This design comes from an exercise in tuning for small area on the open sky130 flow, not from production work.
Only simulation tests tie the RTL to the original design; equivalence was not proved.
Not every run is shown, and edits may drop behaviour that the tests do not exercise.

==> run_1/class_map.png <==
Scale bar: 100 um. Fill, decap, tap and diode cells in grey.
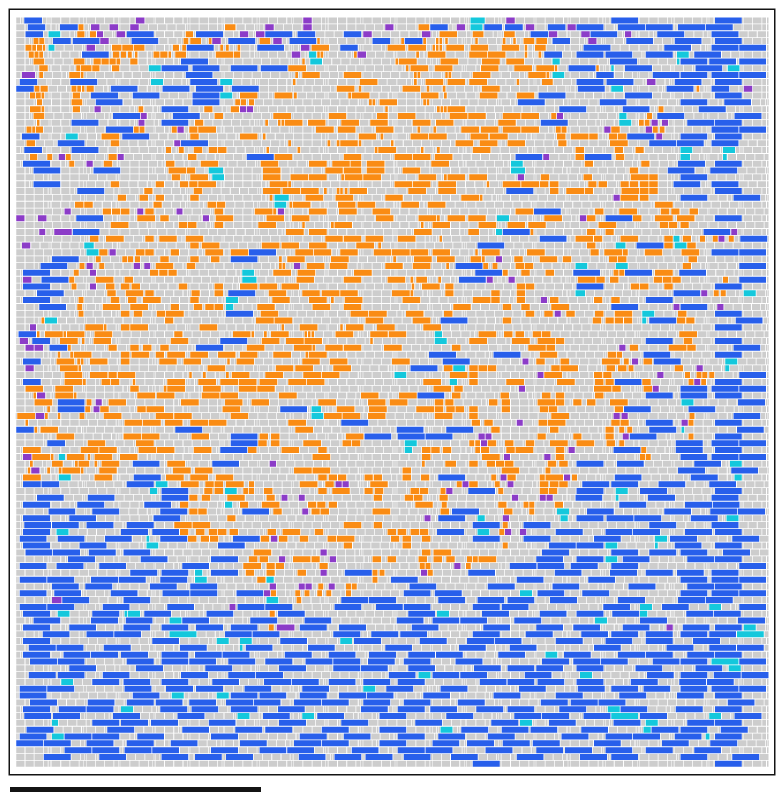
==> run_1/ff_map.png <==
Scale bar: 100 um.
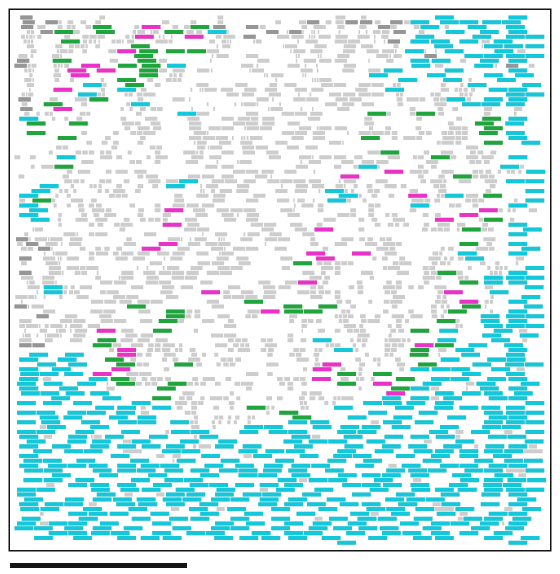
==> run_1/congestion_map.png <==
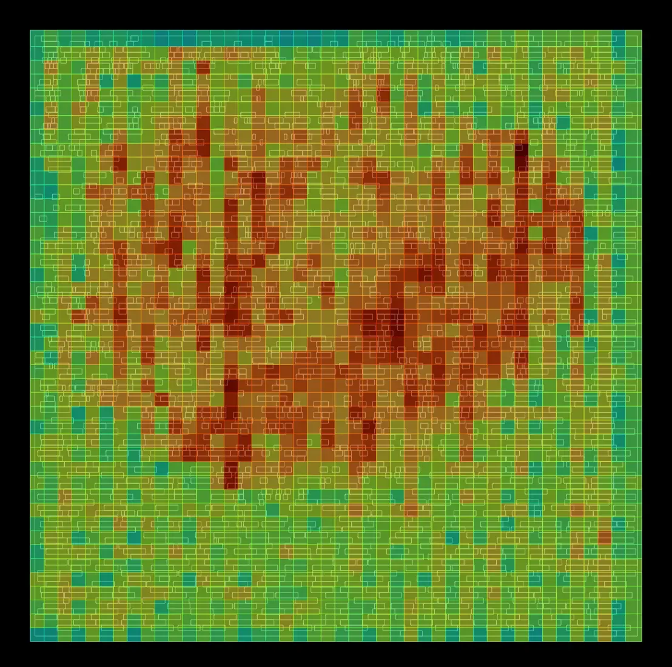
==> run_1/m2.png <==
Scale bar: 100 um. Cells faint in the background.
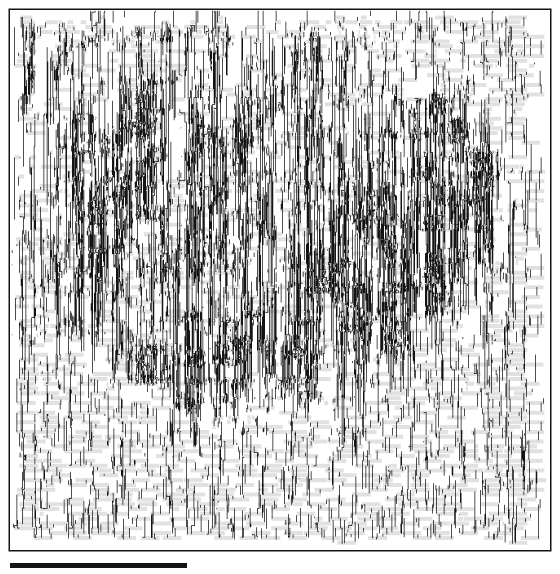
===== flow/config.mk =====
export PLATFORM = sky130hd
export DESIGN_NAME = conv_pe_sr
export DESIGN_NICKNAME = conv_pe_sr
export VERILOG_FILES = /design/flow/design.v
export SDC_FILE = /design/flow/constraint.sdc
export NUM_CORES = 8
export LEC_CHECK = 0
export CAP_MARGIN = 20
export CORE_MARGIN = 2
export CORE_UTILIZATION = 40
export CTS_BUF_LIST = sky130_fd_sc_hd__clkbuf_8
export CTS_CLUSTER_DIAMETER = 60
export CTS_CLUSTER_SIZE = 16
export PLACE_DENSITY = 0.45
export SLEW_MARGIN = 20
export SYNTH_HIERARCHICAL = 1
export SYNTH_MINIMUM_KEEP_SIZE = 0

===== flow/constraint.sdc =====
create_clock -name core_clock -period 10.0 [get_ports {clk}]
set_input_delay 2.0000 -clock core_clock [delete_from_list [all_inputs] [get_ports {clk}]]
set_output_delay 2.0000 -clock core_clock [all_outputs]
set_load 0.01 [all_outputs]

===== flow/design.v =====
`timescale 1ns / 1ps
module fa(input a, input b, input ci, output s, output co);
assign s = a ^ b ^ ci;
assign co = (a & b) | (a & ci) | (b & ci);
endmodule
module ha(input a, input b, output s, output co);
assign s = a ^ b;
assign co = a & b;
endmodule
module sel3(input a1, input a2, input b1, input b2, input c1, input c2, output y);
assign y = ~((a1 & a2) | (b1 & b2) | (c1 & c2));
endmodule
`timescale 1ns / 1ps
module conv_pe_sr#(parameter WIDTH = 9, parameter DW = 2 * WIDTH + 3)
(
    input clk,
    input rst_n,
    input [WIDTH-1:0] data_in,
    input data_valid,
    input [WIDTH-1:0] weight_in,
    input weight_valid,
    output [DW-1:0] data_out,
    output out_valid
);
localparam NPIX = 66;
reg [9*WIDTH-1:0] wreg;
always @(posedge clk)
    if (weight_valid)
        wreg <= {weight_in, wreg[9*WIDTH-1:WIDTH]};
reg odd;
reg [4*(WIDTH+1)-1:0] psum;
wire [WIDTH:0] pair_sum = {weight_in[WIDTH-1], weight_in} + {wreg[9*WIDTH-1], wreg[9*WIDTH-1:8*WIDTH]};
always @(posedge clk)
begin
    if (!rst_n)
        odd <= 1'b0;
    else if (weight_valid)
        odd <= ~odd;
    if (weight_valid && odd)
        psum <= {pair_sum, psum[4*(WIDTH+1)-1:WIDTH+1]};
end
reg [NPIX*WIDTH-1:0] pix;
always @(posedge clk)
    if (data_valid)
        pix <= {pix[(NPIX-1)*WIDTH-1:0], data_in};
reg [4:0] col;
reg [1:0] row;
reg ov;
always @(posedge clk)
begin
    if (!rst_n)
    begin
        col <= 0;
        row <= 0;
        ov <= 1'b0;
    end
    else
    begin
        ov <= data_valid && row[1] && (col >= 2);
        if (data_valid)
        begin
            col <= col + 1'b1;
            if (col == 31 && !row[1])
                row <= row + 1'b1;
        end
    end
end
wire [WIDTH-1:0] x0 = pix[585 +: WIDTH];
wire [WIDTH-1:0] w0 = wreg[0 +: WIDTH];
wire [WIDTH-1:0] x1 = pix[576 +: WIDTH];
wire [WIDTH-1:0] w1 = wreg[9 +: WIDTH];
wire [WIDTH-1:0] x2 = pix[567 +: WIDTH];
wire [WIDTH-1:0] w2 = wreg[18 +: WIDTH];
wire [WIDTH-1:0] x3 = pix[297 +: WIDTH];
wire [WIDTH-1:0] w3 = wreg[27 +: WIDTH];
wire [WIDTH-1:0] x4 = pix[288 +: WIDTH];
wire [WIDTH-1:0] w4 = wreg[36 +: WIDTH];
wire [WIDTH-1:0] x5 = pix[279 +: WIDTH];
wire [WIDTH-1:0] w5 = wreg[45 +: WIDTH];
wire [WIDTH-1:0] x6 = pix[9 +: WIDTH];
wire [WIDTH-1:0] w6 = wreg[54 +: WIDTH];
wire [WIDTH-1:0] x7 = pix[0 +: WIDTH];
wire [WIDTH-1:0] w7 = wreg[63 +: WIDTH];
wire [WIDTH-1:0] x8 = data_in;
wire [WIDTH-1:0] w8 = wreg[72 +: WIDTH];
wire [WIDTH:0] ps0 = psum[0 +: WIDTH+1];
wire [WIDTH:0] ps1 = psum[10 +: WIDTH+1];
wire [WIDTH:0] ps2 = psum[20 +: WIDTH+1];
wire [WIDTH:0] ps3 = psum[30 +: WIDTH+1];
wire sa1 = x0[0] & ~x1[0]; wire sb2 = ~x0[0] & x1[0]; wire sab3 = x0[0] & x1[0];
wire pp4; sel3 upp4 (.a1(sa1), .a2(w0[0]), .b1(sb2), .b2(w1[0]), .c1(sab3), .c2(ps0[0]), .y(pp4));
wire pp5; sel3 upp5 (.a1(sa1), .a2(w0[1]), .b1(sb2), .b2(w1[1]), .c1(sab3), .c2(ps0[1]), .y(pp5));
wire pp6; sel3 upp6 (.a1(sa1), .a2(w0[2]), .b1(sb2), .b2(w1[2]), .c1(sab3), .c2(ps0[2]), .y(pp6));
wire pp7; sel3 upp7 (.a1(sa1), .a2(w0[3]), .b1(sb2), .b2(w1[3]), .c1(sab3), .c2(ps0[3]), .y(pp7));
wire pp8; sel3 upp8 (.a1(sa1), .a2(w0[4]), .b1(sb2), .b2(w1[4]), .c1(sab3), .c2(ps0[4]), .y(pp8));
wire pp9; sel3 upp9 (.a1(sa1), .a2(w0[5]), .b1(sb2), .b2(w1[5]), .c1(sab3), .c2(ps0[5]), .y(pp9));
wire pp10; sel3 upp10 (.a1(sa1), .a2(w0[6]), .b1(sb2), .b2(w1[6]), .c1(sab3), .c2(ps0[6]), .y(pp10));
wire pp11; sel3 upp11 (.a1(sa1), .a2(w0[7]), .b1(sb2), .b2(w1[7]), .c1(sab3), .c2(ps0[7]), .y(pp11));
wire pp12; sel3 upp12 (.a1(sa1), .a2(w0[8]), .b1(sb2), .b2(w1[8]), .c1(sab3), .c2(ps0[8]), .y(pp12));
wire pp13; sel3 upp13 (.a1(sa1), .a2(w0[8]), .b1(sb2), .b2(w1[8]), .c1(sab3), .c2(ps0[9]), .y(pp13));
wire sa14 = x0[1] & ~x1[1]; wire sb15 = ~x0[1] & x1[1]; wire sab16 = x0[1] & x1[1];
wire pp17; sel3 upp17 (.a1(sa14), .a2(w0[0]), .b1(sb15), .b2(w1[0]), .c1(sab16), .c2(ps0[0]), .y(pp17));
wire pp18; sel3 upp18 (.a1(sa14), .a2(w0[1]), .b1(sb15), .b2(w1[1]), .c1(sab16), .c2(ps0[1]), .y(pp18));
wire pp19; sel3 upp19 (.a1(sa14), .a2(w0[2]), .b1(sb15), .b2(w1[2]), .c1(sab16), .c2(ps0[2]), .y(pp19));
wire pp20; sel3 upp20 (.a1(sa14), .a2(w0[3]), .b1(sb15), .b2(w1[3]), .c1(sab16), .c2(ps0[3]), .y(pp20));
wire pp21; sel3 upp21 (.a1(sa14), .a2(w0[4]), .b1(sb15), .b2(w1[4]), .c1(sab16), .c2(ps0[4]), .y(pp21));
wire pp22; sel3 upp22 (.a1(sa14), .a2(w0[5]), .b1(sb15), .b2(w1[5]), .c1(sab16), .c2(ps0[5]), .y(pp22));
wire pp23; sel3 upp23 (.a1(sa14), .a2(w0[6]), .b1(sb15), .b2(w1[6]), .c1(sab16), .c2(ps0[6]), .y(pp23));
wire pp24; sel3 upp24 (.a1(sa14), .a2(w0[7]), .b1(sb15), .b2(w1[7]), .c1(sab16), .c2(ps0[7]), .y(pp24));
wire pp25; sel3 upp25 (.a1(sa14), .a2(w0[8]), .b1(sb15), .b2(w1[8]), .c1(sab16), .c2(ps0[8]), .y(pp25));
wire pp26; sel3 upp26 (.a1(sa14), .a2(w0[8]), .b1(sb15), .b2(w1[8]), .c1(sab16), .c2(ps0[9]), .y(pp26));
wire sa27 = x0[2] & ~x1[2]; wire sb28 = ~x0[2] & x1[2]; wire sab29 = x0[2] & x1[2];
wire pp30; sel3 upp30 (.a1(sa27), .a2(w0[0]), .b1(sb28), .b2(w1[0]), .c1(sab29), .c2(ps0[0]), .y(pp30));
wire pp31; sel3 upp31 (.a1(sa27), .a2(w0[1]), .b1(sb28), .b2(w1[1]), .c1(sab29), .c2(ps0[1]), .y(pp31));
wire pp32; sel3 upp32 (.a1(sa27), .a2(w0[2]), .b1(sb28), .b2(w1[2]), .c1(sab29), .c2(ps0[2]), .y(pp32));
wire pp33; sel3 upp33 (.a1(sa27), .a2(w0[3]), .b1(sb28), .b2(w1[3]), .c1(sab29), .c2(ps0[3]), .y(pp33));
wire pp34; sel3 upp34 (.a1(sa27), .a2(w0[4]), .b1(sb28), .b2(w1[4]), .c1(sab29), .c2(ps0[4]), .y(pp34));
wire pp35; sel3 upp35 (.a1(sa27), .a2(w0[5]), .b1(sb28), .b2(w1[5]), .c1(sab29), .c2(ps0[5]), .y(pp35));
wire pp36; sel3 upp36 (.a1(sa27), .a2(w0[6]), .b1(sb28), .b2(w1[6]), .c1(sab29), .c2(ps0[6]), .y(pp36));
wire pp37; sel3 upp37 (.a1(sa27), .a2(w0[7]), .b1(sb28), .b2(w1[7]), .c1(sab29), .c2(ps0[7]), .y(pp37));
wire pp38; sel3 upp38 (.a1(sa27), .a2(w0[8]), .b1(sb28), .b2(w1[8]), .c1(sab29), .c2(ps0[8]), .y(pp38));
wire pp39; sel3 upp39 (.a1(sa27), .a2(w0[8]), .b1(sb28), .b2(w1[8]), .c1(sab29), .c2(ps0[9]), .y(pp39));
wire sa40 = x0[3] & ~x1[3]; wire sb41 = ~x0[3] & x1[3]; wire sab42 = x0[3] & x1[3];
wire pp43; sel3 upp43 (.a1(sa40), .a2(w0[0]), .b1(sb41), .b2(w1[0]), .c1(sab42), .c2(ps0[0]), .y(pp43));
wire pp44; sel3 upp44 (.a1(sa40), .a2(w0[1]), .b1(sb41), .b2(w1[1]), .c1(sab42), .c2(ps0[1]), .y(pp44));
wire pp45; sel3 upp45 (.a1(sa40), .a2(w0[2]), .b1(sb41), .b2(w1[2]), .c1(sab42), .c2(ps0[2]), .y(pp45));
wire pp46; sel3 upp46 (.a1(sa40), .a2(w0[3]), .b1(sb41), .b2(w1[3]), .c1(sab42), .c2(ps0[3]), .y(pp46));
wire pp47; sel3 upp47 (.a1(sa40), .a2(w0[4]), .b1(sb41), .b2(w1[4]), .c1(sab42), .c2(ps0[4]), .y(pp47));
wire pp48; sel3 upp48 (.a1(sa40), .a2(w0[5]), .b1(sb41), .b2(w1[5]), .c1(sab42), .c2(ps0[5]), .y(pp48));
wire pp49; sel3 upp49 (.a1(sa40), .a2(w0[6]), .b1(sb41), .b2(w1[6]), .c1(sab42), .c2(ps0[6]), .y(pp49));
wire pp50; sel3 upp50 (.a1(sa40), .a2(w0[7]), .b1(sb41), .b2(w1[7]), .c1(sab42), .c2(ps0[7]), .y(pp50));
wire pp51; sel3 upp51 (.a1(sa40), .a2(w0[8]), .b1(sb41), .b2(w1[8]), .c1(sab42), .c2(ps0[8]), .y(pp51));
wire pp52; sel3 upp52 (.a1(sa40), .a2(w0[8]), .b1(sb41), .b2(w1[8]), .c1(sab42), .c2(ps0[9]), .y(pp52));
wire sa53 = x0[4] & ~x1[4]; wire sb54 = ~x0[4] & x1[4]; wire sab55 = x0[4] & x1[4];
wire pp56; sel3 upp56 (.a1(sa53), .a2(w0[0]), .b1(sb54), .b2(w1[0]), .c1(sab55), .c2(ps0[0]), .y(pp56));
wire pp57; sel3 upp57 (.a1(sa53), .a2(w0[1]), .b1(sb54), .b2(w1[1]), .c1(sab55), .c2(ps0[1]), .y(pp57));
wire pp58; sel3 upp58 (.a1(sa53), .a2(w0[2]), .b1(sb54), .b2(w1[2]), .c1(sab55), .c2(ps0[2]), .y(pp58));
wire pp59; sel3 upp59 (.a1(sa53), .a2(w0[3]), .b1(sb54), .b2(w1[3]), .c1(sab55), .c2(ps0[3]), .y(pp59));
wire pp60; sel3 upp60 (.a1(sa53), .a2(w0[4]), .b1(sb54), .b2(w1[4]), .c1(sab55), .c2(ps0[4]), .y(pp60));
wire pp61; sel3 upp61 (.a1(sa53), .a2(w0[5]), .b1(sb54), .b2(w1[5]), .c1(sab55), .c2(ps0[5]), .y(pp61));
wire pp62; sel3 upp62 (.a1(sa53), .a2(w0[6]), .b1(sb54), .b2(w1[6]), .c1(sab55), .c2(ps0[6]), .y(pp62));
wire pp63; sel3 upp63 (.a1(sa53), .a2(w0[7]), .b1(sb54), .b2(w1[7]), .c1(sab55), .c2(ps0[7]), .y(pp63));
wire pp64; sel3 upp64 (.a1(sa53), .a2(w0[8]), .b1(sb54), .b2(w1[8]), .c1(sab55), .c2(ps0[8]), .y(pp64));
wire pp65; sel3 upp65 (.a1(sa53), .a2(w0[8]), .b1(sb54), .b2(w1[8]), .c1(sab55), .c2(ps0[9]), .y(pp65));
wire sa66 = x0[5] & ~x1[5]; wire sb67 = ~x0[5] & x1[5]; wire sab68 = x0[5] & x1[5];
wire pp69; sel3 upp69 (.a1(sa66), .a2(w0[0]), .b1(sb67), .b2(w1[0]), .c1(sab68), .c2(ps0[0]), .y(pp69));
wire pp70; sel3 upp70 (.a1(sa66), .a2(w0[1]), .b1(sb67), .b2(w1[1]), .c1(sab68), .c2(ps0[1]), .y(pp70));
wire pp71; sel3 upp71 (.a1(sa66), .a2(w0[2]), .b1(sb67), .b2(w1[2]), .c1(sab68), .c2(ps0[2]), .y(pp71));
wire pp72; sel3 upp72 (.a1(sa66), .a2(w0[3]), .b1(sb67), .b2(w1[3]), .c1(sab68), .c2(ps0[3]), .y(pp72));
wire pp73; sel3 upp73 (.a1(sa66), .a2(w0[4]), .b1(sb67), .b2(w1[4]), .c1(sab68), .c2(ps0[4]), .y(pp73));
wire pp74; sel3 upp74 (.a1(sa66), .a2(w0[5]), .b1(sb67), .b2(w1[5]), .c1(sab68), .c2(ps0[5]), .y(pp74));
wire pp75; sel3 upp75 (.a1(sa66), .a2(w0[6]), .b1(sb67), .b2(w1[6]), .c1(sab68), .c2(ps0[6]), .y(pp75));
wire pp76; sel3 upp76 (.a1(sa66), .a2(w0[7]), .b1(sb67), .b2(w1[7]), .c1(sab68), .c2(ps0[7]), .y(pp76));
wire pp77; sel3 upp77 (.a1(sa66), .a2(w0[8]), .b1(sb67), .b2(w1[8]), .c1(sab68), .c2(ps0[8]), .y(pp77));
wire pp78; sel3 upp78 (.a1(sa66), .a2(w0[8]), .b1(sb67), .b2(w1[8]), .c1(sab68), .c2(ps0[9]), .y(pp78));
wire sa79 = x0[6] & ~x1[6]; wire sb80 = ~x0[6] & x1[6]; wire sab81 = x0[6] & x1[6];
wire pp82; sel3 upp82 (.a1(sa79), .a2(w0[0]), .b1(sb80), .b2(w1[0]), .c1(sab81), .c2(ps0[0]), .y(pp82));
wire pp83; sel3 upp83 (.a1(sa79), .a2(w0[1]), .b1(sb80), .b2(w1[1]), .c1(sab81), .c2(ps0[1]), .y(pp83));
wire pp84; sel3 upp84 (.a1(sa79), .a2(w0[2]), .b1(sb80), .b2(w1[2]), .c1(sab81), .c2(ps0[2]), .y(pp84));
wire pp85; sel3 upp85 (.a1(sa79), .a2(w0[3]), .b1(sb80), .b2(w1[3]), .c1(sab81), .c2(ps0[3]), .y(pp85));
wire pp86; sel3 upp86 (.a1(sa79), .a2(w0[4]), .b1(sb80), .b2(w1[4]), .c1(sab81), .c2(ps0[4]), .y(pp86));
wire pp87; sel3 upp87 (.a1(sa79), .a2(w0[5]), .b1(sb80), .b2(w1[5]), .c1(sab81), .c2(ps0[5]), .y(pp87));
wire pp88; sel3 upp88 (.a1(sa79), .a2(w0[6]), .b1(sb80), .b2(w1[6]), .c1(sab81), .c2(ps0[6]), .y(pp88));
wire pp89; sel3 upp89 (.a1(sa79), .a2(w0[7]), .b1(sb80), .b2(w1[7]), .c1(sab81), .c2(ps0[7]), .y(pp89));
wire pp90; sel3 upp90 (.a1(sa79), .a2(w0[8]), .b1(sb80), .b2(w1[8]), .c1(sab81), .c2(ps0[8]), .y(pp90));
wire pp91; sel3 upp91 (.a1(sa79), .a2(w0[8]), .b1(sb80), .b2(w1[8]), .c1(sab81), .c2(ps0[9]), .y(pp91));
wire sa92 = x0[7] & ~x1[7]; wire sb93 = ~x0[7] & x1[7]; wire sab94 = x0[7] & x1[7];
wire pp95; sel3 upp95 (.a1(sa92), .a2(w0[0]), .b1(sb93), .b2(w1[0]), .c1(sab94), .c2(ps0[0]), .y(pp95));
wire pp96; sel3 upp96 (.a1(sa92), .a2(w0[1]), .b1(sb93), .b2(w1[1]), .c1(sab94), .c2(ps0[1]), .y(pp96));
wire pp97; sel3 upp97 (.a1(sa92), .a2(w0[2]), .b1(sb93), .b2(w1[2]), .c1(sab94), .c2(ps0[2]), .y(pp97));
wire pp98; sel3 upp98 (.a1(sa92), .a2(w0[3]), .b1(sb93), .b2(w1[3]), .c1(sab94), .c2(ps0[3]), .y(pp98));
wire pp99; sel3 upp99 (.a1(sa92), .a2(w0[4]), .b1(sb93), .b2(w1[4]), .c1(sab94), .c2(ps0[4]), .y(pp99));
wire pp100; sel3 upp100 (.a1(sa92), .a2(w0[5]), .b1(sb93), .b2(w1[5]), .c1(sab94), .c2(ps0[5]), .y(pp100));
wire pp101; sel3 upp101 (.a1(sa92), .a2(w0[6]), .b1(sb93), .b2(w1[6]), .c1(sab94), .c2(ps0[6]), .y(pp101));
wire pp102; sel3 upp102 (.a1(sa92), .a2(w0[7]), .b1(sb93), .b2(w1[7]), .c1(sab94), .c2(ps0[7]), .y(pp102));
wire pp103; sel3 upp103 (.a1(sa92), .a2(w0[8]), .b1(sb93), .b2(w1[8]), .c1(sab94), .c2(ps0[8]), .y(pp103));
wire pp104; sel3 upp104 (.a1(sa92), .a2(w0[8]), .b1(sb93), .b2(w1[8]), .c1(sab94), .c2(ps0[9]), .y(pp104));
wire sa105 = x0[8] & ~x1[8]; wire sb106 = ~x0[8] & x1[8]; wire sab107 = x0[8] & x1[8];
wire pp108; sel3 upp108 (.a1(sa105), .a2(w0[0]), .b1(sb106), .b2(w1[0]), .c1(sab107), .c2(ps0[0]), .y(pp108));
wire pp109; sel3 upp109 (.a1(sa105), .a2(w0[1]), .b1(sb106), .b2(w1[1]), .c1(sab107), .c2(ps0[1]), .y(pp109));
wire pp110; sel3 upp110 (.a1(sa105), .a2(w0[2]), .b1(sb106), .b2(w1[2]), .c1(sab107), .c2(ps0[2]), .y(pp110));
wire pp111; sel3 upp111 (.a1(sa105), .a2(w0[3]), .b1(sb106), .b2(w1[3]), .c1(sab107), .c2(ps0[3]), .y(pp111));
wire pp112; sel3 upp112 (.a1(sa105), .a2(w0[4]), .b1(sb106), .b2(w1[4]), .c1(sab107), .c2(ps0[4]), .y(pp112));
wire pp113; sel3 upp113 (.a1(sa105), .a2(w0[5]), .b1(sb106), .b2(w1[5]), .c1(sab107), .c2(ps0[5]), .y(pp113));
wire pp114; sel3 upp114 (.a1(sa105), .a2(w0[6]), .b1(sb106), .b2(w1[6]), .c1(sab107), .c2(ps0[6]), .y(pp114));
wire pp115; sel3 upp115 (.a1(sa105), .a2(w0[7]), .b1(sb106), .b2(w1[7]), .c1(sab107), .c2(ps0[7]), .y(pp115));
wire pp116; sel3 upp116 (.a1(sa105), .a2(w0[8]), .b1(sb106), .b2(w1[8]), .c1(sab107), .c2(ps0[8]), .y(pp116));
wire pp117; sel3 upp117 (.a1(sa105), .a2(w0[8]), .b1(sb106), .b2(w1[8]), .c1(sab107), .c2(ps0[9]), .y(pp117));
wire sa118 = x2[0] & ~x3[0]; wire sb119 = ~x2[0] & x3[0]; wire sab120 = x2[0] & x3[0];
wire pp121; sel3 upp121 (.a1(sa118), .a2(w2[0]), .b1(sb119), .b2(w3[0]), .c1(sab120), .c2(ps1[0]), .y(pp121));
wire pp122; sel3 upp122 (.a1(sa118), .a2(w2[1]), .b1(sb119), .b2(w3[1]), .c1(sab120), .c2(ps1[1]), .y(pp122));
wire pp123; sel3 upp123 (.a1(sa118), .a2(w2[2]), .b1(sb119), .b2(w3[2]), .c1(sab120), .c2(ps1[2]), .y(pp123));
wire pp124; sel3 upp124 (.a1(sa118), .a2(w2[3]), .b1(sb119), .b2(w3[3]), .c1(sab120), .c2(ps1[3]), .y(pp124));
wire pp125; sel3 upp125 (.a1(sa118), .a2(w2[4]), .b1(sb119), .b2(w3[4]), .c1(sab120), .c2(ps1[4]), .y(pp125));
wire pp126; sel3 upp126 (.a1(sa118), .a2(w2[5]), .b1(sb119), .b2(w3[5]), .c1(sab120), .c2(ps1[5]), .y(pp126));
wire pp127; sel3 upp127 (.a1(sa118), .a2(w2[6]), .b1(sb119), .b2(w3[6]), .c1(sab120), .c2(ps1[6]), .y(pp127));
wire pp128; sel3 upp128 (.a1(sa118), .a2(w2[7]), .b1(sb119), .b2(w3[7]), .c1(sab120), .c2(ps1[7]), .y(pp128));
wire pp129; sel3 upp129 (.a1(sa118), .a2(w2[8]), .b1(sb119), .b2(w3[8]), .c1(sab120), .c2(ps1[8]), .y(pp129));
wire pp130; sel3 upp130 (.a1(sa118), .a2(w2[8]), .b1(sb119), .b2(w3[8]), .c1(sab120), .c2(ps1[9]), .y(pp130));
wire sa131 = x2[1] & ~x3[1]; wire sb132 = ~x2[1] & x3[1]; wire sab133 = x2[1] & x3[1];
wire pp134; sel3 upp134 (.a1(sa131), .a2(w2[0]), .b1(sb132), .b2(w3[0]), .c1(sab133), .c2(ps1[0]), .y(pp134));
wire pp135; sel3 upp135 (.a1(sa131), .a2(w2[1]), .b1(sb132), .b2(w3[1]), .c1(sab133), .c2(ps1[1]), .y(pp135));
wire pp136; sel3 upp136 (.a1(sa131), .a2(w2[2]), .b1(sb132), .b2(w3[2]), .c1(sab133), .c2(ps1[2]), .y(pp136));
wire pp137; sel3 upp137 (.a1(sa131), .a2(w2[3]), .b1(sb132), .b2(w3[3]), .c1(sab133), .c2(ps1[3]), .y(pp137));
wire pp138; sel3 upp138 (.a1(sa131), .a2(w2[4]), .b1(sb132), .b2(w3[4]), .c1(sab133), .c2(ps1[4]), .y(pp138));
wire pp139; sel3 upp139 (.a1(sa131), .a2(w2[5]), .b1(sb132), .b2(w3[5]), .c1(sab133), .c2(ps1[5]), .y(pp139));
wire pp140; sel3 upp140 (.a1(sa131), .a2(w2[6]), .b1(sb132), .b2(w3[6]), .c1(sab133), .c2(ps1[6]), .y(pp140));
wire pp141; sel3 upp141 (.a1(sa131), .a2(w2[7]), .b1(sb132), .b2(w3[7]), .c1(sab133), .c2(ps1[7]), .y(pp141));
wire pp142; sel3 upp142 (.a1(sa131), .a2(w2[8]), .b1(sb132), .b2(w3[8]), .c1(sab133), .c2(ps1[8]), .y(pp142));
wire pp143; sel3 upp143 (.a1(sa131), .a2(w2[8]), .b1(sb132), .b2(w3[8]), .c1(sab133), .c2(ps1[9]), .y(pp143));
wire sa144 = x2[2] & ~x3[2]; wire sb145 = ~x2[2] & x3[2]; wire sab146 = x2[2] & x3[2];
wire pp147; sel3 upp147 (.a1(sa144), .a2(w2[0]), .b1(sb145), .b2(w3[0]), .c1(sab146), .c2(ps1[0]), .y(pp147));
wire pp148; sel3 upp148 (.a1(sa144), .a2(w2[1]), .b1(sb145), .b2(w3[1]), .c1(sab146), .c2(ps1[1]), .y(pp148));
wire pp149; sel3 upp149 (.a1(sa144), .a2(w2[2]), .b1(sb145), .b2(w3[2]), .c1(sab146), .c2(ps1[2]), .y(pp149));
wire pp150; sel3 upp150 (.a1(sa144), .a2(w2[3]), .b1(sb145), .b2(w3[3]), .c1(sab146), .c2(ps1[3]), .y(pp150));
wire pp151; sel3 upp151 (.a1(sa144), .a2(w2[4]), .b1(sb145), .b2(w3[4]), .c1(sab146), .c2(ps1[4]), .y(pp151));
wire pp152; sel3 upp152 (.a1(sa144), .a2(w2[5]), .b1(sb145), .b2(w3[5]), .c1(sab146), .c2(ps1[5]), .y(pp152));
wire pp153; sel3 upp153 (.a1(sa144), .a2(w2[6]), .b1(sb145), .b2(w3[6]), .c1(sab146), .c2(ps1[6]), .y(pp153));
wire pp154; sel3 upp154 (.a1(sa144), .a2(w2[7]), .b1(sb145), .b2(w3[7]), .c1(sab146), .c2(ps1[7]), .y(pp154));
wire pp155; sel3 upp155 (.a1(sa144), .a2(w2[8]), .b1(sb145), .b2(w3[8]), .c1(sab146), .c2(ps1[8]), .y(pp155));
wire pp156; sel3 upp156 (.a1(sa144), .a2(w2[8]), .b1(sb145), .b2(w3[8]), .c1(sab146), .c2(ps1[9]), .y(pp156));
wire sa157 = x2[3] & ~x3[3]; wire sb158 = ~x2[3] & x3[3]; wire sab159 = x2[3] & x3[3];
wire pp160; sel3 upp160 (.a1(sa157), .a2(w2[0]), .b1(sb158), .b2(w3[0]), .c1(sab159), .c2(ps1[0]), .y(pp160));
wire pp161; sel3 upp161 (.a1(sa157), .a2(w2[1]), .b1(sb158), .b2(w3[1]), .c1(sab159), .c2(ps1[1]), .y(pp161));
wire pp162; sel3 upp162 (.a1(sa157), .a2(w2[2]), .b1(sb158), .b2(w3[2]), .c1(sab159), .c2(ps1[2]), .y(pp162));
wire pp163; sel3 upp163 (.a1(sa157), .a2(w2[3]), .b1(sb158), .b2(w3[3]), .c1(sab159), .c2(ps1[3]), .y(pp163));
wire pp164; sel3 upp164 (.a1(sa157), .a2(w2[4]), .b1(sb158), .b2(w3[4]), .c1(sab159), .c2(ps1[4]), .y(pp164));
wire pp165; sel3 upp165 (.a1(sa157), .a2(w2[5]), .b1(sb158), .b2(w3[5]), .c1(sab159), .c2(ps1[5]), .y(pp165));
wire pp166; sel3 upp166 (.a1(sa157), .a2(w2[6]), .b1(sb158), .b2(w3[6]), .c1(sab159), .c2(ps1[6]), .y(pp166));
wire pp167; sel3 upp167 (.a1(sa157), .a2(w2[7]), .b1(sb158), .b2(w3[7]), .c1(sab159), .c2(ps1[7]), .y(pp167));
wire pp168; sel3 upp168 (.a1(sa157), .a2(w2[8]), .b1(sb158), .b2(w3[8]), .c1(sab159), .c2(ps1[8]), .y(pp168));
wire pp169; sel3 upp169 (.a1(sa157), .a2(w2[8]), .b1(sb158), .b2(w3[8]), .c1(sab159), .c2(ps1[9]), .y(pp169));
wire sa170 = x2[4] & ~x3[4]; wire sb171 = ~x2[4] & x3[4]; wire sab172 = x2[4] & x3[4];
wire pp173; sel3 upp173 (.a1(sa170), .a2(w2[0]), .b1(sb171), .b2(w3[0]), .c1(sab172), .c2(ps1[0]), .y(pp173));
wire pp174; sel3 upp174 (.a1(sa170), .a2(w2[1]), .b1(sb171), .b2(w3[1]), .c1(sab172), .c2(ps1[1]), .y(pp174));
wire pp175; sel3 upp175 (.a1(sa170), .a2(w2[2]), .b1(sb171), .b2(w3[2]), .c1(sab172), .c2(ps1[2]), .y(pp175));
wire pp176; sel3 upp176 (.a1(sa170), .a2(w2[3]), .b1(sb171), .b2(w3[3]), .c1(sab172), .c2(ps1[3]), .y(pp176));
wire pp177; sel3 upp177 (.a1(sa170), .a2(w2[4]), .b1(sb171), .b2(w3[4]), .c1(sab172), .c2(ps1[4]), .y(pp177));
wire pp178; sel3 upp178 (.a1(sa170), .a2(w2[5]), .b1(sb171), .b2(w3[5]), .c1(sab172), .c2(ps1[5]), .y(pp178));
wire pp179; sel3 upp179 (.a1(sa170), .a2(w2[6]), .b1(sb171), .b2(w3[6]), .c1(sab172), .c2(ps1[6]), .y(pp179));
wire pp180; sel3 upp180 (.a1(sa170), .a2(w2[7]), .b1(sb171), .b2(w3[7]), .c1(sab172), .c2(ps1[7]), .y(pp180));
wire pp181; sel3 upp181 (.a1(sa170), .a2(w2[8]), .b1(sb171), .b2(w3[8]), .c1(sab172), .c2(ps1[8]), .y(pp181));
wire pp182; sel3 upp182 (.a1(sa170), .a2(w2[8]), .b1(sb171), .b2(w3[8]), .c1(sab172), .c2(ps1[9]), .y(pp182));
wire sa183 = x2[5] & ~x3[5]; wire sb184 = ~x2[5] & x3[5]; wire sab185 = x2[5] & x3[5];
wire pp186; sel3 upp186 (.a1(sa183), .a2(w2[0]), .b1(sb184), .b2(w3[0]), .c1(sab185), .c2(ps1[0]), .y(pp186));
wire pp187; sel3 upp187 (.a1(sa183), .a2(w2[1]), .b1(sb184), .b2(w3[1]), .c1(sab185), .c2(ps1[1]), .y(pp187));
wire pp188; sel3 upp188 (.a1(sa183), .a2(w2[2]), .b1(sb184), .b2(w3[2]), .c1(sab185), .c2(ps1[2]), .y(pp188));
wire pp189; sel3 upp189 (.a1(sa183), .a2(w2[3]), .b1(sb184), .b2(w3[3]), .c1(sab185), .c2(ps1[3]), .y(pp189));
wire pp190; sel3 upp190 (.a1(sa183), .a2(w2[4]), .b1(sb184), .b2(w3[4]), .c1(sab185), .c2(ps1[4]), .y(pp190));
wire pp191; sel3 upp191 (.a1(sa183), .a2(w2[5]), .b1(sb184), .b2(w3[5]), .c1(sab185), .c2(ps1[5]), .y(pp191));
wire pp192; sel3 upp192 (.a1(sa183), .a2(w2[6]), .b1(sb184), .b2(w3[6]), .c1(sab185), .c2(ps1[6]), .y(pp192));
wire pp193; sel3 upp193 (.a1(sa183), .a2(w2[7]), .b1(sb184), .b2(w3[7]), .c1(sab185), .c2(ps1[7]), .y(pp193));
wire pp194; sel3 upp194 (.a1(sa183), .a2(w2[8]), .b1(sb184), .b2(w3[8]), .c1(sab185), .c2(ps1[8]), .y(pp194));
wire pp195; sel3 upp195 (.a1(sa183), .a2(w2[8]), .b1(sb184), .b2(w3[8]), .c1(sab185), .c2(ps1[9]), .y(pp195));
wire sa196 = x2[6] & ~x3[6]; wire sb197 = ~x2[6] & x3[6]; wire sab198 = x2[6] & x3[6];
wire pp199; sel3 upp199 (.a1(sa196), .a2(w2[0]), .b1(sb197), .b2(w3[0]), .c1(sab198), .c2(ps1[0]), .y(pp199));
wire pp200; sel3 upp200 (.a1(sa196), .a2(w2[1]), .b1(sb197), .b2(w3[1]), .c1(sab198), .c2(ps1[1]), .y(pp200));
wire pp201; sel3 upp201 (.a1(sa196), .a2(w2[2]), .b1(sb197), .b2(w3[2]), .c1(sab198), .c2(ps1[2]), .y(pp201));
wire pp202; sel3 upp202 (.a1(sa196), .a2(w2[3]), .b1(sb197), .b2(w3[3]), .c1(sab198), .c2(ps1[3]), .y(pp202));
wire pp203; sel3 upp203 (.a1(sa196), .a2(w2[4]), .b1(sb197), .b2(w3[4]), .c1(sab198), .c2(ps1[4]), .y(pp203));
wire pp204; sel3 upp204 (.a1(sa196), .a2(w2[5]), .b1(sb197), .b2(w3[5]), .c1(sab198), .c2(ps1[5]), .y(pp204));
wire pp205; sel3 upp205 (.a1(sa196), .a2(w2[6]), .b1(sb197), .b2(w3[6]), .c1(sab198), .c2(ps1[6]), .y(pp205));
wire pp206; sel3 upp206 (.a1(sa196), .a2(w2[7]), .b1(sb197), .b2(w3[7]), .c1(sab198), .c2(ps1[7]), .y(pp206));
wire pp207; sel3 upp207 (.a1(sa196), .a2(w2[8]), .b1(sb197), .b2(w3[8]), .c1(sab198), .c2(ps1[8]), .y(pp207));
wire pp208; sel3 upp208 (.a1(sa196), .a2(w2[8]), .b1(sb197), .b2(w3[8]), .c1(sab198), .c2(ps1[9]), .y(pp208));
wire sa209 = x2[7] & ~x3[7]; wire sb210 = ~x2[7] & x3[7]; wire sab211 = x2[7] & x3[7];
wire pp212; sel3 upp212 (.a1(sa209), .a2(w2[0]), .b1(sb210), .b2(w3[0]), .c1(sab211), .c2(ps1[0]), .y(pp212));
wire pp213; sel3 upp213 (.a1(sa209), .a2(w2[1]), .b1(sb210), .b2(w3[1]), .c1(sab211), .c2(ps1[1]), .y(pp213));
wire pp214; sel3 upp214 (.a1(sa209), .a2(w2[2]), .b1(sb210), .b2(w3[2]), .c1(sab211), .c2(ps1[2]), .y(pp214));
wire pp215; sel3 upp215 (.a1(sa209), .a2(w2[3]), .b1(sb210), .b2(w3[3]), .c1(sab211), .c2(ps1[3]), .y(pp215));
wire pp216; sel3 upp216 (.a1(sa209), .a2(w2[4]), .b1(sb210), .b2(w3[4]), .c1(sab211), .c2(ps1[4]), .y(pp216));
wire pp217; sel3 upp217 (.a1(sa209), .a2(w2[5]), .b1(sb210), .b2(w3[5]), .c1(sab211), .c2(ps1[5]), .y(pp217));
wire pp218; sel3 upp218 (.a1(sa209), .a2(w2[6]), .b1(sb210), .b2(w3[6]), .c1(sab211), .c2(ps1[6]), .y(pp218));
wire pp219; sel3 upp219 (.a1(sa209), .a2(w2[7]), .b1(sb210), .b2(w3[7]), .c1(sab211), .c2(ps1[7]), .y(pp219));
wire pp220; sel3 upp220 (.a1(sa209), .a2(w2[8]), .b1(sb210), .b2(w3[8]), .c1(sab211), .c2(ps1[8]), .y(pp220));
wire pp221; sel3 upp221 (.a1(sa209), .a2(w2[8]), .b1(sb210), .b2(w3[8]), .c1(sab211), .c2(ps1[9]), .y(pp221));
wire sa222 = x2[8] & ~x3[8]; wire sb223 = ~x2[8] & x3[8]; wire sab224 = x2[8] & x3[8];
wire pp225; sel3 upp225 (.a1(sa222), .a2(w2[0]), .b1(sb223), .b2(w3[0]), .c1(sab224), .c2(ps1[0]), .y(pp225));
wire pp226; sel3 upp226 (.a1(sa222), .a2(w2[1]), .b1(sb223), .b2(w3[1]), .c1(sab224), .c2(ps1[1]), .y(pp226));
wire pp227; sel3 upp227 (.a1(sa222), .a2(w2[2]), .b1(sb223), .b2(w3[2]), .c1(sab224), .c2(ps1[2]), .y(pp227));
wire pp228; sel3 upp228 (.a1(sa222), .a2(w2[3]), .b1(sb223), .b2(w3[3]), .c1(sab224), .c2(ps1[3]), .y(pp228));
wire pp229; sel3 upp229 (.a1(sa222), .a2(w2[4]), .b1(sb223), .b2(w3[4]), .c1(sab224), .c2(ps1[4]), .y(pp229));
wire pp230; sel3 upp230 (.a1(sa222), .a2(w2[5]), .b1(sb223), .b2(w3[5]), .c1(sab224), .c2(ps1[5]), .y(pp230));
wire pp231; sel3 upp231 (.a1(sa222), .a2(w2[6]), .b1(sb223), .b2(w3[6]), .c1(sab224), .c2(ps1[6]), .y(pp231));
wire pp232; sel3 upp232 (.a1(sa222), .a2(w2[7]), .b1(sb223), .b2(w3[7]), .c1(sab224), .c2(ps1[7]), .y(pp232));
wire pp233; sel3 upp233 (.a1(sa222), .a2(w2[8]), .b1(sb223), .b2(w3[8]), .c1(sab224), .c2(ps1[8]), .y(pp233));
wire pp234; sel3 upp234 (.a1(sa222), .a2(w2[8]), .b1(sb223), .b2(w3[8]), .c1(sab224), .c2(ps1[9]), .y(pp234));
wire sa235 = x4[0] & ~x5[0]; wire sb236 = ~x4[0] & x5[0]; wire sab237 = x4[0] & x5[0];
wire pp238; sel3 upp238 (.a1(sa235), .a2(w4[0]), .b1(sb236), .b2(w5[0]), .c1(sab237), .c2(ps2[0]), .y(pp238));
wire pp239; sel3 upp239 (.a1(sa235), .a2(w4[1]), .b1(sb236), .b2(w5[1]), .c1(sab237), .c2(ps2[1]), .y(pp239));
wire pp240; sel3 upp240 (.a1(sa235), .a2(w4[2]), .b1(sb236), .b2(w5[2]), .c1(sab237), .c2(ps2[2]), .y(pp240));
wire pp241; sel3 upp241 (.a1(sa235), .a2(w4[3]), .b1(sb236), .b2(w5[3]), .c1(sab237), .c2(ps2[3]), .y(pp241));
wire pp242; sel3 upp242 (.a1(sa235), .a2(w4[4]), .b1(sb236), .b2(w5[4]), .c1(sab237), .c2(ps2[4]), .y(pp242));
wire pp243; sel3 upp243 (.a1(sa235), .a2(w4[5]), .b1(sb236), .b2(w5[5]), .c1(sab237), .c2(ps2[5]), .y(pp243));
wire pp244; sel3 upp244 (.a1(sa235), .a2(w4[6]), .b1(sb236), .b2(w5[6]), .c1(sab237), .c2(ps2[6]), .y(pp244));
wire pp245; sel3 upp245 (.a1(sa235), .a2(w4[7]), .b1(sb236), .b2(w5[7]), .c1(sab237), .c2(ps2[7]), .y(pp245));
wire pp246; sel3 upp246 (.a1(sa235), .a2(w4[8]), .b1(sb236), .b2(w5[8]), .c1(sab237), .c2(ps2[8]), .y(pp246));
wire pp247; sel3 upp247 (.a1(sa235), .a2(w4[8]), .b1(sb236), .b2(w5[8]), .c1(sab237), .c2(ps2[9]), .y(pp247));
wire sa248 = x4[1] & ~x5[1]; wire sb249 = ~x4[1] & x5[1]; wire sab250 = x4[1] & x5[1];
wire pp251; sel3 upp251 (.a1(sa248), .a2(w4[0]), .b1(sb249), .b2(w5[0]), .c1(sab250), .c2(ps2[0]), .y(pp251));
wire pp252; sel3 upp252 (.a1(sa248), .a2(w4[1]), .b1(sb249), .b2(w5[1]), .c1(sab250), .c2(ps2[1]), .y(pp252));
wire pp253; sel3 upp253 (.a1(sa248), .a2(w4[2]), .b1(sb249), .b2(w5[2]), .c1(sab250), .c2(ps2[2]), .y(pp253));
wire pp254; sel3 upp254 (.a1(sa248), .a2(w4[3]), .b1(sb249), .b2(w5[3]), .c1(sab250), .c2(ps2[3]), .y(pp254));
wire pp255; sel3 upp255 (.a1(sa248), .a2(w4[4]), .b1(sb249), .b2(w5[4]), .c1(sab250), .c2(ps2[4]), .y(pp255));
wire pp256; sel3 upp256 (.a1(sa248), .a2(w4[5]), .b1(sb249), .b2(w5[5]), .c1(sab250), .c2(ps2[5]), .y(pp256));
wire pp257; sel3 upp257 (.a1(sa248), .a2(w4[6]), .b1(sb249), .b2(w5[6]), .c1(sab250), .c2(ps2[6]), .y(pp257));
wire pp258; sel3 upp258 (.a1(sa248), .a2(w4[7]), .b1(sb249), .b2(w5[7]), .c1(sab250), .c2(ps2[7]), .y(pp258));
wire pp259; sel3 upp259 (.a1(sa248), .a2(w4[8]), .b1(sb249), .b2(w5[8]), .c1(sab250), .c2(ps2[8]), .y(pp259));
wire pp260; sel3 upp260 (.a1(sa248), .a2(w4[8]), .b1(sb249), .b2(w5[8]), .c1(sab250), .c2(ps2[9]), .y(pp260));
wire sa261 = x4[2] & ~x5[2]; wire sb262 = ~x4[2] & x5[2]; wire sab263 = x4[2] & x5[2];
wire pp264; sel3 upp264 (.a1(sa261), .a2(w4[0]), .b1(sb262), .b2(w5[0]), .c1(sab263), .c2(ps2[0]), .y(pp264));
wire pp265; sel3 upp265 (.a1(sa261), .a2(w4[1]), .b1(sb262), .b2(w5[1]), .c1(sab263), .c2(ps2[1]), .y(pp265));
wire pp266; sel3 upp266 (.a1(sa261), .a2(w4[2]), .b1(sb262), .b2(w5[2]), .c1(sab263), .c2(ps2[2]), .y(pp266));
wire pp267; sel3 upp267 (.a1(sa261), .a2(w4[3]), .b1(sb262), .b2(w5[3]), .c1(sab263), .c2(ps2[3]), .y(pp267));
wire pp268; sel3 upp268 (.a1(sa261), .a2(w4[4]), .b1(sb262), .b2(w5[4]), .c1(sab263), .c2(ps2[4]), .y(pp268));
wire pp269; sel3 upp269 (.a1(sa261), .a2(w4[5]), .b1(sb262), .b2(w5[5]), .c1(sab263), .c2(ps2[5]), .y(pp269));
wire pp270; sel3 upp270 (.a1(sa261), .a2(w4[6]), .b1(sb262), .b2(w5[6]), .c1(sab263), .c2(ps2[6]), .y(pp270));
wire pp271; sel3 upp271 (.a1(sa261), .a2(w4[7]), .b1(sb262), .b2(w5[7]), .c1(sab263), .c2(ps2[7]), .y(pp271));
wire pp272; sel3 upp272 (.a1(sa261), .a2(w4[8]), .b1(sb262), .b2(w5[8]), .c1(sab263), .c2(ps2[8]), .y(pp272));
wire pp273; sel3 upp273 (.a1(sa261), .a2(w4[8]), .b1(sb262), .b2(w5[8]), .c1(sab263), .c2(ps2[9]), .y(pp273));
wire sa274 = x4[3] & ~x5[3]; wire sb275 = ~x4[3] & x5[3]; wire sab276 = x4[3] & x5[3];
wire pp277; sel3 upp277 (.a1(sa274), .a2(w4[0]), .b1(sb275), .b2(w5[0]), .c1(sab276), .c2(ps2[0]), .y(pp277));
wire pp278; sel3 upp278 (.a1(sa274), .a2(w4[1]), .b1(sb275), .b2(w5[1]), .c1(sab276), .c2(ps2[1]), .y(pp278));
wire pp279; sel3 upp279 (.a1(sa274), .a2(w4[2]), .b1(sb275), .b2(w5[2]), .c1(sab276), .c2(ps2[2]), .y(pp279));
wire pp280; sel3 upp280 (.a1(sa274), .a2(w4[3]), .b1(sb275), .b2(w5[3]), .c1(sab276), .c2(ps2[3]), .y(pp280));
wire pp281; sel3 upp281 (.a1(sa274), .a2(w4[4]), .b1(sb275), .b2(w5[4]), .c1(sab276), .c2(ps2[4]), .y(pp281));
wire pp282; sel3 upp282 (.a1(sa274), .a2(w4[5]), .b1(sb275), .b2(w5[5]), .c1(sab276), .c2(ps2[5]), .y(pp282));
wire pp283; sel3 upp283 (.a1(sa274), .a2(w4[6]), .b1(sb275), .b2(w5[6]), .c1(sab276), .c2(ps2[6]), .y(pp283));
wire pp284; sel3 upp284 (.a1(sa274), .a2(w4[7]), .b1(sb275), .b2(w5[7]), .c1(sab276), .c2(ps2[7]), .y(pp284));
wire pp285; sel3 upp285 (.a1(sa274), .a2(w4[8]), .b1(sb275), .b2(w5[8]), .c1(sab276), .c2(ps2[8]), .y(pp285));
wire pp286; sel3 upp286 (.a1(sa274), .a2(w4[8]), .b1(sb275), .b2(w5[8]), .c1(sab276), .c2(ps2[9]), .y(pp286));
wire sa287 = x4[4] & ~x5[4]; wire sb288 = ~x4[4] & x5[4]; wire sab289 = x4[4] & x5[4];
wire pp290; sel3 upp290 (.a1(sa287), .a2(w4[0]), .b1(sb288), .b2(w5[0]), .c1(sab289), .c2(ps2[0]), .y(pp290));
wire pp291; sel3 upp291 (.a1(sa287), .a2(w4[1]), .b1(sb288), .b2(w5[1]), .c1(sab289), .c2(ps2[1]), .y(pp291));
wire pp292; sel3 upp292 (.a1(sa287), .a2(w4[2]), .b1(sb288), .b2(w5[2]), .c1(sab289), .c2(ps2[2]), .y(pp292));
wire pp293; sel3 upp293 (.a1(sa287), .a2(w4[3]), .b1(sb288), .b2(w5[3]), .c1(sab289), .c2(ps2[3]), .y(pp293));
wire pp294; sel3 upp294 (.a1(sa287), .a2(w4[4]), .b1(sb288), .b2(w5[4]), .c1(sab289), .c2(ps2[4]), .y(pp294));
wire pp295; sel3 upp295 (.a1(sa287), .a2(w4[5]), .b1(sb288), .b2(w5[5]), .c1(sab289), .c2(ps2[5]), .y(pp295));
wire pp296; sel3 upp296 (.a1(sa287), .a2(w4[6]), .b1(sb288), .b2(w5[6]), .c1(sab289), .c2(ps2[6]), .y(pp296));
wire pp297; sel3 upp297 (.a1(sa287), .a2(w4[7]), .b1(sb288), .b2(w5[7]), .c1(sab289), .c2(ps2[7]), .y(pp297));
wire pp298; sel3 upp298 (.a1(sa287), .a2(w4[8]), .b1(sb288), .b2(w5[8]), .c1(sab289), .c2(ps2[8]), .y(pp298));
wire pp299; sel3 upp299 (.a1(sa287), .a2(w4[8]), .b1(sb288), .b2(w5[8]), .c1(sab289), .c2(ps2[9]), .y(pp299));
wire sa300 = x4[5] & ~x5[5]; wire sb301 = ~x4[5] & x5[5]; wire sab302 = x4[5] & x5[5];
wire pp303; sel3 upp303 (.a1(sa300), .a2(w4[0]), .b1(sb301), .b2(w5[0]), .c1(sab302), .c2(ps2[0]), .y(pp303));
wire pp304; sel3 upp304 (.a1(sa300), .a2(w4[1]), .b1(sb301), .b2(w5[1]), .c1(sab302), .c2(ps2[1]), .y(pp304));
wire pp305; sel3 upp305 (.a1(sa300), .a2(w4[2]), .b1(sb301), .b2(w5[2]), .c1(sab302), .c2(ps2[2]), .y(pp305));
wire pp306; sel3 upp306 (.a1(sa300), .a2(w4[3]), .b1(sb301), .b2(w5[3]), .c1(sab302), .c2(ps2[3]), .y(pp306));
wire pp307; sel3 upp307 (.a1(sa300), .a2(w4[4]), .b1(sb301), .b2(w5[4]), .c1(sab302), .c2(ps2[4]), .y(pp307));
wire pp308; sel3 upp308 (.a1(sa300), .a2(w4[5]), .b1(sb301), .b2(w5[5]), .c1(sab302), .c2(ps2[5]), .y(pp308));
wire pp309; sel3 upp309 (.a1(sa300), .a2(w4[6]), .b1(sb301), .b2(w5[6]), .c1(sab302), .c2(ps2[6]), .y(pp309));
wire pp310; sel3 upp310 (.a1(sa300), .a2(w4[7]), .b1(sb301), .b2(w5[7]), .c1(sab302), .c2(ps2[7]), .y(pp310));
wire pp311; sel3 upp311 (.a1(sa300), .a2(w4[8]), .b1(sb301), .b2(w5[8]), .c1(sab302), .c2(ps2[8]), .y(pp311));
wire pp312; sel3 upp312 (.a1(sa300), .a2(w4[8]), .b1(sb301), .b2(w5[8]), .c1(sab302), .c2(ps2[9]), .y(pp312));
wire sa313 = x4[6] & ~x5[6]; wire sb314 = ~x4[6] & x5[6]; wire sab315 = x4[6] & x5[6];
wire pp316; sel3 upp316 (.a1(sa313), .a2(w4[0]), .b1(sb314), .b2(w5[0]), .c1(sab315), .c2(ps2[0]), .y(pp316));
wire pp317; sel3 upp317 (.a1(sa313), .a2(w4[1]), .b1(sb314), .b2(w5[1]), .c1(sab315), .c2(ps2[1]), .y(pp317));
wire pp318; sel3 upp318 (.a1(sa313), .a2(w4[2]), .b1(sb314), .b2(w5[2]), .c1(sab315), .c2(ps2[2]), .y(pp318));
wire pp319; sel3 upp319 (.a1(sa313), .a2(w4[3]), .b1(sb314), .b2(w5[3]), .c1(sab315), .c2(ps2[3]), .y(pp319));
wire pp320; sel3 upp320 (.a1(sa313), .a2(w4[4]), .b1(sb314), .b2(w5[4]), .c1(sab315), .c2(ps2[4]), .y(pp320));
wire pp321; sel3 upp321 (.a1(sa313), .a2(w4[5]), .b1(sb314), .b2(w5[5]), .c1(sab315), .c2(ps2[5]), .y(pp321));
wire pp322; sel3 upp322 (.a1(sa313), .a2(w4[6]), .b1(sb314), .b2(w5[6]), .c1(sab315), .c2(ps2[6]), .y(pp322));
wire pp323; sel3 upp323 (.a1(sa313), .a2(w4[7]), .b1(sb314), .b2(w5[7]), .c1(sab315), .c2(ps2[7]), .y(pp323));
wire pp324; sel3 upp324 (.a1(sa313), .a2(w4[8]), .b1(sb314), .b2(w5[8]), .c1(sab315), .c2(ps2[8]), .y(pp324));
wire pp325; sel3 upp325 (.a1(sa313), .a2(w4[8]), .b1(sb314), .b2(w5[8]), .c1(sab315), .c2(ps2[9]), .y(pp325));
wire sa326 = x4[7] & ~x5[7]; wire sb327 = ~x4[7] & x5[7]; wire sab328 = x4[7] & x5[7];
wire pp329; sel3 upp329 (.a1(sa326), .a2(w4[0]), .b1(sb327), .b2(w5[0]), .c1(sab328), .c2(ps2[0]), .y(pp329));
wire pp330; sel3 upp330 (.a1(sa326), .a2(w4[1]), .b1(sb327), .b2(w5[1]), .c1(sab328), .c2(ps2[1]), .y(pp330));
wire pp331; sel3 upp331 (.a1(sa326), .a2(w4[2]), .b1(sb327), .b2(w5[2]), .c1(sab328), .c2(ps2[2]), .y(pp331));
wire pp332; sel3 upp332 (.a1(sa326), .a2(w4[3]), .b1(sb327), .b2(w5[3]), .c1(sab328), .c2(ps2[3]), .y(pp332));
wire pp333; sel3 upp333 (.a1(sa326), .a2(w4[4]), .b1(sb327), .b2(w5[4]), .c1(sab328), .c2(ps2[4]), .y(pp333));
wire pp334; sel3 upp334 (.a1(sa326), .a2(w4[5]), .b1(sb327), .b2(w5[5]), .c1(sab328), .c2(ps2[5]), .y(pp334));
wire pp335; sel3 upp335 (.a1(sa326), .a2(w4[6]), .b1(sb327), .b2(w5[6]), .c1(sab328), .c2(ps2[6]), .y(pp335));
wire pp336; sel3 upp336 (.a1(sa326), .a2(w4[7]), .b1(sb327), .b2(w5[7]), .c1(sab328), .c2(ps2[7]), .y(pp336));
wire pp337; sel3 upp337 (.a1(sa326), .a2(w4[8]), .b1(sb327), .b2(w5[8]), .c1(sab328), .c2(ps2[8]), .y(pp337));
wire pp338; sel3 upp338 (.a1(sa326), .a2(w4[8]), .b1(sb327), .b2(w5[8]), .c1(sab328), .c2(ps2[9]), .y(pp338));
wire sa339 = x4[8] & ~x5[8]; wire sb340 = ~x4[8] & x5[8]; wire sab341 = x4[8] & x5[8];
wire pp342; sel3 upp342 (.a1(sa339), .a2(w4[0]), .b1(sb340), .b2(w5[0]), .c1(sab341), .c2(ps2[0]), .y(pp342));
wire pp343; sel3 upp343 (.a1(sa339), .a2(w4[1]), .b1(sb340), .b2(w5[1]), .c1(sab341), .c2(ps2[1]), .y(pp343));
wire pp344; sel3 upp344 (.a1(sa339), .a2(w4[2]), .b1(sb340), .b2(w5[2]), .c1(sab341), .c2(ps2[2]), .y(pp344));
wire pp345; sel3 upp345 (.a1(sa339), .a2(w4[3]), .b1(sb340), .b2(w5[3]), .c1(sab341), .c2(ps2[3]), .y(pp345));
wire pp346; sel3 upp346 (.a1(sa339), .a2(w4[4]), .b1(sb340), .b2(w5[4]), .c1(sab341), .c2(ps2[4]), .y(pp346));
wire pp347; sel3 upp347 (.a1(sa339), .a2(w4[5]), .b1(sb340), .b2(w5[5]), .c1(sab341), .c2(ps2[5]), .y(pp347));
wire pp348; sel3 upp348 (.a1(sa339), .a2(w4[6]), .b1(sb340), .b2(w5[6]), .c1(sab341), .c2(ps2[6]), .y(pp348));
wire pp349; sel3 upp349 (.a1(sa339), .a2(w4[7]), .b1(sb340), .b2(w5[7]), .c1(sab341), .c2(ps2[7]), .y(pp349));
wire pp350; sel3 upp350 (.a1(sa339), .a2(w4[8]), .b1(sb340), .b2(w5[8]), .c1(sab341), .c2(ps2[8]), .y(pp350));
wire pp351; sel3 upp351 (.a1(sa339), .a2(w4[8]), .b1(sb340), .b2(w5[8]), .c1(sab341), .c2(ps2[9]), .y(pp351));
wire sa352 = x6[0] & ~x7[0]; wire sb353 = ~x6[0] & x7[0]; wire sab354 = x6[0] & x7[0];
wire pp355; sel3 upp355 (.a1(sa352), .a2(w6[0]), .b1(sb353), .b2(w7[0]), .c1(sab354), .c2(ps3[0]), .y(pp355));
wire pp356; sel3 upp356 (.a1(sa352), .a2(w6[1]), .b1(sb353), .b2(w7[1]), .c1(sab354), .c2(ps3[1]), .y(pp356));
wire pp357; sel3 upp357 (.a1(sa352), .a2(w6[2]), .b1(sb353), .b2(w7[2]), .c1(sab354), .c2(ps3[2]), .y(pp357));
wire pp358; sel3 upp358 (.a1(sa352), .a2(w6[3]), .b1(sb353), .b2(w7[3]), .c1(sab354), .c2(ps3[3]), .y(pp358));
wire pp359; sel3 upp359 (.a1(sa352), .a2(w6[4]), .b1(sb353), .b2(w7[4]), .c1(sab354), .c2(ps3[4]), .y(pp359));
wire pp360; sel3 upp360 (.a1(sa352), .a2(w6[5]), .b1(sb353), .b2(w7[5]), .c1(sab354), .c2(ps3[5]), .y(pp360));
wire pp361; sel3 upp361 (.a1(sa352), .a2(w6[6]), .b1(sb353), .b2(w7[6]), .c1(sab354), .c2(ps3[6]), .y(pp361));
wire pp362; sel3 upp362 (.a1(sa352), .a2(w6[7]), .b1(sb353), .b2(w7[7]), .c1(sab354), .c2(ps3[7]), .y(pp362));
wire pp363; sel3 upp363 (.a1(sa352), .a2(w6[8]), .b1(sb353), .b2(w7[8]), .c1(sab354), .c2(ps3[8]), .y(pp363));
wire pp364; sel3 upp364 (.a1(sa352), .a2(w6[8]), .b1(sb353), .b2(w7[8]), .c1(sab354), .c2(ps3[9]), .y(pp364));
wire sa365 = x6[1] & ~x7[1]; wire sb366 = ~x6[1] & x7[1]; wire sab367 = x6[1] & x7[1];
wire pp368; sel3 upp368 (.a1(sa365), .a2(w6[0]), .b1(sb366), .b2(w7[0]), .c1(sab367), .c2(ps3[0]), .y(pp368));
wire pp369; sel3 upp369 (.a1(sa365), .a2(w6[1]), .b1(sb366), .b2(w7[1]), .c1(sab367), .c2(ps3[1]), .y(pp369));
wire pp370; sel3 upp370 (.a1(sa365), .a2(w6[2]), .b1(sb366), .b2(w7[2]), .c1(sab367), .c2(ps3[2]), .y(pp370));
wire pp371; sel3 upp371 (.a1(sa365), .a2(w6[3]), .b1(sb366), .b2(w7[3]), .c1(sab367), .c2(ps3[3]), .y(pp371));
wire pp372; sel3 upp372 (.a1(sa365), .a2(w6[4]), .b1(sb366), .b2(w7[4]), .c1(sab367), .c2(ps3[4]), .y(pp372));
wire pp373; sel3 upp373 (.a1(sa365), .a2(w6[5]), .b1(sb366), .b2(w7[5]), .c1(sab367), .c2(ps3[5]), .y(pp373));
wire pp374; sel3 upp374 (.a1(sa365), .a2(w6[6]), .b1(sb366), .b2(w7[6]), .c1(sab367), .c2(ps3[6]), .y(pp374));
wire pp375; sel3 upp375 (.a1(sa365), .a2(w6[7]), .b1(sb366), .b2(w7[7]), .c1(sab367), .c2(ps3[7]), .y(pp375));
wire pp376; sel3 upp376 (.a1(sa365), .a2(w6[8]), .b1(sb366), .b2(w7[8]), .c1(sab367), .c2(ps3[8]), .y(pp376));
wire pp377; sel3 upp377 (.a1(sa365), .a2(w6[8]), .b1(sb366), .b2(w7[8]), .c1(sab367), .c2(ps3[9]), .y(pp377));
wire sa378 = x6[2] & ~x7[2]; wire sb379 = ~x6[2] & x7[2]; wire sab380 = x6[2] & x7[2];
wire pp381; sel3 upp381 (.a1(sa378), .a2(w6[0]), .b1(sb379), .b2(w7[0]), .c1(sab380), .c2(ps3[0]), .y(pp381));
wire pp382; sel3 upp382 (.a1(sa378), .a2(w6[1]), .b1(sb379), .b2(w7[1]), .c1(sab380), .c2(ps3[1]), .y(pp382));
wire pp383; sel3 upp383 (.a1(sa378), .a2(w6[2]), .b1(sb379), .b2(w7[2]), .c1(sab380), .c2(ps3[2]), .y(pp383));
wire pp384; sel3 upp384 (.a1(sa378), .a2(w6[3]), .b1(sb379), .b2(w7[3]), .c1(sab380), .c2(ps3[3]), .y(pp384));
wire pp385; sel3 upp385 (.a1(sa378), .a2(w6[4]), .b1(sb379), .b2(w7[4]), .c1(sab380), .c2(ps3[4]), .y(pp385));
wire pp386; sel3 upp386 (.a1(sa378), .a2(w6[5]), .b1(sb379), .b2(w7[5]), .c1(sab380), .c2(ps3[5]), .y(pp386));
wire pp387; sel3 upp387 (.a1(sa378), .a2(w6[6]), .b1(sb379), .b2(w7[6]), .c1(sab380), .c2(ps3[6]), .y(pp387));
wire pp388; sel3 upp388 (.a1(sa378), .a2(w6[7]), .b1(sb379), .b2(w7[7]), .c1(sab380), .c2(ps3[7]), .y(pp388));
wire pp389; sel3 upp389 (.a1(sa378), .a2(w6[8]), .b1(sb379), .b2(w7[8]), .c1(sab380), .c2(ps3[8]), .y(pp389));
wire pp390; sel3 upp390 (.a1(sa378), .a2(w6[8]), .b1(sb379), .b2(w7[8]), .c1(sab380), .c2(ps3[9]), .y(pp390));
wire sa391 = x6[3] & ~x7[3]; wire sb392 = ~x6[3] & x7[3]; wire sab393 = x6[3] & x7[3];
wire pp394; sel3 upp394 (.a1(sa391), .a2(w6[0]), .b1(sb392), .b2(w7[0]), .c1(sab393), .c2(ps3[0]), .y(pp394));
wire pp395; sel3 upp395 (.a1(sa391), .a2(w6[1]), .b1(sb392), .b2(w7[1]), .c1(sab393), .c2(ps3[1]), .y(pp395));
wire pp396; sel3 upp396 (.a1(sa391), .a2(w6[2]), .b1(sb392), .b2(w7[2]), .c1(sab393), .c2(ps3[2]), .y(pp396));
wire pp397; sel3 upp397 (.a1(sa391), .a2(w6[3]), .b1(sb392), .b2(w7[3]), .c1(sab393), .c2(ps3[3]), .y(pp397));
wire pp398; sel3 upp398 (.a1(sa391), .a2(w6[4]), .b1(sb392), .b2(w7[4]), .c1(sab393), .c2(ps3[4]), .y(pp398));
wire pp399; sel3 upp399 (.a1(sa391), .a2(w6[5]), .b1(sb392), .b2(w7[5]), .c1(sab393), .c2(ps3[5]), .y(pp399));
wire pp400; sel3 upp400 (.a1(sa391), .a2(w6[6]), .b1(sb392), .b2(w7[6]), .c1(sab393), .c2(ps3[6]), .y(pp400));
wire pp401; sel3 upp401 (.a1(sa391), .a2(w6[7]), .b1(sb392), .b2(w7[7]), .c1(sab393), .c2(ps3[7]), .y(pp401));
wire pp402; sel3 upp402 (.a1(sa391), .a2(w6[8]), .b1(sb392), .b2(w7[8]), .c1(sab393), .c2(ps3[8]), .y(pp402));
wire pp403; sel3 upp403 (.a1(sa391), .a2(w6[8]), .b1(sb392), .b2(w7[8]), .c1(sab393), .c2(ps3[9]), .y(pp403));
wire sa404 = x6[4] & ~x7[4]; wire sb405 = ~x6[4] & x7[4]; wire sab406 = x6[4] & x7[4];
wire pp407; sel3 upp407 (.a1(sa404), .a2(w6[0]), .b1(sb405), .b2(w7[0]), .c1(sab406), .c2(ps3[0]), .y(pp407));
wire pp408; sel3 upp408 (.a1(sa404), .a2(w6[1]), .b1(sb405), .b2(w7[1]), .c1(sab406), .c2(ps3[1]), .y(pp408));
wire pp409; sel3 upp409 (.a1(sa404), .a2(w6[2]), .b1(sb405), .b2(w7[2]), .c1(sab406), .c2(ps3[2]), .y(pp409));
wire pp410; sel3 upp410 (.a1(sa404), .a2(w6[3]), .b1(sb405), .b2(w7[3]), .c1(sab406), .c2(ps3[3]), .y(pp410));
wire pp411; sel3 upp411 (.a1(sa404), .a2(w6[4]), .b1(sb405), .b2(w7[4]), .c1(sab406), .c2(ps3[4]), .y(pp411));
wire pp412; sel3 upp412 (.a1(sa404), .a2(w6[5]), .b1(sb405), .b2(w7[5]), .c1(sab406), .c2(ps3[5]), .y(pp412));
wire pp413; sel3 upp413 (.a1(sa404), .a2(w6[6]), .b1(sb405), .b2(w7[6]), .c1(sab406), .c2(ps3[6]), .y(pp413));
wire pp414; sel3 upp414 (.a1(sa404), .a2(w6[7]), .b1(sb405), .b2(w7[7]), .c1(sab406), .c2(ps3[7]), .y(pp414));
wire pp415; sel3 upp415 (.a1(sa404), .a2(w6[8]), .b1(sb405), .b2(w7[8]), .c1(sab406), .c2(ps3[8]), .y(pp415));
wire pp416; sel3 upp416 (.a1(sa404), .a2(w6[8]), .b1(sb405), .b2(w7[8]), .c1(sab406), .c2(ps3[9]), .y(pp416));
wire sa417 = x6[5] & ~x7[5]; wire sb418 = ~x6[5] & x7[5]; wire sab419 = x6[5] & x7[5];
wire pp420; sel3 upp420 (.a1(sa417), .a2(w6[0]), .b1(sb418), .b2(w7[0]), .c1(sab419), .c2(ps3[0]), .y(pp420));
wire pp421; sel3 upp421 (.a1(sa417), .a2(w6[1]), .b1(sb418), .b2(w7[1]), .c1(sab419), .c2(ps3[1]), .y(pp421));
wire pp422; sel3 upp422 (.a1(sa417), .a2(w6[2]), .b1(sb418), .b2(w7[2]), .c1(sab419), .c2(ps3[2]), .y(pp422));
wire pp423; sel3 upp423 (.a1(sa417), .a2(w6[3]), .b1(sb418), .b2(w7[3]), .c1(sab419), .c2(ps3[3]), .y(pp423));
wire pp424; sel3 upp424 (.a1(sa417), .a2(w6[4]), .b1(sb418), .b2(w7[4]), .c1(sab419), .c2(ps3[4]), .y(pp424));
wire pp425; sel3 upp425 (.a1(sa417), .a2(w6[5]), .b1(sb418), .b2(w7[5]), .c1(sab419), .c2(ps3[5]), .y(pp425));
wire pp426; sel3 upp426 (.a1(sa417), .a2(w6[6]), .b1(sb418), .b2(w7[6]), .c1(sab419), .c2(ps3[6]), .y(pp426));
wire pp427; sel3 upp427 (.a1(sa417), .a2(w6[7]), .b1(sb418), .b2(w7[7]), .c1(sab419), .c2(ps3[7]), .y(pp427));
wire pp428; sel3 upp428 (.a1(sa417), .a2(w6[8]), .b1(sb418), .b2(w7[8]), .c1(sab419), .c2(ps3[8]), .y(pp428));
wire pp429; sel3 upp429 (.a1(sa417), .a2(w6[8]), .b1(sb418), .b2(w7[8]), .c1(sab419), .c2(ps3[9]), .y(pp429));
wire sa430 = x6[6] & ~x7[6]; wire sb431 = ~x6[6] & x7[6]; wire sab432 = x6[6] & x7[6];
wire pp433; sel3 upp433 (.a1(sa430), .a2(w6[0]), .b1(sb431), .b2(w7[0]), .c1(sab432), .c2(ps3[0]), .y(pp433));
wire pp434; sel3 upp434 (.a1(sa430), .a2(w6[1]), .b1(sb431), .b2(w7[1]), .c1(sab432), .c2(ps3[1]), .y(pp434));
wire pp435; sel3 upp435 (.a1(sa430), .a2(w6[2]), .b1(sb431), .b2(w7[2]), .c1(sab432), .c2(ps3[2]), .y(pp435));
wire pp436; sel3 upp436 (.a1(sa430), .a2(w6[3]), .b1(sb431), .b2(w7[3]), .c1(sab432), .c2(ps3[3]), .y(pp436));
wire pp437; sel3 upp437 (.a1(sa430), .a2(w6[4]), .b1(sb431), .b2(w7[4]), .c1(sab432), .c2(ps3[4]), .y(pp437));
wire pp438; sel3 upp438 (.a1(sa430), .a2(w6[5]), .b1(sb431), .b2(w7[5]), .c1(sab432), .c2(ps3[5]), .y(pp438));
wire pp439; sel3 upp439 (.a1(sa430), .a2(w6[6]), .b1(sb431), .b2(w7[6]), .c1(sab432), .c2(ps3[6]), .y(pp439));
wire pp440; sel3 upp440 (.a1(sa430), .a2(w6[7]), .b1(sb431), .b2(w7[7]), .c1(sab432), .c2(ps3[7]), .y(pp440));
wire pp441; sel3 upp441 (.a1(sa430), .a2(w6[8]), .b1(sb431), .b2(w7[8]), .c1(sab432), .c2(ps3[8]), .y(pp441));
wire pp442; sel3 upp442 (.a1(sa430), .a2(w6[8]), .b1(sb431), .b2(w7[8]), .c1(sab432), .c2(ps3[9]), .y(pp442));
wire sa443 = x6[7] & ~x7[7]; wire sb444 = ~x6[7] & x7[7]; wire sab445 = x6[7] & x7[7];
wire pp446; sel3 upp446 (.a1(sa443), .a2(w6[0]), .b1(sb444), .b2(w7[0]), .c1(sab445), .c2(ps3[0]), .y(pp446));
wire pp447; sel3 upp447 (.a1(sa443), .a2(w6[1]), .b1(sb444), .b2(w7[1]), .c1(sab445), .c2(ps3[1]), .y(pp447));
wire pp448; sel3 upp448 (.a1(sa443), .a2(w6[2]), .b1(sb444), .b2(w7[2]), .c1(sab445), .c2(ps3[2]), .y(pp448));
wire pp449; sel3 upp449 (.a1(sa443), .a2(w6[3]), .b1(sb444), .b2(w7[3]), .c1(sab445), .c2(ps3[3]), .y(pp449));
wire pp450; sel3 upp450 (.a1(sa443), .a2(w6[4]), .b1(sb444), .b2(w7[4]), .c1(sab445), .c2(ps3[4]), .y(pp450));
wire pp451; sel3 upp451 (.a1(sa443), .a2(w6[5]), .b1(sb444), .b2(w7[5]), .c1(sab445), .c2(ps3[5]), .y(pp451));
wire pp452; sel3 upp452 (.a1(sa443), .a2(w6[6]), .b1(sb444), .b2(w7[6]), .c1(sab445), .c2(ps3[6]), .y(pp452));
wire pp453; sel3 upp453 (.a1(sa443), .a2(w6[7]), .b1(sb444), .b2(w7[7]), .c1(sab445), .c2(ps3[7]), .y(pp453));
wire pp454; sel3 upp454 (.a1(sa443), .a2(w6[8]), .b1(sb444), .b2(w7[8]), .c1(sab445), .c2(ps3[8]), .y(pp454));
wire pp455; sel3 upp455 (.a1(sa443), .a2(w6[8]), .b1(sb444), .b2(w7[8]), .c1(sab445), .c2(ps3[9]), .y(pp455));
wire sa456 = x6[8] & ~x7[8]; wire sb457 = ~x6[8] & x7[8]; wire sab458 = x6[8] & x7[8];
wire pp459; sel3 upp459 (.a1(sa456), .a2(w6[0]), .b1(sb457), .b2(w7[0]), .c1(sab458), .c2(ps3[0]), .y(pp459));
wire pp460; sel3 upp460 (.a1(sa456), .a2(w6[1]), .b1(sb457), .b2(w7[1]), .c1(sab458), .c2(ps3[1]), .y(pp460));
wire pp461; sel3 upp461 (.a1(sa456), .a2(w6[2]), .b1(sb457), .b2(w7[2]), .c1(sab458), .c2(ps3[2]), .y(pp461));
wire pp462; sel3 upp462 (.a1(sa456), .a2(w6[3]), .b1(sb457), .b2(w7[3]), .c1(sab458), .c2(ps3[3]), .y(pp462));
wire pp463; sel3 upp463 (.a1(sa456), .a2(w6[4]), .b1(sb457), .b2(w7[4]), .c1(sab458), .c2(ps3[4]), .y(pp463));
wire pp464; sel3 upp464 (.a1(sa456), .a2(w6[5]), .b1(sb457), .b2(w7[5]), .c1(sab458), .c2(ps3[5]), .y(pp464));
wire pp465; sel3 upp465 (.a1(sa456), .a2(w6[6]), .b1(sb457), .b2(w7[6]), .c1(sab458), .c2(ps3[6]), .y(pp465));
wire pp466; sel3 upp466 (.a1(sa456), .a2(w6[7]), .b1(sb457), .b2(w7[7]), .c1(sab458), .c2(ps3[7]), .y(pp466));
wire pp467; sel3 upp467 (.a1(sa456), .a2(w6[8]), .b1(sb457), .b2(w7[8]), .c1(sab458), .c2(ps3[8]), .y(pp467));
wire pp468; sel3 upp468 (.a1(sa456), .a2(w6[8]), .b1(sb457), .b2(w7[8]), .c1(sab458), .c2(ps3[9]), .y(pp468));
wire pp469 = ~(x8[0] & w8[0]);
wire pp470 = ~(x8[1] & w8[0]);
wire pp471 = ~(x8[2] & w8[0]);
wire pp472 = ~(x8[3] & w8[0]);
wire pp473 = ~(x8[4] & w8[0]);
wire pp474 = ~(x8[5] & w8[0]);
wire pp475 = ~(x8[6] & w8[0]);
wire pp476 = ~(x8[7] & w8[0]);
wire pp477 = ~(x8[8] & w8[0]);
wire pp478 = ~(x8[0] & w8[1]);
wire pp479 = ~(x8[1] & w8[1]);
wire pp480 = ~(x8[2] & w8[1]);
wire pp481 = ~(x8[3] & w8[1]);
wire pp482 = ~(x8[4] & w8[1]);
wire pp483 = ~(x8[5] & w8[1]);
wire pp484 = ~(x8[6] & w8[1]);
wire pp485 = ~(x8[7] & w8[1]);
wire pp486 = ~(x8[8] & w8[1]);
wire pp487 = ~(x8[0] & w8[2]);
wire pp488 = ~(x8[1] & w8[2]);
wire pp489 = ~(x8[2] & w8[2]);
wire pp490 = ~(x8[3] & w8[2]);
wire pp491 = ~(x8[4] & w8[2]);
wire pp492 = ~(x8[5] & w8[2]);
wire pp493 = ~(x8[6] & w8[2]);
wire pp494 = ~(x8[7] & w8[2]);
wire pp495 = ~(x8[8] & w8[2]);
wire pp496 = ~(x8[0] & w8[3]);
wire pp497 = ~(x8[1] & w8[3]);
wire pp498 = ~(x8[2] & w8[3]);
wire pp499 = ~(x8[3] & w8[3]);
wire pp500 = ~(x8[4] & w8[3]);
wire pp501 = ~(x8[5] & w8[3]);
wire pp502 = ~(x8[6] & w8[3]);
wire pp503 = ~(x8[7] & w8[3]);
wire pp504 = ~(x8[8] & w8[3]);
wire pp505 = ~(x8[0] & w8[4]);
wire pp506 = ~(x8[1] & w8[4]);
wire pp507 = ~(x8[2] & w8[4]);
wire pp508 = ~(x8[3] & w8[4]);
wire pp509 = ~(x8[4] & w8[4]);
wire pp510 = ~(x8[5] & w8[4]);
wire pp511 = ~(x8[6] & w8[4]);
wire pp512 = ~(x8[7] & w8[4]);
wire pp513 = ~(x8[8] & w8[4]);
wire pp514 = ~(x8[0] & w8[5]);
wire pp515 = ~(x8[1] & w8[5]);
wire pp516 = ~(x8[2] & w8[5]);
wire pp517 = ~(x8[3] & w8[5]);
wire pp518 = ~(x8[4] & w8[5]);
wire pp519 = ~(x8[5] & w8[5]);
wire pp520 = ~(x8[6] & w8[5]);
wire pp521 = ~(x8[7] & w8[5]);
wire pp522 = ~(x8[8] & w8[5]);
wire pp523 = ~(x8[0] & w8[6]);
wire pp524 = ~(x8[1] & w8[6]);
wire pp525 = ~(x8[2] & w8[6]);
wire pp526 = ~(x8[3] & w8[6]);
wire pp527 = ~(x8[4] & w8[6]);
wire pp528 = ~(x8[5] & w8[6]);
wire pp529 = ~(x8[6] & w8[6]);
wire pp530 = ~(x8[7] & w8[6]);
wire pp531 = ~(x8[8] & w8[6]);
wire pp532 = ~(x8[0] & w8[7]);
wire pp533 = ~(x8[1] & w8[7]);
wire pp534 = ~(x8[2] & w8[7]);
wire pp535 = ~(x8[3] & w8[7]);
wire pp536 = ~(x8[4] & w8[7]);
wire pp537 = ~(x8[5] & w8[7]);
wire pp538 = ~(x8[6] & w8[7]);
wire pp539 = ~(x8[7] & w8[7]);
wire pp540 = ~(x8[8] & w8[7]);
wire pp541 = ~(x8[0] & w8[8]);
wire pp542 = ~(x8[1] & w8[8]);
wire pp543 = ~(x8[2] & w8[8]);
wire pp544 = ~(x8[3] & w8[8]);
wire pp545 = ~(x8[4] & w8[8]);
wire pp546 = ~(x8[5] & w8[8]);
wire pp547 = ~(x8[6] & w8[8]);
wire pp548 = ~(x8[7] & w8[8]);
wire pp549 = ~(x8[8] & w8[8]);
wire s550, c551; fa us550 (.a(pp4), .b(pp121), .ci(pp238), .s(s550), .co(c551));
wire s552, c553; fa us552 (.a(pp355), .b(s550), .ci(pp469), .s(s552), .co(c553));
wire s554, c555; fa us554 (.a(pp5), .b(pp17), .ci(pp122), .s(s554), .co(c555));
wire s556, c557; fa us556 (.a(pp134), .b(pp239), .ci(pp251), .s(s556), .co(c557));
wire s558, c559; fa us558 (.a(pp356), .b(pp368), .ci(c551), .s(s558), .co(c559));
wire s560, c561; fa us560 (.a(s554), .b(s556), .ci(s558), .s(s560), .co(c561));
wire s562, c563; fa us562 (.a(pp470), .b(pp478), .ci(s560), .s(s562), .co(c563));
wire s564, c565; fa us564 (.a(pp6), .b(pp18), .ci(pp30), .s(s564), .co(c565));
wire s566, c567; fa us566 (.a(pp123), .b(pp135), .ci(pp147), .s(s566), .co(c567));
wire s568, c569; fa us568 (.a(pp240), .b(pp252), .ci(pp264), .s(s568), .co(c569));
wire s570, c571; fa us570 (.a(pp357), .b(pp369), .ci(pp381), .s(s570), .co(c571));
wire s572, c573; fa us572 (.a(c555), .b(c557), .ci(s564), .s(s572), .co(c573));
wire s574, c575; fa us574 (.a(s566), .b(s568), .ci(s570), .s(s574), .co(c575));
wire s576, c577; fa us576 (.a(c559), .b(s572), .ci(s574), .s(s576), .co(c577));
wire s578, c579; fa us578 (.a(pp471), .b(pp479), .ci(pp487), .s(s578), .co(c579));
wire s580, c581; fa us580 (.a(c561), .b(s576), .ci(s578), .s(s580), .co(c581));
wire s582, c583; fa us582 (.a(pp7), .b(pp19), .ci(pp31), .s(s582), .co(c583));
wire s584, c585; fa us584 (.a(pp43), .b(pp124), .ci(pp136), .s(s584), .co(c585));
wire s586, c587; fa us586 (.a(pp148), .b(pp160), .ci(pp241), .s(s586), .co(c587));
wire s588, c589; fa us588 (.a(pp253), .b(pp265), .ci(pp277), .s(s588), .co(c589));
wire s590, c591; fa us590 (.a(pp358), .b(pp370), .ci(pp382), .s(s590), .co(c591));
wire s592, c593; fa us592 (.a(pp394), .b(c565), .ci(c567), .s(s592), .co(c593));
wire s594, c595; fa us594 (.a(c569), .b(c571), .ci(s582), .s(s594), .co(c595));
wire s596, c597; fa us596 (.a(s584), .b(s586), .ci(s588), .s(s596), .co(c597));
wire s598, c599; fa us598 (.a(s590), .b(c573), .ci(c575), .s(s598), .co(c599));
wire s600, c601; fa us600 (.a(s592), .b(s594), .ci(s596), .s(s600), .co(c601));
wire s602, c603; fa us602 (.a(pp472), .b(pp480), .ci(pp488), .s(s602), .co(c603));
wire s604, c605; fa us604 (.a(pp496), .b(c577), .ci(s598), .s(s604), .co(c605));
wire s606, c607; fa us606 (.a(s600), .b(c579), .ci(s602), .s(s606), .co(c607));
wire s608, c609; fa us608 (.a(s604), .b(c581), .ci(s606), .s(s608), .co(c609));
wire s610, c611; fa us610 (.a(pp8), .b(pp20), .ci(pp32), .s(s610), .co(c611));
wire s612, c613; fa us612 (.a(pp44), .b(pp56), .ci(pp125), .s(s612), .co(c613));
wire s614, c615; fa us614 (.a(pp137), .b(pp149), .ci(pp161), .s(s614), .co(c615));
wire s616, c617; fa us616 (.a(pp173), .b(pp242), .ci(pp254), .s(s616), .co(c617));
wire s618, c619; fa us618 (.a(pp266), .b(pp278), .ci(pp290), .s(s618), .co(c619));
wire s620, c621; fa us620 (.a(pp359), .b(pp371), .ci(pp383), .s(s620), .co(c621));
wire s622, c623; fa us622 (.a(pp395), .b(pp407), .ci(c583), .s(s622), .co(c623));
wire s624, c625; fa us624 (.a(c585), .b(c587), .ci(c589), .s(s624), .co(c625));
wire s626, c627; fa us626 (.a(c591), .b(s610), .ci(s612), .s(s626), .co(c627));
wire s628, c629; fa us628 (.a(s614), .b(s616), .ci(s618), .s(s628), .co(c629));
wire s630, c631; fa us630 (.a(s620), .b(c593), .ci(c595), .s(s630), .co(c631));
wire s632, c633; fa us632 (.a(c597), .b(s622), .ci(s624), .s(s632), .co(c633));
wire s634, c635; fa us634 (.a(s626), .b(s628), .ci(pp473), .s(s634), .co(c635));
wire s636, c637; fa us636 (.a(pp481), .b(pp489), .ci(pp497), .s(s636), .co(c637));
wire s638, c639; fa us638 (.a(pp505), .b(c599), .ci(s630), .s(s638), .co(c639));
wire s640, c641; fa us640 (.a(c601), .b(s632), .ci(c603), .s(s640), .co(c641));
wire s642, c643; fa us642 (.a(s634), .b(s636), .ci(c605), .s(s642), .co(c643));
wire s644, c645; fa us644 (.a(s638), .b(c607), .ci(s640), .s(s644), .co(c645));
wire s646, c647; fa us646 (.a(s642), .b(c609), .ci(s644), .s(s646), .co(c647));
wire s648, c649; fa us648 (.a(pp9), .b(pp21), .ci(pp33), .s(s648), .co(c649));
wire s650, c651; fa us650 (.a(pp45), .b(pp57), .ci(pp69), .s(s650), .co(c651));
wire s652, c653; fa us652 (.a(pp126), .b(pp138), .ci(pp150), .s(s652), .co(c653));
wire s654, c655; fa us654 (.a(pp162), .b(pp174), .ci(pp186), .s(s654), .co(c655));
wire s656, c657; fa us656 (.a(pp243), .b(pp255), .ci(pp267), .s(s656), .co(c657));
wire s658, c659; fa us658 (.a(pp279), .b(pp291), .ci(pp303), .s(s658), .co(c659));
wire s660, c661; fa us660 (.a(pp360), .b(pp372), .ci(pp384), .s(s660), .co(c661));
wire s662, c663; fa us662 (.a(pp396), .b(pp408), .ci(pp420), .s(s662), .co(c663));
wire s664, c665; fa us664 (.a(c611), .b(c613), .ci(c615), .s(s664), .co(c665));
wire s666, c667; fa us666 (.a(c617), .b(c619), .ci(c621), .s(s666), .co(c667));
wire s668, c669; fa us668 (.a(s648), .b(s650), .ci(s652), .s(s668), .co(c669));
wire s670, c671; fa us670 (.a(s654), .b(s656), .ci(s658), .s(s670), .co(c671));
wire s672, c673; fa us672 (.a(s660), .b(s662), .ci(c623), .s(s672), .co(c673));
wire s674, c675; fa us674 (.a(c625), .b(c627), .ci(c629), .s(s674), .co(c675));
wire s676, c677; fa us676 (.a(s664), .b(s666), .ci(s668), .s(s676), .co(c677));
wire s678, c679; fa us678 (.a(s670), .b(c631), .ci(pp474), .s(s678), .co(c679));
wire s680, c681; fa us680 (.a(pp482), .b(pp490), .ci(pp498), .s(s680), .co(c681));
wire s682, c683; fa us682 (.a(pp506), .b(pp514), .ci(s672), .s(s682), .co(c683));
wire s684, c685; fa us684 (.a(c633), .b(s674), .ci(s676), .s(s684), .co(c685));
wire s686, c687; fa us686 (.a(c635), .b(c637), .ci(c639), .s(s686), .co(c687));
wire s688, c689; fa us688 (.a(s678), .b(s680), .ci(s682), .s(s688), .co(c689));
wire s690, c691; fa us690 (.a(s684), .b(c641), .ci(c643), .s(s690), .co(c691));
wire s692, c693; fa us692 (.a(s686), .b(s688), .ci(c645), .s(s692), .co(c693));
wire s694, c695; fa us694 (.a(s690), .b(c647), .ci(s692), .s(s694), .co(c695));
wire s696, c697; fa us696 (.a(pp10), .b(pp22), .ci(pp34), .s(s696), .co(c697));
wire s698, c699; fa us698 (.a(pp46), .b(pp58), .ci(pp70), .s(s698), .co(c699));
wire s700, c701; fa us700 (.a(pp82), .b(pp127), .ci(pp139), .s(s700), .co(c701));
wire s702, c703; fa us702 (.a(pp151), .b(pp163), .ci(pp175), .s(s702), .co(c703));
wire s704, c705; fa us704 (.a(pp187), .b(pp199), .ci(pp244), .s(s704), .co(c705));
wire s706, c707; fa us706 (.a(pp256), .b(pp268), .ci(pp280), .s(s706), .co(c707));
wire s708, c709; fa us708 (.a(pp292), .b(pp304), .ci(pp316), .s(s708), .co(c709));
wire s710, c711; fa us710 (.a(pp361), .b(pp373), .ci(pp385), .s(s710), .co(c711));
wire s712, c713; fa us712 (.a(pp397), .b(pp409), .ci(pp421), .s(s712), .co(c713));
wire s714, c715; fa us714 (.a(pp433), .b(c649), .ci(c651), .s(s714), .co(c715));
wire s716, c717; fa us716 (.a(c653), .b(c655), .ci(c657), .s(s716), .co(c717));
wire s718, c719; fa us718 (.a(c659), .b(c661), .ci(c663), .s(s718), .co(c719));
wire s720, c721; fa us720 (.a(s696), .b(s698), .ci(s700), .s(s720), .co(c721));
wire s722, c723; fa us722 (.a(s702), .b(s704), .ci(s706), .s(s722), .co(c723));
wire s724, c725; fa us724 (.a(s708), .b(s710), .ci(s712), .s(s724), .co(c725));
wire s726, c727; fa us726 (.a(c665), .b(c667), .ci(c669), .s(s726), .co(c727));
wire s728, c729; fa us728 (.a(c671), .b(s714), .ci(s716), .s(s728), .co(c729));
wire s730, c731; fa us730 (.a(s718), .b(s720), .ci(s722), .s(s730), .co(c731));
wire s732, c733; fa us732 (.a(s724), .b(c673), .ci(pp475), .s(s732), .co(c733));
wire s734, c735; fa us734 (.a(pp483), .b(pp491), .ci(pp499), .s(s734), .co(c735));
wire s736, c737; fa us736 (.a(pp507), .b(pp515), .ci(pp523), .s(s736), .co(c737));
wire s738, c739; fa us738 (.a(c675), .b(c677), .ci(s726), .s(s738), .co(c739));
wire s740, c741; fa us740 (.a(s728), .b(s730), .ci(c679), .s(s740), .co(c741));
wire s742, c743; fa us742 (.a(c681), .b(c683), .ci(s732), .s(s742), .co(c743));
wire s744, c745; fa us744 (.a(s734), .b(s736), .ci(c685), .s(s744), .co(c745));
wire s746, c747; fa us746 (.a(s738), .b(c687), .ci(s740), .s(s746), .co(c747));
wire s748, c749; fa us748 (.a(c689), .b(s742), .ci(s744), .s(s748), .co(c749));
wire s750, c751; fa us750 (.a(c691), .b(s746), .ci(s748), .s(s750), .co(c751));
wire s752, c753; fa us752 (.a(c693), .b(s750), .ci(c695), .s(s752), .co(c753));
wire s754, c755; fa us754 (.a(pp11), .b(pp23), .ci(pp35), .s(s754), .co(c755));
wire s756, c757; fa us756 (.a(pp47), .b(pp59), .ci(pp71), .s(s756), .co(c757));
wire s758, c759; fa us758 (.a(pp83), .b(pp95), .ci(pp128), .s(s758), .co(c759));
wire s760, c761; fa us760 (.a(pp140), .b(pp152), .ci(pp164), .s(s760), .co(c761));
wire s762, c763; fa us762 (.a(pp176), .b(pp188), .ci(pp200), .s(s762), .co(c763));
wire s764, c765; fa us764 (.a(pp212), .b(pp245), .ci(pp257), .s(s764), .co(c765));
wire s766, c767; fa us766 (.a(pp269), .b(pp281), .ci(pp293), .s(s766), .co(c767));
wire s768, c769; fa us768 (.a(pp305), .b(pp317), .ci(pp329), .s(s768), .co(c769));
wire s770, c771; fa us770 (.a(pp362), .b(pp374), .ci(pp386), .s(s770), .co(c771));
wire s772, c773; fa us772 (.a(pp398), .b(pp410), .ci(pp422), .s(s772), .co(c773));
wire s774, c775; fa us774 (.a(pp434), .b(pp446), .ci(c697), .s(s774), .co(c775));
wire s776, c777; fa us776 (.a(c699), .b(c701), .ci(c703), .s(s776), .co(c777));
wire s778, c779; fa us778 (.a(c705), .b(c707), .ci(c709), .s(s778), .co(c779));
wire s780, c781; fa us780 (.a(c711), .b(c713), .ci(s754), .s(s780), .co(c781));
wire s782, c783; fa us782 (.a(s756), .b(s758), .ci(s760), .s(s782), .co(c783));
wire s784, c785; fa us784 (.a(s762), .b(s764), .ci(s766), .s(s784), .co(c785));
wire s786, c787; fa us786 (.a(s768), .b(s770), .ci(s772), .s(s786), .co(c787));
wire s788, c789; fa us788 (.a(c715), .b(c717), .ci(c719), .s(s788), .co(c789));
wire s790, c791; fa us790 (.a(c721), .b(c723), .ci(c725), .s(s790), .co(c791));
wire s792, c793; fa us792 (.a(s774), .b(s776), .ci(s778), .s(s792), .co(c793));
wire s794, c795; fa us794 (.a(s780), .b(s782), .ci(s784), .s(s794), .co(c795));
wire s796, c797; fa us796 (.a(s786), .b(pp476), .ci(pp484), .s(s796), .co(c797));
wire s798, c799; fa us798 (.a(pp492), .b(pp500), .ci(pp508), .s(s798), .co(c799));
wire s800, c801; fa us800 (.a(pp516), .b(pp524), .ci(pp532), .s(s800), .co(c801));
wire s802, c803; fa us802 (.a(c727), .b(s788), .ci(c729), .s(s802), .co(c803));
wire s804, c805; fa us804 (.a(c731), .b(s790), .ci(s792), .s(s804), .co(c805));
wire s806, c807; fa us806 (.a(s794), .b(c733), .ci(c735), .s(s806), .co(c807));
wire s808, c809; fa us808 (.a(c737), .b(s796), .ci(s798), .s(s808), .co(c809));
wire s810, c811; fa us810 (.a(s800), .b(c739), .ci(s802), .s(s810), .co(c811));
wire s812, c813; fa us812 (.a(s804), .b(c741), .ci(c743), .s(s812), .co(c813));
wire s814, c815; fa us814 (.a(s806), .b(c745), .ci(s808), .s(s814), .co(c815));
wire s816, c817; fa us816 (.a(s810), .b(c747), .ci(s812), .s(s816), .co(c817));
wire s818, c819; fa us818 (.a(c749), .b(s814), .ci(s816), .s(s818), .co(c819));
wire s820, c821; fa us820 (.a(c751), .b(s818), .ci(c753), .s(s820), .co(c821));
wire s822, c823; fa us822 (.a(pp108), .b(pp225), .ci(pp342), .s(s822), .co(c823));
wire s824, c825; fa us824 (.a(pp12), .b(pp24), .ci(pp36), .s(s824), .co(c825));
wire s826, c827; fa us826 (.a(pp48), .b(pp60), .ci(pp72), .s(s826), .co(c827));
wire s828, c829; fa us828 (.a(pp84), .b(pp96), .ci(pp129), .s(s828), .co(c829));
wire s830, c831; fa us830 (.a(pp141), .b(pp153), .ci(pp165), .s(s830), .co(c831));
wire s832, c833; fa us832 (.a(pp177), .b(pp189), .ci(pp201), .s(s832), .co(c833));
wire s834, c835; fa us834 (.a(pp213), .b(pp246), .ci(pp258), .s(s834), .co(c835));
wire s836, c837; fa us836 (.a(pp270), .b(pp282), .ci(pp294), .s(s836), .co(c837));
wire s838, c839; fa us838 (.a(pp306), .b(pp318), .ci(pp330), .s(s838), .co(c839));
wire s840, c841; fa us840 (.a(pp363), .b(pp375), .ci(pp387), .s(s840), .co(c841));
wire s842, c843; fa us842 (.a(pp399), .b(pp411), .ci(pp423), .s(s842), .co(c843));
wire s844, c845; fa us844 (.a(pp435), .b(pp447), .ci(c755), .s(s844), .co(c845));
wire s846, c847; fa us846 (.a(c757), .b(c759), .ci(c761), .s(s846), .co(c847));
wire s848, c849; fa us848 (.a(c763), .b(c765), .ci(c767), .s(s848), .co(c849));
wire s850, c851; fa us850 (.a(c769), .b(c771), .ci(c773), .s(s850), .co(c851));
wire s852, c853; fa us852 (.a(s824), .b(s826), .ci(s828), .s(s852), .co(c853));
wire s854, c855; fa us854 (.a(s830), .b(s832), .ci(s834), .s(s854), .co(c855));
wire s856, c857; fa us856 (.a(s836), .b(s838), .ci(s840), .s(s856), .co(c857));
wire s858, c859; fa us858 (.a(s842), .b(c775), .ci(c777), .s(s858), .co(c859));
wire s860, c861; fa us860 (.a(c779), .b(c781), .ci(c783), .s(s860), .co(c861));
wire s862, c863; fa us862 (.a(c785), .b(c787), .ci(s844), .s(s862), .co(c863));
wire s864, c865; fa us864 (.a(s846), .b(s848), .ci(s850), .s(s864), .co(c865));
wire s866, c867; fa us866 (.a(s852), .b(s854), .ci(s856), .s(s866), .co(c867));
wire s868, c869; fa us868 (.a(pp459), .b(s822), .ci(pp477), .s(s868), .co(c869));
wire s870, c871; fa us870 (.a(c789), .b(pp485), .ci(pp493), .s(s870), .co(c871));
wire s872, c873; fa us872 (.a(pp501), .b(pp509), .ci(pp517), .s(s872), .co(c873));
wire s874, c875; fa us874 (.a(pp525), .b(pp533), .ci(s858), .s(s874), .co(c875));
wire s876, c877; fa us876 (.a(c791), .b(c793), .ci(c795), .s(s876), .co(c877));
wire s878, c879; fa us878 (.a(s860), .b(s862), .ci(s864), .s(s878), .co(c879));
wire s880, c881; fa us880 (.a(s866), .b(c797), .ci(c799), .s(s880), .co(c881));
wire s882, c883; fa us882 (.a(c801), .b(c803), .ci(s870), .s(s882), .co(c883));
wire s884, c885; fa us884 (.a(s872), .b(s874), .ci(c805), .s(s884), .co(c885));
wire s886, c887; fa us886 (.a(s876), .b(s878), .ci(c807), .s(s886), .co(c887));
wire s888, c889; fa us888 (.a(c809), .b(s880), .ci(c811), .s(s888), .co(c889));
wire s890, c891; fa us890 (.a(s882), .b(s884), .ci(c813), .s(s890), .co(c891));
wire s892, c893; fa us892 (.a(s886), .b(c815), .ci(s888), .s(s892), .co(c893));
wire s894, c895; fa us894 (.a(s890), .b(c817), .ci(s892), .s(s894), .co(c895));
wire s896, c897; fa us896 (.a(pp541), .b(s868), .ci(~c819), .s(s896), .co(c897));
wire s898, c899; fa us898 (.a(s894), .b(~s896), .ci(c821), .s(s898), .co(c899));
wire s900 = ~(pp13 ^ pp109); wire c901 = pp13 | pp109;
wire s902, c903; fa us902 (.a(pp130), .b(pp226), .ci(pp247), .s(s902), .co(c903));
wire s904, c905; fa us904 (.a(pp343), .b(pp364), .ci(pp460), .s(s904), .co(c905));
wire s906, c907; fa us906 (.a(pp25), .b(pp37), .ci(pp49), .s(s906), .co(c907));
wire s908, c909; fa us908 (.a(pp61), .b(pp73), .ci(pp85), .s(s908), .co(c909));
wire s910, c911; fa us910 (.a(pp97), .b(pp142), .ci(pp154), .s(s910), .co(c911));
wire s912, c913; fa us912 (.a(pp166), .b(pp178), .ci(pp190), .s(s912), .co(c913));
wire s914, c915; fa us914 (.a(pp202), .b(pp214), .ci(pp259), .s(s914), .co(c915));
wire s916, c917; fa us916 (.a(pp271), .b(pp283), .ci(pp295), .s(s916), .co(c917));
wire s918, c919; fa us918 (.a(pp307), .b(pp319), .ci(pp331), .s(s918), .co(c919));
wire s920, c921; fa us920 (.a(pp376), .b(pp388), .ci(pp400), .s(s920), .co(c921));
wire s922, c923; fa us922 (.a(pp412), .b(pp424), .ci(pp436), .s(s922), .co(c923));
wire s924, c925; fa us924 (.a(pp448), .b(c825), .ci(c827), .s(s924), .co(c925));
wire s926, c927; fa us926 (.a(c829), .b(c831), .ci(c833), .s(s926), .co(c927));
wire s928, c929; fa us928 (.a(c835), .b(c837), .ci(c839), .s(s928), .co(c929));
wire s930, c931; fa us930 (.a(s900), .b(c823), .ci(s902), .s(s930), .co(c931));
wire s932, c933; fa us932 (.a(c841), .b(c843), .ci(s906), .s(s932), .co(c933));
wire s934, c935; fa us934 (.a(s908), .b(s910), .ci(s912), .s(s934), .co(c935));
wire s936, c937; fa us936 (.a(s914), .b(s916), .ci(s918), .s(s936), .co(c937));
wire s938, c939; fa us938 (.a(s920), .b(s922), .ci(c845), .s(s938), .co(c939));
wire s940, c941; fa us940 (.a(c847), .b(c849), .ci(c851), .s(s940), .co(c941));
wire s942, c943; fa us942 (.a(c853), .b(c855), .ci(c857), .s(s942), .co(c943));
wire s944, c945; fa us944 (.a(s924), .b(s926), .ci(s928), .s(s944), .co(c945));
wire s946, c947; fa us946 (.a(s932), .b(s934), .ci(s936), .s(s946), .co(c947));
wire s948, c949; fa us948 (.a(s904), .b(s930), .ci(pp486), .s(s948), .co(c949));
wire s950, c951; fa us950 (.a(c859), .b(pp494), .ci(pp502), .s(s950), .co(c951));
wire s952, c953; fa us952 (.a(pp510), .b(pp518), .ci(pp526), .s(s952), .co(c953));
wire s954, c955; fa us954 (.a(pp534), .b(s938), .ci(c861), .s(s954), .co(c955));
wire s956, c957; fa us956 (.a(s940), .b(c863), .ci(c865), .s(s956), .co(c957));
wire s958, c959; fa us958 (.a(c867), .b(s942), .ci(s944), .s(s958), .co(c959));
wire s960, c961; fa us960 (.a(s946), .b(c871), .ci(c873), .s(s960), .co(c961));
wire s962, c963; fa us962 (.a(pp542), .b(c869), .ci(s948), .s(s962), .co(c963));
wire s964, c965; fa us964 (.a(c875), .b(s950), .ci(s952), .s(s964), .co(c965));
wire s966, c967; fa us966 (.a(c877), .b(s954), .ci(c879), .s(s966), .co(c967));
wire s968, c969; fa us968 (.a(s956), .b(s958), .ci(c881), .s(s968), .co(c969));
wire s970, c971; fa us970 (.a(c883), .b(s960), .ci(c885), .s(s970), .co(c971));
wire s972, c973; fa us972 (.a(s964), .b(s966), .ci(c887), .s(s972), .co(c973));
wire s974, c975; fa us974 (.a(c889), .b(s968), .ci(s970), .s(s974), .co(c975));
wire s976, c977; fa us976 (.a(c891), .b(s972), .ci(c893), .s(s976), .co(c977));
wire s978, c979; fa us978 (.a(s974), .b(c895), .ci(s976), .s(s978), .co(c979));
wire s980, c981; fa us980 (.a(s962), .b(c897), .ci(~s978), .s(s980), .co(c981));
wire s982 = ~(pp26 ^ pp110); wire c983 = pp26 | pp110;
wire s984, c985; fa us984 (.a(pp143), .b(pp227), .ci(pp260), .s(s984), .co(c985));
wire s986, c987; fa us986 (.a(pp344), .b(pp377), .ci(pp461), .s(s986), .co(c987));
wire s988, c989; fa us988 (.a(pp38), .b(pp50), .ci(pp62), .s(s988), .co(c989));
wire s990, c991; fa us990 (.a(pp74), .b(pp86), .ci(pp98), .s(s990), .co(c991));
wire s992, c993; fa us992 (.a(pp155), .b(pp167), .ci(pp179), .s(s992), .co(c993));
wire s994, c995; fa us994 (.a(pp191), .b(pp203), .ci(pp215), .s(s994), .co(c995));
wire s996, c997; fa us996 (.a(pp272), .b(pp284), .ci(pp296), .s(s996), .co(c997));
wire s998, c999; fa us998 (.a(pp308), .b(pp320), .ci(pp332), .s(s998), .co(c999));
wire s1000, c1001; fa us1000 (.a(pp389), .b(pp401), .ci(pp413), .s(s1000), .co(c1001));
wire s1002, c1003; fa us1002 (.a(pp425), .b(pp437), .ci(pp449), .s(s1002), .co(c1003));
wire s1004, c1005; fa us1004 (.a(c901), .b(s982), .ci(c903), .s(s1004), .co(c1005));
wire s1006, c1007; fa us1006 (.a(c907), .b(c909), .ci(c911), .s(s1006), .co(c1007));
wire s1008, c1009; fa us1008 (.a(c913), .b(c915), .ci(c917), .s(s1008), .co(c1009));
wire s1010, c1011; fa us1010 (.a(c919), .b(c921), .ci(c923), .s(s1010), .co(c1011));
wire s1012, c1013; fa us1012 (.a(c905), .b(s984), .ci(s986), .s(s1012), .co(c1013));
wire s1014, c1015; fa us1014 (.a(s988), .b(s990), .ci(s992), .s(s1014), .co(c1015));
wire s1016, c1017; fa us1016 (.a(s994), .b(s996), .ci(s998), .s(s1016), .co(c1017));
wire s1018, c1019; fa us1018 (.a(s1000), .b(s1002), .ci(c925), .s(s1018), .co(c1019));
wire s1020, c1021; fa us1020 (.a(c927), .b(c929), .ci(c933), .s(s1020), .co(c1021));
wire s1022, c1023; fa us1022 (.a(c935), .b(c937), .ci(s1006), .s(s1022), .co(c1023));
wire s1024, c1025; fa us1024 (.a(c931), .b(s1004), .ci(s1012), .s(s1024), .co(c1025));
wire s1026, c1027; fa us1026 (.a(s1008), .b(s1010), .ci(s1014), .s(s1026), .co(c1027));
wire s1028, c1029; fa us1028 (.a(s1016), .b(c939), .ci(c941), .s(s1028), .co(c1029));
wire s1030, c1031; fa us1030 (.a(pp503), .b(pp511), .ci(pp519), .s(s1030), .co(c1031));
wire s1032, c1033; fa us1032 (.a(pp527), .b(pp535), .ci(s1018), .s(s1032), .co(c1033));
wire s1034, c1035; fa us1034 (.a(c943), .b(c945), .ci(s1020), .s(s1034), .co(c1035));
wire s1036, c1037; fa us1036 (.a(pp495), .b(pp543), .ci(s1024), .s(s1036), .co(c1037));
wire s1038, c1039; fa us1038 (.a(c947), .b(s1022), .ci(s1026), .s(s1038), .co(c1039));
wire s1040, c1041; fa us1040 (.a(c951), .b(c953), .ci(c955), .s(s1040), .co(c1041));
wire s1042, c1043; fa us1042 (.a(s1028), .b(c957), .ci(s1030), .s(s1042), .co(c1043));
wire s1044, c1045; fa us1044 (.a(s1032), .b(c959), .ci(s1034), .s(s1044), .co(c1045));
wire s1046, c1047; fa us1046 (.a(c949), .b(s1036), .ci(c963), .s(s1046), .co(c1047));
wire s1048, c1049; fa us1048 (.a(s1038), .b(c961), .ci(c965), .s(s1048), .co(c1049));
wire s1050, c1051; fa us1050 (.a(s1040), .b(c967), .ci(s1042), .s(s1050), .co(c1051));
wire s1052, c1053; fa us1052 (.a(s1044), .b(c969), .ci(c971), .s(s1052), .co(c1053));
wire s1054, c1055; fa us1054 (.a(s1048), .b(c973), .ci(s1050), .s(s1054), .co(c1055));
wire s1056, c1057; fa us1056 (.a(c975), .b(s1052), .ci(s1054), .s(s1056), .co(c1057));
wire s1058, c1059; fa us1058 (.a(c977), .b(s1056), .ci(c979), .s(s1058), .co(c1059));
wire s1060, c1061; fa us1060 (.a(s1046), .b(c981), .ci(~s1058), .s(s1060), .co(c1061));
wire s1062 = ~(pp39 ^ pp111); wire c1063 = pp39 | pp111;
wire s1064, c1065; fa us1064 (.a(pp156), .b(pp228), .ci(pp273), .s(s1064), .co(c1065));
wire s1066, c1067; fa us1066 (.a(pp345), .b(pp390), .ci(pp462), .s(s1066), .co(c1067));
wire s1068, c1069; fa us1068 (.a(pp51), .b(pp63), .ci(pp75), .s(s1068), .co(c1069));
wire s1070, c1071; fa us1070 (.a(pp87), .b(pp99), .ci(pp168), .s(s1070), .co(c1071));
wire s1072, c1073; fa us1072 (.a(pp180), .b(pp192), .ci(pp204), .s(s1072), .co(c1073));
wire s1074, c1075; fa us1074 (.a(pp216), .b(pp285), .ci(pp297), .s(s1074), .co(c1075));
wire s1076, c1077; fa us1076 (.a(pp309), .b(pp321), .ci(pp333), .s(s1076), .co(c1077));
wire s1078, c1079; fa us1078 (.a(pp402), .b(pp414), .ci(pp426), .s(s1078), .co(c1079));
wire s1080, c1081; fa us1080 (.a(c983), .b(s1062), .ci(c985), .s(s1080), .co(c1081));
wire s1082, c1083; fa us1082 (.a(pp438), .b(pp450), .ci(c989), .s(s1082), .co(c1083));
wire s1084, c1085; fa us1084 (.a(c991), .b(c993), .ci(c995), .s(s1084), .co(c1085));
wire s1086, c1087; fa us1086 (.a(c997), .b(c999), .ci(c1001), .s(s1086), .co(c1087));
wire s1088, c1089; fa us1088 (.a(c987), .b(s1064), .ci(s1066), .s(s1088), .co(c1089));
wire s1090, c1091; fa us1090 (.a(c1003), .b(s1068), .ci(s1070), .s(s1090), .co(c1091));
wire s1092, c1093; fa us1092 (.a(s1072), .b(s1074), .ci(s1076), .s(s1092), .co(c1093));
wire s1094, c1095; fa us1094 (.a(s1078), .b(c1007), .ci(c1009), .s(s1094), .co(c1095));
wire s1096, c1097; fa us1096 (.a(c1005), .b(c1013), .ci(s1080), .s(s1096), .co(c1097));
wire s1098, c1099; fa us1098 (.a(c1011), .b(c1015), .ci(c1017), .s(s1098), .co(c1099));
wire s1100, c1101; fa us1100 (.a(s1082), .b(s1084), .ci(s1086), .s(s1100), .co(c1101));
wire s1102, c1103; fa us1102 (.a(s1090), .b(s1092), .ci(c1019), .s(s1102), .co(c1103));
wire s1104, c1105; fa us1104 (.a(s1088), .b(pp504), .ci(pp544), .s(s1104), .co(c1105));
wire s1106, c1107; fa us1106 (.a(c1021), .b(pp512), .ci(pp520), .s(s1106), .co(c1107));
wire s1108, c1109; fa us1108 (.a(pp528), .b(pp536), .ci(s1094), .s(s1108), .co(c1109));
wire s1110, c1111; fa us1110 (.a(c1023), .b(c1027), .ci(s1098), .s(s1110), .co(c1111));
wire s1112, c1113; fa us1112 (.a(s1100), .b(c1029), .ci(c1031), .s(s1112), .co(c1113));
wire s1114, c1115; fa us1114 (.a(c1033), .b(s1102), .ci(c1035), .s(s1114), .co(c1115));
wire s1116, c1117; fa us1116 (.a(c1025), .b(s1096), .ci(s1104), .s(s1116), .co(c1117));
wire s1118, c1119; fa us1118 (.a(s1106), .b(s1108), .ci(c1039), .s(s1118), .co(c1119));
wire s1120, c1121; fa us1120 (.a(s1110), .b(c1041), .ci(c1043), .s(s1120), .co(c1121));
wire s1122, c1123; fa us1122 (.a(s1112), .b(c1045), .ci(s1114), .s(s1122), .co(c1123));
wire s1124, c1125; fa us1124 (.a(c1037), .b(s1116), .ci(c1047), .s(s1124), .co(c1125));
wire s1126, c1127; fa us1126 (.a(s1118), .b(c1049), .ci(c1051), .s(s1126), .co(c1127));
wire s1128, c1129; fa us1128 (.a(s1120), .b(s1122), .ci(c1053), .s(s1128), .co(c1129));
wire s1130, c1131; fa us1130 (.a(s1126), .b(c1055), .ci(s1128), .s(s1130), .co(c1131));
wire s1132, c1133; fa us1132 (.a(c1057), .b(s1130), .ci(c1059), .s(s1132), .co(c1133));
wire s1134, c1135; fa us1134 (.a(s1124), .b(c1061), .ci(~s1132), .s(s1134), .co(c1135));
wire s1136, c1137; fa us1136 (.a(pp52), .b(pp112), .ci(pp169), .s(s1136), .co(c1137));
wire s1138, c1139; fa us1138 (.a(pp229), .b(pp286), .ci(pp346), .s(s1138), .co(c1139));
wire s1140, c1141; fa us1140 (.a(pp64), .b(pp76), .ci(pp88), .s(s1140), .co(c1141));
wire s1142, c1143; fa us1142 (.a(pp100), .b(pp181), .ci(pp193), .s(s1142), .co(c1143));
wire s1144, c1145; fa us1144 (.a(pp205), .b(pp217), .ci(pp298), .s(s1144), .co(c1145));
wire s1146, c1147; fa us1146 (.a(pp310), .b(pp322), .ci(pp334), .s(s1146), .co(c1147));
wire s1148, c1149; fa us1148 (.a(pp415), .b(pp427), .ci(pp439), .s(s1148), .co(c1149));
wire s1150, c1151; fa us1150 (.a(pp403), .b(pp463), .ci(c1063), .s(s1150), .co(c1151));
wire s1152, c1153; fa us1152 (.a(pp451), .b(c1069), .ci(c1071), .s(s1152), .co(c1153));
wire s1154, c1155; fa us1154 (.a(c1073), .b(c1075), .ci(c1077), .s(s1154), .co(c1155));
wire s1156, c1157; fa us1156 (.a(c1065), .b(c1067), .ci(s1136), .s(s1156), .co(c1157));
wire s1158, c1159; fa us1158 (.a(c1079), .b(s1140), .ci(s1142), .s(s1158), .co(c1159));
wire s1160, c1161; fa us1160 (.a(s1144), .b(s1146), .ci(s1148), .s(s1160), .co(c1161));
wire s1162, c1163; fa us1162 (.a(s1138), .b(s1150), .ci(c1081), .s(s1162), .co(c1163));
wire s1164, c1165; fa us1164 (.a(c1083), .b(c1085), .ci(c1087), .s(s1164), .co(c1165));
wire s1166, c1167; fa us1166 (.a(c1091), .b(c1093), .ci(s1152), .s(s1166), .co(c1167));
wire s1168, c1169; fa us1168 (.a(s1154), .b(s1158), .ci(s1160), .s(s1168), .co(c1169));
wire s1170, c1171; fa us1170 (.a(c1089), .b(s1156), .ci(pp513), .s(s1170), .co(c1171));
wire s1172, c1173; fa us1172 (.a(c1095), .b(pp521), .ci(pp529), .s(s1172), .co(c1173));
wire s1174, c1175; fa us1174 (.a(pp545), .b(s1162), .ci(c1097), .s(s1174), .co(c1175));
wire s1176, c1177; fa us1176 (.a(pp537), .b(s1164), .ci(c1099), .s(s1176), .co(c1177));
wire s1178, c1179; fa us1178 (.a(c1101), .b(s1166), .ci(s1168), .s(s1178), .co(c1179));
wire s1180, c1181; fa us1180 (.a(c1103), .b(c1107), .ci(c1109), .s(s1180), .co(c1181));
wire s1182, c1183; fa us1182 (.a(c1105), .b(s1170), .ci(s1174), .s(s1182), .co(c1183));
wire s1184, c1185; fa us1184 (.a(s1172), .b(c1111), .ci(s1176), .s(s1184), .co(c1185));
wire s1186, c1187; fa us1186 (.a(s1178), .b(c1113), .ci(c1115), .s(s1186), .co(c1187));
wire s1188, c1189; fa us1188 (.a(s1180), .b(c1119), .ci(s1184), .s(s1188), .co(c1189));
wire s1190, c1191; fa us1190 (.a(c1121), .b(s1186), .ci(c1123), .s(s1190), .co(c1191));
wire s1192, c1193; fa us1192 (.a(c1117), .b(s1182), .ci(c1125), .s(s1192), .co(c1193));
wire s1194, c1195; fa us1194 (.a(s1188), .b(c1127), .ci(s1190), .s(s1194), .co(c1195));
wire s1196, c1197; fa us1196 (.a(c1129), .b(s1194), .ci(c1131), .s(s1196), .co(c1197));
wire s1198, c1199; fa us1198 (.a(~s1192), .b(s1196), .ci(c1133), .s(s1198), .co(c1199));
wire s1200, c1201; fa us1200 (.a(pp65), .b(pp113), .ci(pp182), .s(s1200), .co(c1201));
wire s1202, c1203; fa us1202 (.a(pp230), .b(pp299), .ci(pp347), .s(s1202), .co(c1203));
wire s1204, c1205; fa us1204 (.a(pp77), .b(pp89), .ci(pp101), .s(s1204), .co(c1205));
wire s1206, c1207; fa us1206 (.a(pp194), .b(pp206), .ci(pp218), .s(s1206), .co(c1207));
wire s1208, c1209; fa us1208 (.a(pp311), .b(pp323), .ci(pp335), .s(s1208), .co(c1209));
wire s1210, c1211; fa us1210 (.a(pp428), .b(pp440), .ci(pp452), .s(s1210), .co(c1211));
wire s1212, c1213; fa us1212 (.a(pp416), .b(pp464), .ci(c1137), .s(s1212), .co(c1213));
wire s1214, c1215; fa us1214 (.a(c1141), .b(c1143), .ci(c1145), .s(s1214), .co(c1215));
wire s1216, c1217; fa us1216 (.a(c1139), .b(s1200), .ci(s1202), .s(s1216), .co(c1217));
wire s1218, c1219; fa us1218 (.a(c1147), .b(c1149), .ci(s1204), .s(s1218), .co(c1219));
wire s1220, c1221; fa us1220 (.a(s1206), .b(s1208), .ci(s1210), .s(s1220), .co(c1221));
wire s1222, c1223; fa us1222 (.a(c1151), .b(c1157), .ci(s1212), .s(s1222), .co(c1223));
wire s1224, c1225; fa us1224 (.a(c1153), .b(c1155), .ci(c1159), .s(s1224), .co(c1225));
wire s1226, c1227; fa us1226 (.a(c1161), .b(s1214), .ci(s1218), .s(s1226), .co(c1227));
wire s1228, c1229; fa us1228 (.a(s1216), .b(c1163), .ci(pp522), .s(s1228), .co(c1229));
wire s1230, c1231; fa us1230 (.a(s1220), .b(c1165), .ci(pp530), .s(s1230), .co(c1231));
wire s1232, c1233; fa us1232 (.a(pp538), .b(c1167), .ci(c1169), .s(s1232), .co(c1233));
wire s1234, c1235; fa us1234 (.a(pp546), .b(s1222), .ci(c1171), .s(s1234), .co(c1235));
wire s1236, c1237; fa us1236 (.a(s1224), .b(s1226), .ci(c1173), .s(s1236), .co(c1237));
wire s1238, c1239; fa us1238 (.a(c1177), .b(s1230), .ci(c1179), .s(s1238), .co(c1239));
wire s1240, c1241; fa us1240 (.a(c1175), .b(s1228), .ci(s1234), .s(s1240), .co(c1241));
wire s1242, c1243; fa us1242 (.a(s1232), .b(c1181), .ci(s1236), .s(s1242), .co(c1243));
wire s1244, c1245; fa us1244 (.a(c1185), .b(s1238), .ci(c1187), .s(s1244), .co(c1245));
wire s1246, c1247; fa us1246 (.a(s1242), .b(c1189), .ci(s1244), .s(s1246), .co(c1247));
wire s1248, c1249; fa us1248 (.a(c1183), .b(s1240), .ci(c1193), .s(s1248), .co(c1249));
wire s1250, c1251; fa us1250 (.a(c1191), .b(s1246), .ci(c1195), .s(s1250), .co(c1251));
wire s1252, c1253; fa us1252 (.a(~s1248), .b(s1250), .ci(c1197), .s(s1252), .co(c1253));
wire s1254, c1255; fa us1254 (.a(pp78), .b(pp114), .ci(pp195), .s(s1254), .co(c1255));
wire s1256, c1257; fa us1256 (.a(pp231), .b(pp312), .ci(pp348), .s(s1256), .co(c1257));
wire s1258, c1259; fa us1258 (.a(pp90), .b(pp102), .ci(pp207), .s(s1258), .co(c1259));
wire s1260, c1261; fa us1260 (.a(pp219), .b(pp324), .ci(pp336), .s(s1260), .co(c1261));
wire s1262, c1263; fa us1262 (.a(pp429), .b(pp465), .ci(c1201), .s(s1262), .co(c1263));
wire s1264, c1265; fa us1264 (.a(pp441), .b(pp453), .ci(c1205), .s(s1264), .co(c1265));
wire s1266, c1267; fa us1266 (.a(c1207), .b(c1209), .ci(c1211), .s(s1266), .co(c1267));
wire s1268, c1269; fa us1268 (.a(c1203), .b(s1254), .ci(s1256), .s(s1268), .co(c1269));
wire s1270, c1271; fa us1270 (.a(s1258), .b(s1260), .ci(c1215), .s(s1270), .co(c1271));
wire s1272, c1273; fa us1272 (.a(c1213), .b(c1217), .ci(s1262), .s(s1272), .co(c1273));
wire s1274, c1275; fa us1274 (.a(c1219), .b(c1221), .ci(s1264), .s(s1274), .co(c1275));
wire s1276, c1277; fa us1276 (.a(s1268), .b(pp531), .ci(pp547), .s(s1276), .co(c1277));
wire s1278, c1279; fa us1278 (.a(s1266), .b(pp539), .ci(c1225), .s(s1278), .co(c1279));
wire s1280, c1281; fa us1280 (.a(s1270), .b(c1227), .ci(s1274), .s(s1280), .co(c1281));
wire s1282, c1283; fa us1282 (.a(c1223), .b(s1272), .ci(c1229), .s(s1282), .co(c1283));
wire s1284, c1285; fa us1284 (.a(c1231), .b(s1278), .ci(c1233), .s(s1284), .co(c1285));
wire s1286, c1287; fa us1286 (.a(s1276), .b(c1235), .ci(s1282), .s(s1286), .co(c1287));
wire s1288, c1289; fa us1288 (.a(s1280), .b(c1237), .ci(c1239), .s(s1288), .co(c1289));
wire s1290, c1291; fa us1290 (.a(s1284), .b(c1243), .ci(s1288), .s(s1290), .co(c1291));
wire s1292, c1293; fa us1292 (.a(c1245), .b(s1290), .ci(c1247), .s(s1292), .co(c1293));
wire s1294, c1295; fa us1294 (.a(c1241), .b(s1286), .ci(c1249), .s(s1294), .co(c1295));
wire s1296, c1297; fa us1296 (.a(s1292), .b(c1251), .ci(c1253), .s(s1296), .co(c1297));
wire s1298, c1299; fa us1298 (.a(pp91), .b(pp115), .ci(pp208), .s(s1298), .co(c1299));
wire s1300, c1301; fa us1300 (.a(pp232), .b(pp325), .ci(pp349), .s(s1300), .co(c1301));
wire s1302, c1303; fa us1302 (.a(pp103), .b(pp220), .ci(pp337), .s(s1302), .co(c1303));
wire s1304, c1305; fa us1304 (.a(pp442), .b(pp466), .ci(c1255), .s(s1304), .co(c1305));
wire s1306, c1307; fa us1306 (.a(pp454), .b(c1259), .ci(c1261), .s(s1306), .co(c1307));
wire s1308, c1309; fa us1308 (.a(c1257), .b(s1298), .ci(s1300), .s(s1308), .co(c1309));
wire s1310, c1311; fa us1310 (.a(s1302), .b(c1265), .ci(c1267), .s(s1310), .co(c1311));
wire s1312, c1313; fa us1312 (.a(c1263), .b(c1269), .ci(s1304), .s(s1312), .co(c1313));
wire s1314, c1315; fa us1314 (.a(s1308), .b(pp540), .ci(pp548), .s(s1314), .co(c1315));
wire s1316, c1317; fa us1316 (.a(s1306), .b(c1271), .ci(s1310), .s(s1316), .co(c1317));
wire s1318, c1319; fa us1318 (.a(c1273), .b(s1312), .ci(c1277), .s(s1318), .co(c1319));
wire s1320, c1321; fa us1320 (.a(c1275), .b(c1279), .ci(c1281), .s(s1320), .co(c1321));
wire s1322, c1323; fa us1322 (.a(s1314), .b(c1283), .ci(s1318), .s(s1322), .co(c1323));
wire s1324, c1325; fa us1324 (.a(s1316), .b(c1285), .ci(s1320), .s(s1324), .co(c1325));
wire s1326, c1327; fa us1326 (.a(c1289), .b(s1324), .ci(c1291), .s(s1326), .co(c1327));
wire s1328, c1329; fa us1328 (.a(c1287), .b(s1322), .ci(c1295), .s(s1328), .co(c1329));
wire s1330, c1331; fa us1330 (.a(s1326), .b(c1293), .ci(c1297), .s(s1330), .co(c1331));
wire s1332, c1333; fa us1332 (.a(pp104), .b(pp116), .ci(pp221), .s(s1332), .co(c1333));
wire s1334, c1335; fa us1334 (.a(pp233), .b(pp338), .ci(pp350), .s(s1334), .co(c1335));
wire s1336, c1337; fa us1336 (.a(pp455), .b(pp467), .ci(c1299), .s(s1336), .co(c1337));
wire s1338, c1339; fa us1338 (.a(c1301), .b(s1332), .ci(s1334), .s(s1338), .co(c1339));
wire s1340, c1341; fa us1340 (.a(c1305), .b(c1309), .ci(s1336), .s(s1340), .co(c1341));
wire s1342, c1343; fa us1342 (.a(c1303), .b(c1307), .ci(c1311), .s(s1342), .co(c1343));
wire s1344, c1345; fa us1344 (.a(s1338), .b(c1313), .ci(s1340), .s(s1344), .co(c1345));
wire s1346, c1347; fa us1346 (.a(pp549), .b(c1317), .ci(s1342), .s(s1346), .co(c1347));
wire s1348, c1349; fa us1348 (.a(c1315), .b(s1344), .ci(c1319), .s(s1348), .co(c1349));
wire s1350, c1351; fa us1350 (.a(c1321), .b(s1346), .ci(c1325), .s(s1350), .co(c1351));
wire s1352, c1353; fa us1352 (.a(s1348), .b(c1323), .ci(~s1350), .s(s1352), .co(c1353));
wire s1354, c1355; fa us1354 (.a(~c1327), .b(s1352), .ci(c1329), .s(s1354), .co(c1355));
wire s1356 = ~(~pp117 ^ ~pp234); wire c1357 = ~pp117 | ~pp234;
wire s1358, c1359; fa us1358 (.a(s1356), .b(c1333), .ci(c1335), .s(s1358), .co(c1359));
wire s1360, c1361; fa us1360 (.a(c1337), .b(c1339), .ci(s1358), .s(s1360), .co(c1361));
wire s1362, c1363; fa us1362 (.a(pp351), .b(pp468), .ci(c1343), .s(s1362), .co(c1363));
wire s1364, c1365; fa us1364 (.a(c1341), .b(s1360), .ci(c1345), .s(s1364), .co(c1365));
wire s1366, c1367; fa us1366 (.a(s1362), .b(c1347), .ci(~s1364), .s(s1366), .co(c1367));
wire s1368, c1369; fa us1368 (.a(~c1349), .b(s1366), .ci(c1351), .s(s1368), .co(c1369));
wire s1370, c1371; fa us1370 (.a(c1353), .b(~s1368), .ci(c1355), .s(s1370), .co(c1371));
wire s1372 = ~(c1357 ^ c1359); wire c1373 = c1357 | c1359;
wire s1374, c1375; fa us1374 (.a(s1372), .b(c1361), .ci(c1365), .s(s1374), .co(c1375));
wire s1376, c1377; fa us1376 (.a(c1363), .b(~s1374), .ci(c1367), .s(s1376), .co(c1377));
wire s1378, c1379; fa us1378 (.a(s1376), .b(c1369), .ci(~c1371), .s(s1378), .co(c1379));
wire s1380 = ~(c1373 ^ c1375); wire c1381 = c1373 | c1375;
wire s1382, c1383; fa us1382 (.a(~s1380), .b(c1377), .ci(c1379), .s(s1382), .co(c1383));
wire s1384 = c553 ^ s562; wire c1385 = ~(c553 | s562);
wire s1386, c1387; fa us1386 (.a(c563), .b(s580), .ci(~c1385), .s(s1386), .co(c1387));
wire s1388 = s608 ^ c1387; wire c1389 = ~(s608 | c1387);
wire s1390 = ~s646 ^ c1389; wire c1391 = ~s646 & c1389;
wire s1392 = ~s694 ^ c1391; wire c1393 = ~s694 & c1391;
wire s1394 = ~s752 ^ c1393; wire c1395 = ~s752 & c1393;
wire s1396 = ~s820 ^ c1395; wire c1397 = ~s820 & c1395;
wire s1398 = ~s898 ^ c1397; wire c1399 = ~s898 & c1397;
wire s1400, c1401; fa us1400 (.a(~c899), .b(s980), .ci(c1399), .s(s1400), .co(c1401));
wire s1402, c1403; ha us1402 (.a(s1060), .b(c1401), .s(s1402), .co(c1403));
wire s1404, c1405; ha us1404 (.a(s1134), .b(c1403), .s(s1404), .co(c1405));
wire s1406, c1407; fa us1406 (.a(c1135), .b(~s1198), .ci(c1405), .s(s1406), .co(c1407));
wire s1408, c1409; fa us1408 (.a(c1199), .b(s1252), .ci(~c1407), .s(s1408), .co(c1409));
wire s1410, c1411; fa us1410 (.a(~s1294), .b(s1296), .ci(c1409), .s(s1410), .co(c1411));
wire s1412, c1413; fa us1412 (.a(~s1328), .b(s1330), .ci(c1411), .s(s1412), .co(c1413));
wire s1414, c1415; fa us1414 (.a(c1331), .b(~s1354), .ci(c1413), .s(s1414), .co(c1415));
reg [16:0] res_lo;
reg [3:0] res_a;
reg [3:0] res_b;
reg res_c;
always @(posedge clk)
begin
    res_lo <= {~s1414, ~s1412, ~s1410, ~s1408, s1406, s1404, s1402, s1400, s1398, s1396, s1394, s1392, s1390, s1388, ~s1386, s1384, ~s552};
    res_a <= {c1381, ~s1382, ~s1378, s1370};
    res_b <= {~c1383, 1'b0, 1'b0, 1'b0};
    res_c <= ~c1415;
end
assign out_valid = ov;
wire [4:0] hi_c;
assign hi_c[0] = res_c;
fa uh0 (.a(res_a[0]), .b(res_b[0]), .ci(hi_c[0]), .s(data_out[17]), .co(hi_c[1]));
fa uh1 (.a(res_a[1]), .b(res_b[1]), .ci(hi_c[1]), .s(data_out[18]), .co(hi_c[2]));
fa uh2 (.a(res_a[2]), .b(res_b[2]), .ci(hi_c[2]), .s(data_out[19]), .co(hi_c[3]));
fa uh3 (.a(res_a[3]), .b(res_b[3]), .ci(hi_c[3]), .s(data_out[20]), .co(hi_c[4]));
assign data_out[16:0] = res_lo;
endmodule

===== flow/run.sh =====
#!/bin/bash
# synth_recipe.tcl (not shown) runs the flow's synth.tcl, then flattens the netlist and writes it again
# the make line also repeats each setting of config.mk as NAME=value (left out here)
make -C /OpenROAD-flow-scripts/flow DESIGN_CONFIG=/design/flow/config.mk WORK_HOME=/design/flow/orfs CLKGATE_MAP_FILE= SYNTH_SCRIPT=/design/flow/synth_recipe.tcl finish

==> impl_metrics.py, run 1 <==
metrics = {
    "global_route": {
        "grt_max_degree": 195,
        "grt_pass1_vias": 21300,
    },
    "worst_setup_path": {
        "cpMostUsedCell": "fa_1",
        "cp_max_fo": 10,
        "required_ns": 10.65,
        "worstReg2RegStart": "pix[300]$_DFFE_PP_",
        "max_stage_delay_ns": 0.65,
        "cp.arrival_ns": 10.23,
        "rrSetupSlack_ns": 0.42,
    },
    "synthesis": {
        "synthSimpleGateAreaFrac_pct": 3.02,
        "async_reset_ff_share_pct": 0,
        "synth_cell_types": 34,
        "synth-seq-cells": 747,
        "ys_seq_area_share_pct": 61.1,
    },
    "placed_design": {
        "dp.cells": 3186,
        "finalWeightedCongestion": 0.939,
        "place_area_sq_mm": 0.0388,
    },
    "clock_tree": {
        "ctsLongestPathBuffers": 3,
        "cts_tree": "built",
        "cts_inserted_buffers": 75,
        "clock_latency_ns": 0.74,
        "clk_pin_slew_ns": 0.10,
    },
    "sta": {
        "worst_pin_slew_ns": 1.21,
        "skew_ns": 0.0266,
        "relSlewSlack_pct": 19.4,
        "fmaxAchievable_mhz": 104,
    },
    "layout": {
        "seq_area_sq_mm": 0.0221,
    },
    "floorplan": {
        "die_h_um": 305,
        "ios": 44,
    },
    "detailed_routing": {
        "wl_per_cell_um": 34.7,
        "routed_wl_mm": 115,
        "drc": 0,
        "drt_iter0_markers": 4928,
    },
    "status": {
        "status": "timing/DRC/antenna clean",
    },
    "worst_hold_path": {
        "hold_class": "reg2reg",
        "hold_path.startpoint": "pix[342]$_DFFE_PP_",
    },
}
## Picture notes: class_map.png
legend:
  purple:
    class: remaining buffers and delay cells
    cells: 145
  cyan:
    class: clock drivers and dummy loads
    cells: 126
  orange:
    class: remaining logic cells
    cells: 1119
  blue:
    class: registers
    cells: 747

## Picture notes: ff_map.png
legend:
  green:
    netlist_name: wreg
    placed_flops: 81
    where: widely spread
  magenta:
    netlist_name: psum
    placed_flops: 40
  cyan:
    netlist_name: pix
    placed_flops: 594
    where: widely spread
not coloured: 32

## Picture notes: congestion_map.png
GRT met3 Usage: 6.31%
final core occ: 45.0%

## Picture notes: m2.png
nets with wire on the layer: 2351
share of all routed wire: 44%

run 1: per-layer routing:
metal	track usage [%]	vias up	part of all wire, %
li1	-	8264	-
met1	36.7	11100	43
met4	8.24	0	3.4
met3	6.31	194	9.7
met5	0	-	0
met2	36.5	1249	44
run 1: sequential cells by signal, summed over array words and instances (netlist names):
register  flops
res_a         4
res_c         1
odd           1
res_b         1
col           5
res_lo       17
row           2
psum         40
ov            1
pix         594
wreg         81
run 1: synthesized netlist by cell type (2+ instances only):
| library cell | instances | area [sq um] |
|---|---|---|
| dfxtp_1 | 32 | 641 |
| nor2_1 | 2 | 7.51 |
| inv_1 | 64 | 240 |
| fa_1 | 423 | 8470 |
| edfxtp_1 | 715 | 21500 |
| o21ai_0 | 2 | 10.0 |
| clkbuf_1 | 18 | 67.6 |
| and2_1 | 41 | 257 |
| ha_1 | 27 | 338 |
| xnor2_1 | 7 | 61.3 |
| a222oi_1 | 360 | 3600 |
| nor2b_1 | 77 | 482 |
| nand2_1 | 85 | 319 |
| xor2_1 | 4 | 35.0 |
| a21oi_1 | 5 | 25.0 |
| o21a_1 | 3 | 22.5 |
run 1: modules after synthesis, one instance, submodules excluded:
module,copies in the design,flip-flops and latches,cells inside
conv_pe_sr,1,747,1099
fa,422,0,1
ha,2,0,1
sel3,360,0,1
run 1: layout by cell type (no fill, tap or decap), drive strengths merged, types with 2 or more instances in the layout:
cell type	netlist	final
xor2	4	4
ha	27	27
dfxtp	32	32
buf	1	103
o21ai	2	2
bufinv	0	4
nor2	2	2
clkinv	0	13
diode	0	4
clkinvlp	0	5
xnor2	7	7
and2	41	41
clkdlybuf4s50	0	41
nor2b	77	77
clkbuf	18	80
o21a	3	3
fa	423	423
edfxtp	715	715
conb	1	3
nand2	85	85
inv	64	89
a21oi	5	5
a222oi	360	360
run 1: layout make-up:
class                   count  share of cell area [%]
flip-flops and latches    747                    54.7
well taps                1176                    3.64
repair buffers            145                    3.04
multi-input cells        1055                    34.1
clock inverters            47                    1.20
clock buffers              79                    2.69
diodes                      4                  0.0248
inverters                  64                   0.595
==> run_1/sizing.png <==
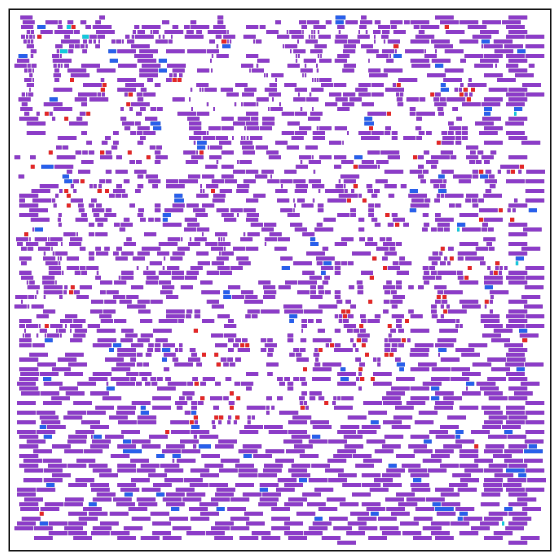

## Run 2: large edit since run 1, in outline
flow/design.v: 1019 -> 1031 lines; modules unchanged: 3
  g_xr2: new, 3 lines
  g_xn2: new, 3 lines
  g_nr2: new, 3 lines
  g_nd2: new, 3 lines
  conv_pe_sr: edited, 1006 -> 1006 lines
==> module g_xr2 as of run 2 <==
module g_xr2(input a, input b, output y);
assign y = a ^ b;
endmodule
==> module g_xn2 as of run 2 <==
module g_xn2(input a, input b, output y);
assign y = ~(a ^ b);
endmodule
==> module g_nr2 as of run 2 <==
module g_nr2(input a, input b, output y);
assign y = ~(a | b);
endmodule
==> module g_nd2 as of run 2 <==
module g_nd2(input a, input b, output y);
assign y = ~(a & b);
endmodule
==> flow/flow/run.sh (new file) <==
#!/bin/bash
# Layout: the standard flow (standard.sh, its synthesis unchanged), with
# plain buf_1 cells as the port buffers and clock tree synthesis given its own
# buffer (clkbuf_8), sink clustering and no dummy loads. The tools' logs are
# in orfs/logs/; standard.sh's own output goes to standard.log here.
set -euo pipefail
CTS="-sink_clustering_enable -repair_clock_nets -dont_use_dummy_load -buf_list sky130_fd_sc_hd__clkbuf_8 -sink_clustering_size 16 -sink_clustering_max_diameter 60"
bash standard.sh "BUFFER_PORTS_ARGS=-buffer_cell sky130_fd_sc_hd__buf_1" "CTS_ARGS=$CTS" finish > standard.log 2>&1
==> flow/standard.sh (new file) <==
#!/bin/bash
# synth_recipe.tcl (not shown) runs the flow's synth.tcl, then flattens the netlist and writes it again
# the make line also repeats each setting of config.mk as NAME=value (left out here)
make -C /OpenROAD-flow-scripts/flow DESIGN_CONFIG=/design/flow/config.mk WORK_HOME=/design/flow/orfs CLKGATE_MAP_FILE= SYNTH_SCRIPT=/design/flow/synth_recipe.tcl "${@:-finish}"
--- a/flow/config.mk
+++ b/flow/config.mk
@@ -8,9 +8,5 @@
 export CAP_MARGIN = 20
 export CORE_MARGIN = 2
-export CORE_UTILIZATION = 40
-export CTS_BUF_LIST = sky130_fd_sc_hd__clkbuf_8
-export CTS_CLUSTER_DIAMETER = 60
-export CTS_CLUSTER_SIZE = 16
-export PLACE_DENSITY = 0.45
+export CORE_UTILIZATION = 70
 export SLEW_MARGIN = 20
 export SYNTH_HIERARCHICAL = 1
removed: flow/run.sh
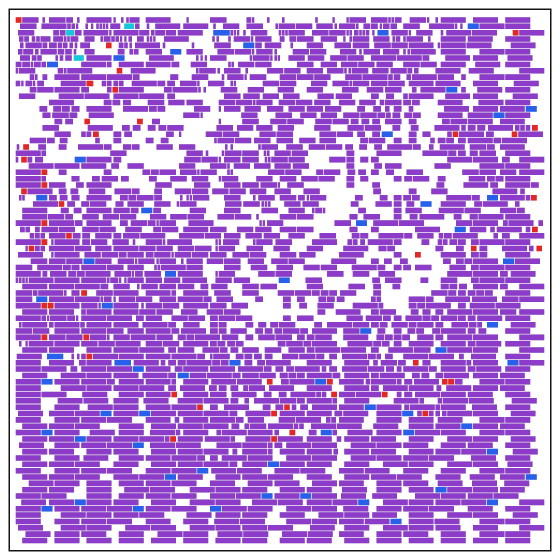
(run_2/sizing.png)
legend:
  purple:
    size: x1 and smaller
    cells: 1906
    share: 94%
    most_used: edfxtp_1
  cyan:
    size: x2
    cells: 3
    share: 0.15%
  blue:
    size: x6 and larger
    cells: 60
    share: 3.0%
    most_used: clkbuf_8
  red:
    size: x3 and x4
    cells: 48
    share: 2.4%
    most_used: buf_4

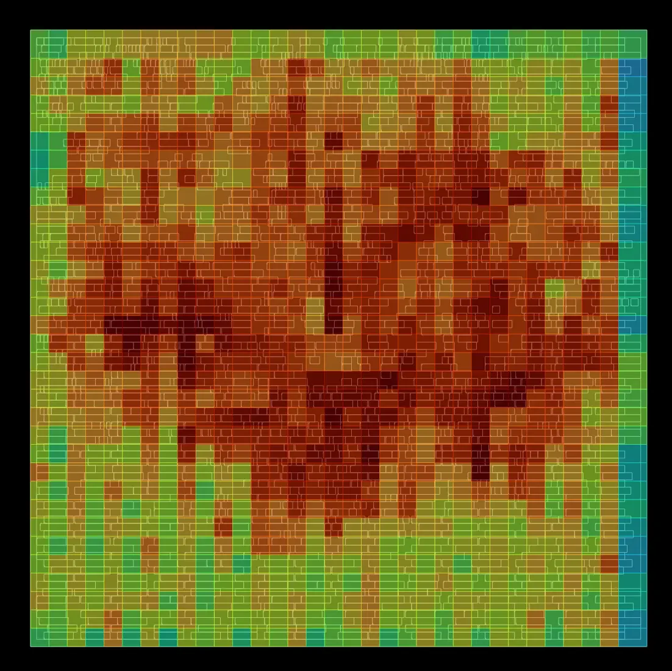
(run_2/congestion_map.png)
total track usage: 41.2%
GRT Max-Usage Layer: met2
routed len/inst: 39.5 um
met1 usage: 53.8%

==> impl_metrics.py, run 2 <==
metrics = {
    "clock_tree": {
        "ctsLongestPathBuffers": 3,
        "clock_latency_ns": 0.71,
        "cts_inserted_buffers": 57,
        "cts_tree": "built",
        "clk_pin_slew_ns": 0.09,
        "clock_sinks": 749,
    },
    "synthesis": {
        "synth_edf_count": 715,
        "async_reset_ff_share_pct": 0,
        "yosysTopAreaCell": "edfxtp_1",
        "yosysMostFrequentCell": "edfxtp_1",
        "synth_cell_types": 36,
        "ys_seq_area_share_pct": 61.2,
        "synthTopCellsByCount": "edfxtp_1, fa_1, a222oi_1, nand2_1, nor2b_1",
        "netlist_top_cells_area": "edfxtp_1, fa_1, a222oi_1",
        "synth-seq-cells": 749,
        "yosys.area.top_type_share_pct": 59.3,
    },
    "worst_setup_path": {
        "cp.arrival_ns": 10.05,
        "required_ns": 10.55,
        "rrSetupSlack_ns": 0.51,
        "worstReg2RegStart": "pix[569]$_DFFE_PP_",
        "path_buf_inv": 3,
        "cp_max_fo": 10,
        "max_stage_delay_ns": 0.67,
        "cp_cell_sequence": "nor2b_1 > a222oi_1 > fa_1 > fa_1 > fa_1 > fa_1 > fa_1 > fa_1 > fa_1 > fa_1 > fa_1 > inv_1 > fa_1 > fa_1 > inv_1 > fa_1 > fa_1 > nand2b_1 > fa_1 > fa_1 > fa_1 > inv_1",
        "cpMostUsedCell": "fa_1",
    },
    "layout": {
        "final_cell_mix": "edfxtp_1, fa_1, a222oi_1, nand2_1, nor2b_1",
        "largest_register_ffs": 594,
        "final_common_cell": "edfxtp_1",
        "regMostFlops": "pix",
        "top_regs": "pix (594), wreg (81), psum (40)",
        "drive_gt1_share_pct": 5.50,
    },
    "detailed_routing": {
        "ant_nets": 0,
        "drc": 0,
        "routed_wl_mm": 107,
        "drt_iter0_markers": 6738,
    },
    "placed_design": {
        "finalWeightedCongestion": 1.08,
    },
    "sta": {
        "relSlewSlack_pct": 22.6,
        "grt_setup_unrepaired": "no",
        "skew_ns": 0.0833,
        "fmaxAchievable_mhz": 105,
        "worst_pin_slew_ns": 1.16,
    },
    "worst_hold_path": {
        "hold_path.startpoint": "pix[339]$_DFFE_PP_",
        "hold_class": "reg2reg",
    },
    "global_route": {
        "grt_pass1_vias": 22300,
        "grt_pass1_wl_mm": 153,
        "grt_max_degree": 204,
    },
    "floorplan": {
        "initial_core_util_pct": 70.7,
        "ios": 44,
        "die_h_um": 231,
    },
    "job": {
        "max-cap-violations": 0,
    },
    "status": {
        "status": "timing/DRC/antenna clean",
    },
}
[run 2: cell count changes after synthesis, moves of 2 or more]
cell / change
ha_1: -15
nor3b_1: +3
nor2_1: +12
dfxtp_1: +2
o21a_1: -3
nand3_1: +2
inv_1: -26
o21ai_1: +2
nor3_1: +2
xnor2_1: +14
nand2_1: +3
nor2b_1: +4
nand2b_1: +2
o2111ai_1: +2
[run 2: cell type report]
cell class                 instances  area (sq um)
sequential                       749         22200
multi-input combinational       1082         13800
tap                              680           851
inverter                          38           143
clock buffer                      57           785
fill                            2819         12900
antenna                            1          2.50
timing repair buffer              91           567
[run 2: worst max path at each step]
stage | slack, ns | end | from | cells past startpoint
final | 0.51 | res_lo[14]$_DFF_P_ | pix[569]$_DFFE_PP_ | 22
after global routing | 0.36 | res_lo[14]$_DFF_P_ | pix[569]$_DFFE_PP_ | 22
after CTS | 0.63 | res_lo[14]$_DFF_P_ | pix[298]$_DFFE_PP_ | 22
after detailed placement | 0.75 | res_lo[14]$_DFF_P_ | pix[569]$_DFFE_PP_ | 22
after global placement | 0.72 | res_lo[14]$_DFF_P_ | pix[298]$_DFFE_PP_ | 22
after floorplan | 1.59 | res_lo[14]$_DFF_P_ | data_in[2] | 19
[run 2: logic make-up (layout without fill, tap and decap cells)]
logic type / after synthesis / count (layout) / synth area share, %
flip-flops: 749 / 749 / 61.2
multiplexers: 2 / 2 / 0.0553
AND/OR/NAND/NOR: 241 / 241 / 3.48
buffers and inverters: 57 / 186 / 0.595
other: 1 / 4 / 0.0104
AO/OA/AOI/OAI: 376 / 376 / 10.3
XOR/XNOR: 25 / 25 / 0.605
adder cells (fa/ha/maj): 435 / 435 / 23.8
[run 2: metrics by stage]
step                      util, %  setup WS (ns)  cell area (sq um)  instances  hold slack [ns]
after CTS                    74.9          0.627              38300       2697            0.418
after detailed placement     73.3          0.746              37600       2640            0.405
after global placement       73.3          0.722              37600       2640            0.401
final                        74.9          0.508              38300       2698            0.410
after global routing         74.9          0.359              38300       2698            0.415
after floorplan                 -           1.59              36200       1888            0.400
[run 2: routing by layer]
metal,global-route usage [%],up-vias,wire length [um]
met4,21.0,10,8090
met2,60.5,2351,46700
li1,-,8093,-
met5,0.827,-,145
met3,16.6,646,17400
met1,53.8,11000,34100
==> run_2/ff_map.png <==
Scale bar: 50 um.
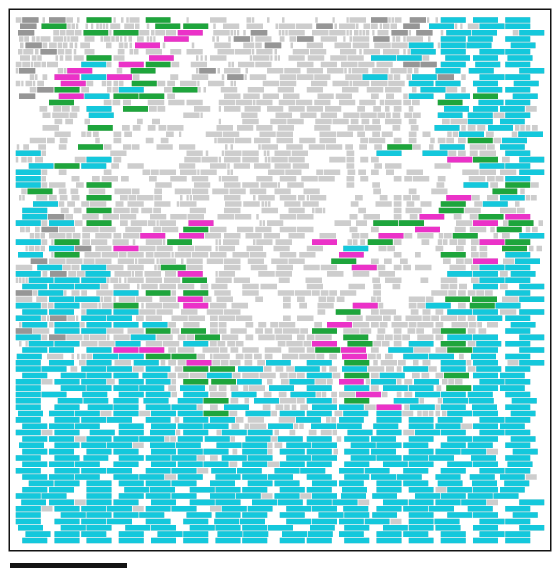

==> inputs of run 3 (changes only) <==
==> flow/flow/run.sh (replaced) <==
#!/bin/bash
# Layout: the standard flow (standard.sh, its synthesis unchanged), with
# plain buf_1 cells as the port buffers, global placement that keeps none of
# its trial resizing, and clock tree synthesis given its own
# buffer (clkbuf_8), sink clustering and no dummy loads. The tools' logs are
# in orfs/logs/; standard.sh's own output goes to standard.log here.
set -euo pipefail
CTS="-sink_clustering_enable -repair_clock_nets -dont_use_dummy_load -buf_list sky130_fd_sc_hd__clkbuf_8 -sink_clustering_size 16 -sink_clustering_max_diameter 60"
bash standard.sh "BUFFER_PORTS_ARGS=-buffer_cell sky130_fd_sc_hd__buf_1" "CTS_ARGS=$CTS" GPL_KEEP_OVERFLOW=0 finish > standard.log 2>&1
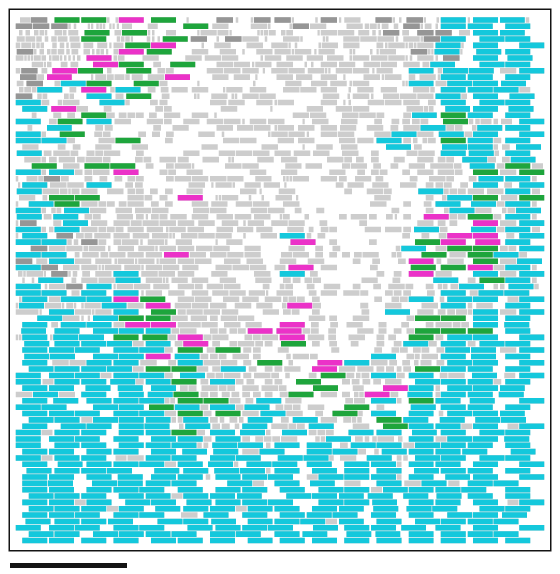
(run_3/ff_map.png)
Scale bar: 50 um.
legend:
  green:
    netlist_name: wreg
    placed_flops: 81
    where: widely spread
  cyan:
    netlist_name: pix
    placed_flops: 594
    where: widely spread
  magenta:
    netlist_name: psum
    placed_flops: 40
not coloured: 34

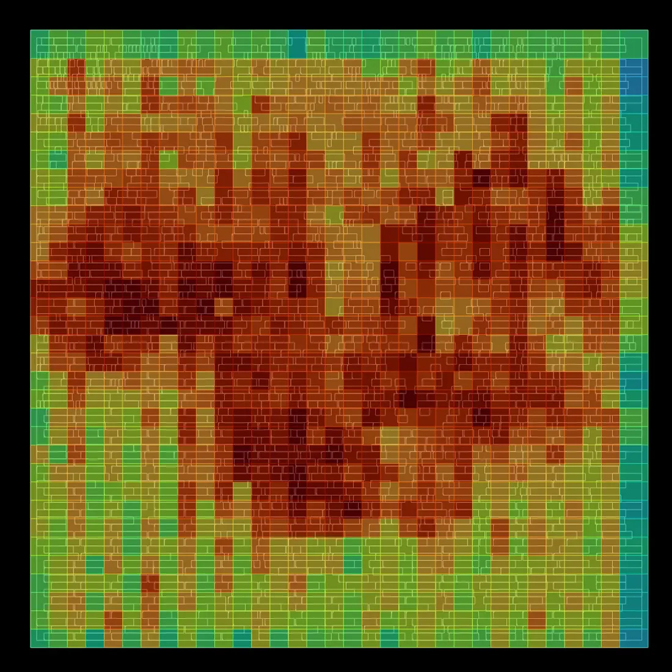
(run_3/congestion_map.png)
routed len/inst: 40.3 um
met2 usage: 61.1%
GRT met3 Usage: 14.7%
met1 usage: 54.4%
total track usage: 41.8%

==> impl_metrics.py, run 3 <==
metrics = {
    "detailed_routing": {
        "drc": 0,
        "drt_iter0_markers": 6648,
    },
    "floorplan": {
        "die_area_sq_mm": 0.0535,
        "ios": 44,
        "initial_core_util_pct": 70.7,
    },
    "clock_tree": {
        "clock_latency_ns": 0.73,
        "clk_pin_slew_ns": 0.11,
        "hold_buffers": 0,
        "ctsLongestPathBuffers": 3,
        "cts_tree": "built",
        "cts_inserted_buffers": 57,
        "clock_sinks": 749,
    },
    "synthesis": {
        "async_reset_ff_share_pct": 0,
        "synth-seq-cells": 749,
        "synth_cell_types": 36,
        "yosysMostFrequentCell": "edfxtp_1",
        "netlist_top_cells_area": "edfxtp_1, fa_1, a222oi_1",
        "ys_seq_area_share_pct": 61.2,
        "synth_edf_count": 715,
        "synthTopCellsByCount": "edfxtp_1, fa_1, a222oi_1, nand2_1, nor2b_1",
        "yosysTopAreaCell": "edfxtp_1",
        "yosys.area.top_type_share_pct": 59.3,
    },
    "worst_setup_path": {
        "cp_max_fo": 10,
        "required_ns": 10.58,
    },
    "global_route": {
        "grt_max_degree": 42,
        "grt_pass1_vias": 22200,
        "grt_pass1_wl_mm": 155,
    },
    "layout": {
        "utilization_pct": 74.9,
        "finalNonFillerCells": 2671,
        "largest_register_ffs": 594,
        "top_regs": "pix (594), wreg (81), psum (40)",
        "drive_gt1_share_pct": 4.22,
        "nNetsFinal": 2449,
        "fillers": 2832,
        "final_cell_mix": "edfxtp_1, fa_1, a222oi_1, nand2_1, nor2b_1",
        "final_common_cell": "edfxtp_1",
    },
    "status": {
        "status": "timing/DRC/antenna clean",
    },
    "job": {
        "max-cap-violations": 0,
    },
    "worst_hold_path": {
        "hold_class": "reg2reg",
    },
    "sta": {
        "grt_setup_unrepaired": "no",
        "hold_slack_ns": 0.383,
        "worst_pin_slew_ns": 1.08,
        "fmaxAchievable_mhz": 108,
        "skew_ns": 0.126,
        "relSlewSlack_pct": 28.2,
    },
    "placed_design": {
        "place_area_sq_mm": 0.0376,
        "place_ws_ns": 0.802,
        "finalWeightedCongestion": 1.05,
    },
}
run 3: modules after synthesis, one instance, submodules excluded:
module      copies in the design  flops+latches
g_xr2                          2              0
conv_pe_sr                     1            749
g_xn2                         13              0
g_nr2                          6              0
fa                           422              0
sel3                         360              0
g_nd2                          2              0
run 3: worst paths after layout:
path,startpoint,endpoint,slack [ns],cells after the start
worst min register to register,pix[70]$_DFFE_PP_,pix[79]$_DFFE_PP_,0.38,0
worst max-delay path,pix[570]$_DFFE_PP_,res_lo[14]$_DFF_P_,0.71,22
worst min-delay path,pix[70]$_DFFE_PP_,pix[79]$_DFFE_PP_,0.38,0
worst max register to register,pix[570]$_DFFE_PP_,res_lo[14]$_DFF_P_,0.71,22
run 3: worst max-delay path, stage by stage, from the launching register on:
cell      delay (ns)
edfxtp_1        0.50
nor2b_1         0.78
a222oi_1        0.30
fa_1            0.59
fa_1            0.57
fa_1            0.49
fa_1            0.46
fa_1            0.39
fa_1            0.51
fa_1            0.43
fa_1            0.40
fa_1            0.51
inv_1           0.05
fa_1            0.37
fa_1            0.49
inv_1           0.05
fa_1            0.37
fa_1            0.47
nand2b_1        0.18
fa_1            0.39
fa_1            0.38
fa_1            0.48
inv_1           0.04
run 3: layer usage:
layer / vias up / wire length, um / track usage [%] / part of all wire [%]
met5: - / 23 / 0.184 / 0.021
met4: 2 / 9630 / 25.9 / 8.9
met3: 671 / 16600 / 14.7 / 15
met2: 2389 / 47200 / 61.1 / 44
met1: 11000 / 34100 / 54.4 / 32
li1: 8041 / - / - / -
run 3: layout make-up:
class,instances,area (sq um),share of cell area (%)
well taps,680,851,2.22
multi-input cells,1082,13800,36.1
inverters,38,143,0.372
diodes,1,2.50,0.00652
repair buffers,64,594,1.55
flip-flops and latches,749,22200,57.7
clock buffers,57,785,2.04
run 3: cells by family after synthesis:
logic type,share of synthesized area (%)
buffers and inverters,0.595
other,0.0104
AOI/OAI and AO/OA,10.3
DFF,61.2
and+or+nand+nor,3.48
adders and majority gates,23.8
muxes,0.0553
xor gates and xnor gates,0.605
==> run_3/m2.png <==
Scale bar: 50 um. Cells faint in the background.
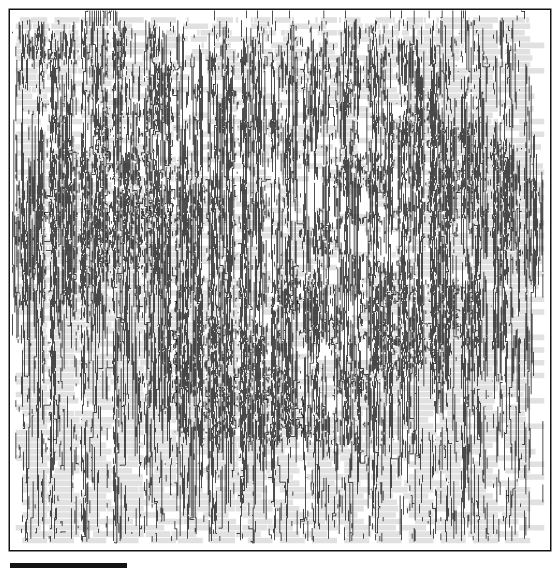

==> inputs of run 4 (changes only) <==
--- a/flow/design.v
+++ b/flow/design.v
@@ -1008,24 +1008,20 @@
 wire s1408, c1409; fa us1408 (.a(~s1250), .b(s1252), .ci(c1407), .s(s1408), .co(c1409));
 wire s1410, c1411; fa us1410 (.a(c1253), .b(s1296), .ci(c1409), .s(s1410), .co(c1411));
 reg [14:0] res_lo;
-reg [5:0] res_a;
-reg [5:0] res_b;
+reg [8:0] res_hi;
 reg res_c;
 always @(posedge clk)
 begin
-    res_lo <= {~s1410, ~s1408, ~s1406, s1404, s1402, s1400, s1398, s1396, s1394, s1392, s1390, s1388, ~s1386, s1384, ~s552};
-    res_a <= {c1381, s1382, ~s1378, s1370, c1331, ~c1297};
-    res_b <= {c1383, 1'b0, 1'b0, 1'b0, s1354, s1330};
-    res_c <= ~c1411;
+    res_lo <= {s1410, s1408, s1406, s1404, s1402, s1400, s1398, s1396, s1394, s1392, s1390, s1388, s1386, s1384, s552};
+    res_hi <= {c1383, c1381, s1382, s1378, s1370, s1354, c1331, s1330, c1297};
+    res_c <= c1411;
 end
 assign out_valid = ov;
-wire [6:0] hi_c;
-assign hi_c[0] = res_c;
-fa uh0 (.a(res_a[0]), .b(res_b[0]), .ci(hi_c[0]), .s(data_out[15]), .co(hi_c[1]));
-fa uh1 (.a(res_a[1]), .b(res_b[1]), .ci(hi_c[1]), .s(data_out[16]), .co(hi_c[2]));
-fa uh2 (.a(res_a[2]), .b(res_b[2]), .ci(hi_c[2]), .s(data_out[17]), .co(hi_c[3]));
-fa uh3 (.a(res_a[3]), .b(res_b[3]), .ci(hi_c[3]), .s(data_out[18]), .co(hi_c[4]));
-fa uh4 (.a(res_a[4]), .b(res_b[4]), .ci(hi_c[4]), .s(data_out[19]), .co(hi_c[5]));
-fa uh5 (.a(res_a[5]), .b(res_b[5]), .ci(hi_c[5]), .s(data_out[20]), .co(hi_c[6]));
-assign data_out[14:0] = res_lo;
+wire s1412, c1413; fa us1412 (.a(~res_hi[0]), .b(res_hi[1]), .ci(~res_c), .s(s1412), .co(c1413));
+wire s1414, c1415; fa us1414 (.a(res_hi[2]), .b(res_hi[3]), .ci(c1413), .s(s1414), .co(c1415));
+wire s1416, c1417; ha us1416 (.a(res_hi[4]), .b(c1415), .s(s1416), .co(c1417));
+wire s1418, c1419; g_xn2 us1418 (.a(c1417), .b(res_hi[5]), .y(s1418)); assign c1419 = c1417 & ~res_hi[5];
+wire s1420, c1421; ha us1420 (.a(res_hi[6]), .b(c1419), .s(s1420), .co(c1421));
+wire s1422, c1423; fa us1422 (.a(res_hi[7]), .b(res_hi[8]), .ci(c1421), .s(s1422), .co(c1423));
+assign data_out = {s1422, s1420, s1418, s1416, s1414, s1412, ~res_lo[14], ~res_lo[13], ~res_lo[12], res_lo[11], res_lo[10], res_lo[9], res_lo[8], res_lo[7], res_lo[6], res_lo[5], res_lo[4], res_lo[3], ~res_lo[2], res_lo[1], ~res_lo[0]};
 endmodule
==> flow/flow/run.sh (replaced) <==
#!/bin/bash
# Layout: the standard flow (standard.sh, its synthesis unchanged), with
# plain buf_1 cells as the port buffers and clock tree synthesis given its own
# buffer (clkbuf_8), sink clustering and no dummy loads. The tools' logs are
# in orfs/logs/; standard.sh's own output goes to standard.log here.
set -euo pipefail
CTS="-sink_clustering_enable -repair_clock_nets -dont_use_dummy_load -buf_list sky130_fd_sc_hd__clkbuf_8 -sink_clustering_size 16 -sink_clustering_max_diameter 60"
bash standard.sh "BUFFER_PORTS_ARGS=-buffer_cell sky130_fd_sc_hd__buf_1" "CTS_ARGS=$CTS" finish > standard.log 2>&1
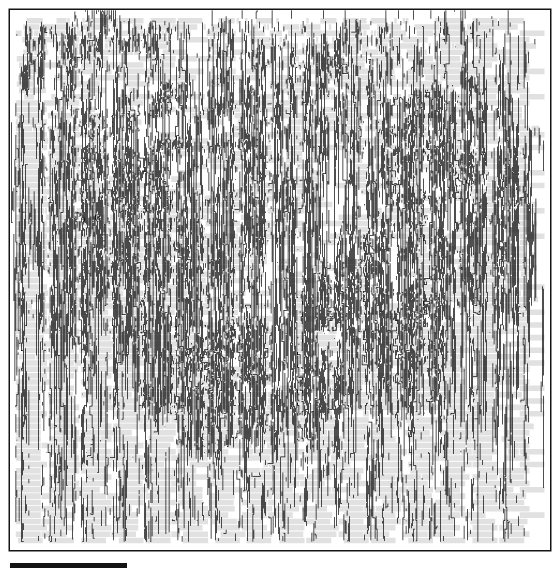
(run_4/m2.png)
Scale bar: 50 um. Cells faint in the background.
longest straight run: 106 um
share of all routed wire: 44%
main direction: vertical
nets with wire on the layer: 2301
wire length on this layer: 46.4 mm

==> impl_metrics.py, run 4 <==
metrics = {
    "detailed_routing": {
        "wl_per_cell_um": 39.1,
        "drt_iter0_markers": 6970,
        "routed_wl_mm": 106,
        "drc": 0,
        "ant_nets": 0,
    },
    "synthesis": {
        "synth_mux_area_share_pct": 0.0552,
        "ys_seq_area_share_pct": 61.0,
        "synth-xor-area-share_pct": 0.627,
        "synth-compound-area-share_pct": 10.2,
        "synth_cell_types": 36,
        "yosysTopAreaCell": "edfxtp_1",
        "synthTopCellsByCount": "edfxtp_1, fa_1, a222oi_1, nand2_1, nor2b_1",
        "synth-seq-cells": 749,
        "synthAdderAreaFrac_pct": 23.7,
        "synthSimpleGateAreaFrac_pct": 3.49,
        "async_reset_ff_share_pct": 0,
        "synth_edf_count": 715,
        "netlist_top_cells_area": "edfxtp_1, fa_1, a222oi_1",
        "yosysMostFrequentCell": "edfxtp_1",
    },
    "job": {
        "max-cap-violations": 0,
    },
    "global_route": {
        "grt_max_degree": 183,
        "gr-total-overflow": 0,
        "grt_use_total_pct": 40.6,
        "grt_pass1_wl_mm": 153,
    },
    "layout": {
        "fillers": 2861,
        "drive_gt1_share_pct": 5.70,
        "utilization_pct": 74.7,
        "nNetsFinal": 2476,
        "final_common_cell": "edfxtp_1",
        "final_cell_mix": "edfxtp_1, fa_1, a222oi_1, nand2_1, nor2b_1",
    },
    "worst_hold_path": {
        "hold_class": "reg2reg",
        "hold_path.startpoint": "pix[91]$_DFFE_PP_",
    },
    "worst_setup_path": {
        "worstReg2RegStart": "pix[571]$_DFFE_PP_",
        "path_delay_family": "adder cells",
        "cp_cell_sequence": "nor2b_1 > a222oi_1 > fa_1 > fa_1 > fa_1 > fa_1 > fa_1 > fa_1 > fa_1 > fa_1 > fa_1 > inv_1 > fa_1 > fa_1 > inv_1 > fa_1 > fa_1 > nand2b_1 > fa_1 > fa_1 > fa_1",
        "cp.arrival_ns": 9.87,
        "max_stage_delay_ns": 0.72,
        "path_buf_inv": 2,
        "startpoint": "pix[571]$_DFFE_PP_",
        "slowest_stage": "nor2b_1",
        "cp_max_fo": 10,
    },
    "clock_tree": {
        "clock_latency_ns": 0.73,
        "cts_inserted_buffers": 57,
        "clock_sinks": 749,
        "hold_buffers": 0,
        "cts_tree": "built",
        "ctsLongestPathBuffers": 3,
    },
    "sta": {
        "grt_setup_unrepaired": "no",
        "skew_ns": 0.104,
        "maxSlewViolCount": 0,
        "worst_pin_slew_ns": 1.23,
    },
    "placed_design": {
        "place_ws_ns": 0.829,
    },
    "status": {
        "status": "timing/DRC/antenna clean",
    },
    "floorplan": {
        "initial_core_util_pct": 70.7,
        "die_area_sq_mm": 0.0537,
    },
}
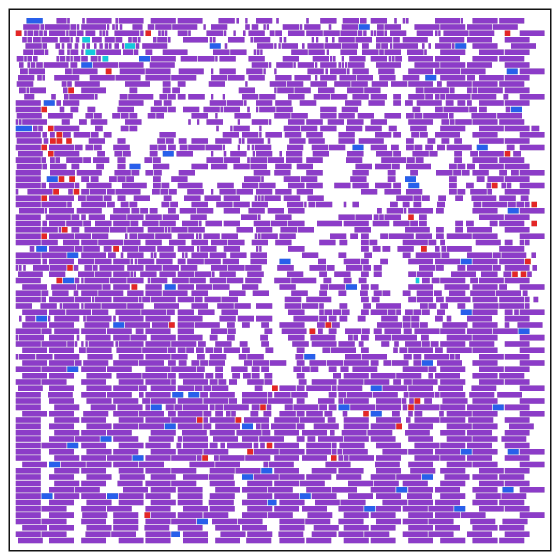
(run_4/sizing.png)
legend:
  purple:
    size: x1 and smaller
    cells: 1903
    share: 94%
    most_used: edfxtp_1
  red:
    size: x3 and x4
    cells: 49
    share: 2.4%
    most_used: buf_4
  blue:
    size: x6 and larger
    cells: 61
    share: 3.0%
    most_used: clkbuf_8
  cyan:
    size: x2
    cells: 5
    share: 0.25%

## run 4: final cells by class
cell class,count,area (sq um),share of cell area (%)
Sequential cell,749,22200,57.8
Tap cell,680,851,2.22
Inverter,37,139,0.362
Timing Repair Buffer,95,589,1.54
Antenna cell,1,2.50,0.00653
Multi-Input combinational cell,1080,13800,36.0
Clock buffer,57,785,2.05
## run 4: final timing paths
check	depth (start not counted)	slack [ns]	endpoint
min	0	0.38	pix[100]$_DFFE_PP_
max	21	0.65	res_lo[14]$_DFF_P_
min reg2reg	0	0.38	pix[100]$_DFFE_PP_
max reg2reg	21	0.65	res_lo[14]$_DFF_P_
## run 4: logic make-up (layout without fill, tap and decap cells)
group           after synthesis  in the layout
compound gates              376            376
xor+xnor                     26             26
fa+ha+maj                   434            434
buf+inv                      72            189
flops                       749            749
mux                           2              2
other cells                   0              1
simple gates                242            242
## run 4: modules after synthesis (local to each module, per instance)
module,area [sq um],times used,flops+latches
g_nr2,3.75,6,0
conv_pe_sr,24100,1,749
g_nd2,3.75,2,0
g_xr2,8.76,2,0
g_xn2,8.76,14,0
fa,20.0,419,0
sel3,10.0,360,0
ha,12.5,2,0
## run 4: layer usage
| metal | track usage (%) | vias up | wire length (um) |
|---|---|---|---|
| met4 | 19.6 | 6 | 7740 |
| met1 | 54.8 | 10800 | 34900 |
| met2 | 59.6 | 2346 | 46400 |
| li1 | - | 8113 | - |
| met3 | 15.1 | 583 | 16400 |
| met5 | 0.735 | - | 78 |
## run 4: metrics by stage
| stage | cell area, sq um | hold slack (ns) | instances |
|---|---|---|---|
| floorplan | 36300 | 0.400 | 1901 |
| global placement | 37500 | 0.402 | 2640 |
| detailed placement | 37500 | 0.405 | 2641 |
| CTS | 38300 | 0.348 | 2698 |
| global route | 38300 | 0.353 | 2699 |
| finish | 38300 | 0.383 | 2699 |
==> run_4/congestion_map.png <==
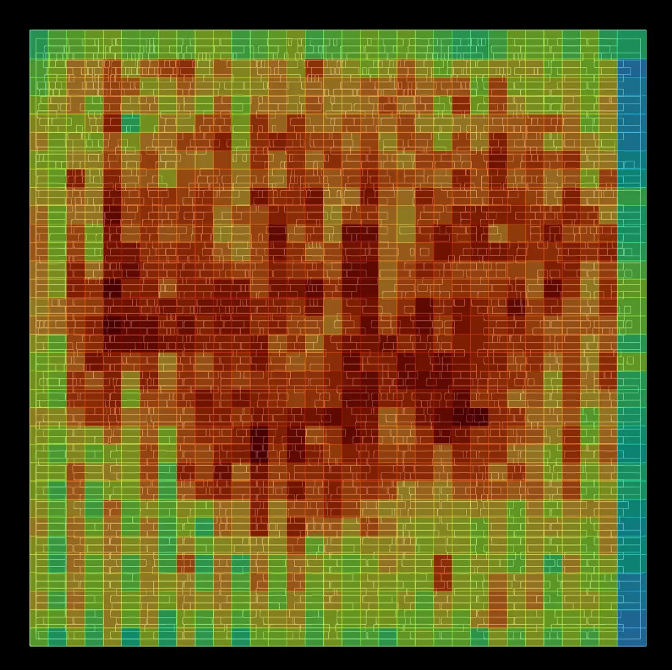

==> inputs of run 5 (changes only) <==
==> flow/flow/run.sh (replaced) <==
#!/bin/bash
# Layout: the standard flow (standard.sh, its synthesis unchanged), with
# plain buf_1 cells as the port buffers and clock tree synthesis given its own
# buffer (clkbuf_8), sink clustering and no dummy loads. The tools' logs are
# in orfs/logs/; standard.sh's own output goes to standard.log here.
set -euo pipefail
CTS="-sink_clustering_enable -repair_clock_nets -dont_use_dummy_load -buf_list sky130_fd_sc_hd__clkbuf_8 -sink_clustering_size 18 -sink_clustering_max_diameter 60"
bash standard.sh "BUFFER_PORTS_ARGS=-buffer_cell sky130_fd_sc_hd__buf_1" "CTS_ARGS=$CTS" finish > standard.log 2>&1
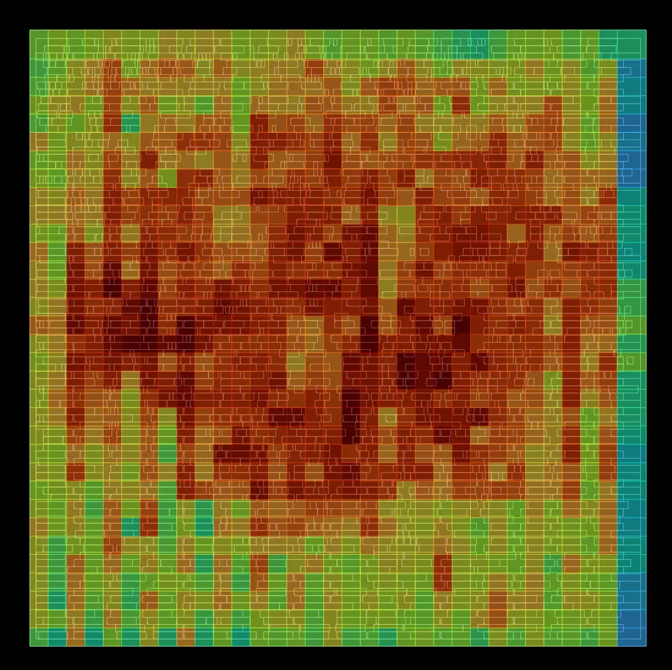
(run_5/congestion_map.png)
final core occ: 74.7%
total track usage: 40.7%
met2 usage: 59.5%
met1 usage: 54.2%
GRT met3 Usage: 16.1%

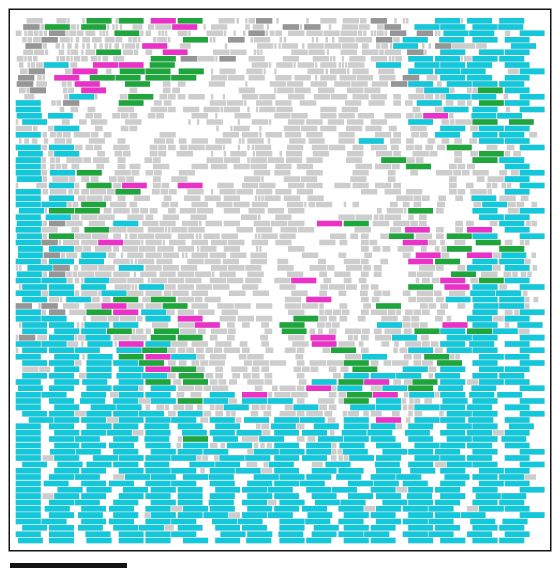
(run_5/ff_map.png)
Scale bar: 50 um.
legend:
  cyan:
    netlist_name: pix
    placed_flops: 594
    where: widely spread
  green:
    netlist_name: wreg
    placed_flops: 81
  magenta:
    netlist_name: psum
    placed_flops: 40
not coloured: 34

==> impl_metrics.py, run 5 <==
metrics = {
    "synthesis": {
        "yosys.area.top_type_share_pct": 59.2,
        "yosysMostFrequentCell": "edfxtp_1",
        "synth_cell_types": 36,
        "ys_seq_area_share_pct": 61.0,
        "synthSimpleGateAreaFrac_pct": 3.49,
        "synth_edf_count": 715,
        "netlist_top_cells_area": "edfxtp_1, fa_1, a222oi_1",
        "synthAdderAreaFrac_pct": 23.7,
        "synth_top_family_by_area": "adder cells",
        "yosysTopAreaCell": "edfxtp_1",
        "async_reset_ff_share_pct": 0,
        "synth_mux_area_share_pct": 0.0552,
        "synth-compound-area-share_pct": 10.2,
    },
    "worst_setup_path": {
        "cp_max_fo": 10,
        "worstReg2RegStart": "pix[571]$_DFFE_PP_",
        "cpMostUsedCell": "fa_1",
        "path_delay_family": "adder cells",
        "max_stage_delay_ns": 0.75,
        "cp.arrival_ns": 9.96,
        "r2r-end": "res_lo[14]$_DFF_P_",
        "r2r_cells": 21,
    },
    "placed_design": {
        "dp.cells": 2641,
        "place_area_sq_mm": 0.0375,
        "finalWeightedCongestion": 1.10,
    },
    "detailed_routing": {
        "drc": 0,
        "ant_nets": 0,
        "wl_per_cell_um": 39.2,
        "routed_wl_mm": 106,
    },
    "worst_hold_path": {
        "hold_class": "reg2reg",
        "hold_path.startpoint": "pix[360]$_DFFE_PP_",
    },
    "sta": {
        "grt_setup_unrepaired": "no",
        "skew_ns": 0.117,
    },
    "global_route": {
        "grt_max_degree": 183,
        "gr-total-overflow": 0,
    },
    "job": {
        "max-cap-violations": 0,
    },
    "clock_tree": {
        "hold_buffers": 0,
        "clk_pin_slew_ns": 0.12,
        "cts_inserted_buffers": 53,
        "ctsLongestPathBuffers": 3,
    },
    "layout": {
        "final_common_cell": "edfxtp_1",
        "nNetsFinal": 2473,
        "top_regs": "pix (594), wreg (81), psum (40)",
        "fillers": 2870,
        "final_cell_mix": "edfxtp_1, fa_1, a222oi_1, nand2_1, nor2b_1",
        "seq_area_sq_mm": 0.0222,
        "fin_area_sq_mm": 0.0383,
        "largest_register_ffs": 594,
        "multi_input_area_sq_mm": 0.0138,
    },
    "status": {
        "status": "timing/DRC/antenna clean",
    },
    "floorplan": {
        "initial_core_util_pct": 70.7,
        "ios": 44,
    },
}
-- run 5: worst max-delay path by stage --
stage,end,cells past startpoint,start,slack [ns]
floorplan,res_lo[14]$_DFF_P_,18,data_in[2],1.67
global placement,res_lo[14]$_DFF_P_,21,pix[571]$_DFFE_PP_,0.85
detailed placement,res_lo[14]$_DFF_P_,21,pix[571]$_DFFE_PP_,0.83
CTS,res_lo[14]$_DFF_P_,21,pix[571]$_DFFE_PP_,0.75
global route,res_lo[14]$_DFF_P_,21,pix[571]$_DFFE_PP_,0.46
finish,res_lo[14]$_DFF_P_,21,pix[571]$_DFFE_PP_,0.57
-- run 5: logic make-up (layout without fill, tap and decap cells) --
| group | after synthesis | count (layout) |
|---|---|---|
| buf+inv | 72 | 186 |
| other cells | 0 | 1 |
| xor+xnor | 26 | 26 |
| flops | 749 | 749 |
| mux | 2 | 2 |
| fa+ha+maj | 434 | 434 |
| compound gates | 376 | 376 |
| simple gates | 242 | 242 |
-- run 5: through the flow --
| stage | worst slack, ns | hold WS (ns) |
|---|---|---|
| after global placement | 0.850 | 0.402 |
| after CTS | 0.748 | 0.395 |
| after floorplan | 1.67 | 0.400 |
| final | 0.573 | 0.382 |
| after detailed placement | 0.829 | 0.405 |
| after global routing | 0.461 | 0.385 |
-- run 5: layer usage --
layer | global-route usage, % | up-vias | routed length [um]
li1 | - | 8091 | -
met1 | 54.2 | 10900 | 35200
met2 | 59.5 | 2299 | 45900
met3 | 16.1 | 575 | 16400
met4 | 20.3 | 2 | 8260
met5 | 0 | - | 12
-- run 5: area by class of cell --
| type | instances | area share (%) |
|---|---|---|
| diodes | 1 | 0.00653 |
| clock buffers | 53 | 1.90 |
| multi-input cells | 1080 | 36.1 |
| inverters | 37 | 0.363 |
| repair buffers | 96 | 1.61 |
| well taps | 680 | 2.22 |
| flip-flops and latches | 749 | 57.8 |
==> run_5/m2.png <==
Scale bar: 50 um. Cells faint in the background.
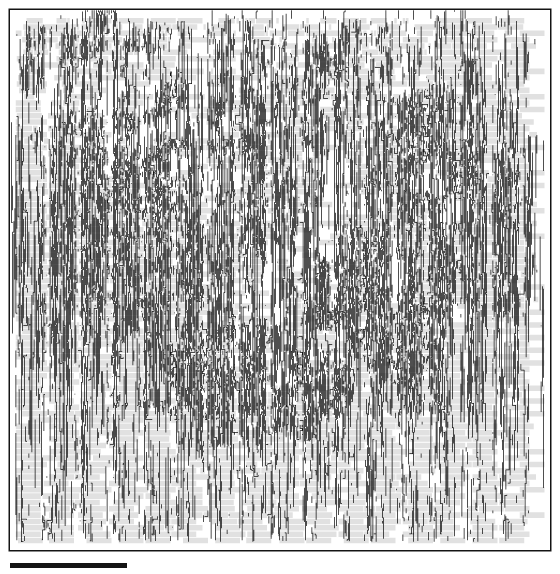

==> inputs of run 6 (changes only) <==
--- a/flow/config.mk
+++ b/flow/config.mk
@@ -7,7 +7,7 @@
 export LEC_CHECK = 0
 export CAP_MARGIN = 20
 export CORE_MARGIN = 2
-export CORE_UTILIZATION = 70
+export CORE_UTILIZATION = 75
 export SLEW_MARGIN = 20
 export SYNTH_HIERARCHICAL = 1
 export SYNTH_MINIMUM_KEEP_SIZE = 0
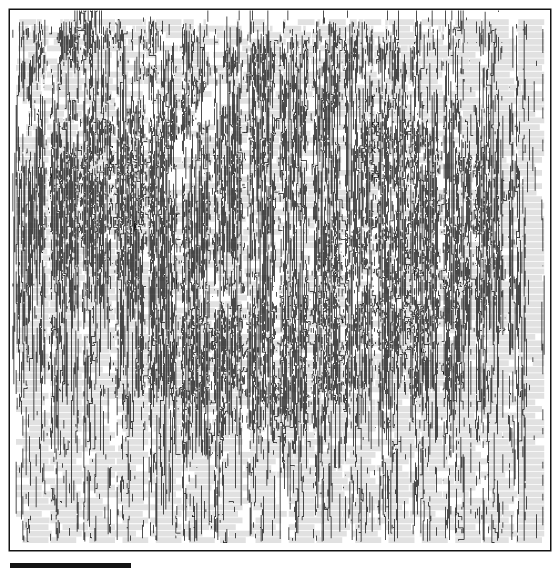
(run_6/m2.png)
Scale bar: 50 um. Cells faint in the background.
wire length on this layer: 43.6 mm
share of all routed wire: 42%
main direction: vertical
nets with wire on the layer: 2309

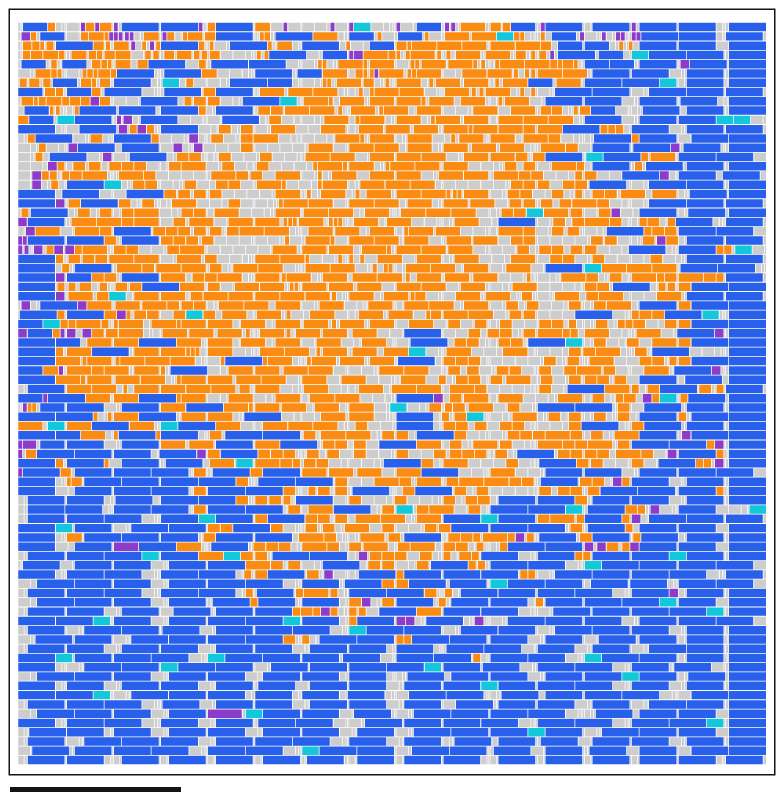
(run_6/class_map.png)
Scale bar: 50 um. Fill, decap, tap and diode cells in grey.
legend:
  purple:
    class: remaining buffers and delay cells
    cells: 101
  cyan:
    class: clock-net drivers
    cells: 54
  blue:
    class: registers
    cells: 749
  orange:
    class: remaining logic cells
    cells: 1117

==> impl_metrics.py, run 6 <==
metrics = {
    "status": {
        "status": "timing/DRC/antenna clean",
    },
    "clock_tree": {
        "clk_pin_slew_ns": 0.10,
        "clock_sinks": 749,
        "cts_inserted_buffers": 54,
    },
    "synthesis": {
        "yosysMostFrequentCell": "edfxtp_1",
        "synth-seq-cells": 749,
        "synthTopCellsByCount": "edfxtp_1, fa_1, a222oi_1, nand2_1, nor2b_1",
        "yosys.area.top_type_share_pct": 59.2,
        "async_reset_ff_share_pct": 0,
        "yosysTopAreaCell": "edfxtp_1",
        "synth_edf_count": 715,
    },
    "layout": {
        "finalNonFillerCells": 2639,
        "regMostFlops": "pix",
        "nNetsFinal": 2479,
        "final_common_cell": "edfxtp_1",
        "largest_register_ffs": 594,
        "drive_gt1_share_pct": 5.84,
        "utilization_pct": 80.1,
    },
    "detailed_routing": {
        "wl_per_cell_um": 39.0,
        "drt_iter0_markers": 7136,
        "routed_wl_mm": 103,
    },
    "sta": {
        "skew_ns": 0.118,
        "hold_slack_ns": 0.400,
        "fmaxAchievable_mhz": 109,
        "setup_ws_ns": 0.811,
    },
    "worst_hold_path": {
        "hold_class": "reg2reg",
    },
    "placed_design": {
        "dp.cells": 2581,
        "place_area_sq_mm": 0.0375,
        "place_ws_ns": 0.981,
    },
    "global_route": {
        "grt_pass1_vias": 22300,
        "grt_pass1_wl_mm": 149,
    },
    "worst_setup_path": {
        "path_delay_family": "adder cells",
        "rrSetupSlack_ns": 0.81,
        "cp.arrival_ns": 9.74,
        "cpMostUsedCell": "fa_1",
        "path_buf_inv": 2,
        "max_stage_delay_ns": 0.76,
        "required_ns": 10.55,
        "slowest_stage": "nor2b_1",
    },
    "floorplan": {
        "die_area_sq_mm": 0.0502,
    },
}
==> run 6: cell counts after synthesis <==
No cell type changed its count.
==> run 6: final cells by class <==
cell class / instances / area [sq um] / share of cell area, %
repair buffers: 101 / 641 / 1.67
diodes: 3 / 7.51 / 0.0196
flip-flops and latches: 749 / 22200 / 57.9
multi-input cells: 1080 / 13800 / 36.1
clock buffers: 54 / 743 / 1.94
inverters: 37 / 139 / 0.363
well taps: 615 / 769 / 2.01
==> run 6: routing by layer <==
layer | vias up | global-route usage [%] | part of all wire (%)
met3 | 718 | 18.9 | 17
li1 | 8113 | - | -
met2 | 2553 | 59.9 | 42
met1 | 10800 | 54.2 | 32
met4 | 4 | 25.3 | 8.8
met5 | - | 0.196 | 0.059
==> run 6: Yosys stat by module (local to each module, per instance) <==
module | area (sq um) | cells inside | flip-flops and latches | times used
conv_pe_sr | 24100 | 1096 | 749 | 1
fa | 20.0 | 1 | 0 | 419
ha | 12.5 | 1 | 0 | 2
sel3 | 10.0 | 1 | 0 | 360
g_xn2 | 8.76 | 1 | 0 | 14
g_xr2 | 8.76 | 1 | 0 | 2
g_nd2 | 3.75 | 1 | 0 | 2
g_nr2 | 3.75 | 1 | 0 | 6
==> run 6: cells by family after synthesis <==
logic type	synth area share, %
mux	0.0552
compound gates	10.2
buf+inv	0.914
simple gates	3.49
fa+ha+maj	23.7
flops	61.0
xor+xnor	0.627
==> run 6: final timing paths <==
check / from / endpoint / cells after the start
hold reg to reg: pix[477]$_DFFE_PP_ / pix[486]$_DFFE_PP_ / 0
setup reg to reg: pix[569]$_DFFE_PP_ / res_lo[14]$_DFF_P_ / 21
setup / recovery: pix[569]$_DFFE_PP_ / res_lo[14]$_DFF_P_ / 21
hold / removal: pix[477]$_DFFE_PP_ / pix[486]$_DFFE_PP_ / 0
==> run 6: worst reg2reg max path, cell delays in order (launching register included) <==
cell and delay, ns:
edfxtp_1 0.55, nor2b_1 0.76, a222oi_1 0.29, fa_1 0.53, fa_1 0.49, fa_1 0.43, fa_1 0.46, fa_1 0.43
fa_1 0.52, fa_1 0.43, fa_1 0.40, fa_1 0.51, inv_1 0.05, fa_1 0.37, fa_1 0.49, inv_1 0.05
fa_1 0.39, fa_1 0.49, nand2b_1 0.18, fa_1 0.39, fa_1 0.40, fa_1 0.43

==> notes/layouts.md <==
Pictures saved along the way, in no particular order.

Cell sizes after repair.
picture 1
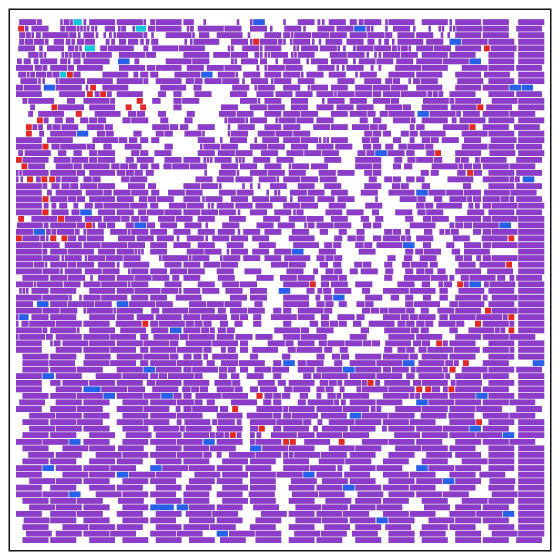
picture 2
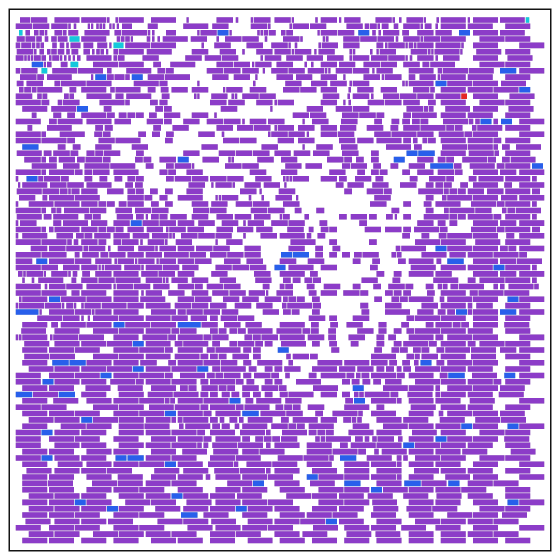
| from | picture |
|---|---|
| run 3 | picture 2 |
| run 6 | picture 1 |

what the ideal ports hide:
No port has a modelled driver above. Below, the same layouts with a new extraction and two added sets of constraints. Step 1: set_driving_cell puts a clkbuf_16 on clk and a buf_2 on each other input, an assumption about the parent block. Step 2, shift: input delay + t, output delay - t, t = (earliest + latest rising clock arrival at the registers) / 2. This alone moves slack from input paths to output paths. Slacks: ideal ports / drivers / drivers and shift; pairs: ideal ports / drivers.
run | shift t [ns] | setup slack, ns | hold slack, ns | clock arrival spread, ns | slew at the worst register clock pin (ns)
run 1 | 0.796 | 0.417 / 0.417 / 0.296 | 0.411 / 0.411 / 0.411 | 0.032 / 0.031 | 0.10 / 0.10
run 2 | 0.724 | 0.508 / 0.508 / 0.508 | 0.410 / 0.410 / 0.410 | 0.084 / 0.084 | 0.11 / 0.11
run 3 | 0.726 | 0.706 / 0.706 / 0.706 | 0.383 / 0.383 / 0.383 | 0.130 / 0.129 | 0.11 / 0.11
run 4 | 0.733 | 0.646 / 0.646 / 0.646 | 0.383 / 0.383 / 0.383 | 0.104 / 0.104 | 0.11 / 0.11
run 5 | 0.719 | 0.573 / 0.573 / 0.573 | 0.382 / 0.382 / 0.382 | 0.117 / 0.117 | 0.12 / 0.12
run 6 | 0.713 | 0.811 / 0.811 / 0.811 | 0.400 / 0.400 / 0.400 | 0.118 / 0.118 | 0.12 / 0.12
After both steps setup and hold are still met in every run listed. The setup slack of run 1, which loses most, moves by 0.000 ns with the drivers and by -0.121 ns with both steps.
